This is an optimization exercise on Yosys and OpenROAD, whose aim is small area, not a production implementation. In this exercise RTL edits were held to simulation tests only and were not proved equivalent to the original. Some runs may be left out. An edit can pass the tests and still lose a function that they never use. Power figures rest on the tool's default switching activity, not on a simulated workload.

==> design/flow/design.v <==
parameter
    SYNC  = 6'd0,
    IMM0  = 6'd1,
    PHA0  = 6'd2,
    PLA0  = 6'd3,
    ZPG0  = 6'd4,
    DATA  = 6'd5,
    ABS0  = 6'd6,
    ABS1  = 6'd7,
    BRA0  = 6'd8,
    JSR0  = 6'd9,
    JSR1  = 6'd10,
    JSR2  = 6'd11,
    RTS0  = 6'd12,
    RTS1  = 6'd13,
    RTS2  = 6'd14,
    JMP0  = 6'd15,
    JMP1  = 6'd16,
    IDX0  = 6'd17,
    IDX1  = 6'd18,
    IDX2  = 6'd19,
    BRK0  = 6'd20,
    BRK1  = 6'd21,
    BRK2  = 6'd22,
    BRK3  = 6'd23,
    RTI0  = 6'd24,
    IND0  = 6'd25,
    IND1  = 6'd26,
    ZPW0  = 6'd27,
    ABW0  = 6'd28,
    ABW1  = 6'd29,
    RMW0  = 6'd30,
    RMW1  = 6'd31,
    BRK4  = 6'd32,
    JMPW  = 6'd33,
    INDW  = 6'd34,
    ABSW  = 6'd35,
    ABWW  = 6'd36,
    JSRW  = 6'd37,
    JSRH  = 6'd38,
    JSRL  = 6'd39,
    JSR3  = 6'd40,
    JSR4  = 6'd41,
    RTSW  = 6'd42,
    THRD  = 6'd43,
    THR0  = 6'd44,
    THP2  = 6'd45,
    THP1  = 6'd46,
    THP0  = 6'd47;
parameter
    NOP   = 2'b00,
    LDA   = 2'b01,
    STA   = 2'b10,
    RMW   = 2'b11;
parameter
    DST__ = 2'b00,
    DST_X = 2'b01,
    DST_Y = 2'b10,
    DST_A = 2'b11;
parameter
    SRC__ = 2'b00,
    SRC_Z = 2'b00,
    SRC_X = 2'b01,
    SRC_Y = 2'b10,
    SRC_A = 2'b11;
parameter
    SEL_Z = 2'b00,
    SEL_X = 2'b01,
    SEL_Y = 2'b10,
    SEL_A = 2'b11;
parameter
    FLAG____ = 2'b00,
    FLAG_ADD = 2'b01,
    FLAG_CMP = 2'b10,
    FLAG_BIT = 2'b11;
parameter
    IZ = SEL_Z,
    IX = SEL_X,
    IY = SEL_Y;
parameter
    IDX___ = 2'b00,      
    IDX_X_ = 2'b01,      
    IDX__Y = 2'b10,      
    IDX_XY = 2'b11;      
parameter  
    ALU_____ = 9'b00_000_00_00,
    ALU_REG  = 9'b00_000_00_00,  
    ALU_INCA = 9'b00_000_00_01,  
    ALU_DECA = 9'b00_000_10_00,  
    ALU_LDA  = 9'b00_001_00_00,  
    ALU_INCM = 9'b00_001_00_01,  
    ALU_DECM = 9'b00_001_10_00,  
    ALU_ADC  = 9'b00_000_01_10,  
    ALU_CMP  = 9'b00_000_11_01,  
    ALU_SBC  = 9'b00_000_11_10,  
    ALU_ORA  = 9'b00_100_00_00,  
    ALU_AND  = 9'b00_101_00_00,  
    ALU_EOR  = 9'b00_110_00_00,  
    ALU_TSX  = 9'b00_111_00_00,  
    ALU_PLA  = 9'b01_000_00_00,  
    ALU_ASLA = 9'b10_000_00_00,  
    ALU_ROLA = 9'b10_000_00_11,  
    ALU_LSRA = 9'b11_000_00_00,  
    ALU_RORA = 9'b11_000_00_11,  
    ALU_ASLM = 9'b10_001_00_00,  
    ALU_ROLM = 9'b10_001_00_11,  
    ALU_LSRM = 9'b11_001_00_00,  
    ALU_RORM = 9'b11_001_00_11;  
parameter
    AB_ZPGX = 10'b00_1_00_00_11_0,   
    AB_ABSX = 10'b10_1_00_10_01_0,   
    AB_PUSH = 10'b01_0_00_00_00_0,   
    AB_PULL = 10'b01_0_00_00_00_1,   
    AB_HOLD = 10'b10_0_00_11_00_0,   
    AB_NEXT = 10'b10_0_00_11_00_1,   
    AB_THRD = 10'b00_0_00_01_00_0,   
    AB_OPER = 10'b00_0_01_01_00_0,   
    AB_FWRD = 10'b10_0_01_01_10_0,   
    AB_JMP1 = 10'b10_0_01_10_00_1,   
    AB_JMP0 = 10'b10_0_01_10_01_0,   
    AB_BACK = 10'b11_0_01_01_10_0,   
    AB_NMIV = 10'b01_0_10_00_00_0,   
    AB_IRQV = 10'b01_0_11_00_00_0;   
parameter
    WE___ = 2'b00,                   
    WE_1_ = 2'b01,                   
    WE_ST = 2'b10;                   
parameter
    DR___ = 1'b0,                    
    DR_DI = 1'b1;                    
parameter
    DO____ = 3'b000,
    DO_ALU = 3'b000,
    DO_PCL = 3'b001,
    DO_PCH = 3'b010,
    DO_PHP = 3'b011,
    DO_PC3 = 3'b100;
parameter
    S____  = 2'b00,
    S_INC  = 2'b01,
    S_DEC  = 2'b10;
parameter
    AB16  = 2'b00,
    AB24  = 2'b01,
    AB32  = 2'b10,
    AB48  = 2'b11;
parameter
    R08  = 2'b00,
    R16  = 2'b01,
    R24  = 2'b10,
    R32  = 2'b11;
parameter
    NUM_THREADS  = 8;
module cpu(
    input clk,                           
    input RST,                           
    output [23:0] AB,                    
    output sync,                         
    input [7:0] DI,                      
    output reg [7:0] DO,                 
    output WE,                           
    input IRQ,                           
    input NMI,                           
    input RDY,                           
    input debug );                       
 parameter
    SYNC  = 6'd0,
    IMM0  = 6'd1,
    PHA0  = 6'd2,
    PLA0  = 6'd3,
    ZPG0  = 6'd4,
    DATA  = 6'd5,
    ABS0  = 6'd6,
    ABS1  = 6'd7,
    BRA0  = 6'd8,
    JSR0  = 6'd9,
    JSR1  = 6'd10,
    JSR2  = 6'd11,
    RTS0  = 6'd12,
    RTS1  = 6'd13,
    RTS2  = 6'd14,
    JMP0  = 6'd15,
    JMP1  = 6'd16,
    IDX0  = 6'd17,
    IDX1  = 6'd18,
    IDX2  = 6'd19,
    BRK0  = 6'd20,
    BRK1  = 6'd21,
    BRK2  = 6'd22,
    BRK3  = 6'd23,
    RTI0  = 6'd24,
    IND0  = 6'd25,
    IND1  = 6'd26,
    ZPW0  = 6'd27,
    ABW0  = 6'd28,
    ABW1  = 6'd29,
    RMW0  = 6'd30,
    RMW1  = 6'd31,
    BRK4  = 6'd32,
    JMPW  = 6'd33,
    INDW  = 6'd34,
    ABSW  = 6'd35,
    ABWW  = 6'd36,
    JSRW  = 6'd37,
    JSRH  = 6'd38,
    JSRL  = 6'd39,
    JSR3  = 6'd40,
    JSR4  = 6'd41,
    RTSW  = 6'd42,
    THRD  = 6'd43,
    THR0  = 6'd44,
    THP2  = 6'd45,
    THP1  = 6'd46,
    THP0  = 6'd47;
parameter
    NOP   = 2'b00,
    LDA   = 2'b01,
    STA   = 2'b10,
    RMW   = 2'b11;
parameter
    DST__ = 2'b00,
    DST_X = 2'b01,
    DST_Y = 2'b10,
    DST_A = 2'b11;
parameter
    SRC__ = 2'b00,
    SRC_Z = 2'b00,
    SRC_X = 2'b01,
    SRC_Y = 2'b10,
    SRC_A = 2'b11;
parameter
    SEL_Z = 2'b00,
    SEL_X = 2'b01,
    SEL_Y = 2'b10,
    SEL_A = 2'b11;
parameter
    FLAG____ = 2'b00,
    FLAG_ADD = 2'b01,
    FLAG_CMP = 2'b10,
    FLAG_BIT = 2'b11;
parameter
    IZ = SEL_Z,
    IX = SEL_X,
    IY = SEL_Y;
parameter
    IDX___ = 2'b00,      
    IDX_X_ = 2'b01,      
    IDX__Y = 2'b10,      
    IDX_XY = 2'b11;      
parameter  
    ALU_____ = 9'b00_000_00_00,
    ALU_REG  = 9'b00_000_00_00,  
    ALU_INCA = 9'b00_000_00_01,  
    ALU_DECA = 9'b00_000_10_00,  
    ALU_LDA  = 9'b00_001_00_00,  
    ALU_INCM = 9'b00_001_00_01,  
    ALU_DECM = 9'b00_001_10_00,  
    ALU_ADC  = 9'b00_000_01_10,  
    ALU_CMP  = 9'b00_000_11_01,  
    ALU_SBC  = 9'b00_000_11_10,  
    ALU_ORA  = 9'b00_100_00_00,  
    ALU_AND  = 9'b00_101_00_00,  
    ALU_EOR  = 9'b00_110_00_00,  
    ALU_TSX  = 9'b00_111_00_00,  
    ALU_PLA  = 9'b01_000_00_00,  
    ALU_ASLA = 9'b10_000_00_00,  
    ALU_ROLA = 9'b10_000_00_11,  
    ALU_LSRA = 9'b11_000_00_00,  
    ALU_RORA = 9'b11_000_00_11,  
    ALU_ASLM = 9'b10_001_00_00,  
    ALU_ROLM = 9'b10_001_00_11,  
    ALU_LSRM = 9'b11_001_00_00,  
    ALU_RORM = 9'b11_001_00_11;  
parameter
    AB_ZPGX = 10'b00_1_00_00_11_0,   
    AB_ABSX = 10'b10_1_00_10_01_0,   
    AB_PUSH = 10'b01_0_00_00_00_0,   
    AB_PULL = 10'b01_0_00_00_00_1,   
    AB_HOLD = 10'b10_0_00_11_00_0,   
    AB_NEXT = 10'b10_0_00_11_00_1,   
    AB_THRD = 10'b00_0_00_01_00_0,   
    AB_OPER = 10'b00_0_01_01_00_0,   
    AB_FWRD = 10'b10_0_01_01_10_0,   
    AB_JMP1 = 10'b10_0_01_10_00_1,   
    AB_JMP0 = 10'b10_0_01_10_01_0,   
    AB_BACK = 10'b11_0_01_01_10_0,   
    AB_NMIV = 10'b01_0_10_00_00_0,   
    AB_IRQV = 10'b01_0_11_00_00_0;   
parameter
    WE___ = 2'b00,                   
    WE_1_ = 2'b01,                   
    WE_ST = 2'b10;                   
parameter
    DR___ = 1'b0,                    
    DR_DI = 1'b1;                    
parameter
    DO____ = 3'b000,
    DO_ALU = 3'b000,
    DO_PCL = 3'b001,
    DO_PCH = 3'b010,
    DO_PHP = 3'b011,
    DO_PC3 = 3'b100;
parameter
    S____  = 2'b00,
    S_INC  = 2'b01,
    S_DEC  = 2'b10;
parameter
    AB16  = 2'b00,
    AB24  = 2'b01,
    AB32  = 2'b10,
    AB48  = 2'b11;
parameter
    R08  = 2'b00,
    R16  = 2'b01,
    R24  = 2'b10,
    R32  = 2'b11;
parameter
    NUM_THREADS  = 8;
wire [63:0]  A_all;
wire [63:0]  X_all;
wire [63:0]  Y_all;
wire [63:0]  S_all;
wire [191:0] PC_all;
wire [47:0]  PF_all;                     
reg [7:0] D3;                            
reg [7:0] DR;                            
reg [7:0] OPC;                         
reg hold_q;                              
reg lag;                                 
reg ABW_Q;                               
wire ABWDTH;
reg N, V, D, I, Z, C;
wire [7:0] P = { N, V, 1'b1, 1'b1, D, I, Z, C };
reg [2:0] T;                             
reg [5:0] state;
assign sync = (state == SYNC);
wire [7:0] IR = hold_q ? D3 : DI;
reg [24:0] dec_c;
always @* begin
    case( OPC )
         8'h6D: dec_c = { FLAG_ADD, LDA, SRC_A, DST_A, ALU_ADC , IZ, (ABWDTH == 1'b1) ? ABSW : ABS0 };  
         8'h7D: dec_c = { FLAG_ADD, LDA, SRC_A, DST_A, ALU_ADC , IX, (ABWDTH == 1'b1) ? ABSW : ABS0 };  
         8'h79: dec_c = { FLAG_ADD, LDA, SRC_A, DST_A, ALU_ADC , IY, (ABWDTH == 1'b1) ? ABSW : ABS0 };  
         8'h69: dec_c = { FLAG_ADD, LDA, SRC_A, DST_A, ALU_ADC , IZ, IMM0 };  
         8'h65: dec_c = { FLAG_ADD, LDA, SRC_A, DST_A, ALU_ADC , IZ, ZPG0 };  
         8'h72: dec_c = { FLAG_ADD, LDA, SRC_A, DST_A, ALU_ADC , IZ, IDX0 };  
         8'h61: dec_c = { FLAG_ADD, LDA, SRC_A, DST_A, ALU_ADC , IX, IDX0 };  
         8'h75: dec_c = { FLAG_ADD, LDA, SRC_A, DST_A, ALU_ADC , IX, ZPG0 };  
         8'h71: dec_c = { FLAG_ADD, LDA, SRC_A, DST_A, ALU_ADC , IY, IDX0 };  
         8'hED: dec_c = { FLAG_ADD, LDA, SRC_A, DST_A, ALU_SBC , IZ, (ABWDTH == 1'b1) ? ABSW : ABS0 };  
         8'hFD: dec_c = { FLAG_ADD, LDA, SRC_A, DST_A, ALU_SBC , IX, (ABWDTH == 1'b1) ? ABSW : ABS0 };  
         8'hF9: dec_c = { FLAG_ADD, LDA, SRC_A, DST_A, ALU_SBC , IY, (ABWDTH == 1'b1) ? ABSW : ABS0 };  
         8'hE9: dec_c = { FLAG_ADD, LDA, SRC_A, DST_A, ALU_SBC , IZ, IMM0 };  
         8'hE5: dec_c = { FLAG_ADD, LDA, SRC_A, DST_A, ALU_SBC , IZ, ZPG0 };  
         8'hF2: dec_c = { FLAG_ADD, LDA, SRC_A, DST_A, ALU_SBC , IZ, IDX0 };  
         8'hE1: dec_c = { FLAG_ADD, LDA, SRC_A, DST_A, ALU_SBC , IX, IDX0 };  
         8'hF5: dec_c = { FLAG_ADD, LDA, SRC_A, DST_A, ALU_SBC , IX, ZPG0 };  
         8'hF1: dec_c = { FLAG_ADD, LDA, SRC_A, DST_A, ALU_SBC , IY, IDX0 };  
         8'h2D: dec_c = { FLAG____, LDA, SRC_A, DST_A, ALU_AND , IZ, (ABWDTH == 1'b1) ? ABSW : ABS0 };  
         8'h3D: dec_c = { FLAG____, LDA, SRC_A, DST_A, ALU_AND , IX, (ABWDTH == 1'b1) ? ABSW : ABS0 };  
         8'h39: dec_c = { FLAG____, LDA, SRC_A, DST_A, ALU_AND , IY, (ABWDTH == 1'b1) ? ABSW : ABS0 };  
         8'h29: dec_c = { FLAG____, LDA, SRC_A, DST_A, ALU_AND , IZ, IMM0 };  
         8'h25: dec_c = { FLAG____, LDA, SRC_A, DST_A, ALU_AND , IZ, ZPG0 };  
         8'h32: dec_c = { FLAG____, LDA, SRC_A, DST_A, ALU_AND , IZ, IDX0 };  
         8'h21: dec_c = { FLAG____, LDA, SRC_A, DST_A, ALU_AND , IX, IDX0 };  
         8'h35: dec_c = { FLAG____, LDA, SRC_A, DST_A, ALU_AND , IX, ZPG0 };  
         8'h31: dec_c = { FLAG____, LDA, SRC_A, DST_A, ALU_AND , IY, IDX0 };  
         8'h0D: dec_c = { FLAG____, LDA, SRC_A, DST_A, ALU_ORA , IZ, (ABWDTH == 1'b1) ? ABSW : ABS0 };  
         8'h1D: dec_c = { FLAG____, LDA, SRC_A, DST_A, ALU_ORA , IX, (ABWDTH == 1'b1) ? ABSW : ABS0 };  
         8'h19: dec_c = { FLAG____, LDA, SRC_A, DST_A, ALU_ORA , IY, (ABWDTH == 1'b1) ? ABSW : ABS0 };  
         8'h09: dec_c = { FLAG____, LDA, SRC_A, DST_A, ALU_ORA , IZ, IMM0 };  
         8'h05: dec_c = { FLAG____, LDA, SRC_A, DST_A, ALU_ORA , IZ, ZPG0 };  
         8'h12: dec_c = { FLAG____, LDA, SRC_A, DST_A, ALU_ORA , IZ, IDX0 };  
         8'h01: dec_c = { FLAG____, LDA, SRC_A, DST_A, ALU_ORA , IX, IDX0 };  
         8'h15: dec_c = { FLAG____, LDA, SRC_A, DST_A, ALU_ORA , IX, ZPG0 };  
         8'h11: dec_c = { FLAG____, LDA, SRC_A, DST_A, ALU_ORA , IY, IDX0 };  
         8'hAD: dec_c = { FLAG____, LDA, SRC_A, DST_A, ALU_LDA , IZ, (ABWDTH == 1'b1) ? ABSW : ABS0 };  
         8'hBD: dec_c = { FLAG____, LDA, SRC_A, DST_A, ALU_LDA , IX, (ABWDTH == 1'b1) ? ABSW : ABS0 };  
         8'hB9: dec_c = { FLAG____, LDA, SRC_A, DST_A, ALU_LDA , IY, (ABWDTH == 1'b1) ? ABSW : ABS0 };  
         8'hA9: dec_c = { FLAG____, LDA, SRC_A, DST_A, ALU_LDA , IZ, IMM0 };  
         8'hA5: dec_c = { FLAG____, LDA, SRC_A, DST_A, ALU_LDA , IZ, ZPG0 };  
         8'hB2: dec_c = { FLAG____, LDA, SRC_A, DST_A, ALU_LDA , IZ, IDX0 };  
         8'hA1: dec_c = { FLAG____, LDA, SRC_A, DST_A, ALU_LDA , IX, IDX0 };  
         8'hB5: dec_c = { FLAG____, LDA, SRC_A, DST_A, ALU_LDA , IX, ZPG0 };  
         8'hB1: dec_c = { FLAG____, LDA, SRC_A, DST_A, ALU_LDA , IY, IDX0 };  
         8'hCD: dec_c = { FLAG_CMP, NOP, SRC_A, DST__, ALU_CMP , IZ, (ABWDTH == 1'b1) ? ABSW : ABS0 };  
         8'hDD: dec_c = { FLAG_CMP, NOP, SRC_A, DST__, ALU_CMP , IX, (ABWDTH == 1'b1) ? ABSW : ABS0 };  
         8'hD9: dec_c = { FLAG_CMP, NOP, SRC_A, DST__, ALU_CMP , IY, (ABWDTH == 1'b1) ? ABSW : ABS0 };  
         8'hC9: dec_c = { FLAG_CMP, NOP, SRC_A, DST__, ALU_CMP , IZ, IMM0 };  
         8'hC5: dec_c = { FLAG_CMP, NOP, SRC_A, DST__, ALU_CMP , IZ, ZPG0 };  
         8'hD2: dec_c = { FLAG_CMP, NOP, SRC_A, DST__, ALU_CMP , IZ, IDX0 };  
         8'hC1: dec_c = { FLAG_CMP, NOP, SRC_A, DST__, ALU_CMP , IX, IDX0 };  
         8'hD5: dec_c = { FLAG_CMP, NOP, SRC_A, DST__, ALU_CMP , IX, ZPG0 };  
         8'hD1: dec_c = { FLAG_CMP, NOP, SRC_A, DST__, ALU_CMP , IY, IDX0 };  
         8'h4D: dec_c = { FLAG____, LDA, SRC_A, DST_A, ALU_EOR , IZ, (ABWDTH == 1'b1) ? ABSW : ABS0 };  
         8'h5D: dec_c = { FLAG____, LDA, SRC_A, DST_A, ALU_EOR , IX, (ABWDTH == 1'b1) ? ABSW : ABS0 };  
         8'h59: dec_c = { FLAG____, LDA, SRC_A, DST_A, ALU_EOR , IY, (ABWDTH == 1'b1) ? ABSW : ABS0 };  
         8'h49: dec_c = { FLAG____, LDA, SRC_A, DST_A, ALU_EOR , IZ, IMM0 };  
         8'h45: dec_c = { FLAG____, LDA, SRC_A, DST_A, ALU_EOR , IZ, ZPG0 };  
         8'h52: dec_c = { FLAG____, LDA, SRC_A, DST_A, ALU_EOR , IZ, IDX0 };  
         8'h41: dec_c = { FLAG____, LDA, SRC_A, DST_A, ALU_EOR , IX, IDX0 };  
         8'h55: dec_c = { FLAG____, LDA, SRC_A, DST_A, ALU_EOR , IX, ZPG0 };  
         8'h51: dec_c = { FLAG____, LDA, SRC_A, DST_A, ALU_EOR , IY, IDX0 };  
         8'h8D: dec_c = { FLAG____, STA, SRC_A, DST__, ALU_REG , IZ, (ABWDTH == 1'b1) ? ABSW : ABS0 };  
         8'h9D: dec_c = { FLAG____, STA, SRC_A, DST__, ALU_REG , IX, (ABWDTH == 1'b1) ? ABSW : ABS0 };  
         8'h99: dec_c = { FLAG____, STA, SRC_A, DST__, ALU_REG , IY, (ABWDTH == 1'b1) ? ABSW : ABS0 };  
         8'h85: dec_c = { FLAG____, STA, SRC_A, DST__, ALU_REG , IZ, ZPG0 };  
         8'h92: dec_c = { FLAG____, STA, SRC_A, DST__, ALU_REG , IZ, IDX0 };  
         8'h81: dec_c = { FLAG____, STA, SRC_A, DST__, ALU_REG , IX, IDX0 };  
         8'h95: dec_c = { FLAG____, STA, SRC_A, DST__, ALU_REG , IX, ZPG0 };  
         8'h91: dec_c = { FLAG____, STA, SRC_A, DST__, ALU_REG , IY, IDX0 };  
         8'h0A: dec_c = { FLAG____, LDA, SRC_A, DST_A, ALU_ASLA, IZ, SYNC };  
         8'h4A: dec_c = { FLAG____, LDA, SRC_A, DST_A, ALU_LSRA, IZ, SYNC };  
         8'h2A: dec_c = { FLAG____, LDA, SRC_A, DST_A, ALU_ROLA, IZ, SYNC };  
         8'h6A: dec_c = { FLAG____, LDA, SRC_A, DST_A, ALU_RORA, IZ, SYNC };  
         8'h0E: dec_c = { FLAG____, RMW, SRC__, DST__, ALU_ASLM, IZ, (ABWDTH == 1'b1) ? ABWW : ABW0 };  
         8'h1E: dec_c = { FLAG____, RMW, SRC__, DST__, ALU_ASLM, IX, (ABWDTH == 1'b1) ? ABWW : ABW0 };  
         8'h06: dec_c = { FLAG____, RMW, SRC__, DST__, ALU_ASLM, IZ, ZPW0 };  
         8'h16: dec_c = { FLAG____, RMW, SRC__, DST__, ALU_ASLM, IX, ZPW0 };  
         8'h4E: dec_c = { FLAG____, RMW, SRC__, DST__, ALU_LSRM, IZ, (ABWDTH == 1'b1) ? ABWW : ABW0 };  
         8'h5E: dec_c = { FLAG____, RMW, SRC__, DST__, ALU_LSRM, IX, (ABWDTH == 1'b1) ? ABWW : ABW0 };  
         8'h46: dec_c = { FLAG____, RMW, SRC__, DST__, ALU_LSRM, IZ, ZPW0 };  
         8'h56: dec_c = { FLAG____, RMW, SRC__, DST__, ALU_LSRM, IX, ZPW0 };  
         8'h2E: dec_c = { FLAG____, RMW, SRC__, DST__, ALU_ROLM, IZ, (ABWDTH == 1'b1) ? ABWW : ABW0 };  
         8'h3E: dec_c = { FLAG____, RMW, SRC__, DST__, ALU_ROLM, IX, (ABWDTH == 1'b1) ? ABWW : ABW0 };  
         8'h26: dec_c = { FLAG____, RMW, SRC__, DST__, ALU_ROLM, IZ, ZPW0 };  
         8'h36: dec_c = { FLAG____, RMW, SRC__, DST__, ALU_ROLM, IX, ZPW0 };  
         8'h6E: dec_c = { FLAG____, RMW, SRC__, DST__, ALU_RORM, IZ, (ABWDTH == 1'b1) ? ABWW : ABW0 };  
         8'h7E: dec_c = { FLAG____, RMW, SRC__, DST__, ALU_RORM, IX, (ABWDTH == 1'b1) ? ABWW : ABW0 };  
         8'h66: dec_c = { FLAG____, RMW, SRC__, DST__, ALU_RORM, IZ, ZPW0 };  
         8'h76: dec_c = { FLAG____, RMW, SRC__, DST__, ALU_RORM, IX, ZPW0 };  
         8'h90: dec_c = { FLAG____, NOP, SRC__, DST__, ALU_____, IZ, BRA0 };  
         8'hB0: dec_c = { FLAG____, NOP, SRC__, DST__, ALU_____, IZ, BRA0 };  
         8'hF0: dec_c = { FLAG____, NOP, SRC__, DST__, ALU_____, IZ, BRA0 };  
         8'h30: dec_c = { FLAG____, NOP, SRC__, DST__, ALU_____, IZ, BRA0 };  
         8'hD0: dec_c = { FLAG____, NOP, SRC__, DST__, ALU_____, IZ, BRA0 };  
         8'h10: dec_c = { FLAG____, NOP, SRC__, DST__, ALU_____, IZ, BRA0 };  
         8'h80: dec_c = { FLAG____, NOP, SRC__, DST__, ALU_____, IZ, BRA0 };  
         8'h50: dec_c = { FLAG____, NOP, SRC__, DST__, ALU_____, IZ, BRA0 };  
         8'h70: dec_c = { FLAG____, NOP, SRC__, DST__, ALU_____, IZ, BRA0 };  
         8'h2C: dec_c = { FLAG_BIT, NOP, SRC_A, DST__, ALU_AND , IZ, (ABWDTH == 1'b1) ? ABSW : ABS0 };  
         8'h3C: dec_c = { FLAG_BIT, NOP, SRC_A, DST__, ALU_AND , IX, (ABWDTH == 1'b1) ? ABSW : ABS0 };  
         8'h89: dec_c = { FLAG_BIT, NOP, SRC_A, DST__, ALU_AND , IZ, IMM0 };  
         8'h24: dec_c = { FLAG_BIT, NOP, SRC_A, DST__, ALU_AND , IZ, ZPG0 };  
         8'h34: dec_c = { FLAG_BIT, NOP, SRC_A, DST__, ALU_AND , IX, ZPG0 };  
         8'h18: dec_c = { FLAG____, NOP, SRC__, DST__, ALU_____, IZ, SYNC };  
         8'hD8: dec_c = { FLAG____, NOP, SRC__, DST__, ALU_____, IZ, SYNC };  
         8'h58: dec_c = { FLAG____, NOP, SRC__, DST__, ALU_____, IZ, SYNC };  
         8'hB8: dec_c = { FLAG____, NOP, SRC__, DST__, ALU_____, IZ, SYNC };  
         8'h38: dec_c = { FLAG____, NOP, SRC__, DST__, ALU_____, IZ, SYNC };  
         8'hF8: dec_c = { FLAG____, NOP, SRC__, DST__, ALU_____, IZ, SYNC };  
         8'h78: dec_c = { FLAG____, NOP, SRC__, DST__, ALU_____, IZ, SYNC };  
         8'hEA: dec_c = { FLAG____, NOP, SRC__, DST__, ALU_____, IZ, SYNC };  
         8'hEC: dec_c = { FLAG_CMP, NOP, SRC_X, DST__, ALU_CMP , IZ, (ABWDTH == 1'b1) ? ABSW : ABS0 };  
         8'hE0: dec_c = { FLAG_CMP, NOP, SRC_X, DST__, ALU_CMP , IZ, IMM0 };  
         8'hE4: dec_c = { FLAG_CMP, NOP, SRC_X, DST__, ALU_CMP , IZ, ZPG0 };  
         8'hCC: dec_c = { FLAG_CMP, NOP, SRC_Y, DST__, ALU_CMP , IZ, (ABWDTH == 1'b1) ? ABSW : ABS0 };  
         8'hC0: dec_c = { FLAG_CMP, NOP, SRC_Y, DST__, ALU_CMP , IZ, IMM0 };  
         8'hC4: dec_c = { FLAG_CMP, NOP, SRC_Y, DST__, ALU_CMP , IZ, ZPG0 };  
         8'hCE: dec_c = { FLAG____, RMW, SRC__, DST__, ALU_DECM, IZ, (ABWDTH == 1'b1) ? ABWW : ABW0 };  
         8'hDE: dec_c = { FLAG____, RMW, SRC__, DST__, ALU_DECM, IX, (ABWDTH == 1'b1) ? ABWW : ABW0 };  
         8'hC6: dec_c = { FLAG____, RMW, SRC__, DST__, ALU_DECM, IZ, ZPW0 };  
         8'hD6: dec_c = { FLAG____, RMW, SRC__, DST__, ALU_DECM, IX, ZPW0 };  
         8'hEE: dec_c = { FLAG____, RMW, SRC__, DST__, ALU_INCM, IZ, (ABWDTH == 1'b1) ? ABWW : ABW0 };  
         8'hFE: dec_c = { FLAG____, RMW, SRC__, DST__, ALU_INCM, IX, (ABWDTH == 1'b1) ? ABWW : ABW0 };  
         8'hE6: dec_c = { FLAG____, RMW, SRC__, DST__, ALU_INCM, IZ, ZPW0 };  
         8'hF6: dec_c = { FLAG____, RMW, SRC__, DST__, ALU_INCM, IX, ZPW0 };  
         8'h3A: dec_c = { FLAG____, LDA, SRC_A, DST_A, ALU_DECA, IZ, SYNC };  
         8'hCA: dec_c = { FLAG____, LDA, SRC_X, DST_X, ALU_DECA, IZ, SYNC };  
         8'h88: dec_c = { FLAG____, LDA, SRC_Y, DST_Y, ALU_DECA, IZ, SYNC };  
         8'h1A: dec_c = { FLAG____, LDA, SRC_A, DST_A, ALU_INCA, IZ, SYNC };  
         8'hE8: dec_c = { FLAG____, LDA, SRC_X, DST_X, ALU_INCA, IZ, SYNC };  
         8'hC8: dec_c = { FLAG____, LDA, SRC_Y, DST_Y, ALU_INCA, IZ, SYNC };  
         8'hAA: dec_c = { FLAG____, LDA, SRC_A, DST_X, ALU_REG , IZ, SYNC };  
         8'hA8: dec_c = { FLAG____, LDA, SRC_A, DST_Y, ALU_REG , IZ, SYNC };  
         8'hBA: dec_c = { FLAG____, LDA, SRC__, DST_X, ALU_TSX , IZ, SYNC };  
         8'h8A: dec_c = { FLAG____, LDA, SRC_X, DST_A, ALU_REG , IZ, SYNC };  
         8'h9A: dec_c = { FLAG____, NOP, SRC_X, DST__, ALU_REG , IZ, SYNC };  
         8'h98: dec_c = { FLAG____, LDA, SRC_Y, DST_A, ALU_REG , IZ, SYNC };  
         8'h00: dec_c = { FLAG____, NOP, SRC__, DST__, ALU_____, IZ, BRK0 };  
         8'h4C: dec_c = { FLAG____, NOP, SRC__, DST__, ALU_____, IZ, (ABWDTH == 1'b1) ? JMPW : JMP0 };  
         8'h6C: dec_c = { FLAG____, NOP, SRC__, DST__, ALU_____, IZ, (ABWDTH == 1'b1) ? INDW : IND0 };  
         8'h7C: dec_c = { FLAG____, NOP, SRC__, DST__, ALU_____, IX, (ABWDTH == 1'b1) ? INDW : IND0 };  
         8'h20: dec_c = { FLAG____, NOP, SRC__, DST__, ALU_____, IZ, (ABWDTH == 1'b1) ? JSRW : JSR0 };  
         8'h40: dec_c = { FLAG____, NOP, SRC__, DST__, ALU_____, IZ, RTI0 };  
         8'h60: dec_c = { FLAG____, NOP, SRC__, DST__, ALU_____, IZ, RTS0 };  
         8'hAE: dec_c = { FLAG____, LDA, SRC__, DST_X, ALU_LDA , IZ, (ABWDTH == 1'b1) ? ABSW : ABS0 };  
         8'hBE: dec_c = { FLAG____, LDA, SRC__, DST_X, ALU_LDA , IY, (ABWDTH == 1'b1) ? ABSW : ABS0 };  
         8'hA2: dec_c = { FLAG____, LDA, SRC__, DST_X, ALU_LDA , IZ, IMM0 };  
         8'hA6: dec_c = { FLAG____, LDA, SRC__, DST_X, ALU_LDA , IZ, ZPG0 };  
         8'hB6: dec_c = { FLAG____, LDA, SRC__, DST_X, ALU_LDA , IY, ZPG0 };  
         8'hAC: dec_c = { FLAG____, LDA, SRC__, DST_Y, ALU_LDA , IZ, (ABWDTH == 1'b1) ? ABSW : ABS0 };  
         8'hBC: dec_c = { FLAG____, LDA, SRC__, DST_Y, ALU_LDA , IX, (ABWDTH == 1'b1) ? ABSW : ABS0 };  
         8'hA0: dec_c = { FLAG____, LDA, SRC__, DST_Y, ALU_LDA , IZ, IMM0 };  
         8'hA4: dec_c = { FLAG____, LDA, SRC__, DST_Y, ALU_LDA , IZ, ZPG0 };  
         8'hB4: dec_c = { FLAG____, LDA, SRC__, DST_Y, ALU_LDA , IX, ZPG0 };  
         8'h48: dec_c = { FLAG____, NOP, SRC_A, DST__, ALU_REG , IZ, PHA0 };  
         8'hDA: dec_c = { FLAG____, NOP, SRC_X, DST__, ALU_REG , IZ, PHA0 };  
         8'h5A: dec_c = { FLAG____, NOP, SRC_Y, DST__, ALU_REG , IZ, PHA0 };  
         8'h68: dec_c = { FLAG____, LDA, SRC__, DST_A, ALU_PLA , IZ, PLA0 };  
         8'hFA: dec_c = { FLAG____, LDA, SRC__, DST_X, ALU_PLA , IZ, PLA0 };  
         8'h7A: dec_c = { FLAG____, LDA, SRC__, DST_Y, ALU_PLA , IZ, PLA0 };  
         8'h08: dec_c = { FLAG____, NOP, SRC__, DST__, ALU_REG , IZ, PHA0 };  
         8'h28: dec_c = { FLAG____, NOP, SRC__, DST__, ALU_____, IZ, PLA0 };  
         8'h8E: dec_c = { FLAG____, STA, SRC_X, DST__, ALU_REG , IZ, (ABWDTH == 1'b1) ? ABSW : ABS0 };  
         8'h86: dec_c = { FLAG____, STA, SRC_X, DST__, ALU_REG , IZ, ZPG0 };  
         8'h96: dec_c = { FLAG____, STA, SRC_X, DST__, ALU_REG , IY, ZPG0 };  
         8'h8C: dec_c = { FLAG____, STA, SRC_Y, DST__, ALU_REG , IZ, (ABWDTH == 1'b1) ? ABSW : ABS0 };  
         8'h84: dec_c = { FLAG____, STA, SRC_Y, DST__, ALU_REG , IZ, ZPG0 };  
         8'h94: dec_c = { FLAG____, STA, SRC_Y, DST__, ALU_REG , IX, ZPG0 };  
         8'h9C: dec_c = { FLAG____, STA, SRC_Z, DST__, ALU_REG , IZ, (ABWDTH == 1'b1) ? ABSW : ABS0 };  
         8'h9E: dec_c = { FLAG____, STA, SRC_Z, DST__, ALU_REG , IX, (ABWDTH == 1'b1) ? ABSW : ABS0 };  
         8'h64: dec_c = { FLAG____, STA, SRC_Z, DST__, ALU_REG , IZ, ZPG0 };  
         8'h74: dec_c = { FLAG____, STA, SRC_Z, DST__, ALU_REG , IX, ZPG0 };  
         8'h0F: dec_c = { FLAG____, NOP, SRC__, DST__, ALU_____, IZ, SYNC };  
         8'h1F: dec_c = { FLAG____, NOP, SRC__, DST__, ALU_____, IZ, SYNC };  
         8'h03: dec_c = { FLAG____, NOP, SRC__, DST__, ALU_____, IZ, THRD };  
         8'h13: dec_c = { FLAG____, NOP, SRC__, DST__, ALU_____, IZ, THRD };  
         8'h23: dec_c = { FLAG____, NOP, SRC__, DST__, ALU_____, IZ, SYNC };  
         8'h33: dec_c = { FLAG____, NOP, SRC__, DST__, ALU_____, IZ, THP2 };  
         8'h43: dec_c = { FLAG____, NOP, SRC_A, DST__, ALU_REG , IZ, SYNC };  
         8'h53: dec_c = { FLAG____, NOP, SRC_A, DST__, ALU_REG , IZ, SYNC };  
         8'h63: dec_c = { FLAG____, NOP, SRC__, DST__, ALU_TSX , IZ, SYNC };  
         8'h73: dec_c = { FLAG____, NOP, SRC_X, DST__, ALU_REG , IZ, SYNC };  
         8'h1C: dec_c = { 19'b00_00_00_00_000000000_00, (ABWDTH == 1'b1) ? ABSW : ABS0 };  
         8'h14: dec_c = { 19'b00_00_00_00_000000000_00, ZPG0 };  
         8'h0C: dec_c = { 19'b00_00_00_00_000000000_00, (ABWDTH == 1'b1) ? ABSW : ABS0 };  
         8'h04: dec_c = { 19'b00_00_00_00_000000000_00, ZPG0 };  
       default: dec_c = { 19'b00_00_00_00_000000000_00, SYNC }; 
    endcase
end
wire [18:0] control = dec_c[24:6];
wire [1:0] ins_type = control[18:17];
wire adc_sbc = (ins_type == FLAG_ADD);
wire cmp     = (ins_type == FLAG_CMP);
wire bit_isn = (ins_type == FLAG_BIT);
wire store = control[16];
wire load  = control[15];
wire [1:0] reg_src = control[14:13];
wire [1:0] reg_dst = control[12:11];
wire [8:0] alu_op = control[10:2];
wire [1:0] yx = control[1:0];
wire shift = alu_op[8];
wire clc = (OPC == 8'h18);
wire sec = (OPC == 8'h38);
wire cld = (OPC == 8'hD8);
wire sed = (OPC == 8'hF8);
wire cli = (OPC == 8'h58);
wire sei = (OPC == 8'h78);
wire rti = (OPC == 8'h40);
wire clv = (OPC == 8'hB8);
wire php = (OPC == 8'h08) || (OPC == 8'h00);
wire plp = (OPC == 8'h28);
wire txs = (OPC == 8'h9A);
wire variation = (OPC == 8'h0F);
wire thr = (OPC == 8'h03);
wire thy = (OPC == 8'h23);
wire tta = (OPC == 8'h43);
wire tat = (OPC == 8'h53);
wire tts = (OPC == 8'h63);
wire tst = (OPC == 8'h73);
wire prefix = (OPC == 8'h1F);
reg [24:0] dec_s;
always @* begin
    case( IR )
         8'h6D: dec_s = { FLAG_ADD, LDA, SRC_A, DST_A, ALU_ADC , IZ, (ABWDTH == 1'b1) ? ABSW : ABS0 };  
         8'h7D: dec_s = { FLAG_ADD, LDA, SRC_A, DST_A, ALU_ADC , IX, (ABWDTH == 1'b1) ? ABSW : ABS0 };  
         8'h79: dec_s = { FLAG_ADD, LDA, SRC_A, DST_A, ALU_ADC , IY, (ABWDTH == 1'b1) ? ABSW : ABS0 };  
         8'h69: dec_s = { FLAG_ADD, LDA, SRC_A, DST_A, ALU_ADC , IZ, IMM0 };  
         8'h65: dec_s = { FLAG_ADD, LDA, SRC_A, DST_A, ALU_ADC , IZ, ZPG0 };  
         8'h72: dec_s = { FLAG_ADD, LDA, SRC_A, DST_A, ALU_ADC , IZ, IDX0 };  
         8'h61: dec_s = { FLAG_ADD, LDA, SRC_A, DST_A, ALU_ADC , IX, IDX0 };  
         8'h75: dec_s = { FLAG_ADD, LDA, SRC_A, DST_A, ALU_ADC , IX, ZPG0 };  
         8'h71: dec_s = { FLAG_ADD, LDA, SRC_A, DST_A, ALU_ADC , IY, IDX0 };  
         8'hED: dec_s = { FLAG_ADD, LDA, SRC_A, DST_A, ALU_SBC , IZ, (ABWDTH == 1'b1) ? ABSW : ABS0 };  
         8'hFD: dec_s = { FLAG_ADD, LDA, SRC_A, DST_A, ALU_SBC , IX, (ABWDTH == 1'b1) ? ABSW : ABS0 };  
         8'hF9: dec_s = { FLAG_ADD, LDA, SRC_A, DST_A, ALU_SBC , IY, (ABWDTH == 1'b1) ? ABSW : ABS0 };  
         8'hE9: dec_s = { FLAG_ADD, LDA, SRC_A, DST_A, ALU_SBC , IZ, IMM0 };  
         8'hE5: dec_s = { FLAG_ADD, LDA, SRC_A, DST_A, ALU_SBC , IZ, ZPG0 };  
         8'hF2: dec_s = { FLAG_ADD, LDA, SRC_A, DST_A, ALU_SBC , IZ, IDX0 };  
         8'hE1: dec_s = { FLAG_ADD, LDA, SRC_A, DST_A, ALU_SBC , IX, IDX0 };  
         8'hF5: dec_s = { FLAG_ADD, LDA, SRC_A, DST_A, ALU_SBC , IX, ZPG0 };  
         8'hF1: dec_s = { FLAG_ADD, LDA, SRC_A, DST_A, ALU_SBC , IY, IDX0 };  
         8'h2D: dec_s = { FLAG____, LDA, SRC_A, DST_A, ALU_AND , IZ, (ABWDTH == 1'b1) ? ABSW : ABS0 };  
         8'h3D: dec_s = { FLAG____, LDA, SRC_A, DST_A, ALU_AND , IX, (ABWDTH == 1'b1) ? ABSW : ABS0 };  
         8'h39: dec_s = { FLAG____, LDA, SRC_A, DST_A, ALU_AND , IY, (ABWDTH == 1'b1) ? ABSW : ABS0 };  
         8'h29: dec_s = { FLAG____, LDA, SRC_A, DST_A, ALU_AND , IZ, IMM0 };  
         8'h25: dec_s = { FLAG____, LDA, SRC_A, DST_A, ALU_AND , IZ, ZPG0 };  
         8'h32: dec_s = { FLAG____, LDA, SRC_A, DST_A, ALU_AND , IZ, IDX0 };  
         8'h21: dec_s = { FLAG____, LDA, SRC_A, DST_A, ALU_AND , IX, IDX0 };  
         8'h35: dec_s = { FLAG____, LDA, SRC_A, DST_A, ALU_AND , IX, ZPG0 };  
         8'h31: dec_s = { FLAG____, LDA, SRC_A, DST_A, ALU_AND , IY, IDX0 };  
         8'h0D: dec_s = { FLAG____, LDA, SRC_A, DST_A, ALU_ORA , IZ, (ABWDTH == 1'b1) ? ABSW : ABS0 };  
         8'h1D: dec_s = { FLAG____, LDA, SRC_A, DST_A, ALU_ORA , IX, (ABWDTH == 1'b1) ? ABSW : ABS0 };  
         8'h19: dec_s = { FLAG____, LDA, SRC_A, DST_A, ALU_ORA , IY, (ABWDTH == 1'b1) ? ABSW : ABS0 };  
         8'h09: dec_s = { FLAG____, LDA, SRC_A, DST_A, ALU_ORA , IZ, IMM0 };  
         8'h05: dec_s = { FLAG____, LDA, SRC_A, DST_A, ALU_ORA , IZ, ZPG0 };  
         8'h12: dec_s = { FLAG____, LDA, SRC_A, DST_A, ALU_ORA , IZ, IDX0 };  
         8'h01: dec_s = { FLAG____, LDA, SRC_A, DST_A, ALU_ORA , IX, IDX0 };  
         8'h15: dec_s = { FLAG____, LDA, SRC_A, DST_A, ALU_ORA , IX, ZPG0 };  
         8'h11: dec_s = { FLAG____, LDA, SRC_A, DST_A, ALU_ORA , IY, IDX0 };  
         8'hAD: dec_s = { FLAG____, LDA, SRC_A, DST_A, ALU_LDA , IZ, (ABWDTH == 1'b1) ? ABSW : ABS0 };  
         8'hBD: dec_s = { FLAG____, LDA, SRC_A, DST_A, ALU_LDA , IX, (ABWDTH == 1'b1) ? ABSW : ABS0 };  
         8'hB9: dec_s = { FLAG____, LDA, SRC_A, DST_A, ALU_LDA , IY, (ABWDTH == 1'b1) ? ABSW : ABS0 };  
         8'hA9: dec_s = { FLAG____, LDA, SRC_A, DST_A, ALU_LDA , IZ, IMM0 };  
         8'hA5: dec_s = { FLAG____, LDA, SRC_A, DST_A, ALU_LDA , IZ, ZPG0 };  
         8'hB2: dec_s = { FLAG____, LDA, SRC_A, DST_A, ALU_LDA , IZ, IDX0 };  
         8'hA1: dec_s = { FLAG____, LDA, SRC_A, DST_A, ALU_LDA , IX, IDX0 };  
         8'hB5: dec_s = { FLAG____, LDA, SRC_A, DST_A, ALU_LDA , IX, ZPG0 };  
         8'hB1: dec_s = { FLAG____, LDA, SRC_A, DST_A, ALU_LDA , IY, IDX0 };  
         8'hCD: dec_s = { FLAG_CMP, NOP, SRC_A, DST__, ALU_CMP , IZ, (ABWDTH == 1'b1) ? ABSW : ABS0 };  
         8'hDD: dec_s = { FLAG_CMP, NOP, SRC_A, DST__, ALU_CMP , IX, (ABWDTH == 1'b1) ? ABSW : ABS0 };  
         8'hD9: dec_s = { FLAG_CMP, NOP, SRC_A, DST__, ALU_CMP , IY, (ABWDTH == 1'b1) ? ABSW : ABS0 };  
         8'hC9: dec_s = { FLAG_CMP, NOP, SRC_A, DST__, ALU_CMP , IZ, IMM0 };  
         8'hC5: dec_s = { FLAG_CMP, NOP, SRC_A, DST__, ALU_CMP , IZ, ZPG0 };  
         8'hD2: dec_s = { FLAG_CMP, NOP, SRC_A, DST__, ALU_CMP , IZ, IDX0 };  
         8'hC1: dec_s = { FLAG_CMP, NOP, SRC_A, DST__, ALU_CMP , IX, IDX0 };  
         8'hD5: dec_s = { FLAG_CMP, NOP, SRC_A, DST__, ALU_CMP , IX, ZPG0 };  
         8'hD1: dec_s = { FLAG_CMP, NOP, SRC_A, DST__, ALU_CMP , IY, IDX0 };  
         8'h4D: dec_s = { FLAG____, LDA, SRC_A, DST_A, ALU_EOR , IZ, (ABWDTH == 1'b1) ? ABSW : ABS0 };  
         8'h5D: dec_s = { FLAG____, LDA, SRC_A, DST_A, ALU_EOR , IX, (ABWDTH == 1'b1) ? ABSW : ABS0 };  
         8'h59: dec_s = { FLAG____, LDA, SRC_A, DST_A, ALU_EOR , IY, (ABWDTH == 1'b1) ? ABSW : ABS0 };  
         8'h49: dec_s = { FLAG____, LDA, SRC_A, DST_A, ALU_EOR , IZ, IMM0 };  
         8'h45: dec_s = { FLAG____, LDA, SRC_A, DST_A, ALU_EOR , IZ, ZPG0 };  
         8'h52: dec_s = { FLAG____, LDA, SRC_A, DST_A, ALU_EOR , IZ, IDX0 };  
         8'h41: dec_s = { FLAG____, LDA, SRC_A, DST_A, ALU_EOR , IX, IDX0 };  
         8'h55: dec_s = { FLAG____, LDA, SRC_A, DST_A, ALU_EOR , IX, ZPG0 };  
         8'h51: dec_s = { FLAG____, LDA, SRC_A, DST_A, ALU_EOR , IY, IDX0 };  
         8'h8D: dec_s = { FLAG____, STA, SRC_A, DST__, ALU_REG , IZ, (ABWDTH == 1'b1) ? ABSW : ABS0 };  
         8'h9D: dec_s = { FLAG____, STA, SRC_A, DST__, ALU_REG , IX, (ABWDTH == 1'b1) ? ABSW : ABS0 };  
         8'h99: dec_s = { FLAG____, STA, SRC_A, DST__, ALU_REG , IY, (ABWDTH == 1'b1) ? ABSW : ABS0 };  
         8'h85: dec_s = { FLAG____, STA, SRC_A, DST__, ALU_REG , IZ, ZPG0 };  
         8'h92: dec_s = { FLAG____, STA, SRC_A, DST__, ALU_REG , IZ, IDX0 };  
         8'h81: dec_s = { FLAG____, STA, SRC_A, DST__, ALU_REG , IX, IDX0 };  
         8'h95: dec_s = { FLAG____, STA, SRC_A, DST__, ALU_REG , IX, ZPG0 };  
         8'h91: dec_s = { FLAG____, STA, SRC_A, DST__, ALU_REG , IY, IDX0 };  
         8'h0A: dec_s = { FLAG____, LDA, SRC_A, DST_A, ALU_ASLA, IZ, SYNC };  
         8'h4A: dec_s = { FLAG____, LDA, SRC_A, DST_A, ALU_LSRA, IZ, SYNC };  
         8'h2A: dec_s = { FLAG____, LDA, SRC_A, DST_A, ALU_ROLA, IZ, SYNC };  
         8'h6A: dec_s = { FLAG____, LDA, SRC_A, DST_A, ALU_RORA, IZ, SYNC };  
         8'h0E: dec_s = { FLAG____, RMW, SRC__, DST__, ALU_ASLM, IZ, (ABWDTH == 1'b1) ? ABWW : ABW0 };  
         8'h1E: dec_s = { FLAG____, RMW, SRC__, DST__, ALU_ASLM, IX, (ABWDTH == 1'b1) ? ABWW : ABW0 };  
         8'h06: dec_s = { FLAG____, RMW, SRC__, DST__, ALU_ASLM, IZ, ZPW0 };  
         8'h16: dec_s = { FLAG____, RMW, SRC__, DST__, ALU_ASLM, IX, ZPW0 };  
         8'h4E: dec_s = { FLAG____, RMW, SRC__, DST__, ALU_LSRM, IZ, (ABWDTH == 1'b1) ? ABWW : ABW0 };  
         8'h5E: dec_s = { FLAG____, RMW, SRC__, DST__, ALU_LSRM, IX, (ABWDTH == 1'b1) ? ABWW : ABW0 };  
         8'h46: dec_s = { FLAG____, RMW, SRC__, DST__, ALU_LSRM, IZ, ZPW0 };  
         8'h56: dec_s = { FLAG____, RMW, SRC__, DST__, ALU_LSRM, IX, ZPW0 };  
         8'h2E: dec_s = { FLAG____, RMW, SRC__, DST__, ALU_ROLM, IZ, (ABWDTH == 1'b1) ? ABWW : ABW0 };  
         8'h3E: dec_s = { FLAG____, RMW, SRC__, DST__, ALU_ROLM, IX, (ABWDTH == 1'b1) ? ABWW : ABW0 };  
         8'h26: dec_s = { FLAG____, RMW, SRC__, DST__, ALU_ROLM, IZ, ZPW0 };  
         8'h36: dec_s = { FLAG____, RMW, SRC__, DST__, ALU_ROLM, IX, ZPW0 };  
         8'h6E: dec_s = { FLAG____, RMW, SRC__, DST__, ALU_RORM, IZ, (ABWDTH == 1'b1) ? ABWW : ABW0 };  
         8'h7E: dec_s = { FLAG____, RMW, SRC__, DST__, ALU_RORM, IX, (ABWDTH == 1'b1) ? ABWW : ABW0 };  
         8'h66: dec_s = { FLAG____, RMW, SRC__, DST__, ALU_RORM, IZ, ZPW0 };  
         8'h76: dec_s = { FLAG____, RMW, SRC__, DST__, ALU_RORM, IX, ZPW0 };  
         8'h90: dec_s = { FLAG____, NOP, SRC__, DST__, ALU_____, IZ, BRA0 };  
         8'hB0: dec_s = { FLAG____, NOP, SRC__, DST__, ALU_____, IZ, BRA0 };  
         8'hF0: dec_s = { FLAG____, NOP, SRC__, DST__, ALU_____, IZ, BRA0 };  
         8'h30: dec_s = { FLAG____, NOP, SRC__, DST__, ALU_____, IZ, BRA0 };  
         8'hD0: dec_s = { FLAG____, NOP, SRC__, DST__, ALU_____, IZ, BRA0 };  
         8'h10: dec_s = { FLAG____, NOP, SRC__, DST__, ALU_____, IZ, BRA0 };  
         8'h80: dec_s = { FLAG____, NOP, SRC__, DST__, ALU_____, IZ, BRA0 };  
         8'h50: dec_s = { FLAG____, NOP, SRC__, DST__, ALU_____, IZ, BRA0 };  
         8'h70: dec_s = { FLAG____, NOP, SRC__, DST__, ALU_____, IZ, BRA0 };  
         8'h2C: dec_s = { FLAG_BIT, NOP, SRC_A, DST__, ALU_AND , IZ, (ABWDTH == 1'b1) ? ABSW : ABS0 };  
         8'h3C: dec_s = { FLAG_BIT, NOP, SRC_A, DST__, ALU_AND , IX, (ABWDTH == 1'b1) ? ABSW : ABS0 };  
         8'h89: dec_s = { FLAG_BIT, NOP, SRC_A, DST__, ALU_AND , IZ, IMM0 };  
         8'h24: dec_s = { FLAG_BIT, NOP, SRC_A, DST__, ALU_AND , IZ, ZPG0 };  
         8'h34: dec_s = { FLAG_BIT, NOP, SRC_A, DST__, ALU_AND , IX, ZPG0 };  
         8'h18: dec_s = { FLAG____, NOP, SRC__, DST__, ALU_____, IZ, SYNC };  
         8'hD8: dec_s = { FLAG____, NOP, SRC__, DST__, ALU_____, IZ, SYNC };  
         8'h58: dec_s = { FLAG____, NOP, SRC__, DST__, ALU_____, IZ, SYNC };  
         8'hB8: dec_s = { FLAG____, NOP, SRC__, DST__, ALU_____, IZ, SYNC };  
         8'h38: dec_s = { FLAG____, NOP, SRC__, DST__, ALU_____, IZ, SYNC };  
         8'hF8: dec_s = { FLAG____, NOP, SRC__, DST__, ALU_____, IZ, SYNC };  
         8'h78: dec_s = { FLAG____, NOP, SRC__, DST__, ALU_____, IZ, SYNC };  
         8'hEA: dec_s = { FLAG____, NOP, SRC__, DST__, ALU_____, IZ, SYNC };  
         8'hEC: dec_s = { FLAG_CMP, NOP, SRC_X, DST__, ALU_CMP , IZ, (ABWDTH == 1'b1) ? ABSW : ABS0 };  
         8'hE0: dec_s = { FLAG_CMP, NOP, SRC_X, DST__, ALU_CMP , IZ, IMM0 };  
         8'hE4: dec_s = { FLAG_CMP, NOP, SRC_X, DST__, ALU_CMP , IZ, ZPG0 };  
         8'hCC: dec_s = { FLAG_CMP, NOP, SRC_Y, DST__, ALU_CMP , IZ, (ABWDTH == 1'b1) ? ABSW : ABS0 };  
         8'hC0: dec_s = { FLAG_CMP, NOP, SRC_Y, DST__, ALU_CMP , IZ, IMM0 };  
         8'hC4: dec_s = { FLAG_CMP, NOP, SRC_Y, DST__, ALU_CMP , IZ, ZPG0 };  
         8'hCE: dec_s = { FLAG____, RMW, SRC__, DST__, ALU_DECM, IZ, (ABWDTH == 1'b1) ? ABWW : ABW0 };  
         8'hDE: dec_s = { FLAG____, RMW, SRC__, DST__, ALU_DECM, IX, (ABWDTH == 1'b1) ? ABWW : ABW0 };  
         8'hC6: dec_s = { FLAG____, RMW, SRC__, DST__, ALU_DECM, IZ, ZPW0 };  
         8'hD6: dec_s = { FLAG____, RMW, SRC__, DST__, ALU_DECM, IX, ZPW0 };  
         8'hEE: dec_s = { FLAG____, RMW, SRC__, DST__, ALU_INCM, IZ, (ABWDTH == 1'b1) ? ABWW : ABW0 };  
         8'hFE: dec_s = { FLAG____, RMW, SRC__, DST__, ALU_INCM, IX, (ABWDTH == 1'b1) ? ABWW : ABW0 };  
         8'hE6: dec_s = { FLAG____, RMW, SRC__, DST__, ALU_INCM, IZ, ZPW0 };  
         8'hF6: dec_s = { FLAG____, RMW, SRC__, DST__, ALU_INCM, IX, ZPW0 };  
         8'h3A: dec_s = { FLAG____, LDA, SRC_A, DST_A, ALU_DECA, IZ, SYNC };  
         8'hCA: dec_s = { FLAG____, LDA, SRC_X, DST_X, ALU_DECA, IZ, SYNC };  
         8'h88: dec_s = { FLAG____, LDA, SRC_Y, DST_Y, ALU_DECA, IZ, SYNC };  
         8'h1A: dec_s = { FLAG____, LDA, SRC_A, DST_A, ALU_INCA, IZ, SYNC };  
         8'hE8: dec_s = { FLAG____, LDA, SRC_X, DST_X, ALU_INCA, IZ, SYNC };  
         8'hC8: dec_s = { FLAG____, LDA, SRC_Y, DST_Y, ALU_INCA, IZ, SYNC };  
         8'hAA: dec_s = { FLAG____, LDA, SRC_A, DST_X, ALU_REG , IZ, SYNC };  
         8'hA8: dec_s = { FLAG____, LDA, SRC_A, DST_Y, ALU_REG , IZ, SYNC };  
         8'hBA: dec_s = { FLAG____, LDA, SRC__, DST_X, ALU_TSX , IZ, SYNC };  
         8'h8A: dec_s = { FLAG____, LDA, SRC_X, DST_A, ALU_REG , IZ, SYNC };  
         8'h9A: dec_s = { FLAG____, NOP, SRC_X, DST__, ALU_REG , IZ, SYNC };  
         8'h98: dec_s = { FLAG____, LDA, SRC_Y, DST_A, ALU_REG , IZ, SYNC };  
         8'h00: dec_s = { FLAG____, NOP, SRC__, DST__, ALU_____, IZ, BRK0 };  
         8'h4C: dec_s = { FLAG____, NOP, SRC__, DST__, ALU_____, IZ, (ABWDTH == 1'b1) ? JMPW : JMP0 };  
         8'h6C: dec_s = { FLAG____, NOP, SRC__, DST__, ALU_____, IZ, (ABWDTH == 1'b1) ? INDW : IND0 };  
         8'h7C: dec_s = { FLAG____, NOP, SRC__, DST__, ALU_____, IX, (ABWDTH == 1'b1) ? INDW : IND0 };  
         8'h20: dec_s = { FLAG____, NOP, SRC__, DST__, ALU_____, IZ, (ABWDTH == 1'b1) ? JSRW : JSR0 };  
         8'h40: dec_s = { FLAG____, NOP, SRC__, DST__, ALU_____, IZ, RTI0 };  
         8'h60: dec_s = { FLAG____, NOP, SRC__, DST__, ALU_____, IZ, RTS0 };  
         8'hAE: dec_s = { FLAG____, LDA, SRC__, DST_X, ALU_LDA , IZ, (ABWDTH == 1'b1) ? ABSW : ABS0 };  
         8'hBE: dec_s = { FLAG____, LDA, SRC__, DST_X, ALU_LDA , IY, (ABWDTH == 1'b1) ? ABSW : ABS0 };  
         8'hA2: dec_s = { FLAG____, LDA, SRC__, DST_X, ALU_LDA , IZ, IMM0 };  
         8'hA6: dec_s = { FLAG____, LDA, SRC__, DST_X, ALU_LDA , IZ, ZPG0 };  
         8'hB6: dec_s = { FLAG____, LDA, SRC__, DST_X, ALU_LDA , IY, ZPG0 };  
         8'hAC: dec_s = { FLAG____, LDA, SRC__, DST_Y, ALU_LDA , IZ, (ABWDTH == 1'b1) ? ABSW : ABS0 };  
         8'hBC: dec_s = { FLAG____, LDA, SRC__, DST_Y, ALU_LDA , IX, (ABWDTH == 1'b1) ? ABSW : ABS0 };  
         8'hA0: dec_s = { FLAG____, LDA, SRC__, DST_Y, ALU_LDA , IZ, IMM0 };  
         8'hA4: dec_s = { FLAG____, LDA, SRC__, DST_Y, ALU_LDA , IZ, ZPG0 };  
         8'hB4: dec_s = { FLAG____, LDA, SRC__, DST_Y, ALU_LDA , IX, ZPG0 };  
         8'h48: dec_s = { FLAG____, NOP, SRC_A, DST__, ALU_REG , IZ, PHA0 };  
         8'hDA: dec_s = { FLAG____, NOP, SRC_X, DST__, ALU_REG , IZ, PHA0 };  
         8'h5A: dec_s = { FLAG____, NOP, SRC_Y, DST__, ALU_REG , IZ, PHA0 };  
         8'h68: dec_s = { FLAG____, LDA, SRC__, DST_A, ALU_PLA , IZ, PLA0 };  
         8'hFA: dec_s = { FLAG____, LDA, SRC__, DST_X, ALU_PLA , IZ, PLA0 };  
         8'h7A: dec_s = { FLAG____, LDA, SRC__, DST_Y, ALU_PLA , IZ, PLA0 };  
         8'h08: dec_s = { FLAG____, NOP, SRC__, DST__, ALU_REG , IZ, PHA0 };  
         8'h28: dec_s = { FLAG____, NOP, SRC__, DST__, ALU_____, IZ, PLA0 };  
         8'h8E: dec_s = { FLAG____, STA, SRC_X, DST__, ALU_REG , IZ, (ABWDTH == 1'b1) ? ABSW : ABS0 };  
         8'h86: dec_s = { FLAG____, STA, SRC_X, DST__, ALU_REG , IZ, ZPG0 };  
         8'h96: dec_s = { FLAG____, STA, SRC_X, DST__, ALU_REG , IY, ZPG0 };  
         8'h8C: dec_s = { FLAG____, STA, SRC_Y, DST__, ALU_REG , IZ, (ABWDTH == 1'b1) ? ABSW : ABS0 };  
         8'h84: dec_s = { FLAG____, STA, SRC_Y, DST__, ALU_REG , IZ, ZPG0 };  
         8'h94: dec_s = { FLAG____, STA, SRC_Y, DST__, ALU_REG , IX, ZPG0 };  
         8'h9C: dec_s = { FLAG____, STA, SRC_Z, DST__, ALU_REG , IZ, (ABWDTH == 1'b1) ? ABSW : ABS0 };  
         8'h9E: dec_s = { FLAG____, STA, SRC_Z, DST__, ALU_REG , IX, (ABWDTH == 1'b1) ? ABSW : ABS0 };  
         8'h64: dec_s = { FLAG____, STA, SRC_Z, DST__, ALU_REG , IZ, ZPG0 };  
         8'h74: dec_s = { FLAG____, STA, SRC_Z, DST__, ALU_REG , IX, ZPG0 };  
         8'h0F: dec_s = { FLAG____, NOP, SRC__, DST__, ALU_____, IZ, SYNC };  
         8'h1F: dec_s = { FLAG____, NOP, SRC__, DST__, ALU_____, IZ, SYNC };  
         8'h03: dec_s = { FLAG____, NOP, SRC__, DST__, ALU_____, IZ, THRD };  
         8'h13: dec_s = { FLAG____, NOP, SRC__, DST__, ALU_____, IZ, THRD };  
         8'h23: dec_s = { FLAG____, NOP, SRC__, DST__, ALU_____, IZ, SYNC };  
         8'h33: dec_s = { FLAG____, NOP, SRC__, DST__, ALU_____, IZ, THP2 };  
         8'h43: dec_s = { FLAG____, NOP, SRC_A, DST__, ALU_REG , IZ, SYNC };  
         8'h53: dec_s = { FLAG____, NOP, SRC_A, DST__, ALU_REG , IZ, SYNC };  
         8'h63: dec_s = { FLAG____, NOP, SRC__, DST__, ALU_TSX , IZ, SYNC };  
         8'h73: dec_s = { FLAG____, NOP, SRC_X, DST__, ALU_REG , IZ, SYNC };  
         8'h1C: dec_s = { 19'b00_00_00_00_000000000_00, (ABWDTH == 1'b1) ? ABSW : ABS0 };  
         8'h14: dec_s = { 19'b00_00_00_00_000000000_00, ZPG0 };  
         8'h0C: dec_s = { 19'b00_00_00_00_000000000_00, (ABWDTH == 1'b1) ? ABSW : ABS0 };  
         8'h04: dec_s = { 19'b00_00_00_00_000000000_00, ZPG0 };  
       default: dec_s = { 19'b00_00_00_00_000000000_00, SYNC }; 
    endcase
end
wire [5:0] init_state = dec_s[5:0];
assign ABWDTH = sync ? ((IR == 8'h1F) || (IR == 8'h40) || prefix) : ABW_Q;
always @(posedge clk)
    if( RST ) begin
        OPC <= 8'h1F;                  
        ABW_Q <= 1'b1;
    end else if( sync ) begin
        OPC <= IR;
        ABW_Q <= ABWDTH;
    end
reg [19:0] bus_op;
wire [9:0] ab_op = bus_op[9:0];
wire [1:0] we_op = bus_op[11:10];
wire dr_di = bus_op[12];
wire [2:0] do_op = bus_op[15:13];
wire [1:0] idx_op = bus_op[17:16];
wire pull = bus_op[18];
wire push = bus_op[19];
reg [3:0] cond_code;
reg cond;
always @*
    casez( OPC[7:4] )
        4'b000?: cond = ~N;
        4'b001?: cond =  N;
        4'b010?: cond = ~V;
        4'b011?: cond =  V;
        4'b1000: cond =  1;
        4'b1001: cond = ~C;
        4'b101?: cond =  C;
        4'b110?: cond = ~Z;
        4'b111?: cond =  Z;
        default: cond =  1;
    endcase
parameter
    AB_SYNC = 10'b00_0_01_01_00_0,   
    AB_SLAG = 10'b10_0_01_01_00_1,   
    AB_TSTP = 10'b10_0_00_01_00_1;   
always @* begin
    case( state )
       ABSW:                    bus_op = { S____, IDX___, DO____, DR_DI, WE___, AB_OPER };
       ABS0:                    bus_op = { S____, IDX___, DO____, DR_DI, WE___, AB_OPER };
       ABS1:                    bus_op = { S____, IDX_XY, DO_ALU, DR___, WE_ST, AB_ABSX };
       ABWW:                    bus_op = { S____, IDX___, DO____, DR_DI, WE___, AB_OPER };
       ABW0:                    bus_op = { S____, IDX___, DO____, DR_DI, WE___, AB_OPER };
       ABW1:                    bus_op = { S____, IDX_XY, DO____, DR___, WE___, AB_ABSX };
       BRA0: if( cond & DI[7] ) bus_op = { S____, IDX___, DO____, DR___, WE___, AB_BACK };
             else if( cond )    bus_op = { S____, IDX___, DO____, DR___, WE___, AB_FWRD };
             else               bus_op = { S____, IDX___, DO____, DR___, WE___, AB_OPER };
       BRK0:                    bus_op = { S_DEC, IDX___, DO_PCH, DR___, WE_1_, AB_PUSH };
       BRK1:                    bus_op = { S_DEC, IDX___, DO_PCL, DR___, WE_1_, AB_PUSH };
       BRK2:                    bus_op = { S_DEC, IDX___, DO_PHP, DR___, WE_1_, AB_IRQV };
       BRK3:                    bus_op = { S____, IDX___, DO____, DR_DI, WE___, AB_OPER };
       BRK4:                    bus_op = { S____, IDX___, DO____, DR___, WE___, AB_OPER };
       DATA:                    bus_op = { S____, IDX___, DO____, DR_DI, WE___, AB_OPER };
       IDX0:                    bus_op = { S____, IDX_X_, DO____, DR_DI, WE___, AB_ZPGX };
       IDX1:                    bus_op = { S____, IDX___, DO____, DR_DI, WE___, AB_NEXT };
       IDX2:                    bus_op = { S____, IDX__Y, DO_ALU, DR___, WE_ST, AB_ABSX };
       IMM0:                    bus_op = { S____, IDX___, DO____, DR_DI, WE___, AB_OPER };
       INDW:                    bus_op = { S____, IDX___, DO____, DR_DI, WE___, AB_OPER };
       IND0:                    bus_op = { S____, IDX___, DO____, DR_DI, WE___, AB_OPER };
       IND1:                    bus_op = { S____, IDX_X_, DO____, DR___, WE___, AB_JMP0 };
       JMPW:                    bus_op = { S____, IDX___, DO____, DR_DI, WE___, AB_OPER };
       JMP0:                    bus_op = { S____, IDX___, DO____, DR_DI, WE___, AB_OPER };
       JMP1:                    bus_op = { S____, IDX___, DO____, DR___, WE___, AB_JMP0 };
       JSRW:                    bus_op = { S_DEC, IDX___, DO_PC3, DR_DI, WE_1_, AB_PUSH };
       JSRH:                    bus_op = { S_DEC, IDX___, DO_PCH, DR___, WE_1_, AB_PUSH };
       JSR3:                    bus_op = { S____, IDX___, DO____, DR___, WE___, AB_OPER };
       JSR4:                    bus_op = { S____, IDX___, DO____, DR___, WE___, AB_OPER };
       JSRL:                    bus_op = { S_DEC, IDX___, DO_PCL, DR_DI, WE_1_, AB_PUSH };
       JSR0:                    bus_op = { S_DEC, IDX___, DO_PCH, DR_DI, WE_1_, AB_PUSH };
       JSR1:                    bus_op = { S_DEC, IDX___, DO_PCL, DR___, WE_1_, AB_PUSH };
       JSR2:                    bus_op = { S____, IDX___, DO____, DR___, WE___, AB_OPER };
       PHA0:                    bus_op = { S_DEC, IDX___, DO_PHP, DR___, WE_1_, AB_PUSH };
       PLA0:                    bus_op = { S_INC, IDX___, DO____, DR___, WE___, AB_PULL };
       RMW0:                    bus_op = { S____, IDX___, DO____, DR_DI, WE___, AB_OPER };
       RMW1:                    bus_op = { S____, IDX___, DO_ALU, DR___, WE_1_, AB_HOLD };
       RTI0:                    bus_op = { S_INC, IDX___, DO____, DR___, WE___, AB_PULL };
       RTS0:                    bus_op = { S_INC, IDX___, DO____, DR___, WE___, AB_PULL };
       RTS1:                    bus_op = { S_INC, IDX___, DO____, DR_DI, WE___, AB_PULL };
       RTSW:                    bus_op = { S_INC, IDX___, DO____, DR_DI, WE___, AB_PULL };
       RTS2: if( rti )          bus_op = { S____, IDX___, DO____, DR___, WE___, AB_JMP0 };
             else               bus_op = { S____, IDX___, DO____, DR___, WE___, AB_JMP1 };
       THRD:                    bus_op = { S____, IDX___, DO____, DR___, WE___, AB_TSTP };
       THP2:                    bus_op = { S____, IDX_X_, DO____, DR_DI, WE___, AB_OPER };
       THP1:                    bus_op = { S____, IDX_X_, DO____, DR_DI, WE___, AB_OPER };
       THP0:                    bus_op = { S____, IDX___, DO____, DR___, WE___, AB_THRD };
       ZPG0:                    bus_op = { S____, IDX_XY, DO_ALU, DR___, WE_ST, AB_ZPGX };
       ZPW0:                    bus_op = { S____, IDX_XY, DO____, DR___, WE___, AB_ZPGX };
       SYNC: if( lag )          bus_op = { S____, IDX___, DO____, DR___, WE___, AB_SLAG };
             else               bus_op = { S____, IDX___, DO____, DR___, WE___, AB_SYNC };
       default:                 bus_op = { S____, IDX___, DO____, DR___, WE___, AB_OPER };
    endcase
end
always @(posedge clk)
    if( RST )
        state <= BRK4;
    else case( state )
        SYNC:  state <= init_state;
        ABSW:  state <= ABS0;
        ABS0:  state <= ABS1;
        ABS1:  state <= DATA;
        ABWW:  state <= ABW0;
        ABW0:  state <= ABW1;
        ABW1:  state <= RMW0;
        BRA0:  state <= SYNC;
        BRK0:  state <= BRK1;
        BRK1:  state <= BRK2;
        BRK2:  state <= BRK3;
        BRK3:  state <= JMP0;
        BRK4:  state <= BRK3;
        DATA:  state <= SYNC;
        IDX0:  state <= IDX1;
        IDX1:  state <= IDX2;
        IDX2:  state <= DATA;
        IMM0:  state <= SYNC;
        INDW:  state <= IND0;
        IND0:  state <= IND1;
        IND1:  state <= ABWDTH ? JMPW : JMP0;
        JMPW:  state <= JMP0;
        JMP0:  state <= JMP1;
        JMP1:  state <= SYNC;
        JSRW:  state <= JSRH;
        JSRH:  state <= JSR3;
        JSR3:  state <= JSRL;
        JSRL:  state <= JSR4;
        JSR4:  state <= JMP1;
        JSR0:  state <= JSR1;
        JSR1:  state <= JSR2;
        JSR2:  state <= JMP1;
        PHA0:  state <= SYNC;
        PLA0:  state <= SYNC;
        RMW0:  state <= RMW1;
        RMW1:  state <= SYNC;
        RTI0:  state <= RTS0;
        RTS0:  state <= ABWDTH ? RTSW : RTS1;
        RTSW:  state <= RTS1;
        RTS1:  state <= RTS2;
        RTS2:  state <= SYNC;
        ZPG0:  state <= DATA;
        ZPW0:  state <= RMW0;
        THRD:  state <= SYNC;
        THP2:  state <= THP1;
        THP1:  state <= THP0;
        THP0:  state <= SYNC;
        default:  state <= SYNC;
    endcase
wire st_thrd = (state == THRD);
wire st_thp0 = (state == THP0);
wire st_hold = (state == PLA0) | (state == PHA0) | (state == RMW1);
function [23:0] sel8;
    input [191:0] v;
    input [7:0] oh;
    input integer w;
    integer k;
    begin
        sel8 = 24'h0;
        for (k = 0; k < 8; k = k + 1)
            sel8 = sel8 | ((v >> (w*k)) & {24{oh[k]}});
    end
endfunction
wire [7:0] T_oh = 8'b1 << T;
wire [7:0] X_r = sel8(X_all, T_oh, 8);
wire [7:0] Y_r = sel8(Y_all, T_oh, 8);
wire [2:0] TY = Y_r[2:0];                            
wire [2:0] RT = (sync & (tta | tts)) ? TY : T;       
wire [7:0] RT_oh = 8'b1 << RT;
wire [7:0] A_r = sel8(A_all, RT_oh, 8);
wire [7:0] S_r = sel8(S_all, RT_oh, 8);
wire [23:0] PCT = sel8(PC_all, T_oh, 24);
wire [7:0] R = (reg_src == SEL_X) ? X_r :
               (reg_src == SEL_Y) ? Y_r :
               (reg_src == SEL_A) ? A_r : 8'h00;
wire [1:0] ridx = yx & idx_op;
wire [7:0] XY = ridx[0] ? X_r : ridx[1] ? Y_r : 8'h00;
reg [7:0] alu_ai;
reg [7:0] alu_bi;
reg alu_ci;
reg [7:0] alu_out;
reg alu_C;
wire alu_si = C & alu_op[0];
wire alu_Z = (alu_out == 8'h00);
wire alu_N = alu_out[7];
wire alu_V = alu_ai[7] ^ alu_bi[7] ^ alu_C ^ alu_N;
always @* begin
    casez( alu_op[6:4] )
        3'b0?0: alu_ai = R;
        3'b0?1: alu_ai = DR;
        3'b100: alu_ai = R | DR;
        3'b101: alu_ai = R & DR;
        3'b110: alu_ai = R ^ DR;
        3'b111: alu_ai = S_r;
    endcase
    case( alu_op[3:2] )
        2'b00: alu_bi = 8'h00;
        2'b01: alu_bi = DR;
        2'b10: alu_bi = 8'hff;
        2'b11: alu_bi = ~DR;
    endcase
    case( alu_op[1:0] )
        2'b01: alu_ci = 1'b1;
        2'b10: alu_ci = C;
        default: alu_ci = 1'b0;
    endcase
    {alu_C, alu_out} = alu_ai + alu_bi + alu_ci;
    if( alu_op[8] )
        if( alu_op[7] )
            {alu_out, alu_C} = {alu_si, alu_out};
        else
            {alu_C, alu_out} = {alu_out, alu_si};
    else if( alu_op[7] )
        alu_out = DI;
end
reg [23:0] ab_hold;
always @(posedge clk)
    if( ab_op[7] )
        ab_hold <= AB;
reg [23:0] base;
always @* begin
    case( ab_op[4:3] )
       2'b00: base = {8'h00, 4'h0, {1'b0, T} + 4'd1, S_r};
       2'b01: base = PCT;
       2'b10: base = ABWDTH ? {DI, DR, D3} : {8'h00, DI, DR};
       2'b11: base = ab_hold;
    endcase
end
wire abl_ci = ab_op[0];
wire [7:0] abl_a = (ab_op[2:1] == 2'b11) ? XY : base[7:0];
wire [7:0] abl_b = (ab_op[2:1] == 2'b01) ? XY :
                   ab_op[2]              ? DI : 8'h00;
wire [8:0] abl_sum = abl_a + abl_b + abl_ci;
wire [7:0] ABL = abl_sum[7:0];
wire abh_ci = ab_op[9] & abl_sum[8];
wire back = (ab_op[9:8] == 2'b11);
wire [15:0] abh_b = { {15{back}}, back | (ab_op[9:8] == 2'b01) };
wire [15:0] abh_sum = base[23:8] + abh_b + abh_ci;
wire [7:0] ABH = abh_sum[7:0];
wire [7:0] AB3 = abh_sum[15:8];
assign AB = { AB3, ABH, ABL };
assign WE = we_op[0] | (we_op[1] & store);
always @*
    case( do_op )
        DO_PHP: DO = php ? P : alu_out;
        DO_PCL: DO = PCT[7:0];
        DO_PCH: DO = PCT[15:8];
        DO_PC3: DO = PCT[23:16];
        default: DO = alu_out;
    endcase
always @(posedge clk) begin
    if( dr_di )
        DR <= DI;
    if( st_thrd )
        D3 <= 8'hF3;
    else if( st_hold )
        D3 <= DI;
    else if( dr_di )
        D3 <= DR;
    hold_q <= st_hold | st_thrd;
end
wire sync_we = sync & load & ~store;
wire [7:0] wd = alu_out | { 1'b0, variation, 2'b00, variation, {3{thy}} & T };
wire we_a = sync & ((sync_we & (reg_dst == SEL_A)) | tta | tat | variation);
wire we_x = sync & ((sync_we & (reg_dst == SEL_X)) | tts);
wire we_y = sync & ((sync_we & (reg_dst == SEL_Y)) | thy);
wire [2:0] a_thr = tat ? TY : T;
wire s_x = sync & (txs | tst);
wire we_s = s_x | push | pull;
wire [2:0] s_thr = tst ? TY : T;
wire [7:0] sd = s_x ? X_r : (S_r + { {7{push}}, 1'b1 });
wire pc_ab = (ab_op[6:5] == 2'b01);
wire pc_vec = (ab_op[6:5] == 2'b11);
wire pc_inc = ~(sync & (init_state == THRD));    
wire [23:0] pcw = st_thp0 ? { DI, DR, D3 } :
                  pc_vec  ? 24'hfffffd :
                            AB + pc_inc;
wire [2:0] pc_thr = st_thp0 ? TY : T;
wire pc_we = st_thp0 | pc_ab | pc_vec;
always @(posedge clk)
    if( RST )
        lag <= 1'b0;
    else
        lag <= st_thp0 & (TY != T);
wire [2:0] T_next = thr ? TY : 3'd0;
wire [5:0] PFn = sel8(PF_all, 8'b1 << T_next, 6);
wire swap = st_thrd & (T_next != T);
always @(posedge clk)
    if( RST )
        T <= 0;
    else if( st_thrd )
        T <= T_next;
wire [7:0] wd_r = wd & {8{~RST}};
wire [7:0] sd_r = sd | {8{RST}};
wire [23:0] pcw_r = pcw & {24{~RST}};
wire [23:0] pcw_r0 = (pcw & {24{~RST}}) | ({24{RST}} & 24'hfffffa);
wire [5:0] pf_r = ({ N, V, D, I, Z, C } & {6{~RST}}) | {3'b000, RST, 2'b00};
genvar i;
generate for( i = 0; i < 8; i = i + 1 ) begin: th
    reg [7:0] a, x, y, s;
    reg [23:0] pc;
    reg [5:0] pf;
    assign A_all[8*i +: 8] = a;
    assign X_all[8*i +: 8] = x;
    assign Y_all[8*i +: 8] = y;
    assign S_all[8*i +: 8] = s;
    assign PC_all[24*i +: 24] = pc;
    assign PF_all[6*i +: 6] = pf;
    wire en_a = RST | (we_a && a_thr == i);
    wire en_x = RST | (we_x && T == i);
    wire en_y = RST | (we_y && T == i);
    wire en_s = RST | (we_s && s_thr == i);
    wire en_pc = RST | (pc_we && pc_thr == i);
    wire en_pf = RST | (st_thrd && T == i);
    always @(posedge clk) begin
        if( en_a )  a <= wd_r;
        if( en_x )  x <= wd_r;
        if( en_y )  y <= wd_r;
        if( en_s )  s <= sd_r;
        if( en_pc ) pc <= (i == 0) ? pcw_r0 : pcw_r;
        if( en_pf ) pf <= pf_r;
    end
end endgenerate
always @(posedge clk)
    if( RST ) begin
        N <= 1'b0;
        V <= 1'b0;
        D <= 1'b0;
        I <= 1'b1;
        Z <= 1'b0;
        C <= 1'b0;
    end else if( swap ) begin
        { N, V, D, I, Z, C } <= PFn;
    end else case( state )
        BRK4: I <= 1'b1;
        RTS0: if( rti ) begin
                N <= DI[7]; V <= DI[6]; D <= DI[3]; I <= DI[2]; Z <= DI[1]; C <= DI[0];
              end
        SYNC: if( plp ) begin
                N <= DI[7]; V <= DI[6]; D <= DI[3]; I <= DI[2]; Z <= DI[1]; C <= DI[0];
              end else begin
                if( bit_isn )                   N <= DR[7];
                else if( load | cmp )           N <= alu_N;
                if( clv )                       V <= 1'b0;
                else if( bit_isn )              V <= DR[6];
                else if( adc_sbc )              V <= alu_V;
                if( cld )                       D <= 1'b0;
                else if( sed )                  D <= 1'b1;
                if( cli )                       I <= 1'b0;
                else if( sei )                  I <= 1'b1;
                if( load | cmp | bit_isn )      Z <= alu_Z;
                if( clc )                       C <= 1'b0;
                else if( sec )                  C <= 1'b1;
                else if( cmp | shift | adc_sbc ) C <= alu_C;
              end
        default:;
    endcase
endmodule
==> design/flow/run.sh <==
#!/bin/bash
# synth_recipe.tcl (not shown) runs the flow's synth.tcl, then flattens the netlist and writes it again
# the make line also repeats each setting of config.mk as NAME=value (left out here)
make -C /OpenROAD-flow-scripts/flow DESIGN_CONFIG=/design/flow/config.mk WORK_HOME=/design/flow/orfs CLKGATE_MAP_FILE= SYNTH_SCRIPT=/design/flow/synth_recipe.tcl finish
==> design/flow/config.mk <==
export PLATFORM = sky130hd
export DESIGN_NAME = cpu
export DESIGN_NICKNAME = cpu
export VERILOG_FILES = /design/flow/design.v
export SDC_FILE = /design/flow/constraint.sdc
export NUM_CORES = 4
export LEC_CHECK = 0
export ABC_AREA = 1
export CAP_MARGIN = 20
export CORE_MARGIN = 2
export CORE_UTILIZATION = 40
export SLEW_MARGIN = 20
==> design/flow/constraint.sdc <==
create_clock -name core_clock -period 14.0 [get_ports {clk}]
set_input_delay 2.8000 -clock core_clock [delete_from_list [all_inputs] [get_ports {clk}]]
set_output_delay 2.8000 -clock core_clock [all_outputs]
set_load 0.01 [all_outputs]
Run 1, clock distribution:
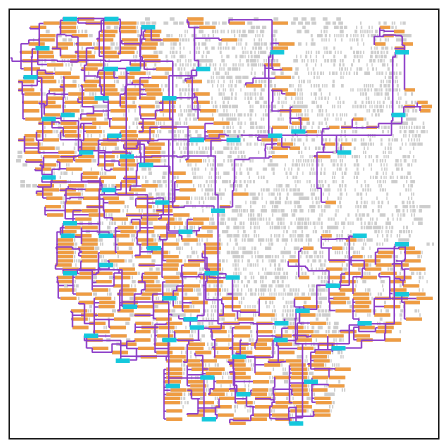
[clock wires] purple | length: 7080 µm
[clock-net drivers] cyan | count: 60
[flip-flops] orange | count: 562
flops lie: widely spread
power share of the clock group: 16.3%
Fin Clk Skew: 0.0410 ns
Clk. pwr: 1.63 mW
clk latency of the worst-skew pair: 0.66 ns

Run 1, a small window of the routed layout:
Region (55, 194) to (85, 224) µm. Cells in grey, sequential cells in the stronger grey; small squares are vias.
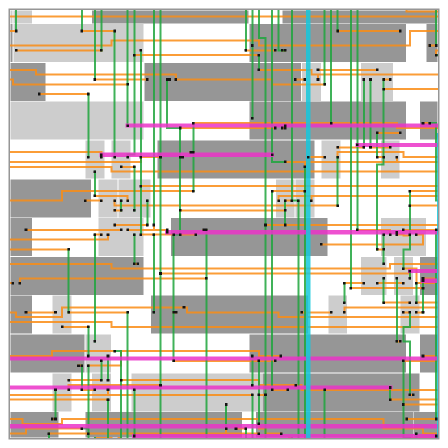
| layer | colour |
|---|---|
| M4 | cyan |
| M2 | green |
| M3 | magenta |
| M1 | orange |
netlist names of flops here include: th.pc (12)
sequential cells in the window: 12
cells with their middle in the window: 35
most frequent: nand2_1 (13), edfxtp_1 (12)

Run 1, the metal 1 layer:
Bar = 100 µm.
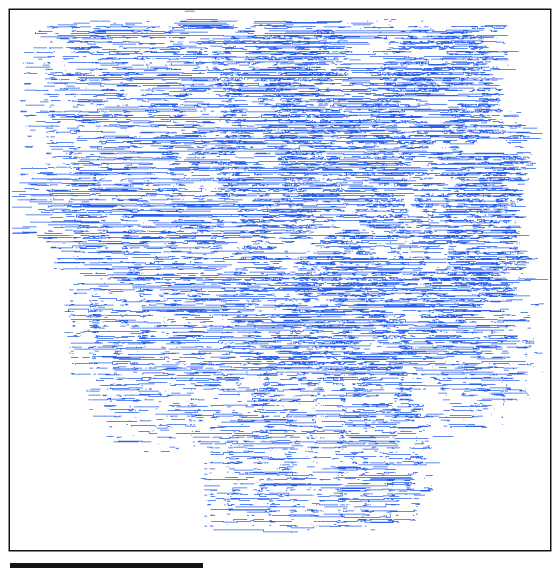
nets with wire on the layer: 3297
longest straight run: 82.8 µm
main direction: horizontal
wire length on this layer: 44.3 mm

==> results.txt, run 1 <==
* Die footprint at 0.0780 mm²
* Xor and xnor area share after synthesis at 1.24%
* Routed wire length at 101000 µm
* Asr flop ratio synth at 0%
* P&R area growth vs syn at 12.1%
* TritonCTS buffer count at 60
* Synth Register Bits at 562
* WP data arrival at 9.75 ns
* Root buf cell: clkbuf_16
* Count of cell types in the netlist at 76
* CTS resizes at 0
* Ys Warns at 1
* Crit share post-route at 89.6%
* Io pins at 48
* Cts hold-fix bufs at 0
* Crit Path Category: in -> out
* Req. time, crit path at 11.20 ns
* Postcts setup bufs at 0
* Achievable Freq at 79.7 MHz
* Leading area contributor after synthesis: edfxtp_1
* DR WL/cell at 23.0 µm
* Cell with the most instances after synthesis: nand2_1
* CTS tree: yes
* Critical path startpoint category: input pin
* Slowest cell on crit path: clkdlybuf4s50_1
* Outcome: finished clean
* Top reg by flops: th.pc
* Initial DRT Pass Iterations at 6
* Initial antenna violation count at 1
* Final critical-path setup slack at 1.45 ns
* Int Power at 5.47 mW
* RSZ-0062 raised after global routing: false
* Post-synth EDFFs at 528
* Max reg flops at 192
* CP delay by family, top: simple AND/OR/NAND/NOR gates
* Core area at 0.0747 mm²
* Area of the multi-input gates at 0.0120 mm²
* Fill count at 7149
* Die height at 279 µm
* Most frequent cells in the layout: 946 x nand2_1, 528 x edfxtp_1, 307 x inv_1
* Static Leakage at 13.9 nW
* Worst-path maximum fanout at 18
* Seq/Total Area, Yosys at 54.6%
* Peak VDD IR at 0.204 mV
* Final Max Tran Viols at 0
* Met3 usage in global routing at 3.58%
* Synth Flop Type: edfxtp_1
* Simple-Gate Fraction of Synth Area at 24.1%
* HP Start: OPC[7]
* Worst setup EP type: output port
* Hold Path Cell Cnt at 2
* Most frequent CP cell: nand2_1
* Area of the mapped netlist at 0.0303 mm²
* Total power draw at 9.99 mW
* Worst-case clock buffer depth at 3
* Antenna Cells at 0
* Crit path from: DI[7]
* Final setup violating endpoints at 0
* Post-Syn Area per Cell at 9.14 µm²
* Chip width at 279 µm
* Antenna Nets Post-Route at 0
* Synthesized Nets at 3396
* PD cells at 294 mW/mm²
## run 1: worst max path at each step
stage               endpoint  slack [ns]  depth (start not counted)
floorplan             AB[22]        3.84                         35
global placement      AB[22]        1.67                         36
detailed placement    AB[22]        1.59                         36
CTS                   AB[22]        1.60                         36
global route          AB[22]        0.91                         36
finish                AB[22]        1.45                         36
## run 1: cell families after synthesis
logic type | Yosys count
DFF | 562
AOI/OAI and AO/OA | 540
adders and majority gates | 67
xor gates and xnor gates | 42
buffers and inverters | 447
and+or+nand+nor | 1657
## run 1: through the flow
stage	cells	util [%]	hold WS (ns)	instance area, µm²
4_1_cts	4401	45.5	0.572	34000
5_1_grt	4401	45.5	0.593	34000
6_report	4401	45.5	0.572	34000
3_3_place_gp	4288	42.8	0.558	31900
3_5_place_dp	4289	42.8	0.560	31900
2_1_floorplan	3315	-	0.455	30300
## run 1: layout make-up
class                   count  area share (%)
flip-flops and latches    562            48.7
multi-input cells        2306            35.4
clock buffers              73            4.56
inverters                 350            3.90
well taps                 969            3.57
repair buffers            102            2.55
clock inverters            39            1.38
Run 1, routed metal, one colour a layer:
Two of the layers only.
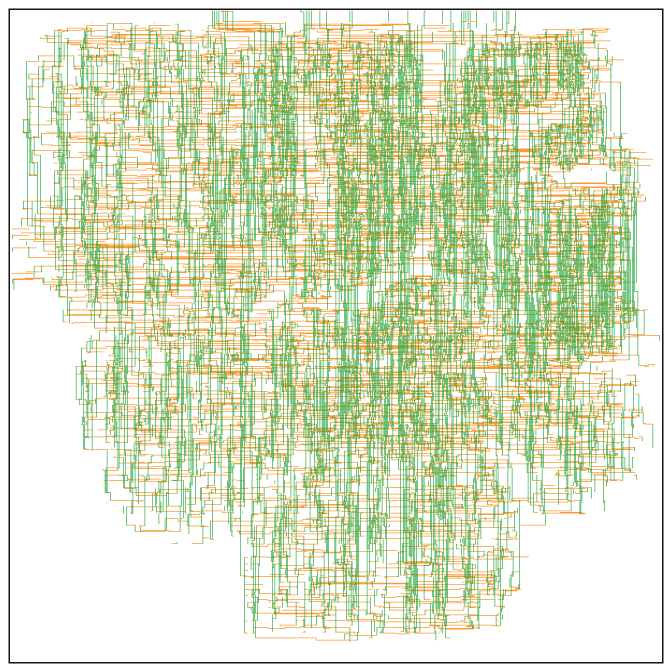

==> run 1 -> run 2 <==
==> design/flow/flow/run.sh (new file) <==
#!/bin/bash
# Own layout flow: the standard flow (standard.sh), with two changes in how
# the layout is made:
#  - synthesis maps the logic with an area-oriented ABC script (flow/abc_area.script)
#    instead of ORFS's, which buffers and upsizes; registers are untouched
#  - CTS uses smaller clock buffers and no dummy loads (optional, see CTS_ARGS)
set -euo pipefail
W=$PWD
rm -rf "$W/own_scripts"
cp -r "$FLOW_HOME/scripts" "$W/own_scripts"
cp "$W/flow/abc_area.script" "$W/own_scripts/abc_area.script"
export SCRIPTS_DIR="$W/own_scripts"
if [[ -f "$W/flow/cts_args" ]]; then
  export CTS_ARGS="$(cat "$W/flow/cts_args")"
fi
bash standard.sh > "$W/standard_flow.log" 2>&1
==> design/flow/flow/abc_area.script (new file) <==
strash
dch -f
amap
strash
dch -f
amap
topo
==> design/flow/standard.sh (new file) <==
#!/bin/bash
# synth_recipe.tcl (not shown) runs the flow's synth.tcl, then flattens the netlist and writes it again
# the make line also repeats each setting of config.mk as NAME=value (left out here)
make -C /OpenROAD-flow-scripts/flow DESIGN_CONFIG=/design/flow/config.mk WORK_HOME=/design/flow/orfs CLKGATE_MAP_FILE= SYNTH_SCRIPT=/design/flow/synth_recipe.tcl "${@:-finish}"
removed: design/flow/run.sh
Run 2, routed metal, one colour a layer:
Two of the layers only.
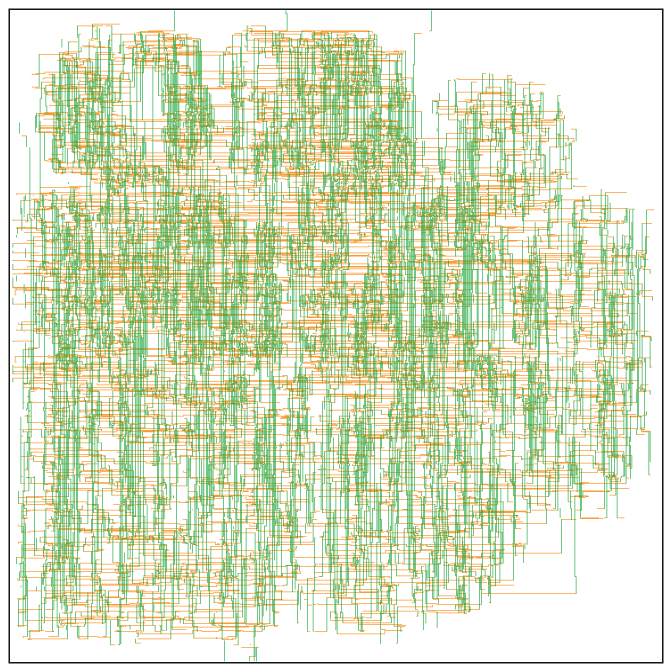
| layer | colour | wire length |
|---|---|---|
| M1 | orange | 40.0 mm |
| M2 | green | 44.1 mm |
via count: 22387
DR WL/cell: 27.5 µm
Overall Global Routing Usage: 27.2%

Run 2, a small window of the routed layout:
Region (51, 183) to (81, 213) µm. Cells in grey, sequential cells in the stronger grey; small squares are vias.
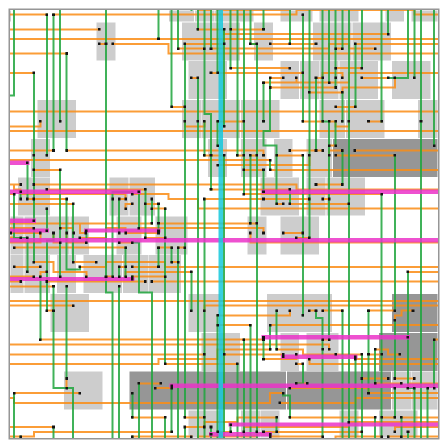
| layer | colour |
|---|---|
| M3 | magenta |
| M1 | orange |
| M2 | green |
| M4 | cyan |
cells with their middle in the window: 60
most frequent: buf_4 (17), clkinv_1 (9), nor2_1 (7)
sequential cells in the window: 4

==> results.txt, run 2 <==
* Slowest cell on crit path: clkdlybuf4s50_1 (unchanged)
* Core area at 0.0669 mm² (was 0.0747 mm²)
* Crit Reg-Reg Endpoint: th[4].pc[23] (was th[5].pc[20])
* Placer Congestion at 0.978 (was 0.976)
* Root buf cell: clkbuf_16 (unchanged)
* P&R area growth vs syn at 17.2% (was 12.1%)
* HP Start: OPC[7] (unchanged)
* Ys Warns at 1 (unchanged)
* Fin crit period at 13.28 ns (was 12.55 ns)
* CTS resizes at 0 (unchanged)
* Reg2reg setup slack at 3.17 ns (was 4.88 ns)
* Critical path startpoint category: input pin (unchanged)
* Leading area contributor after synthesis: edfxtp_1 (unchanged)
* Max cap viols at 0 (unchanged)
* Worst-path maximum fanout at 4 (was 18)
* Hold Path Cell Cnt at 2 (unchanged)
* Routed wire length at 96800 µm (was 101000 µm)
* Fraction of layout cells with a size suffix above 1 at 9.65% (was 8.83%)
* Static Leakage at 10.8 nW (was 13.9 nW)
* Buf+Inv Stages, Crit Path at 9 (was 6)
* Synth Register Bits at 562 (unchanged)
* Antenna Cells at 0 (unchanged)
* Clock-pin slew on the worst setup and hold paths at 0.06 ns (was 0.05 ns)
* Peak VDD IR at 0.230 mV (was 0.204 mV)
* Vias in the first global route at 21414 (was 23114)
* Pin count of the biggest net entering global routing at 80 (was 64)
* Clk. pwr at 1.58 mW (was 1.63 mW)
* Finished Cell Area at 0.0316 mm² (was 0.0340 mm²)
* Total placed cells including tap cells at 3403 (was 4289)
* Met1 Resource Use GR at 37.1% (was 36.9%)
* Commonest non-fill, non-tap cell in the layout: edfxtp_1 (was nand2_1)
* Synthesized Nets at 2440 (was 3396)
* Crit path largest cell delay at 0.56 ns (was 0.59 ns)
* Fin Clk Skew at 0.0336 ns (was 0.0410 ns)
* Final Hold Fails at 0 (unchanged)
* Rows at 95 (was 100)
* Flop pwr share at 37.1% (was 33.7%)
* Chip width at 264 µm (was 279 µm)
* Placed cell area at 0.0296 mm² (was 0.0319 mm²)
* Crit share post-route at 94.9% (was 89.6%)
* Critical path depth at 44 (was 36)
* Max reg flops at 192 (unchanged)
* Req. time, crit path at 11.20 ns (about the same)
* Worst setup EP type: output port (unchanged)
* Initial DRT Pass Iterations at 8 (was 6)
* Seq/Total Area, Yosys at 61.3% (was 54.6%)
* Worst-margin pin slew at 1.14 ns (was 1.20 ns)
* Comb power at 3.92 mW (was 5.00 mW)
* Power share of the clock group at 18.1% (was 16.3%)
* DP Wirelength at 67800 µm (was 72100 µm)
* Comb power frac at 44.8% (was 50.0%)
* Clock sinks at 562 (unchanged)
* Antenna Nets Post-Route at 0 (unchanged)
* CP delay by family, top: compound AO/OA/AOI/OAI gates (was simple AND/OR/NAND/NOR gates)
* Initial antenna violation count at 0 (was 1)
* Top-area cell type share of the netlist area at 58.8% (was 52.3%)
* Xor and xnor area share after synthesis at 0.0325% (was 1.24%)
* Achievable Freq at 75.3 MHz (was 79.7 MHz)
* Synth Area in Adders at 3.30% (was 2.94%)
* Compound-Gate Fraction of Synth Area at 20.0% (was 11.2%)
* Cts hold-fix bufs at 0 (unchanged)
* Final setup violating endpoints at 0 (unchanged)
* Io pins at 48 (unchanged)
* CTS tree: yes (unchanged)
* Cell with the most instances after synthesis: edfxtp_1 (was nand2_1)
* PD cells at 277 mW/mm² (was 294 mW/mm²)
* Synth Flop Type: edfxtp_1 (unchanged)
* Setup_tns at 0 ns (unchanged)
* Met3 usage in global routing at 5.22% (was 3.58%)
* M2 GR Usage at 42.9% (was 39.1%)
* Fin cells at 3515 (was 4401)
* Worst Hold End: OPC[7] (unchanged)
* RSZ-0062 raised after global routing: false (unchanged)
* R2R Path Start: OPC[4] (was T[1])
* Top post-synthesis cells by count: 528 x edfxtp_1, 312 x nor2_1, 222 x clkinv_1 (was 946 x nand2_1, 528 x edfxtp_1, 308 x inv_1)
* Postcts setup bufs at 0 (unchanged)
* Post-synth EDFFs at 528 (unchanged)
* Gr ovfl total at 0 (unchanged)
* Crit Path Category: in -> out (unchanged)
* Most frequent cells in the layout: 528 x edfxtp_1, 309 x nor2_1, 235 x clkinv_1 (was 946 x nand2_1, 528 x edfxtp_1, 307 x inv_1)
* Main combinational cell family by area after synthesis: compound AO/OA/AOI/OAI gates (was simple AND/OR/NAND/NOR gates)
* Rel. slew slack at 23.4% (was 19.5%)
* Asr flop ratio synth at 0% (unchanged)
* Pwr top: combinational logic (unchanged)
* Final Max Tran Viols at 0 (unchanged)
* Die footprint at 0.0695 mm² (was 0.0780 mm²)
* Initial DRC Count at 2931 (was 3374)
* Post-Syn Area per Cell at 11.4 µm² (was 9.14 µm²)
* Initial Utilization at 40.3% (was 40.6%)
* Worst r2r path cells at 43 (was 38)
* Die height at 264 µm (was 279 µm)
* Outcome: finished clean (unchanged)
* Net switching power at 3.60 mW (was 4.52 mW)
* Synth Instances at 2359 (was 3315)
* WP data arrival at 10.48 ns (was 9.75 ns)
* TritonCTS buffer count at 59 (was 60)
* Int Power at 5.16 mW (was 5.47 mW)
* Area of the mapped netlist at 0.0270 mm² (was 0.0303 mm²)
* Hold Crit Class: reg -> reg (unchanged)
* H-tree lvl count at 2 (unchanged)
* Port bufs at 43 (unchanged)
* Post-synthesis mux area share at 0% (unchanged)
* Sequential cell power at 3.25 mW (was 3.36 mW)
* First-pass GRT wire length at 141000 µm (was 150000 µm)
* Worst-case clock buffer depth at 3 (unchanged)
* Simple-Gate Fraction of Synth Area at 12.2% (was 24.1%)
* Final net count at 2673 (was 3463)
* Synth top area cells: edfxtp_1 59%, nor2_1 4.3%, a222oi_1 3.7% (was edfxtp_1 52%, nand2_1 12%, inv_1 3.8%)
* Via-to-Cell Ratio at 6.37 (was 5.75)
* Count of cell types in the netlist at 50 (was 76)
* Busiest grt layer: met2 (unchanged)
* Most frequent CP cell: a21oi_1 (was nand2_1)
* Clk latency of the worst-skew pair at 0.65 ns (was 0.66 ns)
* Post-route DRC violation count at 0 (unchanged)
* Sw Ratio at 41.1% (was 45.2%)
* Top reg by flops: th.pc (unchanged)
* Hold Slack at 0.544 ns (was 0.572 ns)
Run 2, clock distribution:
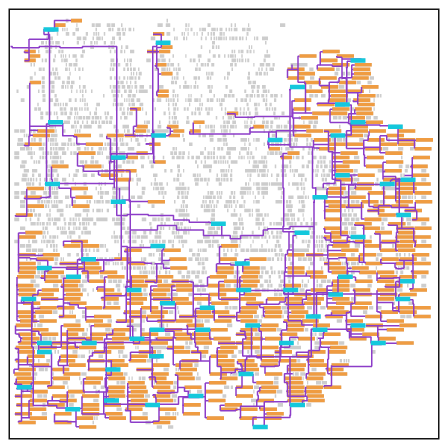
[flip-flops] orange | count: 562
[clock wires] purple | length: 6730 µm
[clock-net drivers] cyan | count: 59
flops lie: widely spread

[run 2: final cells by class]
| cell class | instances | area (µm²) |
|---|---|---|
| fill | 6106 | 35300 |
| sequential | 562 | 16500 |
| multi-input combinational | 1575 | 9770 |
| clock buffer | 70 | 1540 |
| timing repair buffer | 172 | 1390 |
| tap | 873 | 1090 |
| inverter | 222 | 833 |
| clock inverter | 41 | 424 |
[run 2: how the worst max path moves through the flow]
stage                from     end  slack [ns]
finish              DI[4]  AB[20]        0.72
global route        DI[4]  AB[20]        0.04
CTS                 DI[3]  AB[22]        0.19
detailed placement  DI[3]  AB[22]        0.23
global placement    DI[3]  AB[22]        0.31
floorplan           DI[1]  AB[22]        0.83
[run 2: per-stage QoR]
stage	setup WS, ns	power, mW	util, %
after floorplan	0.828	5.33	-
after global placement	0.312	6.97	44.2
after detailed placement	0.234	7.07	44.2
after CTS	0.192	8.67	47.1
after global routing	0.0428	9.18	47.2
final	0.715	8.75	47.2
[run 2: metal layers]
metal | wire length [µm] | part of all wire (%)
met1 | 40000 | 41
met5 | 0 | 0
met4 | 3960 | 4.1
met3 | 8740 | 9.0
met2 | 44100 | 46
Run 2, the metal 1 layer:
Bar = 100 µm.
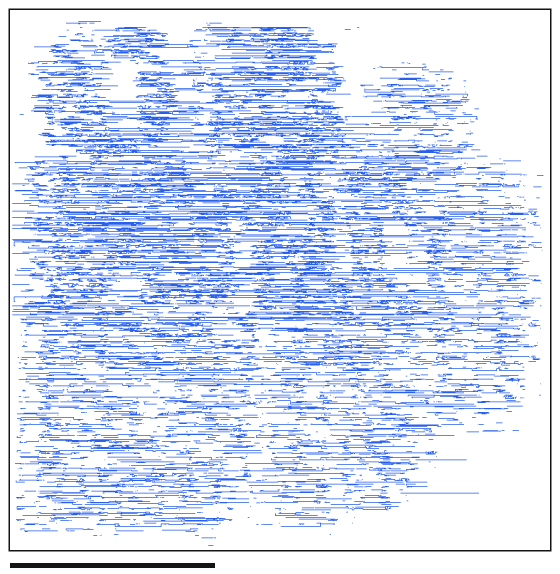

==> run 2 -> run 3 <==
==> design/flow/flow/abc_area.script (replaced) <==
strash
&get -n
&deepsyn -T 120
&put
dch -f
amap
topo
--- a/design/flow/config.mk
+++ b/design/flow/config.mk
@@ -6,7 +6,8 @@
 export NUM_CORES = 4
 export LEC_CHECK = 0
 export ABC_AREA = 1
-export CAP_MARGIN = 20
+export CAP_MARGIN = 0
 export CORE_MARGIN = 2
-export CORE_UTILIZATION = 40
-export SLEW_MARGIN = 20
+export CORE_UTILIZATION = 65
+export GPL_TIMING_DRIVEN = 0
+export SLEW_MARGIN = 0
Run 3, the metal 1 layer:
Bar = 50 µm.
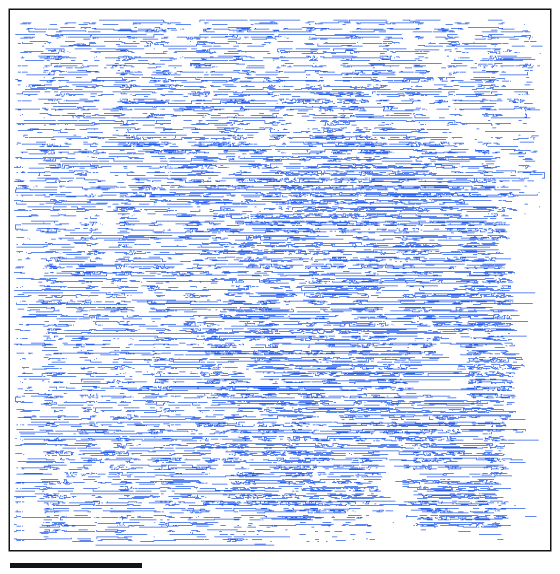
main direction: horizontal
share of all routed wire: 32%
nets with wire on the layer: 2346
longest straight run: 67.6 µm
wire length on this layer: 31.2 mm

Run 3, a small window of the routed layout:
Region (36, 138) to (66, 168) µm. Cells in grey, sequential cells in the stronger grey; small squares are vias.
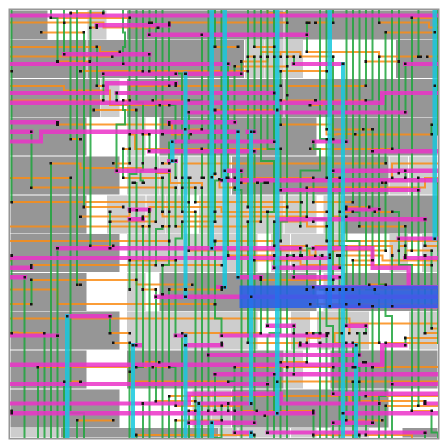
| layer | colour |
|---|---|
| M2 | green |
| M1 | orange |
| M4 | cyan |
| M5 | blue |
| M3 | magenta |
sequential cells in the window: 19
netlist names of flops here include: th.y (8), th.x (6), th.a (5)
most frequent: edfxtp_1 (19), nor2_1 (17), a222oi_1 (3)
cells with their middle in the window: 47

Run 3, routed metal, one colour a layer:
Two of the layers only.
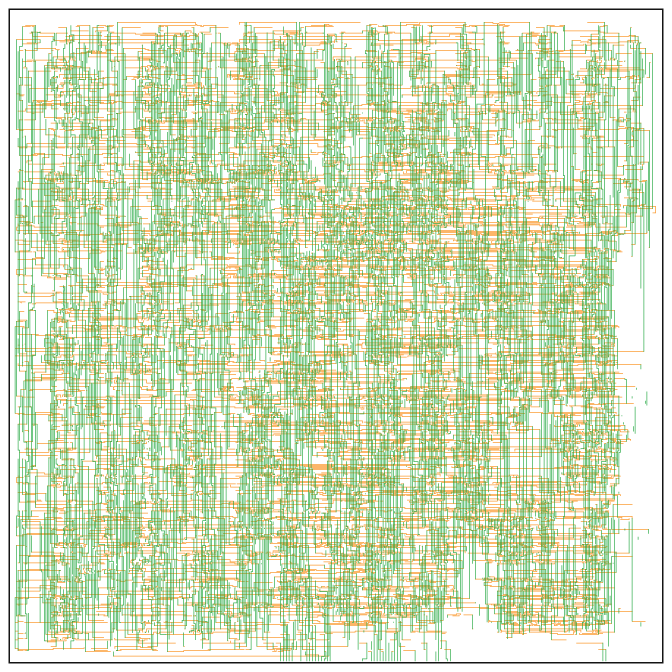
| layer | colour | wire length |
|---|---|---|
| M1 | orange | 31.2 mm |
| M2 | green | 42.4 mm |

==> results.txt, run 3 <==
* Top post-synthesis cells by count: 528 x edfxtp_1, 351 x nor2_1, 218 x clkinv_1 (was 528 x edfxtp_1, 312 x nor2_1, 222 x clkinv_1)
* Io pins at 48 (unchanged)
* DP Wirelength at 60100 µm (was 67800 µm)
* Post-synthesis mux area share at 0% (unchanged)
* Ys Warns at 1 (unchanged)
* Max cap viols at 3 (was 0)
* Initial DRC Count at 4915 (was 2931)
* Post-Syn Area per Cell at 11.8 µm² (was 11.4 µm²)
* Final Max Tran Viols at 1 (was 0)
* CTS tree: yes (unchanged)
* Post-route DRC violation count at 0 (unchanged)
* Max reg flops at 192 (unchanged)
* Layout check faults: capacitance limit, slew limit
* Hold Slack at 0.517 ns (was 0.544 ns)
* Clock sinks at 562 (unchanged)
* WP data arrival at 10.66 ns (was 10.48 ns)
* Static Leakage at 10.1 nW (was 10.8 nW)
* Worst r2r path cells at 59 (was 43)
* Gr ovfl total at 0 (unchanged)
* Synth Area in Adders at 3.40% (was 3.30%)
* Via count at 22691 (was 22387)
* Fin cells at 2927 (was 3515)
* Top reg by flops: th.pc (unchanged)
* Initial DRT Pass Iterations at 10 (was 8)
* Leading area contributor after synthesis: edfxtp_1 (unchanged)
* Initial antenna violation count at 5 (was 0)
* Port bufs at 43 (unchanged)
* Fin crit period at 13.46 ns (was 13.28 ns)
* Compound-Gate Fraction of Synth Area at 19.3% (was 20.0%)
* Top-area cell type share of the netlist area at 60.6% (was 58.8%)
* Finished Cell Area at 0.0302 mm² (was 0.0316 mm²)
* Cts hold-fix bufs at 0 (unchanged)
* Final critical-path setup slack at 0.542 ns (was 0.715 ns)
* Outcome: complete, but fails checks (was finished clean)
* Antenna Nets Post-Route at 0 (unchanged)
* Worst setup EP type: output port (unchanged)
* Simple-Gate Fraction of Synth Area at 11.0% (was 12.2%)
* Count of cell types in the netlist at 50 (unchanged)
* Worst slack, placed at -3.12 ns (was 0.234 ns)
* Commonest non-fill, non-tap cell in the layout: edfxtp_1 (unchanged)
* P&R area growth vs syn at 15.2% (was 17.2%)
* Critical path depth at 56 (was 44)
* Hold Path Cell Cnt at 2 (unchanged)
* Synth Register Bits at 562 (unchanged)
* Clk latency of the worst-skew pair at 0.65 ns (about the same)
* Fill count at 2333 (was 6106)
* HP Start: D3[0] (was OPC[7])
* Achievable Freq at 74.3 MHz (was 75.3 MHz)
* Synth top area cells: edfxtp_1 61%, nor2_1 5.0%, a222oi_1 3.9% (was edfxtp_1 59%, nor2_1 4.3%, a222oi_1 3.7%)
* First-pass GRT wire length at 140000 µm (was 141000 µm)
* Final setup violating endpoints at 0 (unchanged)
* Crit path from: T[1] (was DI[4])
* Xor and xnor area share after synthesis at 0% (was 0.0325%)
* Area of the mapped netlist at 0.0262 mm² (was 0.0270 mm²)
* Cell with the most instances after synthesis: edfxtp_1 (unchanged)
* Slowest cell on crit path: dfxtp_1 (was clkdlybuf4s50_1)
* H-tree lvl count at 2 (unchanged)
* Rows at 73 (was 95)
* Fraction of layout cells with a size suffix above 1 at 8.71% (was 9.65%)
* Post-synth EDFFs at 528 (unchanged)
* Initial Utilization at 65.9% (was 40.3%)
* Chip width at 205 µm (was 264 µm)
* CP delay by family, top: compound AO/OA/AOI/OAI gates (unchanged)
* Final net count at 2435 (was 2673)
* Area of the multi-input gates at 0.00937 mm² (was 0.00977 mm²)
* Overall Global Routing Usage at 45.8% (was 27.2%)
* Buf+Inv Stages, Crit Path at 10 (was 9)
* Critical path startpoint category: flip-flop (was input pin)
* Hold Crit Class: reg -> reg (unchanged)
* Worst-margin pin slew at 1.49 ns (was 1.14 ns)
* Routed wire length at 96000 µm (was 96800 µm)
* DR WL/cell at 32.8 µm (was 27.5 µm)
* R2R Path Start: T[1] (was OPC[4])
* Reg area at 0.0165 mm² (unchanged)
* Total placed cells including tap cells at 2801 (was 3403)
* Synthesized Nets at 2291 (was 2440)
* Root buf cell: clkbuf_16 (unchanged)
* Final Hold Fails at 0 (unchanged)
* Final Util at 75.9% (was 47.2%)
* Most frequent cells in the layout: 528 x edfxtp_1, 333 x nor2_1, 215 x clkinv_1 (was 528 x edfxtp_1, 309 x nor2_1, 235 x clkinv_1)
* Synth Flop Type: edfxtp_1 (unchanged)
* Pin count of the biggest net entering global routing at 64 (was 80)
* Most frequent CP cell: nor2_1 (was a21oi_1)
* Main combinational cell family by area after synthesis: compound AO/OA/AOI/OAI gates (unchanged)
* Postcts setup bufs at 4 (was 0)
* CTS resizes at 67 (was 0)
* PD cells at 237 mW/mm² (was 277 mW/mm²)
* Crit share post-route at 96.1% (was 94.9%)
* Synth Instances at 2210 (was 2359)
* Total power draw at 7.14 mW (was 8.75 mW)
* Via-to-Cell Ratio at 7.75 (was 6.37)
* Core area at 0.0397 mm² (was 0.0669 mm²)
* Asr flop ratio synth at 0% (unchanged)
* Seq/Total Area, Yosys at 63.2% (was 61.3%)
* Worst-path maximum fanout at 31 (was 4)
* Die footprint at 0.0419 mm² (was 0.0695 mm²)
* Placer Congestion at 1.04 (was 0.978)
* Fin Clk Skew at 0.0262 ns (was 0.0336 ns)
* Worst-case clock buffer depth at 3 (unchanged)
* TritonCTS buffer count at 54 (was 59)
* Die height at 205 µm (was 264 µm)
* Placed cell area at 0.0279 mm² (was 0.0296 mm²)
* Rel. slew slack at -0.262% (was 23.4%)
* Peak VDD IR at 0.190 mV (was 0.230 mV)
* Crit path largest cell delay at 0.47 ns (was 0.56 ns)
* Crit Path Category: reg -> out (was in -> out)
* Req. time, crit path at 11.20 ns (about the same)
* Clock-pin slew on the worst setup and hold paths at 0.07 ns (was 0.06 ns)
* Setup_tns at 0 ns (unchanged)
* Vias in the first global route at 21379 (was 21414)
-- run 3: cell types whose count changed after synthesis, moves of 25 or more --
cell	before	now
nand2_1	185	134
a221oi_1	48	16
nor3_1	65	40
a21oi_1	114	84
and3_1	13	45
o22ai_1	123	83
a22oi_1	38	81
nor2_1	312	351
o21ai_0	149	116
-- run 3: layer usage --
layer  share of wire, %  wire length, µm  vias up  GRT usage (%)
met5               0.13              127        -           1.90
met4                6.6             6370        6           23.2
met3                 17            15900      533           13.9
met2                 44            42400     2507           68.9
met1                 32            31200    10567           60.6
li1                   -                -     9078              -
-- run 3: power by group --
part | total (mW) | switching [mW] | internal (mW)
combinational | 2.81 | 1.94 | 0.870
clock | 1.46 | 0.680 | 0.777
sequential | 2.87 | 0.254 | 2.62
-- run 3: path summary, 6_finish.rpt --
check	slack, ns	to
max	0.54	AB[23]
min	0.52	D3[0]
max reg2reg	2.85	th[4].pc[23]
min reg2reg	0.52	D3[0]
-- run 3: final cells by class --
class	count	share of cell area, %
inverter	218	2.83
clock buffer	72	4.71
tap	525	2.18
timing repair buffer	87	3.41
clock inverter	30	0.963
sequential	562	54.8
multi-input combinational	1431	31.1
antenna	2	0.0166
Run 3, clock distribution:
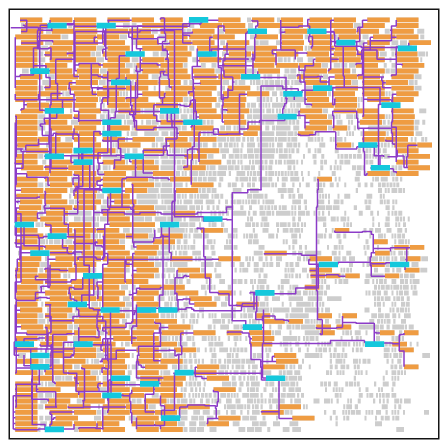

==> run 3 -> run 4 <==
==> design/flow/flow/cts_args (new file) <==
-sink_clustering_enable -repair_clock_nets -dont_use_dummy_load -buf_list {sky130_fd_sc_hd__clkbuf_4 sky130_fd_sc_hd__clkbuf_8}
Run 4, clock distribution:
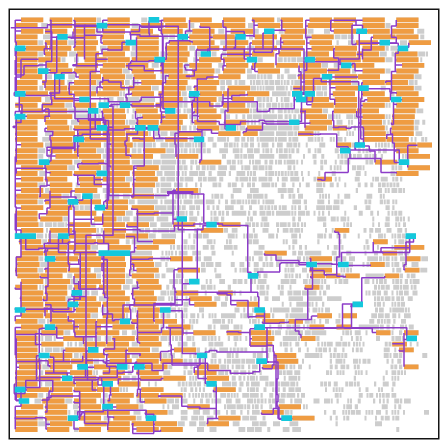
[clock-net drivers] cyan | count: 87
[clock wires] purple | length: 6480 µm
[flip-flops] orange | count: 562
flops lie: widely spread
routed clock nets: 88

Run 4, a small window of the routed layout:
Region (36, 138) to (66, 168) µm. Cells in grey, sequential cells in the stronger grey; small squares are vias.
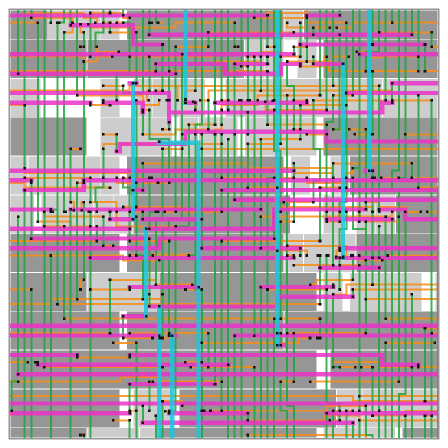
| layer | colour |
|---|---|
| M3 | magenta |
| M2 | green |
| M4 | cyan |
| M1 | orange |
cells with their middle in the window: 55
sequential cells in the window: 20
most frequent: nor2_1 (20), edfxtp_1 (20)
netlist names of flops here include: th.y (8), th.a (6), th.x (6)

==> results.txt, run 4 <==
* Outcome: complete, but fails checks (unchanged)
* Layout check faults: capacitance limit, slew limit (unchanged)
* Flop pwr share at 42.4% (was 40.2%)
* WP data arrival at 10.66 ns (about the same)
* Most frequent CP cell: nor2_1 (unchanged)
* CP delay by family, top: compound AO/OA/AOI/OAI gates (unchanged)
* Top reg by flops: th.pc (unchanged)
* Pwr top: sequential cells (unchanged)
* Overall Global Routing Usage at 43.1% (was 45.8%)
* Chip width at 205 µm (unchanged)
* Final Max Tran Viols at 1 (unchanged)
* Crit path largest cell delay at 0.47 ns (about the same)
* Antenna Cells at 1 (was 2)
* Vias in the first global route at 20911 (was 21379)
* Ys Warns at 1 (unchanged)
* Non-clock buffer count at 87 (unchanged)
* Power share of the clock group at 16.8% (was 20.4%)
* Rows at 73 (unchanged)
* Gr ovfl total at 0 (unchanged)
* Clock-pin slew on the worst setup and hold paths at 0.06 ns (was 0.07 ns)
* Crit Path Category: in -> out (was reg -> out)
* Worst setup EP type: output port (unchanged)
* Tap cells at 525 (unchanged)
* PD cells at 227 mW/mm² (was 237 mW/mm²)
* Comb power frac at 40.9% (was 39.4%)
* Worst-margin pin slew at 1.49 ns (about the same)
* Achievable Freq at 74.3 MHz (about the same)
* Critical path startpoint category: input pin (was flip-flop)
* Commonest non-fill, non-tap cell in the layout: edfxtp_1 (unchanged)
* Die footprint at 0.0419 mm² (unchanged)
* Port bufs at 43 (unchanged)
* Net switching power at 2.69 mW (was 2.88 mW)
* Max cap viols at 2 (was 3)
* Worst-case clock buffer depth at 3 (unchanged)
* Initial DRC Count at 4073 (was 4915)
* H-tree lvl count at 3 (was 2)
* First-pass GRT wire length at 131000 µm (was 140000 µm)
* Top post-synthesis cells by count: 528 x edfxtp_1, 351 x nor2_1, 218 x clkinv_1 (unchanged)
* Buf+Inv Stages, Crit Path at 9 (was 10)
* Clock buf count at 87 (was 72)
* Crit share post-route at 96.1% (about the same)
* Setup_tns at 0 ns (unchanged)
* Clk. pwr at 1.13 mW (was 1.46 mW)
* Final Hold Fails at 0 (unchanged)
* Fraction of layout cells with a size suffix above 1 at 9.39% (was 8.71%)
* Final setup violating endpoints at 0 (unchanged)
* Synthesized Nets at 2291 (unchanged)
* Worst slack, placed at -3.12 ns (unchanged)
* Leading cell kind: registers (unchanged)
* Hold Crit Class: reg -> reg (unchanged)
* Total placed cells including tap cells at 2801 (unchanged)
* Initial DRT Pass Iterations at 9 (was 10)
* P&R area growth vs syn at 13.3% (was 15.2%)
* Fin Clk Skew at 0.0839 ns (was 0.0262 ns)
* Slowest cell on crit path: fa_2 (was dfxtp_1)
* Synth top area cells: edfxtp_1 61%, nor2_1 5.0%, a222oi_1 3.9% (unchanged)
* Top-area cell type share of the netlist area at 60.6% (unchanged)
* Inverters at 218 (unchanged)
* Synth Instances at 2210 (unchanged)
* Final critical-path setup slack at 0.540 ns (was 0.542 ns)
* Sequential share of cell area at 55.8% (was 54.8%)
* Total power draw at 6.72 mW (was 7.14 mW)
* Clock sinks at 562 (unchanged)
* TritonCTS buffer count at 87 (was 54)
* Final net count at 2468 (was 2435)
* Die height at 205 µm (unchanged)
* Post-route DRC violation count at 0 (unchanged)
* Placer Congestion at 1.04 (unchanged)
* Fill count at 2470 (was 2333)
* Max reg flops at 192 (unchanged)
* Peak VDD IR at 0.189 mV (was 0.190 mV)
* Worst-path maximum fanout at 16 (was 31)
* Core area at 0.0397 mm² (unchanged)
* Hold Slack at 0.514 ns (was 0.517 ns)
* Post-Syn Area per Cell at 11.8 µm² (unchanged)
* Reg area at 0.0165 mm² (unchanged)
* Comb power at 2.75 mW (was 2.81 mW)
* DR WL/cell at 31.0 µm (was 32.8 µm)
* Static Leakage at 9.93 nW (was 10.1 nW)
* Fin cells at 2911 (was 2927)
* Seq/Total Area, Yosys at 63.2% (unchanged)
* Most frequent cells in the layout: 528 x edfxtp_1, 335 x nor2_1, 200 x clkinv_1 (was 528 x edfxtp_1, 333 x nor2_1, 215 x clkinv_1)
* Leading area contributor after synthesis: edfxtp_1 (unchanged)
* Via-to-Cell Ratio at 7.63 (was 7.75)
* Post-synth EDFFs at 528 (unchanged)
* Area of the multi-input gates at 0.00936 mm² (was 0.00937 mm²)
* Pin count of the biggest net entering global routing at 64 (unchanged)
* DP Wirelength at 60100 µm (unchanged)
* Final Util at 74.6% (was 75.9%)
* Initial antenna violation count at 4 (was 5)
* Count of cell types in the netlist at 50 (unchanged)
* Sequential cell power at 2.85 mW (was 2.87 mW)
* Asr flop ratio synth at 0% (unchanged)
* Sw Ratio at 40.0% (was 40.3%)
* Io pins at 48 (unchanged)
* Flip-flop and latch count at 562 (unchanged)
* #MultiIn Comb at 1431 (unchanged)
* Finished Cell Area at 0.0296 mm² (was 0.0302 mm²)
* Placed cell area at 0.0279 mm² (unchanged)
* Cell with the most instances after synthesis: edfxtp_1 (unchanged)
* Antenna Nets Post-Route at 0 (unchanged)
* Req. time, crit path at 11.20 ns (about the same)
* Rel. slew slack at -0.114% (was -0.262%)
* Area of the mapped netlist at 0.0262 mm² (unchanged)
* Synth Flop Type: edfxtp_1 (unchanged)
* ClkCell Share at 4.04% (was 5.67%)
* Int Power at 4.03 mW (was 4.27 mW)
* Reg2reg setup slack at 3.03 ns (was 2.85 ns)
* Signal buf overhead at 3.47% (was 3.41%)
* Fin crit period at 13.46 ns (about the same)
* Synth Register Bits at 562 (unchanged)
* Root buf cell: clkbuf_8 (was clkbuf_16)
* Clk latency of the worst-skew pair at 0.73 ns (was 0.65 ns)
* CTS tree: yes (unchanged)
* Initial Utilization at 65.9% (unchanged)
* Multi-input combinational area share at 31.6% (was 31.1%)
Run 4, the metal 1 layer:
Bar = 50 µm.
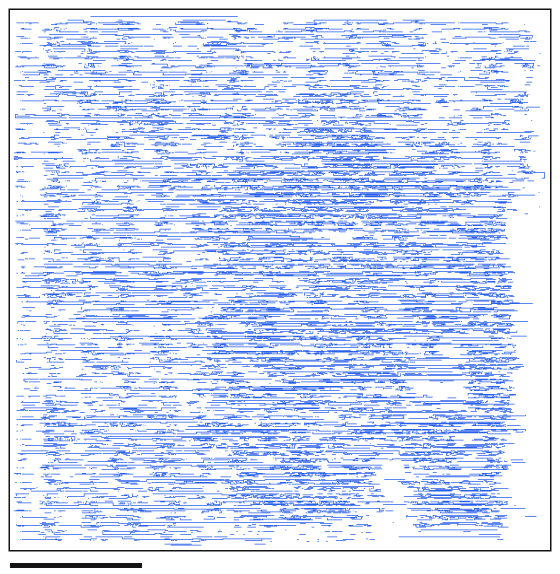
wire length on this layer: 30.3 mm
main direction: horizontal
nets with wire on the layer: 2370
share of all routed wire: 34%
longest straight run: 73.1 µm
routed wire length: 90300 µm
met1 Resource Use GR: 57.1%
via count: 22211

==> run 4: cell count changes in the layout (fill, tap and decap cells not counted), sizes merged, moves of 2 or more <==
cell	previous run	this run
buf	42	45
bufinv	3	0
clkbuf	77	91
clkinv	232	209
clkinvlp	3	1
inv	10	8
==> run 4: kinds of logic (layout without fill, tap and decap cells) <==
group | count (synthesis) | after routing | share of synthesized area (%)
buf+inv | 218 | 392 | 3.13
compound gates | 699 | 699 | 19.3
simple gates | 664 | 665 | 11.0
other cells | 0 | 1 | 0
flops | 562 | 562 | 63.2
fa+ha+maj | 67 | 67 | 3.40
==> run 4: what timing repair did <==
action                     in CTS  in global routing
buffers inserted                3                 17
pin swaps                       3                 11
gates cloned                    1                  0
setup endpoints to repair      33                  6
hold buffers                    0                  0
resized for setup              72                 48
==> run 4: layer usage <==
layer / track usage (%) / routed length (µm)
met1: 57.1 / 30300
met4: 21.9 / 5760
met3: 14.6 / 14900
met2: 63.9 / 39300
met5: 0 / 106
==> run 4: worst paths after layout <==
check | cells after the start | endpoint | start
setup / recovery | 52 | AB[23] | DI[6]
hold / removal | 2 | D3[1] | D3[1]
setup reg to reg | 59 | th[4].pc[23] | T[0]
hold reg to reg | 2 | D3[1] | D3[1]
Run 4, routed metal, one colour a layer:
Two of the layers only.
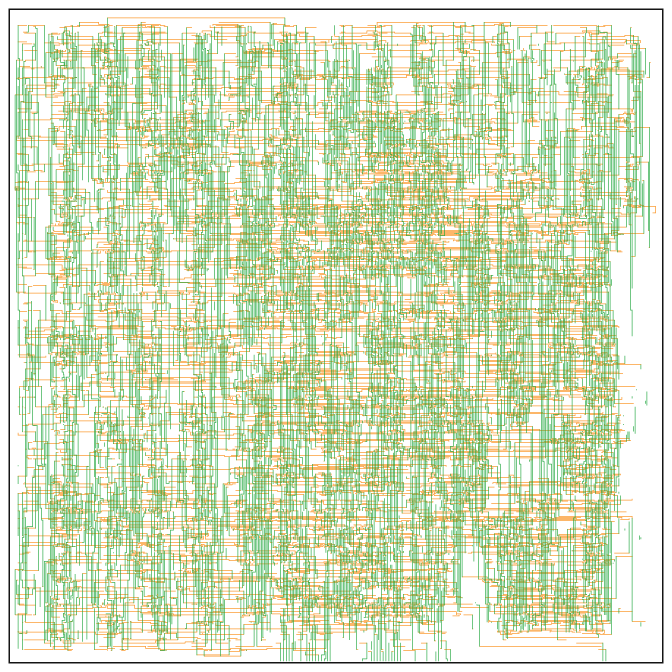

==> run 4 -> run 5 <==
==> design/flow/flow/run.sh (replaced) <==
#!/bin/bash
# Own layout flow: the standard flow (standard.sh) with these changes in how
# the layout is made:
#  - synthesis maps the logic with an area-oriented ABC script (flow/abc_area.script)
#    instead of ORFS's; the registers are the standard synthesis's
#  - CTS clusters more sinks per buffer and inserts no dummy loads (flow/cts_args)
#  - the port buffers are the smallest buffer cell (flow/buffer_ports_args)
# Each tool's output is in the ORFS logs; make's own output is in standard_flow.log.
set -euo pipefail
W=$PWD
rm -rf "$W/own_scripts"
cp -r "$FLOW_HOME/scripts" "$W/own_scripts"
cp "$W/flow/abc_area.script" "$W/own_scripts/abc_area.script"
export SCRIPTS_DIR="$W/own_scripts"
if [[ -f "$W/flow/cts_args" ]]; then
  export CTS_ARGS="$(cat "$W/flow/cts_args")"
fi
if [[ -f "$W/flow/buffer_ports_args" ]]; then
  export BUFFER_PORTS_ARGS="$(cat "$W/flow/buffer_ports_args")"
fi
bash standard.sh > "$W/standard_flow.log" 2>&1
==> design/flow/flow/abc_area.script (replaced) <==
strash
&get -n
&deepsyn -T 300
&put
dch -f
amap
strash
dch -f
amap
topo
==> design/flow/flow/buffer_ports_args (new file) <==
-buffer_cell sky130_fd_sc_hd__buf_1
==> design/flow/flow/cts_args (replaced) <==
-sink_clustering_enable -repair_clock_nets -dont_use_dummy_load -sink_clustering_size 25 -sink_clustering_max_diameter 80
--- a/design/flow/config.mk
+++ b/design/flow/config.mk
@@ -6,8 +6,8 @@
 export NUM_CORES = 4
 export LEC_CHECK = 0
 export ABC_AREA = 1
-export CAP_MARGIN = 0
+export CAP_MARGIN = 20
 export CORE_MARGIN = 2
 export CORE_UTILIZATION = 65
 export GPL_TIMING_DRIVEN = 0
-export SLEW_MARGIN = 0
+export SLEW_MARGIN = 20
Run 5, routed metal, one colour a layer:
Two of the layers only.
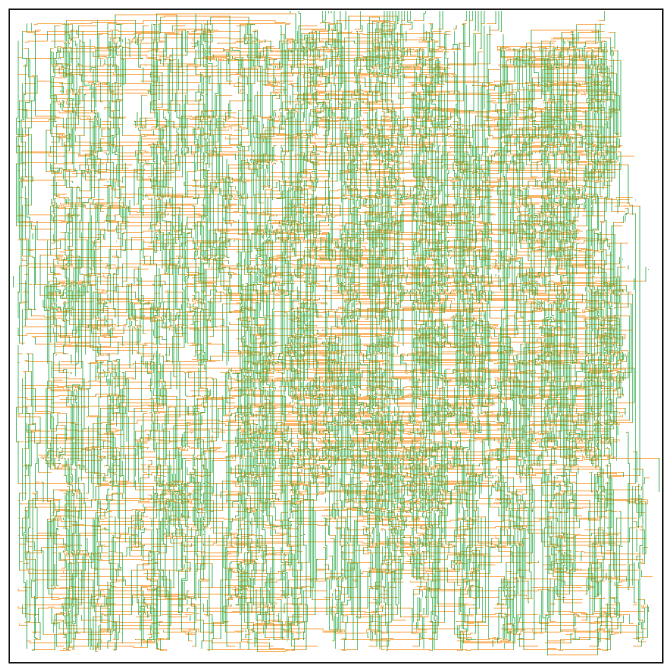
| layer | colour | wire length |
|---|---|---|
| M2 | green | 38.5 mm |
| M1 | orange | 30.3 mm |

Run 5, the metal 1 layer:
Bar = 50 µm.
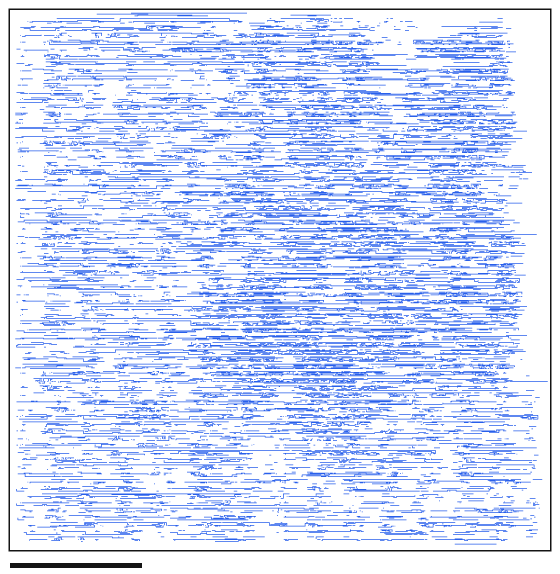
nets with wire on the layer: 2332
share of all routed wire: 35%
main direction: horizontal
wire length on this layer: 30.3 mm
longest straight run: 64.9 µm
routed wire length: 87200 µm
via count: 21547
met1 Resource Use GR: 57.6%

Run 5, a small window of the routed layout:
Region (36, 138) to (66, 168) µm. Cells in grey, sequential cells in the stronger grey; small squares are vias.
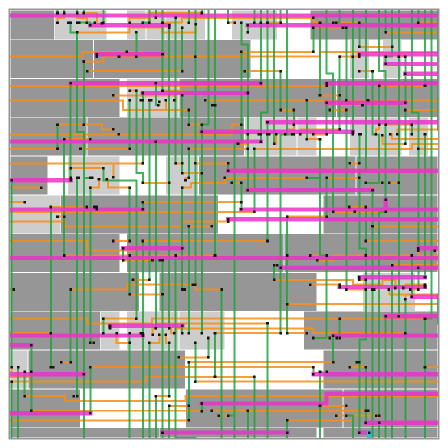
| layer | colour |
|---|---|
| M3 | magenta |
| M4 | cyan |
| M1 | orange |
| M2 | green |
sequential cells in the window: 22
most frequent: edfxtp_1 (22), a222oi_1 (7), nor2_1 (3)
cells with their middle in the window: 40
netlist names of flops here include: th.pc (22)

==> results.txt, run 5 <==
* Synthesized Nets at 2286 (was 2291)
* Cell with the most instances after synthesis: edfxtp_1 (unchanged)
* Sequential cell power at 2.97 mW (was 2.85 mW)
* Most frequent cells in the layout: 528 x edfxtp_1, 326 x nor2_1, 197 x clkinv_1 (was 528 x edfxtp_1, 335 x nor2_1, 200 x clkinv_1)
* Worst setup EP type: output port (unchanged)
* Placed cell area at 0.0278 mm² (was 0.0279 mm²)
* Synth Flop Type: edfxtp_1 (unchanged)
* First-pass GRT wire length at 127000 µm (was 131000 µm)
* Worst r2r path cells at 48 (was 59)
* Via-to-Cell Ratio at 7.52 (was 7.63)
* Ys Warns at 1 (unchanged)
* Pin count of the biggest net entering global routing at 46 (was 64)
* Most frequent CP cell: clkinv_1 (was nor2_1)
* Worst-case clock buffer depth at 3 (unchanged)
* Max cap viols at 0 (was 2)
* CTS tree: yes (unchanged)
* Final Max Tran Viols at 0 (was 1)
* Final Hold Fails at 0 (unchanged)
* Worst Hold End: C (was D3[1])
* DP Wirelength at 61000 µm (was 60100 µm)
* Slowest cell on crit path: a222oi_1 (was fa_2)
* Pwr top: combinational logic (was sequential cells)
* Antenna Cells at 0 (was 1)
* Gr ovfl total at 0 (unchanged)
* Crit Reg-Reg Endpoint: th[7].pc[23] (was th[4].pc[23])
* Final setup violating endpoints at 0 (unchanged)
* Met3 usage in global routing at 11.4% (was 14.6%)
* Static Leakage at 9.49 nW (was 9.93 nW)
* Leading area contributor after synthesis: edfxtp_1 (unchanged)
* Chip width at 204 µm (was 205 µm)
* Fraction of layout cells with a size suffix above 1 at 7.31% (was 9.39%)
* Fin Clk Skew at 0.0772 ns (was 0.0839 ns)
* Overall Global Routing Usage at 41.5% (was 43.1%)
* Hold Path Cell Cnt at 2 (unchanged)
* Top-area cell type share of the netlist area at 61.0% (was 60.6%)
* Hold Crit Class: reg -> reg (unchanged)
* Rel. slew slack at 14.8% (was -0.114%)
* Seq/Total Area, Yosys at 63.6% (was 63.2%)
* Setup_tns at 0 ns (unchanged)
* Antenna Nets Post-Route at 0 (unchanged)
* Final Util at 72.8% (was 74.6%)
* Synth top area cells: edfxtp_1 61%, nor2_1 4.9%, a222oi_1 3.8% (was edfxtp_1 61%, nor2_1 5.0%, a222oi_1 3.9%)
* CP delay by family, top: compound AO/OA/AOI/OAI gates (unchanged)
* Sw Ratio at 43.3% (was 40.0%)
* Rows at 73 (unchanged)
* Die footprint at 0.0416 mm² (was 0.0419 mm²)
* Worst-path maximum fanout at 22 (was 16)
* Achievable Freq at 74.4 MHz (was 74.3 MHz)
* Post-route DRC violation count at 0 (unchanged)
* Crit Path Category: reg -> out (was in -> out)
* Net switching power at 3.04 mW (was 2.69 mW)
* Req. time, crit path at 11.20 ns (about the same)
* Crit path largest cell delay at 0.53 ns (was 0.47 ns)
* Finished Cell Area at 0.0289 mm² (was 0.0296 mm²)
* Fill count at 2636 (was 2470)
* Die height at 204 µm (was 205 µm)
* Clk. pwr at 0.843 mW (was 1.13 mW)
* Root buf cell: clkbuf_16 (was clkbuf_8)
* Crit share post-route at 96.0% (was 96.1%)
* HP Start: C (was D3[1])
* Initial DRC Count at 4362 (was 4073)
* Comb power at 3.20 mW (was 2.75 mW)
* Synth Register Bits at 562 (unchanged)
* Met1 WL at 30300 µm (about the same)
* Port bufs at 43 (unchanged)
* Top reg by flops: th.pc (unchanged)
* Crit path to: AB[22] (was AB[23])
* Power share of the clock group at 12.0% (was 16.8%)
* Total power draw at 7.02 mW (was 6.72 mW)
* Placer Congestion at 0.992 (was 1.04)
* Initial antenna violation count at 0 (was 4)
* Commonest non-fill, non-tap cell in the layout: edfxtp_1 (unchanged)
* Clk latency of the worst-skew pair at 0.62 ns (was 0.73 ns)
* H-tree lvl count at 1 (was 3)
* Top post-synthesis cells by count: 528 x edfxtp_1, 341 x nor2_1, 208 x clkinv_1 (was 528 x edfxtp_1, 351 x nor2_1, 218 x clkinv_1)
* Worst-margin pin slew at 1.27 ns (was 1.49 ns)
* Met2 wire length at 38500 µm (was 39300 µm)
* Comb power frac at 45.7% (was 40.9%)
* Post-synth EDFFs at 528 (unchanged)
* Io pins at 48 (unchanged)
* Final critical-path setup slack at 0.555 ns (was 0.540 ns)
* Synth Instances at 2205 (was 2210)
* M2 GR Usage at 61.9% (was 63.9%)
* P&R area growth vs syn at 11.0% (was 13.3%)
* Reg2reg setup slack at 2.52 ns (was 3.03 ns)
* Busiest grt layer: met2 (unchanged)
* Crit path from: T[0] (was DI[6])
* Critical path depth at 51 (was 52)
* Worst slack, placed at -1.37 ns (was -3.12 ns)
* TritonCTS buffer count at 28 (was 87)
* Met3 wire length at 13600 µm (was 14900 µm)
* R2R Path Start: T[0] (unchanged)
* Flop pwr share at 42.3% (was 42.4%)
* Area of the mapped netlist at 0.0260 mm² (was 0.0262 mm²)
* Outcome: finished clean (was complete, but fails checks)
* Cts hold-fix bufs at 0 (unchanged)
* Clock-pin slew on the worst setup and hold paths at 0.10 ns (was 0.06 ns)
* Post-Syn Area per Cell at 11.8 µm² (about the same)
* Initial Utilization at 65.6% (was 65.9%)
* Top Metal Used: met5 (unchanged)
* DR WL/cell at 30.5 µm (was 31.0 µm)
* Hold Slack at 0.553 ns (was 0.514 ns)
* Clock sinks at 562 (unchanged)
* Total placed cells including tap cells at 2817 (was 2801)
* Int Power at 3.98 mW (was 4.03 mW)
* Peak VDD IR at 0.147 mV (was 0.189 mV)
* Initial DRT Pass Iterations at 14 (was 9)
* Fin cells at 2864 (was 2911)
* Asr flop ratio synth at 0% (unchanged)
* WP data arrival at 10.64 ns (was 10.66 ns)
* Critical path startpoint category: flip-flop (was input pin)
==> run 5: cell count changes after synthesis, sizes merged, moves of 15 or more <==
cell	change
a211oi	-15
a21oi	+19
a22oi	-21
and3	-17
nand2	+16
nor3	+18
==> run 5: cells by family (layout without fill, tap and decap cells) <==
group | after synthesis | count (layout) | share of synthesized area [%]
AOI/OAI and AO/OA | 704 | 704 | 19.1
DFF | 562 | 562 | 63.6
and+or+nand+nor | 664 | 665 | 10.9
adders and majority gates | 67 | 67 | 3.43
buffers and inverters | 208 | 341 | 3.00
==> run 5: timing repair <==
| item | CTS | global route |
|---|---|---|
| setup buffers | 1 | 15 |
| pin swaps | 1 | 7 |
| gates resized for setup | 20 | 32 |
| endpoints found under the hold margin | 0 | 0 |
| endpoints found under the setup margin | 10 | 8 |
| gates cloned | 0 | 1 |
==> run 5: layout make-up <==
class	instances	area [µm²]	area share, %
clock buffer	28	701	2.43
inverter	208	808	2.80
multi-input combinational	1436	9130	31.6
sequential	562	16500	57.3
tap	525	657	2.28
timing repair buffer	105	1020	3.55
Run 5, clock distribution:
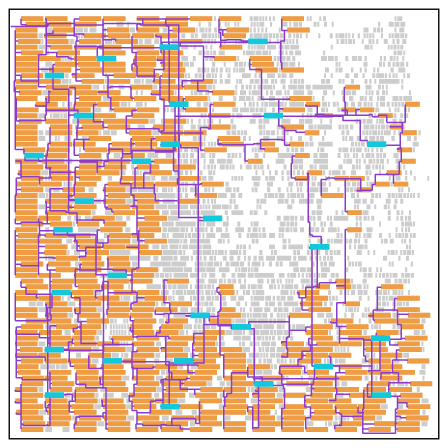

==> run 5 -> run 6 <==
--- a/design/flow/design.v
+++ b/design/flow/design.v
@@ -903,6 +903,21 @@
 wire st_thrd = (state == THRD);
 wire st_thp0 = (state == THP0);
 wire st_hold = (state == PLA0) | (state == PHA0) | (state == RMW1);
+function [24:0] radd;
+    input [23:0] a;
+    input [23:0] b;
+    input ci;
+    integer k;
+    reg c;
+    begin
+        c = ci;
+        for (k = 0; k < 24; k = k + 1) begin
+            radd[k] = a[k] ^ b[k] ^ c;
+            c = (a[k] & b[k]) | (c & (a[k] ^ b[k]));
+        end
+        radd[24] = c;
+    end
+endfunction
 function [23:0] sel8;
     input [191:0] v;
     input [7:0] oh;
@@ -957,7 +972,7 @@
         2'b10: alu_ci = C;
         default: alu_ci = 1'b0;
     endcase
-    {alu_C, alu_out} = alu_ai + alu_bi + alu_ci;
+    { alu_C, alu_out } = radd(alu_ai, alu_bi, alu_ci);
     if( alu_op[8] )
         if( alu_op[7] )
             {alu_out, alu_C} = {alu_si, alu_out};
@@ -970,10 +985,11 @@
 always @(posedge clk)
     if( ab_op[7] )
         ab_hold <= AB;
+wire [3:0] T_p1 = {1'b0, T} + 4'd1;
 reg [23:0] base;
 always @* begin
     case( ab_op[4:3] )
-       2'b00: base = {8'h00, 4'h0, {1'b0, T} + 4'd1, S_r};
+       2'b00: base = {8'h00, 4'h0, T_p1, S_r};
        2'b01: base = PCT;
        2'b10: base = ABWDTH ? {DI, DR, D3} : {8'h00, DI, DR};
        2'b11: base = ab_hold;
@@ -983,12 +999,12 @@
 wire [7:0] abl_a = (ab_op[2:1] == 2'b11) ? XY : base[7:0];
 wire [7:0] abl_b = (ab_op[2:1] == 2'b01) ? XY :
                    ab_op[2]              ? DI : 8'h00;
-wire [8:0] abl_sum = abl_a + abl_b + abl_ci;
+wire [24:0] abl_sum = radd(abl_a, abl_b, abl_ci);
 wire [7:0] ABL = abl_sum[7:0];
 wire abh_ci = ab_op[9] & abl_sum[8];
 wire back = (ab_op[9:8] == 2'b11);
 wire [15:0] abh_b = { {15{back}}, back | (ab_op[9:8] == 2'b01) };
-wire [15:0] abh_sum = base[23:8] + abh_b + abh_ci;
+wire [24:0] abh_sum = radd(base[23:8], abh_b, abh_ci);
 wire [7:0] ABH = abh_sum[7:0];
 wire [7:0] AB3 = abh_sum[15:8];
 assign AB = { AB3, ABH, ABL };
@@ -1021,13 +1037,15 @@
 wire s_x = sync & (txs | tst);
 wire we_s = s_x | push | pull;
 wire [2:0] s_thr = tst ? TY : T;
-wire [7:0] sd = s_x ? X_r : (S_r + { {7{push}}, 1'b1 });
+wire [24:0] s_sum = radd(S_r, { {7{push}}, 1'b1 }, 1'b0);
+wire [7:0] sd = s_x ? X_r : s_sum[7:0];
 wire pc_ab = (ab_op[6:5] == 2'b01);
 wire pc_vec = (ab_op[6:5] == 2'b11);
 wire pc_inc = ~(sync & (init_state == THRD));    
+wire [24:0] pc_sum = radd(AB, 24'h0, pc_inc);
 wire [23:0] pcw = st_thp0 ? { DI, DR, D3 } :
                   pc_vec  ? 24'hfffffd :
-                            AB + pc_inc;
+                            pc_sum[23:0];
 wire [2:0] pc_thr = st_thp0 ? TY : T;
 wire pc_we = st_thp0 | pc_ab | pc_vec;
 always @(posedge clk)
==> design/flow/flow/abc_area.script (replaced) <==
strash
&get -n
&deepsyn -T 120
&put
strash
dch -f
amap
strash
dch -f
amap
strash
dch -f
amap
strash
dch -f
amap
strash
dch -f
amap
strash
dch -f
amap
topo
Run 6, clock distribution:
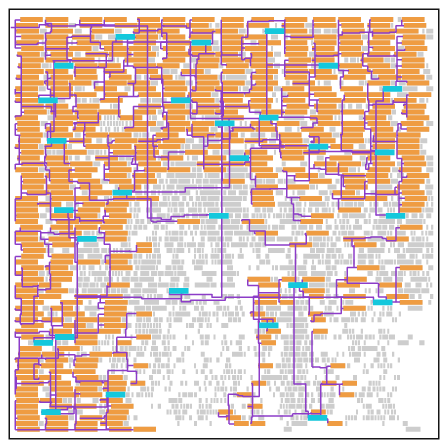
[flip-flops] orange | count: 562
[clock-net drivers] cyan | count: 28
[clock wires] purple | length: 5080 µm
flops lie: widely spread
routed clock nets: 29
power share of the clock group: 14.0%
Clk. pwr: 0.840 mW
Fin Clk Skew: 0.0874 ns
clk latency of the worst-skew pair: 0.63 ns

Run 6, routed metal, one colour a layer:
Two of the layers only.
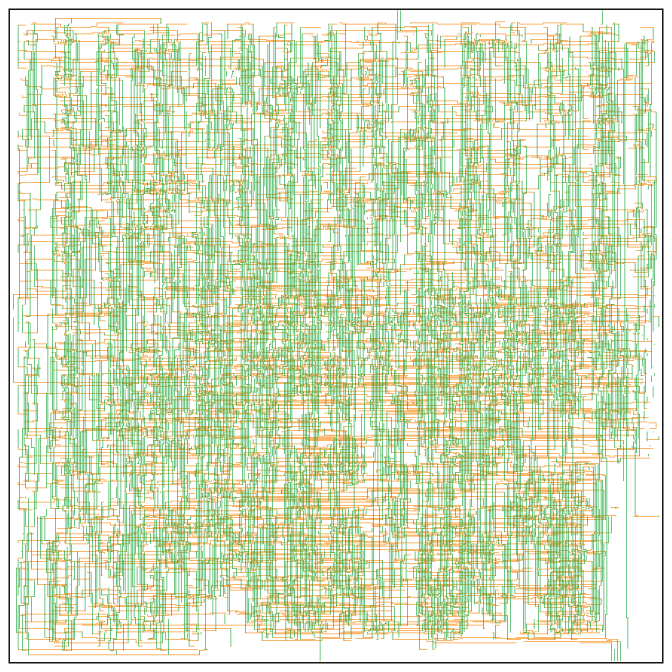
| layer | colour | wire length |
|---|---|---|
| M2 | green | 38.5 mm |
| M1 | orange | 29.3 mm |
Overall Global Routing Usage: 42.0%
via count: 20440
DR WL/cell: 32.1 µm
routed wire length: 85800 µm

==> results.txt, run 6 <==
* Non-clock buffer count at 149 (was 105)
* Worst Hold End: D (was C)
* Flop pwr share at 46.5% (was 42.3%)
* Antenna Nets Post-Route at 0 (unchanged)
* ClkCell Share at 2.42% (was 2.43%)
* Clock-pin slew on the worst setup and hold paths at 0.08 ns (was 0.10 ns)
* Rows at 72 (was 73)
* Root buf cell: clkbuf_16 (unchanged)
* Outcome: complete, but fails checks (was finished clean)
* First-pass GRT wire length at 126000 µm (was 127000 µm)
* Pin count of the biggest net entering global routing at 48 (was 46)
* Fill count at 2399 (was 2636)
* Fin crit period at 15.67 ns (was 13.44 ns)
* Layout check faults: setup timing
* Peak VDD IR at 0.127 mV (was 0.147 mV)
* CTS resizes at 70 (was 20)
* Initial Utilization at 65.8% (was 65.6%)
* Leading area contributor after synthesis: edfxtp_1 (unchanged)
* Initial DRT Pass Iterations at 10 (was 14)
* Final setup violating endpoints at 6 (was 0)
* Multi-input combinational area share at 30.8% (was 31.6%)
* Count of cell types in the netlist at 49 (was 52)
* Req. time, crit path at 11.20 ns (about the same)
* Reg area at 0.0165 mm² (about the same)
* Total placed cells including tap cells at 2577 (was 2817)
* Postcts setup bufs at 36 (was 1)
* WP data arrival at 12.87 ns (was 10.64 ns)
* Gr ovfl total at 0 (unchanged)
* Commonest non-fill, non-tap cell in the layout: edfxtp_1 (unchanged)
* Hold Crit Class: reg -> reg (unchanged)
* Rel. slew slack at 14.4% (was 14.8%)
* Io pins at 48 (unchanged)
* HP Start: D (was C)
* Most frequent cells in the layout: 528 x edfxtp_1, 249 x nor2_1, 152 x clkinv_1 (was 528 x edfxtp_1, 326 x nor2_1, 197 x clkinv_1)
* Post-synth EDFFs at 528 (unchanged)
* Static Leakage at 9.51 nW (was 9.49 nW)
* Chip width at 202 µm (was 204 µm)
* Synthesized Nets at 2069 (was 2286)
* Crit path to: AB[23] (was AB[22])
* Crit share post-route at 112% (was 96.0%)
* Final Hold Fails at 0 (unchanged)
* H-tree lvl count at 1 (unchanged)
* Worst-case clock buffer depth at 3 (unchanged)
* Synth Flop Type: edfxtp_1 (unchanged)
* Sequential share of cell area at 57.1% (was 57.3%)
* Pwr top: sequential cells (was combinational logic)
* Ys Warns at 1 (unchanged)
* Die height at 202 µm (was 204 µm)
* Reg2reg setup slack at 0.19 ns (was 2.52 ns)
* Final critical-path setup slack at -1.67 ns (was 0.555 ns)
* TritonCTS buffer count at 28 (unchanged)
* Fraction of layout cells with a size suffix above 1 at 13.2% (was 7.31%)
* Worst-path maximum fanout at 14 (was 22)
* Top post-synthesis cells by count: 528 x edfxtp_1, 267 x nor2_1, 176 x clkinv_1 (was 528 x edfxtp_1, 341 x nor2_1, 208 x clkinv_1)
* Comb power frac at 39.5% (was 45.7%)
* Achievable Freq at 63.8 MHz (was 74.4 MHz)
* Max cap viols at 0 (unchanged)
* Antenna Cells at 2 (was 0)
* Critical path startpoint category: flip-flop (unchanged)
* CP delay by family, top: adder cells (was compound AO/OA/AOI/OAI gates)
* CTS tree: yes (unchanged)
* Top reg by flops: th.pc (unchanged)
* P&R area growth vs syn at 14.0% (was 11.0%)
* Inverters at 176 (was 208)
* Sequential cell power at 2.80 mW (was 2.97 mW)
* Crit Path Category: reg -> out (unchanged)
* Max reg flops at 192 (unchanged)
* PD cells at 208 mW/mm² (was 243 mW/mm²)
* Vias in the first global route at 19500 (was 19803)
* Leading cell kind: registers (unchanged)
* Buf+Inv Stages, Crit Path at 6 (was 10)
Run 6, a small window of the routed layout:
Region (35, 136) to (65, 166) µm. Cells in grey, sequential cells in the stronger grey; small squares are vias.
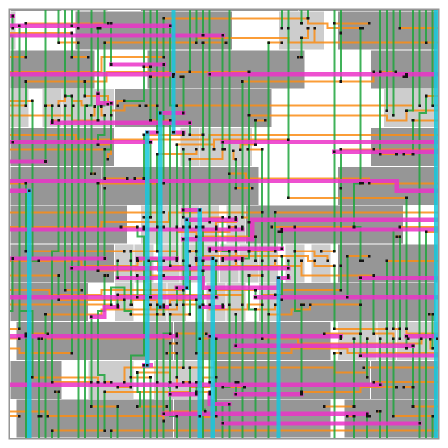
| layer | colour |
|---|---|
| M2 | green |
| M3 | magenta |
| M1 | orange |
| M4 | cyan |
most frequent: nor2_1 (23), edfxtp_1 (20), a222oi_1 (3)
sequential cells in the window: 20
netlist names of flops here include: th.x (9), th.y (6), th.a (5)
cells with their middle in the window: 52

## run 6: changes by cell type after synthesis, moves of 11 or more
cell and delta:
nor2_1 -74, o21ai_0 -49, a21oi_1 -48, a22oi_1 -34, a221oi_1 +32, clkinv_1 -32
fa_1 +30, nor3_1 -24, and3_1 -23, o21a_1 -23, a211oi_1 +18, or2_0 +17
ha_1 -12, o221ai_1 -11
## run 6: cell families (layout without fill, tap and decap cells)
kind of cell | after synthesis | after routing | share of synthesized area [%]
compound gates | 610 | 610 | 18.1
flops | 562 | 562 | 65.1
simple gates | 537 | 539 | 8.97
buf+inv | 176 | 353 | 2.60
fa+ha+maj | 85 | 85 | 5.28
other cells | 0 | 2 | 0
## run 6: routing by layer
layer	GRT usage, %	vias to the layer above	part of all wire (%)
met4	20.2	0	6.3
met5	0	-	0
met1	56.5	9851	34
met2	64.6	1906	45
li1	-	8301	-
met3	10.8	382	15
## run 6: per-stage QoR
stage	setup TNS [ns]	instance area [µm²]
global placement	-236.31	26400
global route	-6.56	29000
detailed placement	-41.14	27400
finish	-5.72	29000
floorplan	-2.88	25600
CTS	-5.22	28600
Run 6, the metal 1 layer:
Bar = 50 µm.
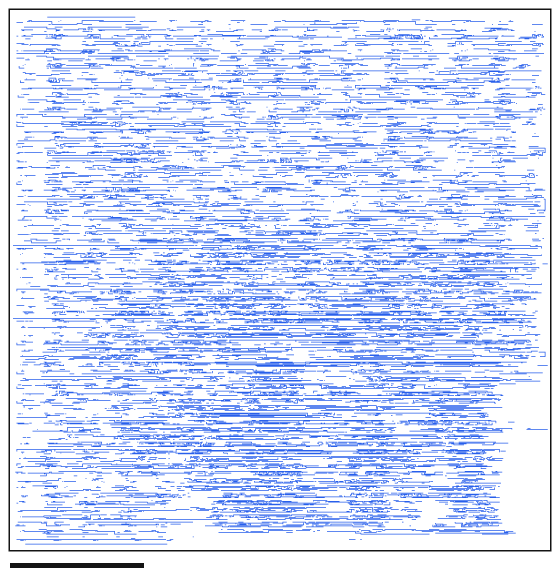

==> run 6 -> run 7 <==
--- a/design/flow/design.v
+++ b/design/flow/design.v
@@ -999,12 +999,12 @@
 wire [7:0] abl_a = (ab_op[2:1] == 2'b11) ? XY : base[7:0];
 wire [7:0] abl_b = (ab_op[2:1] == 2'b01) ? XY :
                    ab_op[2]              ? DI : 8'h00;
-wire [24:0] abl_sum = radd(abl_a, abl_b, abl_ci);
+wire [8:0] abl_sum = abl_a + abl_b + abl_ci;
 wire [7:0] ABL = abl_sum[7:0];
 wire abh_ci = ab_op[9] & abl_sum[8];
 wire back = (ab_op[9:8] == 2'b11);
 wire [15:0] abh_b = { {15{back}}, back | (ab_op[9:8] == 2'b01) };
-wire [24:0] abh_sum = radd(base[23:8], abh_b, abh_ci);
+wire [15:0] abh_sum = base[23:8] + abh_b + abh_ci;
 wire [7:0] ABH = abh_sum[7:0];
 wire [7:0] AB3 = abh_sum[15:8];
 assign AB = { AB3, ABH, ABL };
@@ -1042,7 +1042,7 @@
 wire pc_ab = (ab_op[6:5] == 2'b01);
 wire pc_vec = (ab_op[6:5] == 2'b11);
 wire pc_inc = ~(sync & (init_state == THRD));    
-wire [24:0] pc_sum = radd(AB, 24'h0, pc_inc);
+wire [23:0] pc_sum = AB + pc_inc;
 wire [23:0] pcw = st_thp0 ? { DI, DR, D3 } :
                   pc_vec  ? 24'hfffffd :
                             pc_sum[23:0];
==> design/flow/flow/run.sh (replaced) <==
#!/bin/bash
# Own layout flow: the standard flow (standard.sh) with these changes in how
# the layout is made:
#  - synthesis maps the logic with an area-oriented ABC script (flow/abc_area.script)
#    instead of ORFS's; the registers are the standard synthesis's
#  - the repair_design after global placement may not use the large drive strengths
#    listed in flow/place_dont_use (later steps, CTS and timing repair, may)
#  - CTS clusters more sinks per buffer and inserts no dummy loads (flow/cts_args)
#  - the port buffers are the smallest buffer cell (flow/buffer_ports_args)
# Each tool's output is in the ORFS logs; make's own output is in standard_flow.log.
set -euo pipefail
W=$PWD
rm -rf "$W/own_scripts"
cp -r "$FLOW_HOME/scripts" "$W/own_scripts"
cp "$W/flow/abc_area.script" "$W/own_scripts/abc_area.script"
# placement repair_design: extra dont_use list
python3 - "$W/own_scripts/resize.tcl" "$W/flow/place_dont_use" <<'PY'
import sys
f, du = sys.argv[1], open(sys.argv[2]).read().split()
t = open(f).read()
old = "set_dont_use $::env(DONT_USE_CELLS)\n"
assert old in t
t = t.replace(old, old + "set_dont_use {%s}\n" % " ".join(du), 1)
open(f, "w").write(t)
PY
export SCRIPTS_DIR="$W/own_scripts"
export CTS_ARGS="$(cat "$W/flow/cts_args")"
export BUFFER_PORTS_ARGS="$(cat "$W/flow/buffer_ports_args")"
bash standard.sh > "$W/standard_flow.log" 2>&1
==> design/flow/flow/place_dont_use (new file) <==
sky130_fd_sc_hd__*_4 sky130_fd_sc_hd__*_8 sky130_fd_sc_hd__*_12 sky130_fd_sc_hd__*_16 sky130_fd_sc_hd__buf_6
Run 7, the metal 1 layer:
Bar = 50 µm.
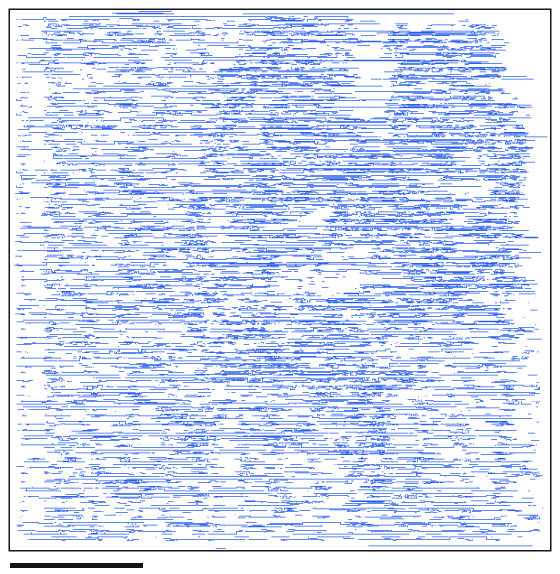
wire length on this layer: 30.2 mm
nets with wire on the layer: 2265
longest straight run: 79.6 µm

Run 7, a small window of the routed layout:
Region (36, 137) to (66, 167) µm. Cells in grey, sequential cells in the stronger grey; small squares are vias.
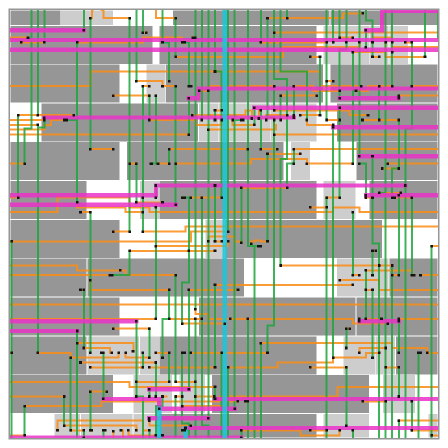
| layer | colour |
|---|---|
| M1 | orange |
| M2 | green |
| M4 | cyan |
| M3 | magenta |
cells with their middle in the window: 44
sequential cells in the window: 21
most frequent: edfxtp_1 (21), nand2_1 (5)
netlist names of flops here include: th.pc (21)

Run 7, clock distribution:
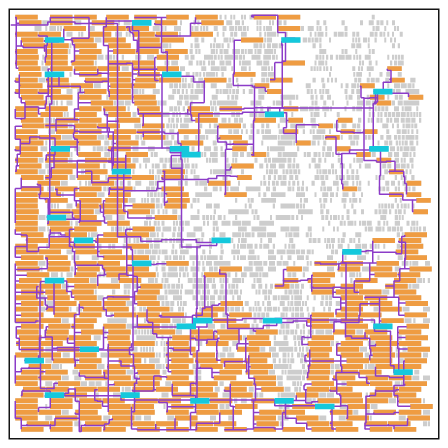
[clock-net drivers] cyan | count: 30
[flip-flops] orange | count: 562
[clock wires] purple | length: 5270 µm
routed clock nets: 31
Fin Clk Skew: 0.0926 ns
power share of the clock group: 13.9%
clk latency of the worst-skew pair: 0.64 ns
Clk. pwr: 0.874 mW

==> results.txt, run 7 <==
* Placed cell area at 0.0270 mm² (was 0.0274 mm²)
* Hold Path Cell Cnt at 2 (unchanged)
* Initial DRT Pass Iterations at 7 (was 10)
* ClkCell Share at 2.65% (was 2.42%)
* Top post-synthesis cells by count: 528 x edfxtp_1, 315 x nor2_1, 190 x clkinv_1 (was 528 x edfxtp_1, 267 x nor2_1, 176 x clkinv_1)
* Total placed cells including tap cells at 2756 (was 2577)
* Count of cell types in the netlist at 51 (was 49)
* Worst slack, placed at -1.93 ns (was -2.66 ns)
* Reg area at 0.0165 mm² (about the same)
* Gr ovfl total at 0 (unchanged)
* First-pass GRT wire length at 123000 µm (was 126000 µm)
* Int Power at 3.73 mW (was 3.68 mW)
* Crit Path Category: in -> out (was reg -> out)
* H-tree lvl count at 1 (unchanged)
* Worst-path maximum fanout at 11 (was 14)
* Clock sinks at 562 (unchanged)
* Fin crit period at 13.67 ns (was 15.67 ns)
* Cell with the most instances after synthesis: edfxtp_1 (unchanged)
* Final Max Tran Viols at 0 (unchanged)
* Achievable Freq at 73.2 MHz (was 63.8 MHz)
* CTS resizes at 49 (was 70)
* DR WL/cell at 29.7 µm (was 32.1 µm)
* Synth top area cells: edfxtp_1 61%, nor2_1 4.6%, a222oi_1 4.2% (was edfxtp_1 62%, nor2_1 3.9%, a222oi_1 3.9%)
* Crit share post-route at 97.6% (was 112%)
* Buf+Inv Stages, Crit Path at 9 (was 6)
* Crit Reg-Reg Endpoint: th[3].pc[22] (was th[3].pc[23])
* CTS tree: yes (unchanged)
* Rel. slew slack at 14.7% (was 14.4%)
* Area of the multi-input gates at 0.00902 mm² (was 0.00893 mm²)
* Via-to-Cell Ratio at 7.47 (was 7.66)
* Fraction of layout cells with a size suffix above 1 at 9.00% (was 13.2%)
* Chip width at 203 µm (was 202 µm)
* Initial antenna violation count at 2 (unchanged)
* Net switching power at 2.55 mW (was 2.34 mW)
* Met1 Resource Use GR at 56.6% (was 56.5%)
* Post-route DRC violation count at 0 (unchanged)
* Flop pwr share at 45.4% (was 46.5%)
* Max cap viols at 0 (unchanged)
* Hold Crit Class: reg -> reg (unchanged)
* Slowest cell on crit path: a2111oi_1 (was dfxtp_1)
* Final net count at 2361 (was 2250)
* Final setup violating endpoints at 0 (was 6)
* Max reg flops at 192 (unchanged)
* Total power draw at 6.29 mW (was 6.02 mW)
* Met3 usage in global routing at 8.64% (was 10.8%)
* Signal buf overhead at 2.12% (was 4.94%)
* Synth Register Bits at 562 (unchanged)
* Leading cell kind: registers (unchanged)
* Crit path largest cell delay at 0.66 ns (was 0.63 ns)
* Final Hold Fails at 0 (unchanged)
* Initial Utilization at 65.4% (was 65.8%)
* Worst Hold End: OPC[0] (was D)
* Static Leakage at 9.42 nW (was 9.51 nW)
* #MultiIn Comb at 1382 (was 1234)
* Clock buf count at 30 (was 28)
* Inverters at 190 (was 176)
* CP delay by family, top: compound AO/OA/AOI/OAI gates (was adder cells)
* Most frequent CP cell: nor2_1 (was fa_2)
* Fin cells at 2807 (was 2669)
* Flip-flop and latch count at 562 (unchanged)
* Outcome: finished clean (was complete, but fails checks)
* TritonCTS buffer count at 30 (was 28)
* Top Metal Used: met4 (unchanged)
* Synth Flop Type: edfxtp_1 (unchanged)
* Fill count at 2752 (was 2399)
* Final Util at 71.8% (was 75.0%)
* Hold Slack at 0.620 ns (was 0.524 ns)
* Post-Syn Area per Cell at 12.1 µm² (was 12.9 µm²)
* Worst r2r path cells at 55 (was 41)
* Clock-pin slew on the worst setup and hold paths at 0.07 ns (was 0.08 ns)
* Peak VDD IR at 0.135 mV (was 0.127 mV)
* Ys Warns at 1 (unchanged)
* Crit path from: DI[4] (was state[4])
* R2R Path Start: T[1] (was state[4])
* Req. time, crit path at 11.20 ns (about the same)
* Met1 WL at 30200 µm (was 29300 µm)
* Die footprint at 0.0413 mm² (was 0.0407 mm²)
* Routed wire length at 83300 µm (was 85800 µm)
* Worst setup EP type: output port (unchanged)
* Post-synth EDFFs at 528 (unchanged)
* Synth Instances at 2134 (was 1970)
* Area of the mapped netlist at 0.0258 mm² (was 0.0254 mm²)
* Pin count of the biggest net entering global routing at 41 (was 48)
* Root buf cell: clkbuf_16 (unchanged)
* Antenna Nets Post-Route at 0 (unchanged)
* Met3 wire length at 11700 µm (was 12600 µm)
* Sw Ratio at 40.6% (was 38.8%)
* WP data arrival at 10.87 ns (was 12.87 ns)
* Port bufs at 43 (unchanged)
* Sequential share of cell area at 58.4% (was 57.1%)
* Comb power frac at 40.7% (was 39.5%)
* Seq/Total Area, Yosys at 64.0% (was 65.1%)
* Non-clock buffer count at 115 (was 149)
* Top-area cell type share of the netlist area at 61.4% (was 62.4%)
* Reg2reg setup slack at 3.07 ns (was 0.19 ns)
* Placer Congestion at 1.02 (was 1.03)
* Overall Global Routing Usage at 40.0% (was 42.0%)
* Antenna Cells at 3 (was 2)
* Via count at 20959 (was 20440)
* Critical path startpoint category: input pin (was flip-flop)
* Commonest non-fill, non-tap cell in the layout: edfxtp_1 (unchanged)
* Top reg by flops: th.pc (unchanged)
* Met2 wire length at 36800 µm (was 38500 µm)
* Io pins at 48 (unchanged)
* Initial DRC Count at 3816 (was 3893)
* DP Wirelength at 59100 µm (was 58900 µm)
* Die height at 203 µm (was 202 µm)
* Final critical-path setup slack at 0.330 ns (was -1.67 ns)
* PD cells at 222 mW/mm² (was 208 mW/mm²)
* Crit path to: AB[23] (unchanged)
* Leading area contributor after synthesis: edfxtp_1 (unchanged)
* Asr flop ratio synth at 0% (unchanged)
* Critical path depth at 53 (was 41)
* P&R area growth vs syn at 9.71% (was 14.0%)
* Worst-case clock buffer depth at 3 (unchanged)
* Most frequent cells in the layout: 528 x edfxtp_1, 286 x nor2_1, 174 x clkinv_1 (was 528 x edfxtp_1, 249 x nor2_1, 152 x clkinv_1)
* Tap cells at 525 (was 518)
* Cts hold-fix bufs at 0 (unchanged)
* Busiest grt layer: met2 (unchanged)
* HP Start: OPC[0] (was D)
* Core area at 0.0395 mm² (was 0.0386 mm²)
* Setup_tns at 0 ns (was -5.72 ns)
* M2 GR Usage at 60.8% (was 64.6%)
* Postcts setup bufs at 7 (was 36)
* Worst-margin pin slew at 1.28 ns (about the same)
* Rows at 73 (was 72)
* Finished Cell Area at 0.0283 mm² (was 0.0290 mm²)
* Vias in the first global route at 19474 (was 19500)
* Synthesized Nets at 2214 (was 2069)
* Multi-input combinational area share at 31.8% (was 30.8%)
[run 7: changes by cell type after synthesis, moves of 17 or more]
| cell | before | now |
|---|---|---|
| fa_1 | 37 | 18 |
| o21a_1 | 5 | 26 |
| nor2_1 | 267 | 315 |
| a21oi_1 | 55 | 103 |
| o22a_1 | 20 | 3 |
| nand2_1 | 143 | 173 |
[run 7: power groups by stage]
stage	clock, mW	combinational (mW)	sequential [mW]
global route	0.922	2.74	2.89
global placement	0	2.26	2.86
CTS	0.867	2.41	2.84
floorplan	0	1.51	2.77
detailed placement	0	2.35	2.87
finish	0.874	2.56	2.85
[run 7: kinds of logic (layout without fill, tap and decap cells)]
kind of cell | count (synthesis) | count (layout) | synth area share, %
other | 0 | 3 | 0
flip-flops | 562 | 562 | 64.0
XOR/XNOR | 1 | 1 | 0.0339
AND/OR/NAND/NOR | 635 | 635 | 10.3
AO/OA/AOI/OAI | 680 | 680 | 19.1
buffers and inverters | 190 | 335 | 2.76
adder cells (fa/ha/maj) | 66 | 66 | 3.72
Run 7, routed metal, one colour a layer:
Two of the layers only.
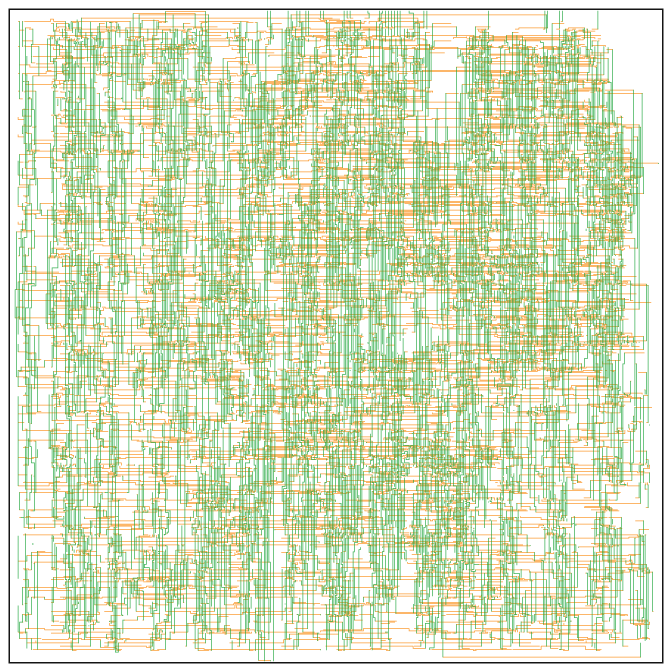

==> run 7 -> run 8 <==
--- a/design/flow/design.v
+++ b/design/flow/design.v
@@ -918,6 +918,31 @@
         radd[24] = c;
     end
 endfunction
+function [23:0] pfx_and24;
+    input [23:0] a;
+    integer j, k;
+    reg blk;
+    reg run;
+    begin
+        blk = 1'b1;
+        for (j = 0; j < 6; j = j + 1) begin
+            run = blk;
+            for (k = 0; k < 4; k = k + 1) begin
+                pfx_and24[4*j+k] = run;
+                run = run & a[4*j+k];
+            end
+            blk = blk & (&a[4*j +: 4]);
+        end
+    end
+endfunction
+function [15:0] pfx_and16;
+    input [15:0] a;
+    reg [23:0] p;
+    begin
+        p = pfx_and24({8'hff, a});
+        pfx_and16 = p[15:0];
+    end
+endfunction
 function [23:0] sel8;
     input [191:0] v;
     input [7:0] oh;
@@ -1003,8 +1028,11 @@
 wire [7:0] ABL = abl_sum[7:0];
 wire abh_ci = ab_op[9] & abl_sum[8];
 wire back = (ab_op[9:8] == 2'b11);
-wire [15:0] abh_b = { {15{back}}, back | (ab_op[9:8] == 2'b01) };
-wire [15:0] abh_sum = base[23:8] + abh_b + abh_ci;
+wire abh_inc = (ab_op[9:8] == 2'b01) | (~back & abh_ci);
+wire abh_dec = back & ~abh_ci;
+wire [15:0] abh_all1 = pfx_and16(base[23:8]);
+wire [15:0] abh_all0 = pfx_and16(~base[23:8]);
+wire [15:0] abh_sum = base[23:8] ^ ((abh_all1 & {16{abh_inc}}) | (abh_all0 & {16{abh_dec}}));
 wire [7:0] ABH = abh_sum[7:0];
 wire [7:0] AB3 = abh_sum[15:8];
 assign AB = { AB3, ABH, ABL };
@@ -1042,7 +1070,8 @@
 wire pc_ab = (ab_op[6:5] == 2'b01);
 wire pc_vec = (ab_op[6:5] == 2'b11);
 wire pc_inc = ~(sync & (init_state == THRD));    
-wire [23:0] pc_sum = AB + pc_inc;
+wire [23:0] pc_all1 = pfx_and24(AB);
+wire [23:0] pc_sum = AB ^ (pc_all1 & {24{pc_inc}});
 wire [23:0] pcw = st_thp0 ? { DI, DR, D3 } :
                   pc_vec  ? 24'hfffffd :
                             pc_sum[23:0];
Run 8, routed metal, one colour a layer:
Two of the layers only.
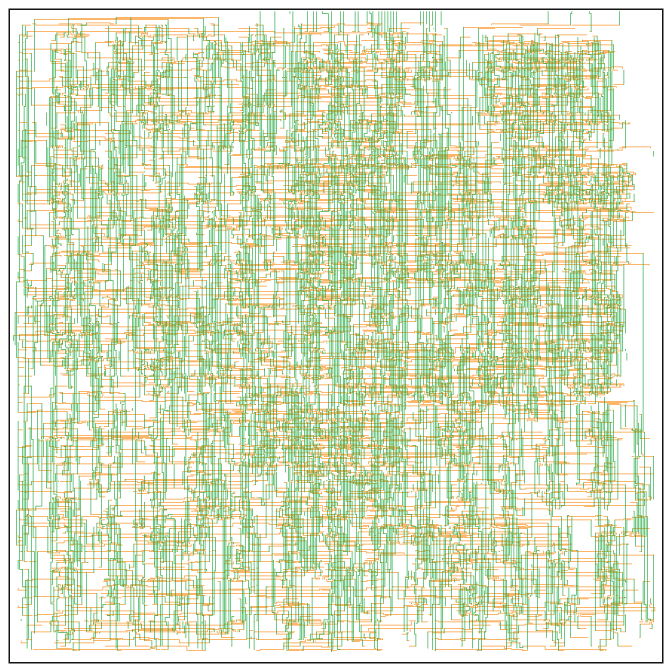
| layer | colour | wire length |
|---|---|---|
| M2 | green | 36.0 mm |
| M1 | orange | 29.1 mm |

Run 8, clock distribution:
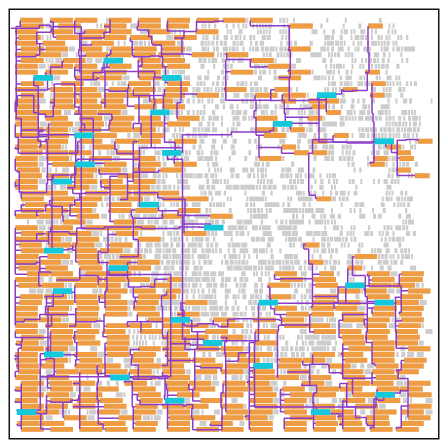
[clock wires] purple | length: 5110 µm
[clock-net drivers] cyan | count: 28
[flip-flops] orange | count: 562
routed clock nets: 29
flops lie: widely spread
Fin Clk Skew: 0.0483 ns
Clk. pwr: 0.839 mW
power share of the clock group: 14.6%

==> results.txt, run 8 <==
* Outcome: finished clean (unchanged)
* Slowest cell on crit path: nor3_2 (was a2111oi_1)
* Antenna Nets Post-Route at 0 (unchanged)
* Antenna Cells at 0 (was 3)
* Crit share post-route at 97.6% (about the same)
* WP data arrival at 10.87 ns (about the same)
* Top reg by flops: th.pc (unchanged)
* Cell with the most instances after synthesis: edfxtp_1 (unchanged)
* #MultiIn Comb at 1392 (was 1382)
* Seq/Total Area, Yosys at 64.9% (was 64.0%)
* Sequential share of cell area at 59.9% (was 58.4%)
* M2 GR Usage at 60.4% (was 60.8%)
* Gr ovfl total at 0 (unchanged)
* Met3 usage in global routing at 9.92% (was 8.64%)
* Via count at 20619 (was 20959)
* ClkCell Share at 2.54% (was 2.65%)
* Rel. slew slack at 16.0% (was 14.7%)
* Worst setup EP type: output port (unchanged)
* Final Util at 71.4% (was 71.8%)
* Reg area at 0.0165 mm² (about the same)
* Post-Syn Area per Cell at 12.0 µm² (was 12.1 µm²)
* Busiest grt layer: met2 (unchanged)
* Vias in the first global route at 19166 (was 19474)
* Root buf cell: clkbuf_16 (unchanged)
* Req. time, crit path at 11.20 ns (about the same)
* Synth Register Bits at 562 (unchanged)
* Synth top area cells: edfxtp_1 62%, nor2_1 5.2%, a222oi_1 4.5% (was edfxtp_1 61%, nor2_1 4.6%, a222oi_1 4.2%)
* Flip-flop and latch count at 562 (unchanged)
* Worst-case clock buffer depth at 3 (unchanged)
* Synthesized Nets at 2191 (was 2214)
* Final Max Tran Viols at 0 (unchanged)
* Clock-pin slew on the worst setup and hold paths at 0.10 ns (was 0.07 ns)
* Met1 Resource Use GR at 55.5% (was 56.6%)
* Initial antenna violation count at 1 (was 2)
* Worst-margin pin slew at 1.25 ns (was 1.28 ns)
* First-pass GRT wire length at 121000 µm (was 123000 µm)
* Overall Global Routing Usage at 39.8% (was 40.0%)
* Synth Flop Type: edfxtp_1 (unchanged)
* Max cap viols at 0 (unchanged)
* Tap cells at 518 (was 525)
* Port bufs at 43 (unchanged)
* Leading area contributor after synthesis: edfxtp_1 (unchanged)
* Fill count at 2647 (was 2752)
* Post-route DRC violation count at 0 (unchanged)
* Signal buf overhead at 1.91% (was 2.12%)
* Final net count at 2334 (was 2361)
* Die height at 202 µm (was 203 µm)
* Most frequent CP cell: fa_1 (was nor2_1)
* Final setup violating endpoints at 0 (unchanged)
* Met2 wire length at 36000 µm (was 36800 µm)
* Commonest non-fill, non-tap cell in the layout: edfxtp_1 (unchanged)
* Rows at 72 (was 73)
* Crit Path Category: reg -> out (was in -> out)
* Achievable Freq at 73.2 MHz (about the same)
* Core area at 0.0386 mm² (was 0.0395 mm²)
* Fin crit period at 13.67 ns (about the same)
* P&R area growth vs syn at 8.31% (was 9.71%)
* Critical path startpoint category: flip-flop (was input pin)
* Chip width at 202 µm (was 203 µm)
* Asr flop ratio synth at 0% (unchanged)
* Hold Crit Class: reg -> reg (unchanged)
* Initial Utilization at 66.0% (was 65.4%)
* Static Leakage at 9.01 nW (was 9.42 nW)
* Inverters at 174 (was 190)
* Final Hold Fails at 0 (unchanged)
* Multi-input combinational area share at 30.9% (was 31.8%)
* Met1 WL at 29100 µm (was 30200 µm)
* Total power draw at 5.73 mW (was 6.29 mW)
* Non-clock buffer count at 113 (was 115)
* Placer Congestion at 1.04 (was 1.02)
* Max reg flops at 192 (unchanged)
* Hold Slack at 0.606 ns (was 0.620 ns)
* Io pins at 48 (unchanged)
* Routed wire length at 81500 µm (was 83300 µm)
* Pin count of the biggest net entering global routing at 38 (was 41)
* Area of the mapped netlist at 0.0255 mm² (was 0.0258 mm²)
* CP delay by family, top: adder cells (was compound AO/OA/AOI/OAI gates)
* Fin cells at 2787 (was 2807)
* Initial DRC Count at 3833 (was 3816)
* TritonCTS buffer count at 28 (was 30)
* Cts hold-fix bufs at 0 (unchanged)
* Top post-synthesis cells by count: 528 x edfxtp_1, 353 x nor2_1, 199 x nand2_1 (was 528 x edfxtp_1, 315 x nor2_1, 190 x clkinv_1)
* Total placed cells including tap cells at 2752 (was 2756)
* PD cells at 208 mW/mm² (was 222 mW/mm²)
* Crit path largest cell delay at 0.59 ns (was 0.66 ns)
* Area of the multi-input gates at 0.00854 mm² (was 0.00902 mm²)
* CTS tree: yes (unchanged)
* Die footprint at 0.0408 mm² (was 0.0413 mm²)
* Met3 wire length at 12300 µm (was 11700 µm)
* Ys Warns at 1 (unchanged)
* Synth Instances at 2128 (was 2134)
* Top-area cell type share of the netlist area at 62.2% (was 61.4%)
* H-tree lvl count at 1 (unchanged)
* DP Wirelength at 59000 µm (was 59100 µm)
* Clock sinks at 562 (unchanged)
* DR WL/cell at 29.2 µm (was 29.7 µm)
* Initial DRT Pass Iterations at 12 (was 7)
* Buf+Inv Stages, Crit Path at 7 (was 9)
* Post-synth EDFFs at 528 (unchanged)
* Via-to-Cell Ratio at 7.40 (was 7.47)
* Top Metal Used: met5 (was met4)
* Peak VDD IR at 0.152 mV (was 0.135 mV)
* Count of cell types in the netlist at 53 (was 51)
* Fraction of layout cells with a size suffix above 1 at 6.74% (was 9.00%)
* Clk latency of the worst-skew pair at 0.60 ns (was 0.64 ns)
* Leading cell kind: registers (unchanged)
* Most frequent cells in the layout: 528 x edfxtp_1, 337 x nor2_1, 198 x nand2_1 (was 528 x edfxtp_1, 286 x nor2_1, 174 x clkinv_1)
* Worst-path maximum fanout at 14 (was 11)
* Clock buf count at 28 (was 30)
Run 8, a small window of the routed layout:
Region (36, 137) to (66, 167) µm. Cells in grey, sequential cells in the stronger grey; small squares are vias.
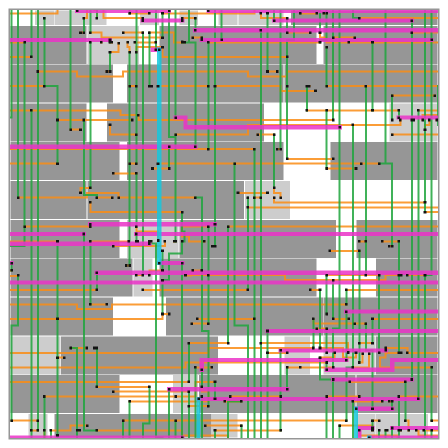
| layer | colour |
|---|---|
| M4 | cyan |
| M3 | magenta |
| M1 | orange |
| M2 | green |
cells with their middle in the window: 35
sequential cells in the window: 23
most frequent: edfxtp_1 (23), a222oi_1 (5), buf_2 (3)
netlist names of flops here include: th.pc (23)

[run 8: timing repair]
action | in CTS | in global routing
resized for setup | 5 | 16
setup buffers | 0 | 6
endpoints found under the setup margin | 7 | 10
cloned | 0 | 0
[run 8: final timing paths]
| kind | endpoint | cells past startpoint | start | slack, ns |
|---|---|---|---|---|
| min | T[0] | 2 | th[7].y[0] | 0.61 |
| max | DO[7] | 30 | state[1] | 0.33 |
| min reg2reg | T[0] | 2 | th[7].y[0] | 0.61 |
| max reg2reg | th[3].pc[23] | 51 | state[1] | 2.57 |
[run 8: per-stage QoR]
step,TNS [ns],cell area (µm²),setup slack [ns]
4_1_cts,0,27500,0.00261
3_3_place_gp,-15.50,26300,-2.01
2_1_floorplan,0,25500,2.17
3_5_place_dp,-1.27,26800,-0.453
6_report,0,27600,0.333
5_1_grt,-0.0371,27600,-0.0371
[run 8: kinds of logic after synthesis]
family | share of synthesized area, %
simple gates | 11.1
buf+inv | 2.56
compound gates | 18.6
flops | 64.9
fa+ha+maj | 2.88
[run 8: power breakdown]
| group | internal [mW] | switching, mW |
|---|---|---|
| Sequential | 2.57 | 0.221 |
| Combinational | 0.564 | 1.54 |
| Clock | 0.356 | 0.484 |
==> run 8 -> run 9 <==
--- a/design/flow/config.mk
+++ b/design/flow/config.mk
@@ -8,6 +8,6 @@
 export ABC_AREA = 1
 export CAP_MARGIN = 20
 export CORE_MARGIN = 2
-export CORE_UTILIZATION = 65
+export CORE_UTILIZATION = 75
 export GPL_TIMING_DRIVEN = 0
 export SLEW_MARGIN = 20
==> results.txt, run 9 <==
* Outcome: did not finish (was finished clean)
* Failed at: 5_1_grt
* Error: [ERROR GRT-0232] Routing congestion too high. Check the congestion heatmap in the GUI.
* DP Wirelength at 62600 µm (was 59000 µm)
* TritonCTS buffer count at 29 (was 28)
* Top-area cell type share of the netlist area at 62.1% (was 62.2%)
* Synthesized Nets at 2199 (was 2191)
* Rows at 67 (was 72)
* Count of cell types in the netlist at 51 (was 53)
* Worst-case clock buffer depth at 3 (unchanged)
* Placed cell area at 0.0267 mm² (was 0.0268 mm²)
* Post-Syn Area per Cell at 12.0 µm² (about the same)
* Io pins at 48 (unchanged)
* Post-synth EDFFs at 528 (unchanged)
* Postcts setup bufs at 0 (unchanged)
* Worst_ep kind: top-level output
* Synth Instances at 2136 (was 2128)
* Overall Global Routing Usage at 70.2%
* Asr flop ratio synth at 0% (unchanged)
* Cell with the most instances after synthesis: edfxtp_1 (unchanged)
* Cts hold-fix bufs at 0 (unchanged)
* Total placed cells including tap cells at 2680 (was 2752)
* Placer Congestion at 1.03 (was 1.04)
* Die height at 189 µm (was 202 µm)
* Worst slack, placed at -0.308 ns (was -0.453 ns)
* Synth Flop Type: edfxtp_1 (unchanged)
* Initial Utilization at 76.2% (was 66.0%)
* Leading area contributor after synthesis: edfxtp_1 (unchanged)
* Port bufs at 43 (unchanged)
* Worst-path endpoint after global-route repair_timing: AB[23]
* Top post-synthesis cells by count: 528 x edfxtp_1, 343 x nor2_1, 193 x clkinv_1 (was 528 x edfxtp_1, 353 x nor2_1, 199 x nand2_1)
* CTS resizes at 27 (was 5)
* Seq/Total Area, Yosys at 64.7% (was 64.9%)
* Chip width at 189 µm (was 202 µm)
* Ys Warns at 1 (unchanged)
* Root buf cell: clkbuf_16 (unchanged)
* Area of the mapped netlist at 0.0255 mm² (about the same)
* Pin count of the biggest net entering global routing at 41
* Synth Register Bits at 562 (unchanged)
* Clock sinks at 562 (unchanged)
* Synth top area cells: edfxtp_1 62%, nor2_1 5.0%, a222oi_1 4.2% (was edfxtp_1 62%, nor2_1 5.2%, a222oi_1 4.5%)
* Gr ovfl total at 8
* H-tree lvl count at 1 (unchanged)
run 9: cell count changes after synthesis, sizes merged, moves of 8 or more:
cell,previous run,this run
clkinv,174,193
nand2,199,182
nor2,353,343
o21ai,104,94
a22oi,24,33
nor3,30,39
o22a,12,4
run 9: kinds of logic after synthesis:
family	count (synthesis)	share of synthesized area [%]
AOI/OAI and AO/OA	664	18.6
and+or+nand+nor	668	10.9
adders and majority gates	49	2.87
DFF	562	64.7
buffers and inverters	193	2.84
run 9: worst max path at each step:
stage / start / endpoint / slack, ns / cells after the start
floorplan: T[0] / DO[7] / 1.77 / 32
global placement: T[0] / DO[7] / -2.47 / 33
detailed placement: DI[1] / AB[23] / -0.31 / 38
CTS: T[1] / AB[23] / 0.06 / 46
run 9: layer usage:
| layer | overflow | GRT usage (%) |
|---|---|---|
| met5 | 0 | 27.2 |
| met4 | 3 | 59.7 |
| met3 | 4 | 58.3 |
| met2 | 1 | 86.1 |
| met1 | 0 | 72.5 |
run 9: power by group through the flow:
stage               Clock, mW  Sequential (mW)  Combinational, mW
floorplan                   0             2.82               1.55
global placement            0             2.91               2.29
detailed placement          0             2.95               2.49
CTS                     0.857             2.95               2.59
==> run 9 -> run 10 <==
--- a/design/flow/design.v
+++ b/design/flow/design.v
@@ -871,7 +871,7 @@
         IMM0:  state <= SYNC;
         INDW:  state <= IND0;
         IND0:  state <= IND1;
-        IND1:  state <= ABWDTH ? JMPW : JMP0;
+        IND1:  state <= ABW_Q ? JMPW : JMP0;
         JMPW:  state <= JMP0;
         JMP0:  state <= JMP1;
         JMP1:  state <= SYNC;
@@ -888,7 +888,7 @@
         RMW0:  state <= RMW1;
         RMW1:  state <= SYNC;
         RTI0:  state <= RTS0;
-        RTS0:  state <= ABWDTH ? RTSW : RTS1;
+        RTS0:  state <= ABW_Q ? RTSW : RTS1;
         RTSW:  state <= RTS1;
         RTS1:  state <= RTS2;
         RTS2:  state <= SYNC;
@@ -1016,7 +1016,7 @@
     case( ab_op[4:3] )
        2'b00: base = {8'h00, 4'h0, T_p1, S_r};
        2'b01: base = PCT;
-       2'b10: base = ABWDTH ? {DI, DR, D3} : {8'h00, DI, DR};
+       2'b10: base = ABW_Q ? {DI, DR, D3} : {8'h00, DI, DR};      
        2'b11: base = ab_hold;
     endcase
 end
==> design/flow/flow/abc_area.script (replaced) <==
strash
&get -n
&deepsyn -T 400
&put
strash
dch -f
amap
strash
dch -f
amap
strash
dch -f
amap
strash
dch -f
amap
strash
dch -f
amap
strash
dch -f
amap
topo
--- a/design/flow/config.mk
+++ b/design/flow/config.mk
@@ -8,6 +8,6 @@
 export ABC_AREA = 1
 export CAP_MARGIN = 20
 export CORE_MARGIN = 2
-export CORE_UTILIZATION = 75
+export CORE_UTILIZATION = 65
 export GPL_TIMING_DRIVEN = 0
 export SLEW_MARGIN = 20
Run 10, the metal 1 layer:
Bar = 50 µm.
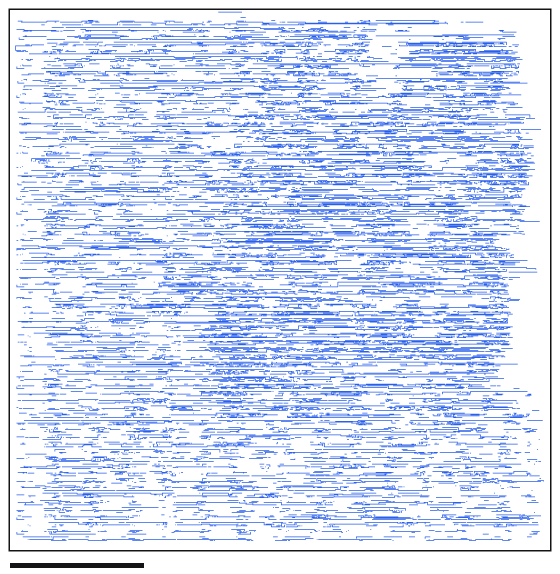
nets with wire on the layer: 2228
longest straight run: 59.3 µm
met1 Resource Use GR: 56.0%
via count: 20725
routed wire length: 83700 µm

Run 10, clock distribution:
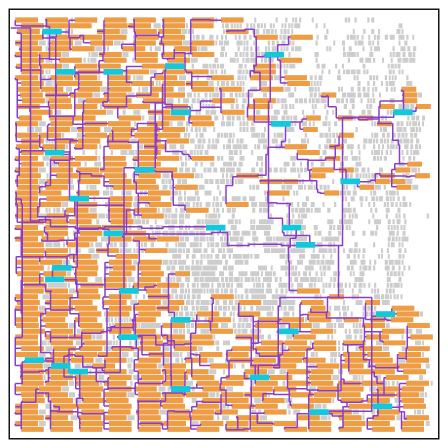
[flip-flops] orange | count: 562
[clock wires] purple | length: 5290 µm
[clock-net drivers] cyan | count: 30
flops lie: widely spread
routed clock nets: 31

Run 10, a small window of the routed layout:
Region (35, 136) to (65, 166) µm. Cells in grey, sequential cells in the stronger grey; small squares are vias.
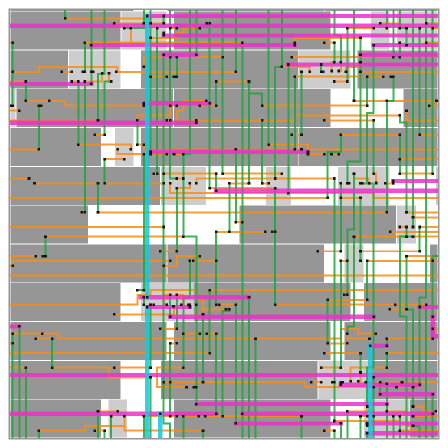
| layer | colour |
|---|---|
| M4 | cyan |
| M2 | green |
| M3 | magenta |
| M1 | orange |
sequential cells in the window: 22
netlist names of flops here include: th.pc (22)
most frequent: edfxtp_1 (22), a222oi_1 (5)
cells with their middle in the window: 37

==> results.txt, run 10 <==
* Inverters at 180
* Synth Area in Adders at 2.88% (was 2.87%)
* Worst-margin pin slew at 1.24 ns
* Simple-Gate Fraction of Synth Area at 11.2% (was 10.9%)
* Initial DRT Pass Iterations at 10
* Net switching power at 2.39 mW
* Max reg flops at 192
* Hold Crit Class: reg -> reg
* H-tree lvl count at 1 (unchanged)
* Sequential share of cell area at 59.7%
* Final Max Tran Viols at 0
* Port bufs at 43 (unchanged)
* Worst-case clock buffer depth at 3 (unchanged)
* First-pass GRT wire length at 124000 µm
* Reg area at 0.0165 mm²
* Post-synth EDFFs at 528 (unchanged)
* Count of cell types in the netlist at 50 (was 51)
* Slowest cell on crit path: fa_1
* Final Util at 71.7%
* Placed cell area at 0.0267 mm² (about the same)
* Outcome: finished clean (was did not finish)
* Top Metal Used: met5
* Met3 wire length at 12300 µm
* Pin count of the biggest net entering global routing at 42
* Vias in the first global route at 19500
* Total placed cells including tap cells at 2728 (was 2680)
* Comb power at 2.29 mW
* Max cap viols at 0
* Sequential cell power at 2.82 mW
* Tap cells at 518
* Worst setup EP type: output port
* Cell with the most instances after synthesis: edfxtp_1 (unchanged)
* Io pins at 48 (unchanged)
* Initial Utilization at 65.9% (was 76.2%)
* Crit path from: T[1]
* Final Hold Fails at 0
* Final setup violating endpoints at 0
* Final critical-path setup slack at 0.535 ns
* Synth top area cells: edfxtp_1 62%, nor2_1 4.7%, a222oi_1 4.2% (was edfxtp_1 62%, nor2_1 5.0%, a222oi_1 4.2%)
* DP Wirelength at 58900 µm (was 62600 µm)
* #MultiIn Comb at 1362
* Final net count at 2315
* WP data arrival at 10.66 ns
* Top reg by flops: th.pc
* Leading cell kind: registers
* Crit share post-route at 96.2%
* Compound-Gate Fraction of Synth Area at 18.3% (was 18.6%)
* Clk. pwr at 0.874 mW
* Leading area contributor after synthesis: edfxtp_1 (unchanged)
* Post-Syn Area per Cell at 12.1 µm² (was 12.0 µm²)
* Area of the mapped netlist at 0.0255 mm² (about the same)
* Die footprint at 0.0408 mm²
* Ys Warns at 1 (unchanged)
* RSZ-0062 raised after global routing: false
* Initial DRC Count at 3732
* Comb power frac at 38.2%
* Top post-synthesis cells by count: 528 x edfxtp_1, 320 x nor2_1, 202 x nand2_1 (was 528 x edfxtp_1, 343 x nor2_1, 193 x clkinv_1)
* Synth Flop Type: edfxtp_1 (unchanged)
* Fin crit period at 13.46 ns
* Synthesized Nets at 2167 (was 2199)
* Area of the multi-input gates at 0.00851 mm²
* Req. time, crit path at 11.20 ns
* Post-synthesis mux area share at 0% (unchanged)
* Non-clock buffer count at 116
* Worst-path maximum fanout at 15
* Root buf cell: clkbuf_16 (unchanged)
* Hold Slack at 0.519 ns
* HP Start: ABW_Q
* PD cells at 216 mW/mm²
* Synth Register Bits at 562 (unchanged)
* ClkCell Share at 2.71%
* Finished Cell Area at 0.0277 mm²
* Main combinational cell family by area after synthesis: compound AO/OA/AOI/OAI gates (unchanged)
* Critical path startpoint category: flip-flop
* Chip width at 202 µm (was 189 µm)
* Clock sinks at 562 (unchanged)
* Met1 WL at 29100 µm
* CTS tree: yes
* Die height at 202 µm (was 189 µm)
* Achievable Freq at 74.3 MHz
* Met2 wire length at 37700 µm
* Via-to-Cell Ratio at 7.48
* Seq/Total Area, Yosys at 64.9% (was 64.7%)
* Signal buf overhead at 2.01%
-- run 10: cell count changes after synthesis, sizes merged, moves of 12 or more --
cell / change
a31oi: -12
nor2: -23
nand2: +20
o22a: +20
a21oi: -17
clkinv: -13
o21ai: -14
-- run 10: path summary, 6_finish.rpt --
kind                                endpoint  slack [ns]  cells past startpoint
worst min register to register         ABW_Q        0.52                      2
worst min-delay path                   ABW_Q        0.52                      2
worst max-delay path                   DO[7]        0.54                     37
worst max register to register  th[7].pc[23]        2.55                     52
-- run 10: layer usage --
layer	up-vias	track usage [%]
li1	8689	-
met1	9885	56.0
met2	1833	62.7
met3	316	10.2
met4	2	17.6
met5	-	0
-- run 10: repair_timing --
action / in CTS / in global routing
gates resized for setup: 7 / 22
setup buffers: 1 / 7
pin swaps: 1 / 0
hold buffers: 0 / 0
setup endpoints to repair: 6 / 9
-- run 10: worst max-delay path, delay by kind of cell (launching register included) --
kind	cells	cell delay (ns)
AO/OA/AOI/OAI	10	2.33
adder cells (fa/ha/maj)	10	3.93
buffers and inverters	11	2.28
flip-flops	1	0.51
AND/OR/NAND/NOR	6	0.93
Run 10, routed metal, one colour a layer:
Two of the layers only.
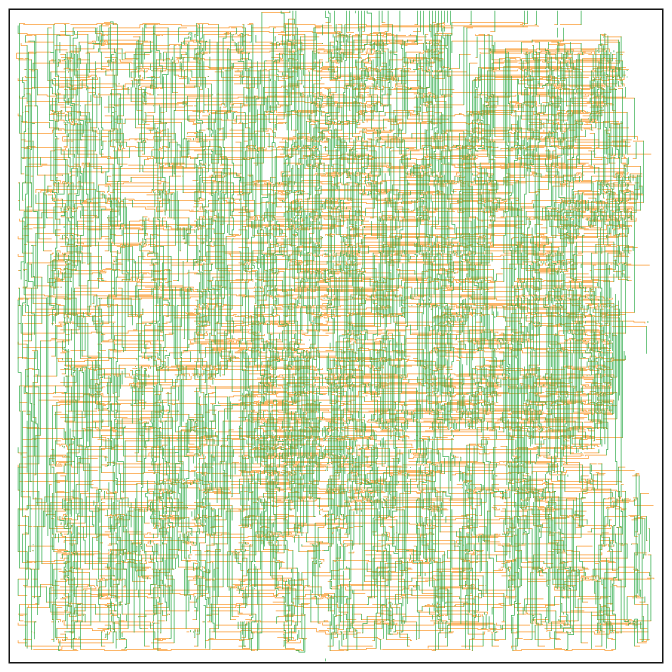

==> run 10 -> run 11 <==
--- a/design/flow/design.v
+++ b/design/flow/design.v
@@ -1010,7 +1010,8 @@
 always @(posedge clk)
     if( ab_op[7] )
         ab_hold <= AB;
-wire [3:0] T_p1 = {1'b0, T} + 4'd1;
+wire [24:0] T_sum = radd(T, 24'h1, 1'b0);
+wire [3:0] T_p1 = T_sum[3:0];
 reg [23:0] base;
 always @* begin
     case( ab_op[4:3] )
@@ -1024,7 +1025,7 @@
 wire [7:0] abl_a = (ab_op[2:1] == 2'b11) ? XY : base[7:0];
 wire [7:0] abl_b = (ab_op[2:1] == 2'b01) ? XY :
                    ab_op[2]              ? DI : 8'h00;
-wire [8:0] abl_sum = abl_a + abl_b + abl_ci;
+wire [24:0] abl_sum = radd(abl_a, abl_b, abl_ci);
 wire [7:0] ABL = abl_sum[7:0];
 wire abh_ci = ab_op[9] & abl_sum[8];
 wire back = (ab_op[9:8] == 2'b11);
==> design/flow/flow/cts_args (replaced) <==
-sink_clustering_enable -repair_clock_nets -dont_use_dummy_load -sink_clustering_size 25 -sink_clustering_max_diameter 100
Run 11, routed metal, one colour a layer:
Two of the layers only.
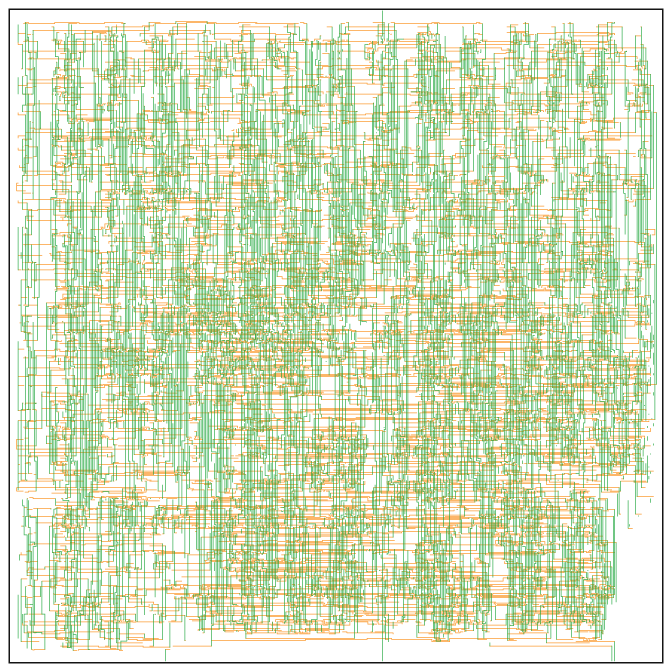
| layer | colour | wire length |
|---|---|---|
| M2 | green | 37.5 mm |
| M1 | orange | 29.1 mm |

Run 11, the metal 1 layer:
Bar = 50 µm.
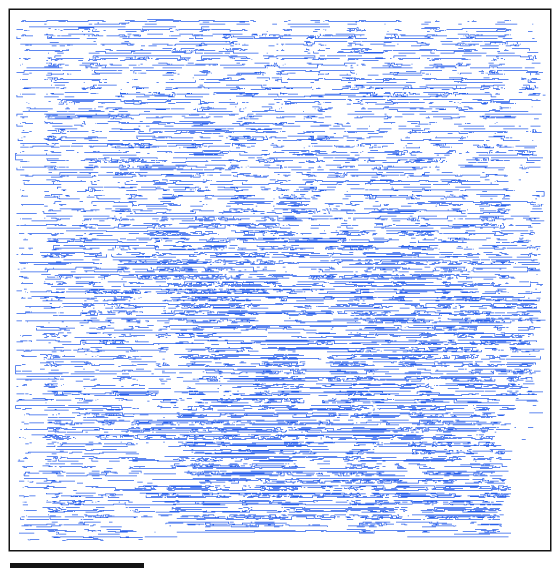
share of all routed wire: 34%
nets with wire on the layer: 2181
main direction: horizontal
wire length on this layer: 29.1 mm
via count: 20730
routed wire length: 84600 µm
met1 Resource Use GR: 56.9%

==> results.txt, run 11 <==
* DP Wirelength at 59600 µm (was 58900 µm)
* Initial antenna violation count at 1 (was 2)
* Overall Global Routing Usage at 41.2% (was 40.8%)
* Worst setup EP type: output port (unchanged)
* Reg area at 0.0165 mm² (about the same)
* P&R area growth vs syn at 9.35% (was 8.78%)
* Multi-input combinational area share at 30.6% (was 30.7%)
* Crit path largest cell delay at 0.48 ns (was 0.61 ns)
* Chip width at 202 µm (about the same)
* Met1 WL at 29100 µm (unchanged)
* Critical path depth at 46 (was 37)
* Via-to-Cell Ratio at 7.56 (was 7.48)
* Tap cells at 518 (unchanged)
* Non-clock buffer count at 122 (was 116)
* Most frequent CP cell: fa_1 (unchanged)
* Vias in the first global route at 19393 (was 19500)
* Int Power at 3.54 mW (was 3.59 mW)
* Crit share post-route at 96.9% (was 96.2%)
* Synth top area cells: edfxtp_1 62%, nor2_1 4.6%, a222oi_1 4.2% (was edfxtp_1 62%, nor2_1 4.7%, a222oi_1 4.2%)
* Leading area contributor after synthesis: edfxtp_1 (unchanged)
* Antenna Nets Post-Route at 0 (unchanged)
* #MultiIn Comb at 1321 (was 1362)
* Rows at 72 (unchanged)
* Leading cell kind: registers (unchanged)
* Met3 usage in global routing at 9.59% (was 10.2%)
* Post-route DRC violation count at 0 (unchanged)
* Initial DRT Pass Iterations at 10 (unchanged)
* Signal buf overhead at 2.30% (was 2.01%)
* Antenna Cells at 1 (was 2)
* Top reg by flops: th.pc (unchanged)
* Root buf cell: clkbuf_16 (unchanged)
* Clock-pin slew on the worst setup and hold paths at 0.11 ns (was 0.10 ns)
* Top Metal Used: met5 (unchanged)
* Final Hold Fails at 0 (unchanged)
* CP delay by family, top: adder cells (unchanged)
* Peak VDD IR at 0.164 mV (was 0.135 mV)
* Sw Ratio at 40.4% (was 40.0%)
* Post-synth EDFFs at 528 (unchanged)
* Synthesized Nets at 2135 (was 2167)
* Fin cells at 2741 (was 2770)
* Worst-path maximum fanout at 13 (was 15)
* Critical path startpoint category: flip-flop (unchanged)
* Max cap viols at 0 (unchanged)
* Total power draw at 5.93 mW (was 5.99 mW)
* Hold Path Cell Cnt at 2 (unchanged)
* Ys Warns at 1 (unchanged)
* WP data arrival at 10.77 ns (was 10.66 ns)
* Met2 wire length at 37500 µm (was 37700 µm)
* Flop pwr share at 46.8% (was 47.2%)
* Finished Cell Area at 0.0278 mm² (was 0.0277 mm²)
* Outcome: finished clean (unchanged)
* Die footprint at 0.0406 mm² (was 0.0408 mm²)
* Achievable Freq at 73.7 MHz (was 74.3 MHz)
* Fill count at 2607 (was 2671)
* Worst-case clock buffer depth at 3 (unchanged)
* Pin count of the biggest net entering global routing at 42 (unchanged)
* Final net count at 2286 (was 2315)
* Setup_tns at 0 ns (unchanged)
* Initial DRC Count at 4036 (was 3732)
* Commonest non-fill, non-tap cell in the layout: edfxtp_1 (unchanged)
* Synth Instances at 2073 (was 2104)
Run 11, clock distribution:
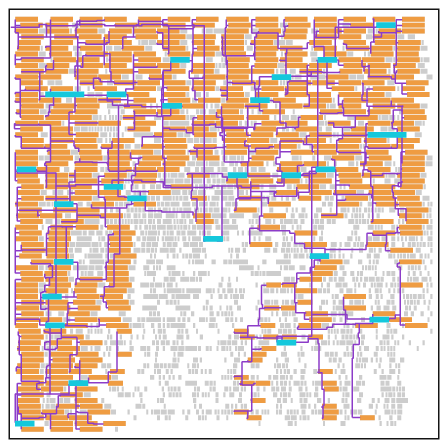
[flip-flops] orange | count: 562
[clock-net drivers] cyan | count: 27
[clock wires] purple | length: 4960 µm
routed clock nets: 28
power share of the clock group: 13.8%
Fin Clk Skew: 0.0576 ns
clk latency of the worst-skew pair: 0.59 ns

-- run 11: power groups by stage --
stage	registers [mW]	clock network, mW	logic, mW
after floorplan	2.70	0	1.36
after global placement	2.77	0	2.07
after detailed placement	2.79	0	2.14
after CTS	2.76	0.813	2.17
after global routing	2.81	0.861	2.45
final	2.77	0.820	2.34
-- run 11: logic make-up (layout without fill, tap and decap cells) --
| group | after synthesis | in the layout | synth area share, % |
|---|---|---|---|
| AO/OA/AOI/OAI | 652 | 652 | 18.6 |
| adder cells (fa/ha/maj) | 48 | 48 | 3.02 |
| buffers and inverters | 190 | 339 | 2.81 |
| flip-flops | 562 | 562 | 65.2 |
| other | 0 | 1 | 0 |
| AND/OR/NAND/NOR | 621 | 621 | 10.4 |
-- run 11: worst paths after layout --
| check | endpoint | slack, ns | from |
|---|---|---|---|
| worst max-delay path | AB[23] | 0.43 | T[0] |
| worst min-delay path | D3[4] | 0.55 | D3[4] |
| worst max register to register | th[1].pc[22] | 1.71 | T[0] |
| worst min register to register | D3[4] | 0.55 | D3[4] |
-- run 11: what timing repair did --
action,4_1_cts,5_1_grt
pin swaps,1,10
hold buffers,0,0
buffers inserted,0,20
endpoints found under the setup margin,13,9
cloned,0,0
resized for setup,28,45
Run 11, a small window of the routed layout:
Region (35, 136) to (65, 166) µm. Cells in grey, sequential cells in the stronger grey; small squares are vias.
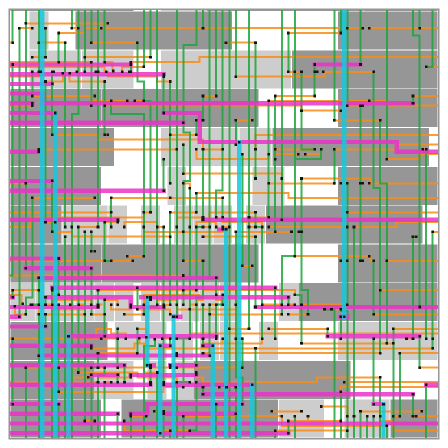

==> run 11 -> run 12 <==
--- a/design/flow/design.v
+++ b/design/flow/design.v
@@ -413,22 +413,22 @@
          8'h4A: dec_c = { FLAG____, LDA, SRC_A, DST_A, ALU_LSRA, IZ, SYNC };  
          8'h2A: dec_c = { FLAG____, LDA, SRC_A, DST_A, ALU_ROLA, IZ, SYNC };  
          8'h6A: dec_c = { FLAG____, LDA, SRC_A, DST_A, ALU_RORA, IZ, SYNC };  
-         8'h0E: dec_c = { FLAG____, RMW, SRC__, DST__, ALU_ASLM, IZ, (ABWDTH == 1'b1) ? ABWW : ABW0 };  
-         8'h1E: dec_c = { FLAG____, RMW, SRC__, DST__, ALU_ASLM, IX, (ABWDTH == 1'b1) ? ABWW : ABW0 };  
-         8'h06: dec_c = { FLAG____, RMW, SRC__, DST__, ALU_ASLM, IZ, ZPW0 };  
-         8'h16: dec_c = { FLAG____, RMW, SRC__, DST__, ALU_ASLM, IX, ZPW0 };  
-         8'h4E: dec_c = { FLAG____, RMW, SRC__, DST__, ALU_LSRM, IZ, (ABWDTH == 1'b1) ? ABWW : ABW0 };  
-         8'h5E: dec_c = { FLAG____, RMW, SRC__, DST__, ALU_LSRM, IX, (ABWDTH == 1'b1) ? ABWW : ABW0 };  
-         8'h46: dec_c = { FLAG____, RMW, SRC__, DST__, ALU_LSRM, IZ, ZPW0 };  
-         8'h56: dec_c = { FLAG____, RMW, SRC__, DST__, ALU_LSRM, IX, ZPW0 };  
-         8'h2E: dec_c = { FLAG____, RMW, SRC__, DST__, ALU_ROLM, IZ, (ABWDTH == 1'b1) ? ABWW : ABW0 };  
-         8'h3E: dec_c = { FLAG____, RMW, SRC__, DST__, ALU_ROLM, IX, (ABWDTH == 1'b1) ? ABWW : ABW0 };  
-         8'h26: dec_c = { FLAG____, RMW, SRC__, DST__, ALU_ROLM, IZ, ZPW0 };  
-         8'h36: dec_c = { FLAG____, RMW, SRC__, DST__, ALU_ROLM, IX, ZPW0 };  
-         8'h6E: dec_c = { FLAG____, RMW, SRC__, DST__, ALU_RORM, IZ, (ABWDTH == 1'b1) ? ABWW : ABW0 };  
-         8'h7E: dec_c = { FLAG____, RMW, SRC__, DST__, ALU_RORM, IX, (ABWDTH == 1'b1) ? ABWW : ABW0 };  
-         8'h66: dec_c = { FLAG____, RMW, SRC__, DST__, ALU_RORM, IZ, ZPW0 };  
-         8'h76: dec_c = { FLAG____, RMW, SRC__, DST__, ALU_RORM, IX, ZPW0 };  
+         8'h0E: dec_c = { FLAG____, RMW, SRC__, DST__, ALU_ASLM, IZ, (ABWDTH == 1'b1) ? ABSW : ABS0 };  
+         8'h1E: dec_c = { FLAG____, RMW, SRC__, DST__, ALU_ASLM, IX, (ABWDTH == 1'b1) ? ABSW : ABS0 };  
+         8'h06: dec_c = { FLAG____, RMW, SRC__, DST__, ALU_ASLM, IZ, ZPG0 };  
+         8'h16: dec_c = { FLAG____, RMW, SRC__, DST__, ALU_ASLM, IX, ZPG0 };  
+         8'h4E: dec_c = { FLAG____, RMW, SRC__, DST__, ALU_LSRM, IZ, (ABWDTH == 1'b1) ? ABSW : ABS0 };  
+         8'h5E: dec_c = { FLAG____, RMW, SRC__, DST__, ALU_LSRM, IX, (ABWDTH == 1'b1) ? ABSW : ABS0 };  
+         8'h46: dec_c = { FLAG____, RMW, SRC__, DST__, ALU_LSRM, IZ, ZPG0 };  
+         8'h56: dec_c = { FLAG____, RMW, SRC__, DST__, ALU_LSRM, IX, ZPG0 };  
+         8'h2E: dec_c = { FLAG____, RMW, SRC__, DST__, ALU_ROLM, IZ, (ABWDTH == 1'b1) ? ABSW : ABS0 };  
+         8'h3E: dec_c = { FLAG____, RMW, SRC__, DST__, ALU_ROLM, IX, (ABWDTH == 1'b1) ? ABSW : ABS0 };  
+         8'h26: dec_c = { FLAG____, RMW, SRC__, DST__, ALU_ROLM, IZ, ZPG0 };  
+         8'h36: dec_c = { FLAG____, RMW, SRC__, DST__, ALU_ROLM, IX, ZPG0 };  
+         8'h6E: dec_c = { FLAG____, RMW, SRC__, DST__, ALU_RORM, IZ, (ABWDTH == 1'b1) ? ABSW : ABS0 };  
+         8'h7E: dec_c = { FLAG____, RMW, SRC__, DST__, ALU_RORM, IX, (ABWDTH == 1'b1) ? ABSW : ABS0 };  
+         8'h66: dec_c = { FLAG____, RMW, SRC__, DST__, ALU_RORM, IZ, ZPG0 };  
+         8'h76: dec_c = { FLAG____, RMW, SRC__, DST__, ALU_RORM, IX, ZPG0 };  
          8'h90: dec_c = { FLAG____, NOP, SRC__, DST__, ALU_____, IZ, BRA0 };  
          8'hB0: dec_c = { FLAG____, NOP, SRC__, DST__, ALU_____, IZ, BRA0 };  
          8'hF0: dec_c = { FLAG____, NOP, SRC__, DST__, ALU_____, IZ, BRA0 };  
@@ -457,14 +457,14 @@
          8'hCC: dec_c = { FLAG_CMP, NOP, SRC_Y, DST__, ALU_CMP , IZ, (ABWDTH == 1'b1) ? ABSW : ABS0 };  
          8'hC0: dec_c = { FLAG_CMP, NOP, SRC_Y, DST__, ALU_CMP , IZ, IMM0 };  
          8'hC4: dec_c = { FLAG_CMP, NOP, SRC_Y, DST__, ALU_CMP , IZ, ZPG0 };  
-         8'hCE: dec_c = { FLAG____, RMW, SRC__, DST__, ALU_DECM, IZ, (ABWDTH == 1'b1) ? ABWW : ABW0 };  
-         8'hDE: dec_c = { FLAG____, RMW, SRC__, DST__, ALU_DECM, IX, (ABWDTH == 1'b1) ? ABWW : ABW0 };  
-         8'hC6: dec_c = { FLAG____, RMW, SRC__, DST__, ALU_DECM, IZ, ZPW0 };  
-         8'hD6: dec_c = { FLAG____, RMW, SRC__, DST__, ALU_DECM, IX, ZPW0 };  
-         8'hEE: dec_c = { FLAG____, RMW, SRC__, DST__, ALU_INCM, IZ, (ABWDTH == 1'b1) ? ABWW : ABW0 };  
-         8'hFE: dec_c = { FLAG____, RMW, SRC__, DST__, ALU_INCM, IX, (ABWDTH == 1'b1) ? ABWW : ABW0 };  
-         8'hE6: dec_c = { FLAG____, RMW, SRC__, DST__, ALU_INCM, IZ, ZPW0 };  
-         8'hF6: dec_c = { FLAG____, RMW, SRC__, DST__, ALU_INCM, IX, ZPW0 };  
+         8'hCE: dec_c = { FLAG____, RMW, SRC__, DST__, ALU_DECM, IZ, (ABWDTH == 1'b1) ? ABSW : ABS0 };  
+         8'hDE: dec_c = { FLAG____, RMW, SRC__, DST__, ALU_DECM, IX, (ABWDTH == 1'b1) ? ABSW : ABS0 };  
+         8'hC6: dec_c = { FLAG____, RMW, SRC__, DST__, ALU_DECM, IZ, ZPG0 };  
+         8'hD6: dec_c = { FLAG____, RMW, SRC__, DST__, ALU_DECM, IX, ZPG0 };  
+         8'hEE: dec_c = { FLAG____, RMW, SRC__, DST__, ALU_INCM, IZ, (ABWDTH == 1'b1) ? ABSW : ABS0 };  
+         8'hFE: dec_c = { FLAG____, RMW, SRC__, DST__, ALU_INCM, IX, (ABWDTH == 1'b1) ? ABSW : ABS0 };  
+         8'hE6: dec_c = { FLAG____, RMW, SRC__, DST__, ALU_INCM, IZ, ZPG0 };  
+         8'hF6: dec_c = { FLAG____, RMW, SRC__, DST__, ALU_INCM, IX, ZPG0 };  
          8'h3A: dec_c = { FLAG____, LDA, SRC_A, DST_A, ALU_DECA, IZ, SYNC };  
          8'hCA: dec_c = { FLAG____, LDA, SRC_X, DST_X, ALU_DECA, IZ, SYNC };  
          8'h88: dec_c = { FLAG____, LDA, SRC_Y, DST_Y, ALU_DECA, IZ, SYNC };  
@@ -536,6 +536,7 @@
 wire bit_isn = (ins_type == FLAG_BIT);
 wire store = control[16];
 wire load  = control[15];
+wire rmw = store & load;
 wire [1:0] reg_src = control[14:13];
 wire [1:0] reg_dst = control[12:11];
 wire [8:0] alu_op = control[10:2];
@@ -638,22 +639,22 @@
          8'h4A: dec_s = { FLAG____, LDA, SRC_A, DST_A, ALU_LSRA, IZ, SYNC };  
          8'h2A: dec_s = { FLAG____, LDA, SRC_A, DST_A, ALU_ROLA, IZ, SYNC };  
          8'h6A: dec_s = { FLAG____, LDA, SRC_A, DST_A, ALU_RORA, IZ, SYNC };  
-         8'h0E: dec_s = { FLAG____, RMW, SRC__, DST__, ALU_ASLM, IZ, (ABWDTH == 1'b1) ? ABWW : ABW0 };  
-         8'h1E: dec_s = { FLAG____, RMW, SRC__, DST__, ALU_ASLM, IX, (ABWDTH == 1'b1) ? ABWW : ABW0 };  
-         8'h06: dec_s = { FLAG____, RMW, SRC__, DST__, ALU_ASLM, IZ, ZPW0 };  
-         8'h16: dec_s = { FLAG____, RMW, SRC__, DST__, ALU_ASLM, IX, ZPW0 };  
-         8'h4E: dec_s = { FLAG____, RMW, SRC__, DST__, ALU_LSRM, IZ, (ABWDTH == 1'b1) ? ABWW : ABW0 };  
-         8'h5E: dec_s = { FLAG____, RMW, SRC__, DST__, ALU_LSRM, IX, (ABWDTH == 1'b1) ? ABWW : ABW0 };  
-         8'h46: dec_s = { FLAG____, RMW, SRC__, DST__, ALU_LSRM, IZ, ZPW0 };  
-         8'h56: dec_s = { FLAG____, RMW, SRC__, DST__, ALU_LSRM, IX, ZPW0 };  
-         8'h2E: dec_s = { FLAG____, RMW, SRC__, DST__, ALU_ROLM, IZ, (ABWDTH == 1'b1) ? ABWW : ABW0 };  
-         8'h3E: dec_s = { FLAG____, RMW, SRC__, DST__, ALU_ROLM, IX, (ABWDTH == 1'b1) ? ABWW : ABW0 };  
-         8'h26: dec_s = { FLAG____, RMW, SRC__, DST__, ALU_ROLM, IZ, ZPW0 };  
-         8'h36: dec_s = { FLAG____, RMW, SRC__, DST__, ALU_ROLM, IX, ZPW0 };  
-         8'h6E: dec_s = { FLAG____, RMW, SRC__, DST__, ALU_RORM, IZ, (ABWDTH == 1'b1) ? ABWW : ABW0 };  
-         8'h7E: dec_s = { FLAG____, RMW, SRC__, DST__, ALU_RORM, IX, (ABWDTH == 1'b1) ? ABWW : ABW0 };  
-         8'h66: dec_s = { FLAG____, RMW, SRC__, DST__, ALU_RORM, IZ, ZPW0 };  
-         8'h76: dec_s = { FLAG____, RMW, SRC__, DST__, ALU_RORM, IX, ZPW0 };  
+         8'h0E: dec_s = { FLAG____, RMW, SRC__, DST__, ALU_ASLM, IZ, (ABWDTH == 1'b1) ? ABSW : ABS0 };  
+         8'h1E: dec_s = { FLAG____, RMW, SRC__, DST__, ALU_ASLM, IX, (ABWDTH == 1'b1) ? ABSW : ABS0 };  
+         8'h06: dec_s = { FLAG____, RMW, SRC__, DST__, ALU_ASLM, IZ, ZPG0 };  
+         8'h16: dec_s = { FLAG____, RMW, SRC__, DST__, ALU_ASLM, IX, ZPG0 };  
+         8'h4E: dec_s = { FLAG____, RMW, SRC__, DST__, ALU_LSRM, IZ, (ABWDTH == 1'b1) ? ABSW : ABS0 };  
+         8'h5E: dec_s = { FLAG____, RMW, SRC__, DST__, ALU_LSRM, IX, (ABWDTH == 1'b1) ? ABSW : ABS0 };  
+         8'h46: dec_s = { FLAG____, RMW, SRC__, DST__, ALU_LSRM, IZ, ZPG0 };  
+         8'h56: dec_s = { FLAG____, RMW, SRC__, DST__, ALU_LSRM, IX, ZPG0 };  
+         8'h2E: dec_s = { FLAG____, RMW, SRC__, DST__, ALU_ROLM, IZ, (ABWDTH == 1'b1) ? ABSW : ABS0 };  
+         8'h3E: dec_s = { FLAG____, RMW, SRC__, DST__, ALU_ROLM, IX, (ABWDTH == 1'b1) ? ABSW : ABS0 };  
+         8'h26: dec_s = { FLAG____, RMW, SRC__, DST__, ALU_ROLM, IZ, ZPG0 };  
+         8'h36: dec_s = { FLAG____, RMW, SRC__, DST__, ALU_ROLM, IX, ZPG0 };  
+         8'h6E: dec_s = { FLAG____, RMW, SRC__, DST__, ALU_RORM, IZ, (ABWDTH == 1'b1) ? ABSW : ABS0 };  
+         8'h7E: dec_s = { FLAG____, RMW, SRC__, DST__, ALU_RORM, IX, (ABWDTH == 1'b1) ? ABSW : ABS0 };  
+         8'h66: dec_s = { FLAG____, RMW, SRC__, DST__, ALU_RORM, IZ, ZPG0 };  
+         8'h76: dec_s = { FLAG____, RMW, SRC__, DST__, ALU_RORM, IX, ZPG0 };  
          8'h90: dec_s = { FLAG____, NOP, SRC__, DST__, ALU_____, IZ, BRA0 };  
          8'hB0: dec_s = { FLAG____, NOP, SRC__, DST__, ALU_____, IZ, BRA0 };  
          8'hF0: dec_s = { FLAG____, NOP, SRC__, DST__, ALU_____, IZ, BRA0 };  
@@ -682,14 +683,14 @@
          8'hCC: dec_s = { FLAG_CMP, NOP, SRC_Y, DST__, ALU_CMP , IZ, (ABWDTH == 1'b1) ? ABSW : ABS0 };  
          8'hC0: dec_s = { FLAG_CMP, NOP, SRC_Y, DST__, ALU_CMP , IZ, IMM0 };  
          8'hC4: dec_s = { FLAG_CMP, NOP, SRC_Y, DST__, ALU_CMP , IZ, ZPG0 };  
-         8'hCE: dec_s = { FLAG____, RMW, SRC__, DST__, ALU_DECM, IZ, (ABWDTH == 1'b1) ? ABWW : ABW0 };  
-         8'hDE: dec_s = { FLAG____, RMW, SRC__, DST__, ALU_DECM, IX, (ABWDTH == 1'b1) ? ABWW : ABW0 };  
-         8'hC6: dec_s = { FLAG____, RMW, SRC__, DST__, ALU_DECM, IZ, ZPW0 };  
-         8'hD6: dec_s = { FLAG____, RMW, SRC__, DST__, ALU_DECM, IX, ZPW0 };  
-         8'hEE: dec_s = { FLAG____, RMW, SRC__, DST__, ALU_INCM, IZ, (ABWDTH == 1'b1) ? ABWW : ABW0 };  
-         8'hFE: dec_s = { FLAG____, RMW, SRC__, DST__, ALU_INCM, IX, (ABWDTH == 1'b1) ? ABWW : ABW0 };  
-         8'hE6: dec_s = { FLAG____, RMW, SRC__, DST__, ALU_INCM, IZ, ZPW0 };  
-         8'hF6: dec_s = { FLAG____, RMW, SRC__, DST__, ALU_INCM, IX, ZPW0 };  
+         8'hCE: dec_s = { FLAG____, RMW, SRC__, DST__, ALU_DECM, IZ, (ABWDTH == 1'b1) ? ABSW : ABS0 };  
+         8'hDE: dec_s = { FLAG____, RMW, SRC__, DST__, ALU_DECM, IX, (ABWDTH == 1'b1) ? ABSW : ABS0 };  
+         8'hC6: dec_s = { FLAG____, RMW, SRC__, DST__, ALU_DECM, IZ, ZPG0 };  
+         8'hD6: dec_s = { FLAG____, RMW, SRC__, DST__, ALU_DECM, IX, ZPG0 };  
+         8'hEE: dec_s = { FLAG____, RMW, SRC__, DST__, ALU_INCM, IZ, (ABWDTH == 1'b1) ? ABSW : ABS0 };  
+         8'hFE: dec_s = { FLAG____, RMW, SRC__, DST__, ALU_INCM, IX, (ABWDTH == 1'b1) ? ABSW : ABS0 };  
+         8'hE6: dec_s = { FLAG____, RMW, SRC__, DST__, ALU_INCM, IZ, ZPG0 };  
+         8'hF6: dec_s = { FLAG____, RMW, SRC__, DST__, ALU_INCM, IX, ZPG0 };  
          8'h3A: dec_s = { FLAG____, LDA, SRC_A, DST_A, ALU_DECA, IZ, SYNC };  
          8'hCA: dec_s = { FLAG____, LDA, SRC_X, DST_X, ALU_DECA, IZ, SYNC };  
          8'h88: dec_s = { FLAG____, LDA, SRC_Y, DST_Y, ALU_DECA, IZ, SYNC };  
@@ -796,9 +797,6 @@
        ABSW:                    bus_op = { S____, IDX___, DO____, DR_DI, WE___, AB_OPER };
        ABS0:                    bus_op = { S____, IDX___, DO____, DR_DI, WE___, AB_OPER };
        ABS1:                    bus_op = { S____, IDX_XY, DO_ALU, DR___, WE_ST, AB_ABSX };
-       ABWW:                    bus_op = { S____, IDX___, DO____, DR_DI, WE___, AB_OPER };
-       ABW0:                    bus_op = { S____, IDX___, DO____, DR_DI, WE___, AB_OPER };
-       ABW1:                    bus_op = { S____, IDX_XY, DO____, DR___, WE___, AB_ABSX };
        BRA0: if( cond & DI[7] ) bus_op = { S____, IDX___, DO____, DR___, WE___, AB_BACK };
              else if( cond )    bus_op = { S____, IDX___, DO____, DR___, WE___, AB_FWRD };
              else               bus_op = { S____, IDX___, DO____, DR___, WE___, AB_OPER };
@@ -841,7 +839,6 @@
        THP1:                    bus_op = { S____, IDX_X_, DO____, DR_DI, WE___, AB_OPER };
        THP0:                    bus_op = { S____, IDX___, DO____, DR___, WE___, AB_THRD };
        ZPG0:                    bus_op = { S____, IDX_XY, DO_ALU, DR___, WE_ST, AB_ZPGX };
-       ZPW0:                    bus_op = { S____, IDX_XY, DO____, DR___, WE___, AB_ZPGX };
        SYNC: if( lag )          bus_op = { S____, IDX___, DO____, DR___, WE___, AB_SLAG };
              else               bus_op = { S____, IDX___, DO____, DR___, WE___, AB_SYNC };
        default:                 bus_op = { S____, IDX___, DO____, DR___, WE___, AB_OPER };
@@ -854,10 +851,7 @@
         SYNC:  state <= init_state;
         ABSW:  state <= ABS0;
         ABS0:  state <= ABS1;
-        ABS1:  state <= DATA;
-        ABWW:  state <= ABW0;
-        ABW0:  state <= ABW1;
-        ABW1:  state <= RMW0;
+        ABS1:  state <= rmw ? RMW0 : DATA;
         BRA0:  state <= SYNC;
         BRK0:  state <= BRK1;
         BRK1:  state <= BRK2;
@@ -892,8 +886,7 @@
         RTSW:  state <= RTS1;
         RTS1:  state <= RTS2;
         RTS2:  state <= SYNC;
-        ZPG0:  state <= DATA;
-        ZPW0:  state <= RMW0;
+        ZPG0:  state <= rmw ? RMW0 : DATA;
         THRD:  state <= SYNC;
         THP2:  state <= THP1;
         THP1:  state <= THP0;
@@ -1010,8 +1003,7 @@
 always @(posedge clk)
     if( ab_op[7] )
         ab_hold <= AB;
-wire [24:0] T_sum = radd(T, 24'h1, 1'b0);
-wire [3:0] T_p1 = T_sum[3:0];
+wire [3:0] T_p1 = {1'b0, T} + 4'd1;
 reg [23:0] base;
 always @* begin
     case( ab_op[4:3] )
@@ -1025,7 +1017,7 @@
 wire [7:0] abl_a = (ab_op[2:1] == 2'b11) ? XY : base[7:0];
 wire [7:0] abl_b = (ab_op[2:1] == 2'b01) ? XY :
                    ab_op[2]              ? DI : 8'h00;
-wire [24:0] abl_sum = radd(abl_a, abl_b, abl_ci);
+wire [8:0] abl_sum = abl_a + abl_b + abl_ci;
 wire [7:0] ABL = abl_sum[7:0];
 wire abh_ci = ab_op[9] & abl_sum[8];
 wire back = (ab_op[9:8] == 2'b11);
@@ -1037,7 +1029,7 @@
 wire [7:0] ABH = abh_sum[7:0];
 wire [7:0] AB3 = abh_sum[15:8];
 assign AB = { AB3, ABH, ABL };
-assign WE = we_op[0] | (we_op[1] & store);
+assign WE = we_op[0] | (we_op[1] & store & ~load);   
 always @*
     case( do_op )
         DO_PHP: DO = php ? P : alu_out;
==> design/flow/flow/abc_area.script (replaced) <==
strash
&get -n
&deepsyn -T 120
&put
strash
dch -f
amap
strash
dch -f
amap
strash
dch -f
amap
strash
dch -f
amap
strash
dch -f
amap
strash
dch -f
amap
topo
==> design/flow/flow/cts_args (replaced) <==
-sink_clustering_enable -repair_clock_nets -dont_use_dummy_load -sink_clustering_size 25 -sink_clustering_max_diameter 80
Run 12, a small window of the routed layout:
Region (35, 136) to (65, 166) µm. Cells in grey, sequential cells in the stronger grey; small squares are vias.
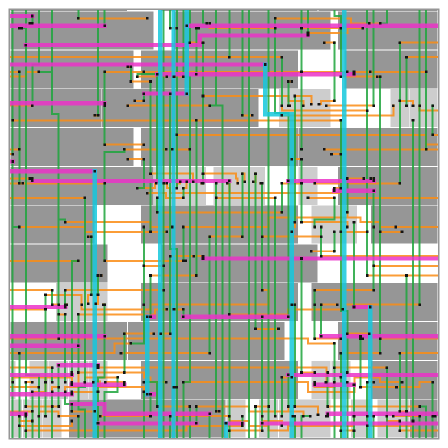
| layer | colour |
|---|---|
| M1 | orange |
| M3 | magenta |
| M4 | cyan |
| M2 | green |
sequential cells in the window: 24
most frequent: edfxtp_1 (24), nor2_1 (10), a222oi_1 (5)
cells with their middle in the window: 46
netlist names of flops here include: th.y (20), th.x (4)

Run 12, routed metal, one colour a layer:
Two of the layers only.
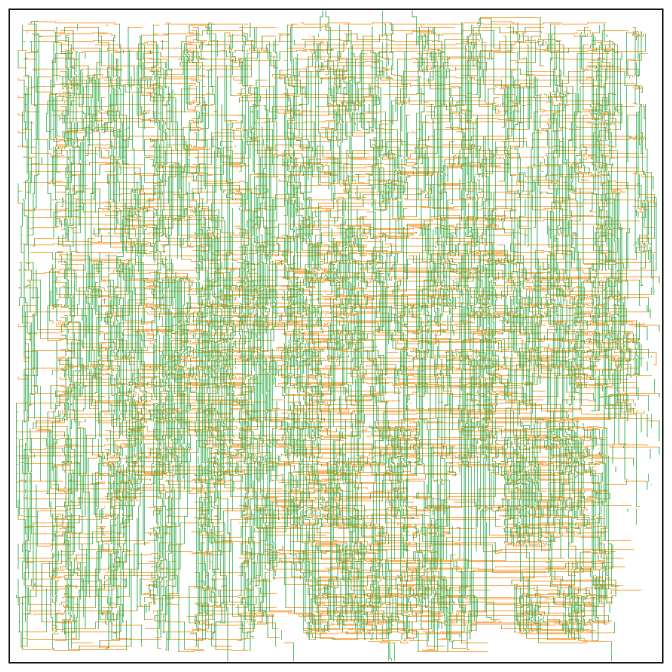
| layer | colour | wire length |
|---|---|---|
| M2 | green | 36.8 mm |
| M1 | orange | 28.7 mm |

Run 12, clock distribution:
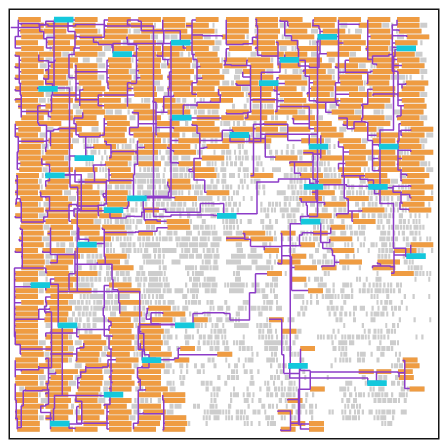
[flip-flops] orange | count: 562
[clock-net drivers] cyan | count: 30
[clock wires] purple | length: 5150 µm
flops lie: widely spread

==> results.txt, run 12 <==
* Root buf cell: clkbuf_16 (unchanged)
* Hold Path Cell Cnt at 2 (unchanged)
* Power share of the clock group at 14.4% (was 13.8%)
* Leading area contributor after synthesis: edfxtp_1 (unchanged)
* H-tree lvl count at 1 (unchanged)
* Initial antenna violation count at 0 (was 1)
* Top post-synthesis cells by count: 528 x edfxtp_1, 325 x nor2_1, 186 x clkinv_1 (was 528 x edfxtp_1, 310 x nor2_1, 190 x clkinv_1)
* Asr flop ratio synth at 0% (unchanged)
* DR WL/cell at 29.8 µm (was 30.9 µm)
* Via-to-Cell Ratio at 7.46 (was 7.56)
* Routed wire length at 82200 µm (was 84600 µm)
* Synth Flop Type: edfxtp_1 (unchanged)
* Comb power frac at 38.3% (was 39.4%)
* Initial DRC Count at 4118 (was 4036)
* Hold Crit Class: reg -> reg (unchanged)
* Signal buf overhead at 1.86% (was 2.30%)
* Top-area cell type share of the netlist area at 62.4% (was 62.5%)
* Clock-pin slew on the worst setup and hold paths at 0.09 ns (was 0.11 ns)
* Initial DRT Pass Iterations at 8 (was 10)
* Req. time, crit path at 11.20 ns (about the same)
* HP Start: D3[0] (was D3[4])
* Clock buf count at 30 (was 27)
* CP delay by family, top: adder cells (unchanged)
* Sw Ratio at 39.7% (was 40.4%)
* Cts hold-fix bufs at 0 (unchanged)
* DP Wirelength at 59300 µm (was 59600 µm)
* Antenna Cells at 0 (was 1)
* CTS tree: yes (unchanged)
* Total power draw at 6.05 mW (was 5.93 mW)
* Fin Clk Skew at 0.0875 ns (was 0.0576 ns)
* Area of the mapped netlist at 0.0254 mm² (about the same)
* Fin crit period at 13.71 ns (was 13.57 ns)
* Die height at 202 µm (about the same)
* ClkCell Share at 2.72% (was 2.43%)
* Leading cell kind: registers (unchanged)
* R2R Path Start: T[1] (was T[0])
* Outcome: finished clean (unchanged)
* First-pass GRT wire length at 121000 µm (was 124000 µm)
* Buf+Inv Stages, Crit Path at 9 (was 12)
* Post-route DRC violation count at 0 (unchanged)
* Top reg by flops: th.pc (unchanged)
* Reg area at 0.0165 mm² (about the same)
* Worst Hold End: D3[0] (was D3[4])
* Critical path startpoint category: flip-flop (unchanged)
* Final critical-path setup slack at 0.289 ns (was 0.428 ns)
* Die footprint at 0.0407 mm² (was 0.0406 mm²)
* Multi-input combinational area share at 30.6% (about the same)
* Seq/Total Area, Yosys at 65.1% (was 65.2%)
* Fin cells at 2759 (was 2741)
* Final setup violating endpoints at 0 (unchanged)
* Post-Syn Area per Cell at 12.1 µm² (was 12.2 µm²)
* Final Hold Fails at 0 (unchanged)
* Reg2reg setup slack at 1.76 ns (was 1.71 ns)
* Synth Instances at 2101 (was 2073)
* Setup_tns at 0 ns (unchanged)
* Overall Global Routing Usage at 40.1% (was 41.2%)
* Synth top area cells: edfxtp_1 62%, nor2_1 4.8%, a222oi_1 4.1% (was edfxtp_1 62%, nor2_1 4.6%, a222oi_1 4.2%)
* #MultiIn Comb at 1353 (was 1321)
* Vias in the first global route at 19158 (was 19393)
* Clock sinks at 562 (unchanged)
* Achievable Freq at 72.9 MHz (was 73.7 MHz)
* Crit share post-route at 97.9% (was 96.9%)
* Final net count at 2306 (was 2286)
* Sequential share of cell area at 59.9% (was 59.6%)
* Tap cells at 518 (unchanged)
* TritonCTS buffer count at 30 (was 27)
* Worst r2r path cells at 49 (was 53)
* Post-synthesis mux area share at 0% (unchanged)
* Io pins at 48 (unchanged)
* Worst-path maximum fanout at 13 (unchanged)
* Chip width at 202 µm (about the same)
* Crit Path Category: reg -> out (unchanged)
* Count of cell types in the netlist at 49 (was 50)
* P&R area growth vs syn at 8.67% (was 9.35%)
* Finished Cell Area at 0.0276 mm² (was 0.0278 mm²)
* Non-clock buffer count at 110 (was 122)
* WP data arrival at 10.91 ns (was 10.77 ns)
* Slowest cell on crit path: fa_1 (unchanged)
* Flip-flop and latch count at 562 (unchanged)
* Most frequent cells in the layout: 528 x edfxtp_1, 310 x nor2_1, 185 x nand2_1 (was 528 x edfxtp_1, 288 x nor2_1, 179 x clkinv_1)
* Post-synth EDFFs at 528 (unchanged)
* Clk. pwr at 0.869 mW (was 0.820 mW)
* Int Power at 3.65 mW (was 3.54 mW)
* Initial Utilization at 65.7% (was 65.8%)
* Synth Area in Adders at 2.89% (was 3.02%)
* Net switching power at 2.40 mW (was 2.39 mW)
* Pwr top: sequential cells (unchanged)
* Total placed cells including tap cells at 2725 (was 2693)
* Peak VDD IR at 0.159 mV (was 0.164 mV)
* Worst-margin pin slew at 1.14 ns (was 1.33 ns)
* Worst setup EP type: output port (unchanged)
* Ys Warns at 1 (unchanged)
* Simple-Gate Fraction of Synth Area at 10.8% (was 10.4%)
* Compound-Gate Fraction of Synth Area at 18.5% (was 18.6%)
* Static Leakage at 8.98 nW (was 8.94 nW)
* Fraction of layout cells with a size suffix above 1 at 6.74% (was 8.51%)
* Cell with the most instances after synthesis: edfxtp_1 (unchanged)
* Synthesized Nets at 2164 (was 2135)
* Fill count at 2567 (was 2607)
* Max reg flops at 192 (unchanged)
* PD cells at 219 mW/mm² (was 214 mW/mm²)
* Sequential cell power at 2.86 mW (was 2.77 mW)
* Area of the multi-input gates at 0.00846 mm² (was 0.00849 mm²)
* Hold Slack at 0.503 ns (was 0.546 ns)
* Rows at 72 (unchanged)
* Worst-case clock buffer depth at 3 (unchanged)
* Placer Congestion at 0.989 (was 1.03)
* Crit Reg-Reg Endpoint: th[2].pc[23] (was th[1].pc[22])
* Xor and xnor area share after synthesis at 0% (unchanged)
* Worst slack, placed at -0.320 ns (was -0.771 ns)
* Clk latency of the worst-skew pair at 0.64 ns (was 0.59 ns)
* Port bufs at 43 (unchanged)
* Final Max Tran Viols at 0 (unchanged)
* Synth Register Bits at 562 (unchanged)
* Final Util at 71.4% (was 72.0%)
* Core area at 0.0386 mm² (about the same)
* Antenna Nets Post-Route at 0 (unchanged)
* Most frequent CP cell: fa_1 (unchanged)
* Via count at 20572 (was 20730)
* Max cap viols at 0 (unchanged)
* Comb power at 2.32 mW (was 2.34 mW)
* Pin count of the biggest net entering global routing at 36 (was 42)
* Rel. slew slack at 23.8% (was 11.6%)
* Inverters at 186 (was 190)
* Crit path largest cell delay at 0.55 ns (was 0.48 ns)
* Placed cell area at 0.0267 mm² (about the same)
* Flop pwr share at 47.3% (was 46.8%)
* Gr ovfl total at 0 (unchanged)
* Commonest non-fill, non-tap cell in the layout: edfxtp_1 (unchanged)
* Main combinational cell family by area after synthesis: compound AO/OA/AOI/OAI gates (unchanged)
## run 12: how the worst max path moves through the flow
stage	from	to	slack, ns	cells past startpoint
2_1_floorplan	T[0]	DO[7]	1.95	32
3_3_place_gp	T[2]	DO[7]	-2.60	28
3_5_place_dp	T[0]	DO[7]	-0.32	37
4_1_cts	T[0]	DO[6]	0.06	37
5_1_grt	T[1]	DO[6]	-0.05	35
6_report	T[1]	DO[6]	0.29	35
## run 12: per-layer routing
layer | global-route usage (%) | up-vias | share of wire [%]
met1 | 54.5 | 9783 | 35
met4 | 19.2 | 0 | 6.1
met2 | 61.8 | 1835 | 45
met3 | 9.33 | 345 | 14
li1 | - | 8609 | -
met5 | 0 | - | 0
## run 12: cells by family after synthesis
family	count (synthesis)
AO/OA/AOI/OAI	649
adder cells (fa/ha/maj)	49
buffers and inverters	186
flip-flops	562
AND/OR/NAND/NOR	655
## run 12: timing repair
item	4_1_cts	5_1_grt
gates resized for setup	8	17
buffers inserted	0	4
pin swaps	0	2
setup endpoints to repair	4	8
Run 12, the metal 1 layer:
Bar = 50 µm.
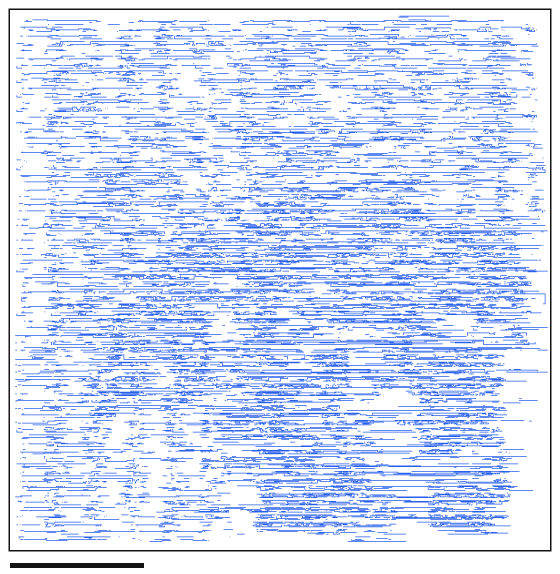

==> run 13: too many edits to list; what changed since run 12 <==
design/flow/design.v: 1151 -> 1147 lines; modules unchanged: 0
  cpu: edited, 998 -> 994 lines
Run 13, the metal 1 layer:
Bar = 50 µm.
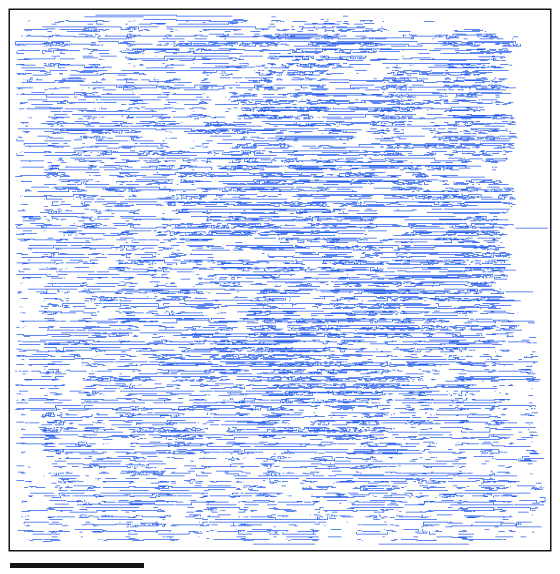
share of all routed wire: 34%
main direction: horizontal
via count: 20906
met1 Resource Use GR: 58.0%
routed wire length: 84600 µm

Run 13, routed metal, one colour a layer:
Two of the layers only.
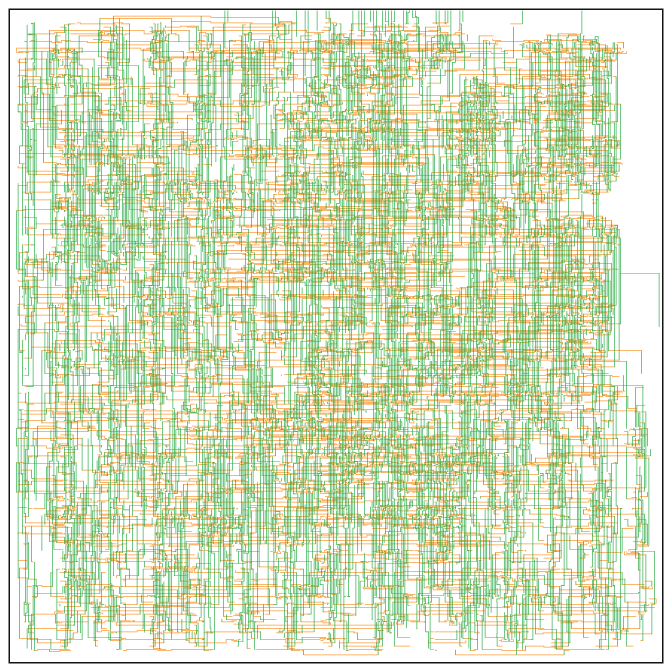
| layer | colour | wire length |
|---|---|---|
| M2 | green | 37.1 mm |
| M1 | orange | 29.2 mm |
DR WL/cell: 30.8 µm
Overall Global Routing Usage: 41.5%

Run 13, a small window of the routed layout:
Region (35, 136) to (65, 166) µm. Cells in grey, sequential cells in the stronger grey; small squares are vias.
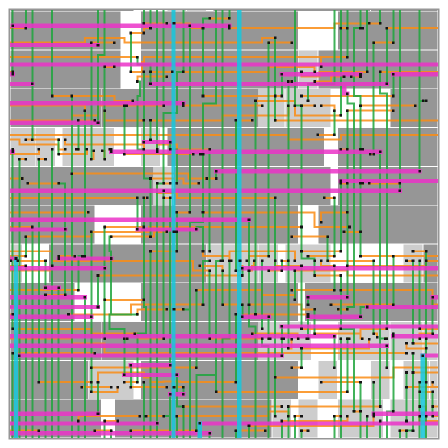
| layer | colour |
|---|---|
| M1 | orange |
| M2 | green |
| M3 | magenta |
| M4 | cyan |
sequential cells in the window: 24
cells with their middle in the window: 49
most frequent: edfxtp_1 (24), nand2_1 (5)
netlist names of flops here include: th.pc (24)

==> results.txt, run 13 <==
* Max cap viols at 0 (unchanged)
* Most frequent cells in the layout: 528 x edfxtp_1, 299 x nor2_1, 179 x clkinv_1 (was 528 x edfxtp_1, 310 x nor2_1, 185 x nand2_1)
* Leading area contributor after synthesis: edfxtp_1 (unchanged)
* Fin Clk Skew at 0.106 ns (was 0.0875 ns)
* Most frequent CP cell: fa_1 (unchanged)
* Critical path depth at 36 (was 35)
* Top Metal Used: met5 (was met4)
* Initial DRT Pass Iterations at 9 (was 8)
* Initial Utilization at 65.7% (about the same)
* Static Leakage at 9.02 nW (was 8.98 nW)
* Crit path largest cell delay at 0.59 ns (was 0.55 ns)
* Synth Register Bits at 562 (unchanged)
* Synth top area cells: edfxtp_1 62%, nor2_1 4.6%, a222oi_1 4.1% (was edfxtp_1 62%, nor2_1 4.8%, a222oi_1 4.1%)
* Cts hold-fix bufs at 0 (unchanged)
* Top post-synthesis cells by count: 528 x edfxtp_1, 314 x nor2_1, 186 x clkinv_1 (was 528 x edfxtp_1, 325 x nor2_1, 186 x clkinv_1)
* Vias in the first global route at 19677 (was 19158)
* Initial DRC Count at 4355 (was 4118)
* Fraction of layout cells with a size suffix above 1 at 7.00% (was 6.74%)
* TritonCTS buffer count at 29 (was 30)
* Rel. slew slack at 18.7% (was 23.8%)
* Worst-margin pin slew at 1.21 ns (was 1.14 ns)
* Seq/Total Area, Yosys at 65.1% (about the same)
* Synth Flop Type: edfxtp_1 (unchanged)
* Antenna Nets Post-Route at 0 (unchanged)
* Simple-Gate Fraction of Synth Area at 10.6% (was 10.8%)
* Worst Hold End: OPC[2] (was D3[0])
* Clock-pin slew on the worst setup and hold paths at 0.07 ns (was 0.09 ns)
* Xor and xnor area share after synthesis at 0% (unchanged)
* Io pins at 48 (unchanged)
* Main combinational cell family by area after synthesis: compound AO/OA/AOI/OAI gates (unchanged)
* Hold Slack at 0.592 ns (was 0.503 ns)
* First-pass GRT wire length at 126000 µm (was 121000 µm)
* Placer Congestion at 1.02 (was 0.989)
* Area of the mapped netlist at 0.0254 mm² (about the same)
* Crit path to: DO[6] (unchanged)
* Initial antenna violation count at 3 (was 0)
* Port bufs at 43 (unchanged)
* Rows at 72 (unchanged)
* CP delay by family, top: adder cells (unchanged)
* Compound-Gate Fraction of Synth Area at 18.7% (was 18.5%)
* Crit path from: T[2] (was T[1])
* Worst-path maximum fanout at 14 (was 13)
* Post-Syn Area per Cell at 12.1 µm² (about the same)
* Commonest non-fill, non-tap cell in the layout: edfxtp_1 (unchanged)
* Req. time, crit path at 11.20 ns (about the same)
* HP Start: OPC[2] (was D3[0])
* M2 GR Usage at 62.4% (was 61.8%)
* Fin crit period at 13.60 ns (was 13.71 ns)
* Max reg flops at 192 (unchanged)
* P&R area growth vs syn at 8.47% (was 8.67%)
* Worst-case clock buffer depth at 3 (unchanged)
* Pin count of the biggest net entering global routing at 35 (was 36)
* Hold Path Cell Cnt at 2 (unchanged)
* Reg2reg setup slack at 0.95 ns (was 1.76 ns)
* H-tree lvl count at 1 (unchanged)
* Gr ovfl total at 0 (unchanged)
* Slowest cell on crit path: dfxtp_1 (was fa_1)
* Ys Warns at 1 (unchanged)
* Worst setup EP type: output port (unchanged)
* Busiest grt layer: met2 (unchanged)
* Asr flop ratio synth at 0% (unchanged)
* Crit Path Category: reg -> out (unchanged)
* Critical path startpoint category: flip-flop (unchanged)
* Setup_tns at 0 ns (unchanged)
* Post-route DRC violation count at 0 (unchanged)
* Outcome: finished clean (unchanged)
* Worst r2r path cells at 59 (was 49)
* Post-synth EDFFs at 528 (unchanged)
* Final Max Tran Viols at 0 (unchanged)
* Achievable Freq at 73.5 MHz (was 72.9 MHz)
* Met1 WL at 29200 µm (was 28700 µm)
* Synthesized Nets at 2156 (was 2164)
* PD cells at 218 mW/mm² (was 219 mW/mm²)
* Clock sinks at 562 (unchanged)
* Hold Crit Class: reg -> reg (unchanged)
* Synth Instances at 2093 (was 2101)
* Cell with the most instances after synthesis: edfxtp_1 (unchanged)
* Die footprint at 0.0407 mm² (about the same)
* R2R Path Start: T[0] (was T[1])
* RSZ-0062 raised after global routing: true
* Met2 wire length at 37100 µm (was 36800 µm)
* CTS tree: yes (unchanged)
* Crit Reg-Reg Endpoint: th[4].pc[23] (was th[2].pc[23])
* Chip width at 202 µm (about the same)
* WP data arrival at 10.80 ns (was 10.91 ns)
* Die height at 202 µm (about the same)
* Top reg by flops: th.pc (unchanged)
* Post-synthesis mux area share at 0% (unchanged)
* Final setup violating endpoints at 0 (unchanged)
* Synth Area in Adders at 2.89% (about the same)
* Via-to-Cell Ratio at 7.61 (was 7.46)
* Count of cell types in the netlist at 49 (unchanged)
* Root buf cell: clkbuf_16 (unchanged)
* Final net count at 2294 (was 2306)
* Met3 usage in global routing at 10.6% (was 9.33%)
* Peak VDD IR at 0.146 mV (was 0.159 mV)
* Crit share post-route at 97.2% (was 97.9%)
* Buf+Inv Stages, Crit Path at 9 (unchanged)
* Top-area cell type share of the netlist area at 62.4% (about the same)
[run 13: what timing repair did]
item	in CTS	in global routing
resized for setup	5	20
setup buffers	0	0
setup endpoints to repair	4	26
[run 13: power by group]
part | total, mW | internal, mW | switching [mW]
Sequential | 2.84 | 2.61 | 0.230
Clock | 0.864 | 0.367 | 0.496
Combinational | 2.31 | 0.613 | 1.69
[run 13: through the flow]
step | util (%) | instances | setup slack, ns | cell area (µm²) | total power, mW
final | 71.3 | 2747 | 0.396 | 27500 | 6.01
after CTS | 71.1 | 2746 | 0.0620 | 27500 | 5.87
after global placement | 67.8 | 2654 | -2.71 | 26200 | 4.89
after floorplan | - | 2093 | 2.02 | 25400 | 4.10
after detailed placement | 69.1 | 2717 | -0.148 | 26700 | 5.00
after global routing | 71.3 | 2747 | -0.0965 | 27500 | 6.22
[run 13: cell type report]
type / instances / area [µm²]
multi-input cells: 1345 / 8430
inverters: 186 / 718
fillers: 2598 / 11100
flip-flops and latches: 562 / 16500
repair buffers: 107 / 489
well taps: 518 / 648
clock buffers: 29 / 726
[run 13: cells by family (layout without fill, tap and decap cells)]
family	Yosys count	in the layout
simple gates	638	638
buf+inv	186	322
compound gates	658	658
fa+ha+maj	49	49
flops	562	562
Run 13, clock distribution:
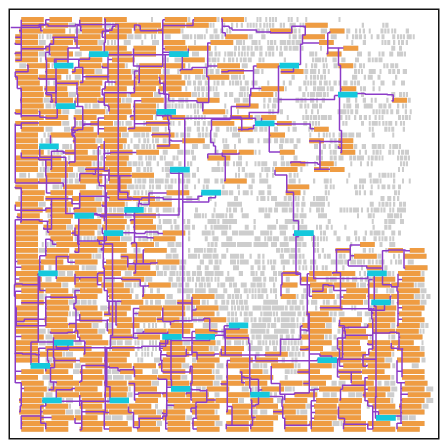

==> run 13 -> run 14 <==
==> design/flow/flow/abc_area.script (replaced) <==
strash
&get -n
&deepsyn -T 120
&put
strash
dch -f
amap -F 3 -A 8
strash
dch -f
amap -F 3 -A 8
strash
dch -f
amap -F 3 -A 8
strash
dch -f
amap -F 3 -A 8
strash
dch -f
amap -F 3 -A 8
topo
Run 14, clock distribution:
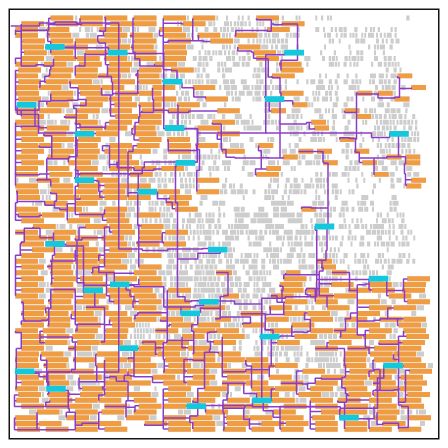
[clock-net drivers] cyan | count: 28
[clock wires] purple | length: 5060 µm
[flip-flops] orange | count: 562
flops lie: widely spread

Run 14, the metal 1 layer:
Bar = 50 µm.
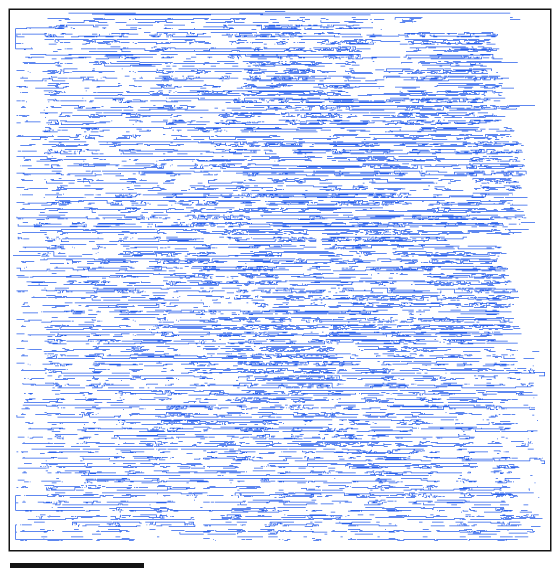
main direction: horizontal
wire length on this layer: 28.9 mm
nets with wire on the layer: 2163
share of all routed wire: 36%
longest straight run: 101 µm
met1 Resource Use GR: 56.8%
routed wire length: 80300 µm
via count: 20014

==> results.txt, run 14 <==
* Multi-input combinational area share at 30.0% (was 30.6%)
* Leading cell kind: registers (unchanged)
* Achievable Freq at 73.2 MHz (was 73.5 MHz)
* Worst slack, placed at -0.133 ns (was -0.148 ns)
* Vias in the first global route at 18704 (was 19677)
* Met3 usage in global routing at 8.31% (was 10.6%)
* Static Leakage at 8.95 nW (was 9.02 nW)
* Signal buf overhead at 1.90% (was 1.78%)
* #MultiIn Comb at 1280 (was 1345)
* Max cap viols at 0 (unchanged)
* Tap cells at 518 (unchanged)
* Inverters at 190 (was 186)
* Asr flop ratio synth at 0% (unchanged)
* Post-Syn Area per Cell at 12.4 µm² (was 12.1 µm²)
* Initial antenna violation count at 3 (unchanged)
* Antenna Cells at 0 (unchanged)
* Fin crit period at 13.66 ns (was 13.60 ns)
* Buf+Inv Stages, Crit Path at 7 (was 9)
* Clock sinks at 562 (unchanged)
* Placer Congestion at 0.993 (was 1.02)
* Req. time, crit path at 11.20 ns (about the same)
* Final critical-path setup slack at 0.342 ns (was 0.396 ns)
* Comb power frac at 39.1% (was 38.4%)
* Met1 WL at 28900 µm (was 29200 µm)
* Total placed cells including tap cells at 2658 (was 2717)
* Fraction of layout cells with a size suffix above 1 at 7.05% (was 7.00%)
* Crit path largest cell delay at 0.60 ns (was 0.59 ns)
* Initial Utilization at 65.5% (was 65.7%)
* DP Wirelength at 58100 µm (was 59900 µm)
* Fill count at 2701 (was 2598)
* ClkCell Share at 2.56% (was 2.63%)
* PD cells at 222 mW/mm² (was 218 mW/mm²)
* P&R area growth vs syn at 8.47% (about the same)
* Io pins at 48 (unchanged)
* Gr ovfl total at 0 (unchanged)
* Most frequent cells in the layout: 528 x edfxtp_1, 280 x nor2_1, 184 x clkinv_1 (was 528 x edfxtp_1, 299 x nor2_1, 179 x clkinv_1)
* Count of cell types in the netlist at 51 (was 49)
* Seq/Total Area, Yosys at 65.6% (was 65.1%)
* Sequential cell power at 2.86 mW (was 2.84 mW)
* Final Max Tran Viols at 0 (unchanged)
* Overall Global Routing Usage at 39.6% (was 41.5%)
* Fin Clk Skew at 0.0847 ns (was 0.106 ns)
* Non-clock buffer count at 110 (was 107)
* Rel. slew slack at 22.7% (was 18.7%)
* Area of the mapped netlist at 0.0252 mm² (was 0.0254 mm²)
* Crit share post-route at 97.6% (was 97.2%)
* Initial DRC Count at 3915 (was 4355)
* Worst setup EP type: output port (unchanged)
* Post-synth EDFFs at 528 (unchanged)
* M2 GR Usage at 58.7% (was 62.4%)
* Initial DRT Pass Iterations at 9 (unchanged)
* Chip width at 201 µm (was 202 µm)
* Met3 wire length at 11700 µm (was 13400 µm)
* Pin count of the biggest net entering global routing at 39 (was 35)
* Synthesized Nets at 2095 (was 2156)
* Die footprint at 0.0404 mm² (was 0.0407 mm²)
* Port bufs at 43 (unchanged)
* Die height at 201 µm (was 202 µm)
* Antenna Nets Post-Route at 0 (unchanged)
* Clk. pwr at 0.836 mW (was 0.864 mW)
* H-tree lvl count at 1 (unchanged)
* Top-area cell type share of the netlist area at 62.9% (was 62.4%)
* Critical path startpoint category: flip-flop (unchanged)
* Fin cells at 2688 (was 2747)
* CTS tree: yes (unchanged)
* First-pass GRT wire length at 119000 µm (was 126000 µm)
* Power share of the clock group at 13.8% (was 14.4%)
* Worst-margin pin slew at 1.16 ns (was 1.21 ns)
* Synth Flop Type: edfxtp_1 (unchanged)
* Slowest cell on crit path: fa_1 (was dfxtp_1)
* Most frequent CP cell: fa_1 (unchanged)
* Cell with the most instances after synthesis: edfxtp_1 (unchanged)
* Area of the multi-input gates at 0.00821 mm² (was 0.00843 mm²)
* Sequential share of cell area at 60.5% (was 60.0%)
* Root buf cell: clkbuf_16 (unchanged)
* Met2 wire length at 35100 µm (was 37100 µm)
* Final net count at 2235 (was 2294)
* CTS resizes at 9 (was 5)
* Reg area at 0.0165 mm² (about the same)
* Int Power at 3.63 mW (was 3.59 mW)
* Commonest non-fill, non-tap cell in the layout: edfxtp_1 (unchanged)
* Final Hold Fails at 0 (unchanged)
* WP data arrival at 10.86 ns (was 10.80 ns)
* Peak VDD IR at 0.167 mV (was 0.146 mV)
* Clock buf count at 28 (was 29)
* Leading area contributor after synthesis: edfxtp_1 (unchanged)
* Rows at 72 (unchanged)
* Hold Crit Class: reg -> reg (unchanged)
* Outcome: finished clean (unchanged)
* Ys Warns at 1 (unchanged)
* Worst-path maximum fanout at 17 (was 14)
* Pwr top: sequential cells (unchanged)
* TritonCTS buffer count at 28 (was 29)
* Clk latency of the worst-skew pair at 0.62 ns (was 0.64 ns)
* Comb power at 2.38 mW (was 2.31 mW)
* Worst-case clock buffer depth at 3 (unchanged)
* Max reg flops at 192 (unchanged)
* Cts hold-fix bufs at 0 (unchanged)
* Setup_tns at 0 ns (unchanged)
* Postcts setup bufs at 0 (unchanged)
* Synth top area cells: edfxtp_1 63%, a222oi_1 6.0%, nor2_1 4.4% (was edfxtp_1 62%, nor2_1 4.6%, a222oi_1 4.1%)
* Flop pwr share at 47.1% (was 47.2%)
* Top reg by flops: th.pc (unchanged)
* CP delay by family, top: adder cells (unchanged)
* Synth Register Bits at 562 (unchanged)
* Net switching power at 2.44 mW (was 2.42 mW)
* Top Metal Used: met5 (unchanged)
* Synth Instances at 2032 (was 2093)
* Post-route DRC violation count at 0 (unchanged)
* Core area at 0.0385 mm² (was 0.0386 mm²)
* Crit Path Category: reg -> out (unchanged)
* Via-to-Cell Ratio at 7.45 (was 7.61)
* Flip-flop and latch count at 562 (unchanged)
* Final setup violating endpoints at 0 (unchanged)
* DR WL/cell at 29.9 µm (was 30.8 µm)
* Top post-synthesis cells by count: 528 x edfxtp_1, 294 x nor2_1, 190 x clkinv_1 (was 528 x edfxtp_1, 314 x nor2_1, 186 x clkinv_1)
* Sw Ratio at 40.3% (about the same)
* Busiest grt layer: met2 (unchanged)
* Clock-pin slew on the worst setup and hold paths at 0.08 ns (was 0.07 ns)
Run 14, routed metal, one colour a layer:
Two of the layers only.
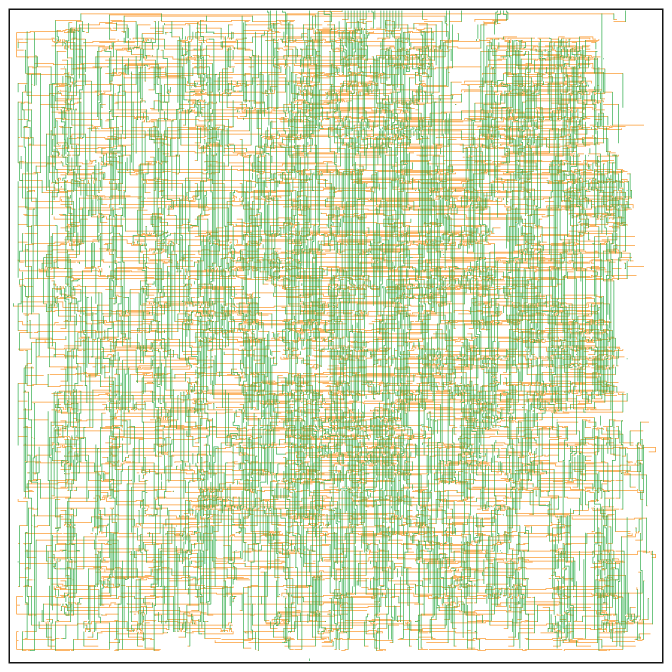
| layer | colour | wire length |
|---|---|---|
| M1 | orange | 28.9 mm |
| M2 | green | 35.1 mm |

run 14: stage by stage:
| stage | hold WS (ns) | total power [mW] | util, % | instance area, µm² |
|---|---|---|---|---|
| after floorplan | 0.476 | 4.21 | - | 25200 |
| after global placement | 0.512 | 5.02 | 67.6 | 26000 |
| after detailed placement | 0.535 | 5.12 | 68.9 | 26500 |
| after CTS | 0.546 | 5.94 | 70.8 | 27200 |
| after global routing | 0.563 | 6.32 | 71.1 | 27300 |
| final | 0.555 | 6.07 | 71.1 | 27300 |
run 14: path summary, 6_finish.rpt:
path / startpoint / end / slack [ns] / cells after the start
worst min register to register: D3[0] / D3[0] / 0.55 / 2
worst max register to register: T[0] / th[1].pc[23] / 2.04 / 61
worst max-delay path: state[1] / DO[6] / 0.34 / 34
worst min-delay path: D3[0] / D3[0] / 0.55 / 2
run 14: logic make-up after synthesis:
kind of cell	Yosys count	share of synthesized area, %
AOI/OAI and AO/OA	655	19.1
and+or+nand+nor	574	9.52
DFF	562	65.6
buffers and inverters	190	2.83
adders and majority gates	49	2.91
xor gates and xnor gates	2	0.0695
Run 14, a small window of the routed layout:
Region (35, 136) to (65, 166) µm. Cells in grey, sequential cells in the stronger grey; small squares are vias.
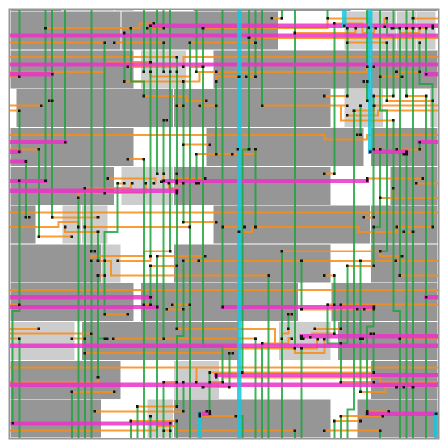

==> run 14 -> run 15 <==
==> design/flow/flow/abc_area.script (replaced) <==
strash
&get -n
&deepsyn -T 120
&put
strash
dch -f
amap -F 4 -A 16
strash
dch -f
amap -F 4 -A 16
strash
dch -f
amap -F 4 -A 16
strash
dch -f
amap -F 4 -A 16
strash
dch -f
amap -F 4 -A 16
topo
Run 15, a small window of the routed layout:
Region (35, 136) to (65, 166) µm. Cells in grey, sequential cells in the stronger grey; small squares are vias.
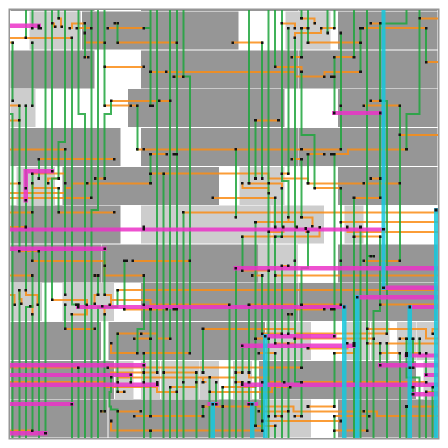
| layer | colour |
|---|---|
| M3 | magenta |
| M2 | green |
| M1 | orange |
| M4 | cyan |
most frequent: edfxtp_1 (25), nor2_1 (5), a222oi_1 (4)
sequential cells in the window: 25
cells with their middle in the window: 48
netlist names of flops here include: th.pf (19), th.s (6)

Run 15, clock distribution:
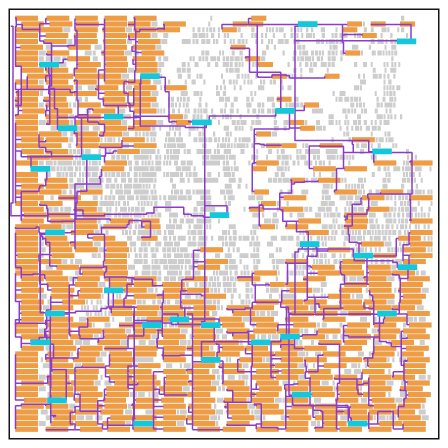
[clock-net drivers] cyan | count: 30
[flip-flops] orange | count: 562
[clock wires] purple | length: 5220 µm
routed clock nets: 31

==> results.txt, run 15 <==
* First-pass GRT wire length at 121000 µm (was 119000 µm)
* Comb power at 2.69 mW (was 2.38 mW)
* Rel. slew slack at 15.9% (was 22.7%)
* Count of cell types in the netlist at 51 (unchanged)
* Top reg by flops: th.pc (unchanged)
* Final setup violating endpoints at 0 (unchanged)
* Sw Ratio at 41.3% (was 40.3%)
* Asr flop ratio synth at 0% (unchanged)
* Final Hold Fails at 0 (unchanged)
* Worst slack, placed at -0.239 ns (was -0.133 ns)
* Initial Utilization at 65.6% (was 65.5%)
* Hold Path Cell Cnt at 2 (unchanged)
* Req. time, crit path at 11.20 ns (about the same)
* Postcts setup bufs at 0 (unchanged)
* Vias in the first global route at 19127 (was 18704)
* Reg2reg setup slack at 2.20 ns (was 2.04 ns)
* Die height at 201 µm (about the same)
* Synth top area cells: edfxtp_1 63%, a222oi_1 6.3%, nor2_1 4.1% (was edfxtp_1 63%, a222oi_1 6.0%, nor2_1 4.4%)
* Cell with the most instances after synthesis: edfxtp_1 (unchanged)
* P&R area growth vs syn at 8.96% (was 8.47%)
* Xor and xnor area share after synthesis at 0.0347% (was 0.0695%)
* Crit share post-route at 98.2% (was 97.6%)
* Slowest cell on crit path: a222oi_1 (was fa_1)
* Clock sinks at 562 (unchanged)
* Final Max Tran Viols at 0 (unchanged)
* Comb power frac at 40.7% (was 39.1%)
* Die footprint at 0.0404 mm² (about the same)
* Io pins at 48 (unchanged)
* Ys Warns at 1 (unchanged)
* Port bufs at 43 (unchanged)
* R2R Path Start: T[1] (was T[0])
* Critical path depth at 35 (was 34)
* Top-area cell type share of the netlist area at 62.8% (was 62.9%)
* Compound-Gate Fraction of Synth Area at 19.2% (was 19.1%)
* Most frequent CP cell: fa_1 (unchanged)
* Worst r2r path cells at 59 (was 61)
* Pin count of the biggest net entering global routing at 36 (was 39)
* Buf+Inv Stages, Crit Path at 11 (was 7)
* Net switching power at 2.73 mW (was 2.44 mW)
* Crit path largest cell delay at 0.60 ns (about the same)
* Worst Hold End: D3[0] (unchanged)
* Synthesized Nets at 2096 (was 2095)
* Seq/Total Area, Yosys at 65.5% (was 65.6%)
* Total placed cells including tap cells at 2654 (was 2658)
* CTS tree: yes (unchanged)
* Worst-margin pin slew at 1.26 ns (was 1.16 ns)
* PD cells at 240 mW/mm² (was 222 mW/mm²)
* H-tree lvl count at 1 (unchanged)
* Crit path from: T[1] (was state[1])
* Crit path to: DO[6] (unchanged)
* Initial DRC Count at 3868 (was 3915)
* Area of the mapped netlist at 0.0252 mm² (about the same)
* Clock-pin slew on the worst setup and hold paths at 0.10 ns (was 0.08 ns)
* Fin cells at 2692 (was 2688)
* Final net count at 2238 (was 2235)
* Post-synthesis mux area share at 0% (unchanged)
* Gr ovfl total at 0 (unchanged)
* Final Util at 71.5% (was 71.1%)
* Power share of the clock group at 13.2% (was 13.8%)
* Finished Cell Area at 0.0275 mm² (was 0.0273 mm²)
* Leading area contributor after synthesis: edfxtp_1 (unchanged)
* Pwr top: sequential cells (unchanged)
* Synth Register Bits at 562 (unchanged)
* Antenna Nets Post-Route at 0 (unchanged)
* Worst-case clock buffer depth at 3 (unchanged)
* DP Wirelength at 58900 µm (was 58100 µm)
* TritonCTS buffer count at 30 (was 28)
* Max cap viols at 0 (unchanged)
* Hold Slack at 0.523 ns (was 0.555 ns)
* Setup_tns at 0 ns (unchanged)
* Via-to-Cell Ratio at 7.61 (was 7.45)
* Static Leakage at 8.94 nW (was 8.95 nW)
* Placed cell area at 0.0265 mm² (about the same)
* Max reg flops at 192 (unchanged)
* Fin Clk Skew at 0.140 ns (was 0.0847 ns)
* Post-route DRC violation count at 0 (unchanged)
* Main combinational cell family by area after synthesis: compound AO/OA/AOI/OAI gates (unchanged)
* Fin crit period at 13.75 ns (was 13.66 ns)
* CP delay by family, top: adder cells (unchanged)
* Sequential cell power at 3.04 mW (was 2.86 mW)
* Most frequent cells in the layout: 528 x edfxtp_1, 262 x nor2_1, 207 x clkinv_1 (was 528 x edfxtp_1, 280 x nor2_1, 184 x clkinv_1)
* Overall Global Routing Usage at 40.2% (was 39.6%)
* Total power draw at 6.60 mW (was 6.07 mW)
* Clk. pwr at 0.871 mW (was 0.836 mW)
* Crit Path Category: reg -> out (unchanged)
* HP Start: D3[0] (unchanged)
* Synth Instances at 2033 (was 2032)
* Root buf cell: clkbuf_16 (unchanged)
* Clk latency of the worst-skew pair at 0.65 ns (was 0.62 ns)
* Initial antenna violation count at 3 (unchanged)
* Simple-Gate Fraction of Synth Area at 9.16% (was 9.52%)
* Achievable Freq at 72.7 MHz (was 73.2 MHz)
* Synth Area in Adders at 2.90% (was 2.91%)
* DR WL/cell at 30.7 µm (was 29.9 µm)
* Rows at 72 (unchanged)
* Outcome: finished clean (unchanged)
* Core area at 0.0385 mm² (unchanged)
* Post-synth EDFFs at 528 (unchanged)
* Peak VDD IR at 0.159 mV (was 0.167 mV)
* Synth Flop Type: edfxtp_1 (unchanged)
* CTS resizes at 11 (was 9)
* Worst setup EP type: output port (unchanged)
* Post-Syn Area per Cell at 12.4 µm² (about the same)
* Fraction of layout cells with a size suffix above 1 at 7.27% (was 7.05%)
* WP data arrival at 10.95 ns (was 10.86 ns)
* Final critical-path setup slack at 0.245 ns (was 0.342 ns)
* Int Power at 3.87 mW (was 3.63 mW)
* Flop pwr share at 46.1% (was 47.1%)
* Hold Crit Class: reg -> reg (unchanged)
* Critical path startpoint category: flip-flop (unchanged)
* Placer Congestion at 1.02 (was 0.993)
* Cts hold-fix bufs at 0 (unchanged)
* Chip width at 201 µm (about the same)
* Top post-synthesis cells by count: 528 x edfxtp_1, 279 x nor2_1, 214 x clkinv_1 (was 528 x edfxtp_1, 294 x nor2_1, 190 x clkinv_1)
* Initial DRT Pass Iterations at 12 (was 9)
* Commonest non-fill, non-tap cell in the layout: edfxtp_1 (unchanged)
* Crit Reg-Reg Endpoint: th[4].pc[23] (was th[1].pc[23])
* Worst-path maximum fanout at 14 (was 17)
Run 15, the metal 1 layer:
Bar = 50 µm.
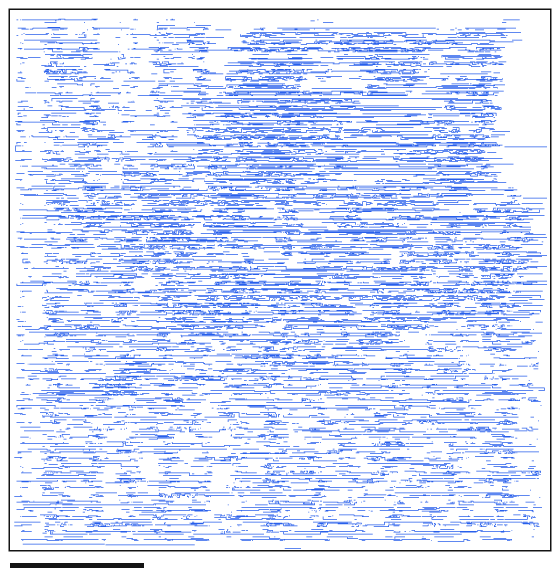
main direction: horizontal
share of all routed wire: 34%
wire length on this layer: 28.4 mm
longest straight run: 74.1 µm
met1 Resource Use GR: 54.4%
routed wire length: 82600 µm
via count: 20478

run 15: changes by cell type in the layout (fill, tap and decap cells not counted), sizes merged, moves of 10 or more:
cell	before	now
clkinv	186	208
a31oi	28	16
nor3	36	25
a22oi	33	47
a21oi	90	100
nand2	150	134
nor2	294	279
o22ai	98	86
o22a	17	6
run 15: worst reg2reg max path: cells and delay by family, from the launching register on:
family / cells / cell delay [ns]
AND/OR/NAND/NOR: 29 / 4.83
AO/OA/AOI/OAI: 11 / 2.67
buffers and inverters: 16 / 2.64
adder cells (fa/ha/maj): 3 / 0.95
flip-flops: 1 / 0.49
run 15: final cells by class:
class / count / area (µm²)
Sequential cell: 562 / 16500
Fill cell: 2565 / 11000
Multi-Input combinational cell: 1257 / 8210
Inverter: 214 / 826
Clock buffer: 30 / 751
Tap cell: 518 / 648
Timing Repair Buffer: 110 / 529
Antenna cell: 1 / 2.50
run 15: routing by layer:
metal	vias to the layer above	GRT usage (%)	wire length, µm
li1	8482	-	-
met4	0	19.9	5090
met3	359	7.99	11700
met1	9704	54.4	28400
met5	-	0	0
met2	1933	62.8	37500

[port drivers added, routing unchanged]
The flow's constraints put no driver on any port. The routed layouts listed below were extracted and timed again, unchanged, in two steps.
Step 1, drivers: a clkbuf_16 drives clk and a buf_2 each remaining input, both assumed.
Step 2 adds t to the input delays and takes it off the output delays; t is the mean of the earliest and latest rising clock arrival at the registers after step 1. Input paths then give back, and output paths get back, about the clock's delay inside the block.
Slacks: ideal ports / drivers / drivers and shift; pairs: ideal ports / drivers.
| run | t, ns | setup WS [ns] | latest minus earliest clock arrival (ns) | worst register clock-pin slew, ns | cell pins on the clock port's net |
|---|---|---|---|---|---|
| run 1 | 0.703 | 1.453 / 1.425 / 1.425 | 0.041 / 0.042 | 0.07 / 0.07 | 1 |
| run 2 | 0.704 | 0.715 / 0.688 / 0.688 | 0.033 / 0.033 | 0.07 / 0.07 | 1 |
| run 3 | 0.693 | 0.542 / 0.483 / 0.541 | 0.027 / 0.026 | 0.08 / 0.08 | 1 |
| run 4 | 0.740 | 0.540 / 0.496 / 0.511 | 0.084 / 0.083 | 0.09 / 0.09 | 1 |
| run 5 | 0.639 | 0.555 / 0.497 / 0.565 | 0.077 / 0.077 | 0.10 / 0.10 | 1 |
| run 6 | 0.645 | -1.673 / -1.733 / -1.605 | 0.087 / 0.087 | 0.10 / 0.10 | 1 |
| run 7 | 0.654 | 0.330 / 0.279 / 0.305 | 0.092 / 0.092 | 0.10 / 0.10 | 1 |
| run 8 | 0.641 | 0.333 / 0.272 / 0.803 | 0.049 / 0.049 | 0.10 / 0.10 | 1 |
| run 10 | 0.638 | 0.535 / 0.480 / 1.118 | 0.118 / 0.118 | 0.10 / 0.10 | 1 |
| run 11 | 0.621 | 0.428 / 0.370 / 0.990 | 0.061 / 0.061 | 0.11 / 0.11 | 1 |
| run 12 | 0.656 | 0.289 / 0.231 / 0.887 | 0.088 / 0.088 | 0.10 / 0.10 | 1 |
| run 13 | 0.641 | 0.396 / 0.340 / 0.947 | 0.107 / 0.107 | 0.10 / 0.10 | 1 |
| run 14 | 0.639 | 0.342 / 0.284 / 0.923 | 0.085 / 0.085 | 0.10 / 0.10 | 1 |
| run 15 | 0.636 | 0.245 / 0.188 / 0.824 | 0.140 / 0.140 | 0.10 / 0.10 | 1 |
For run 4, which loses most, drivers alone change the setup slack by -0.044 ns; drivers and shift together by -0.029 ns.
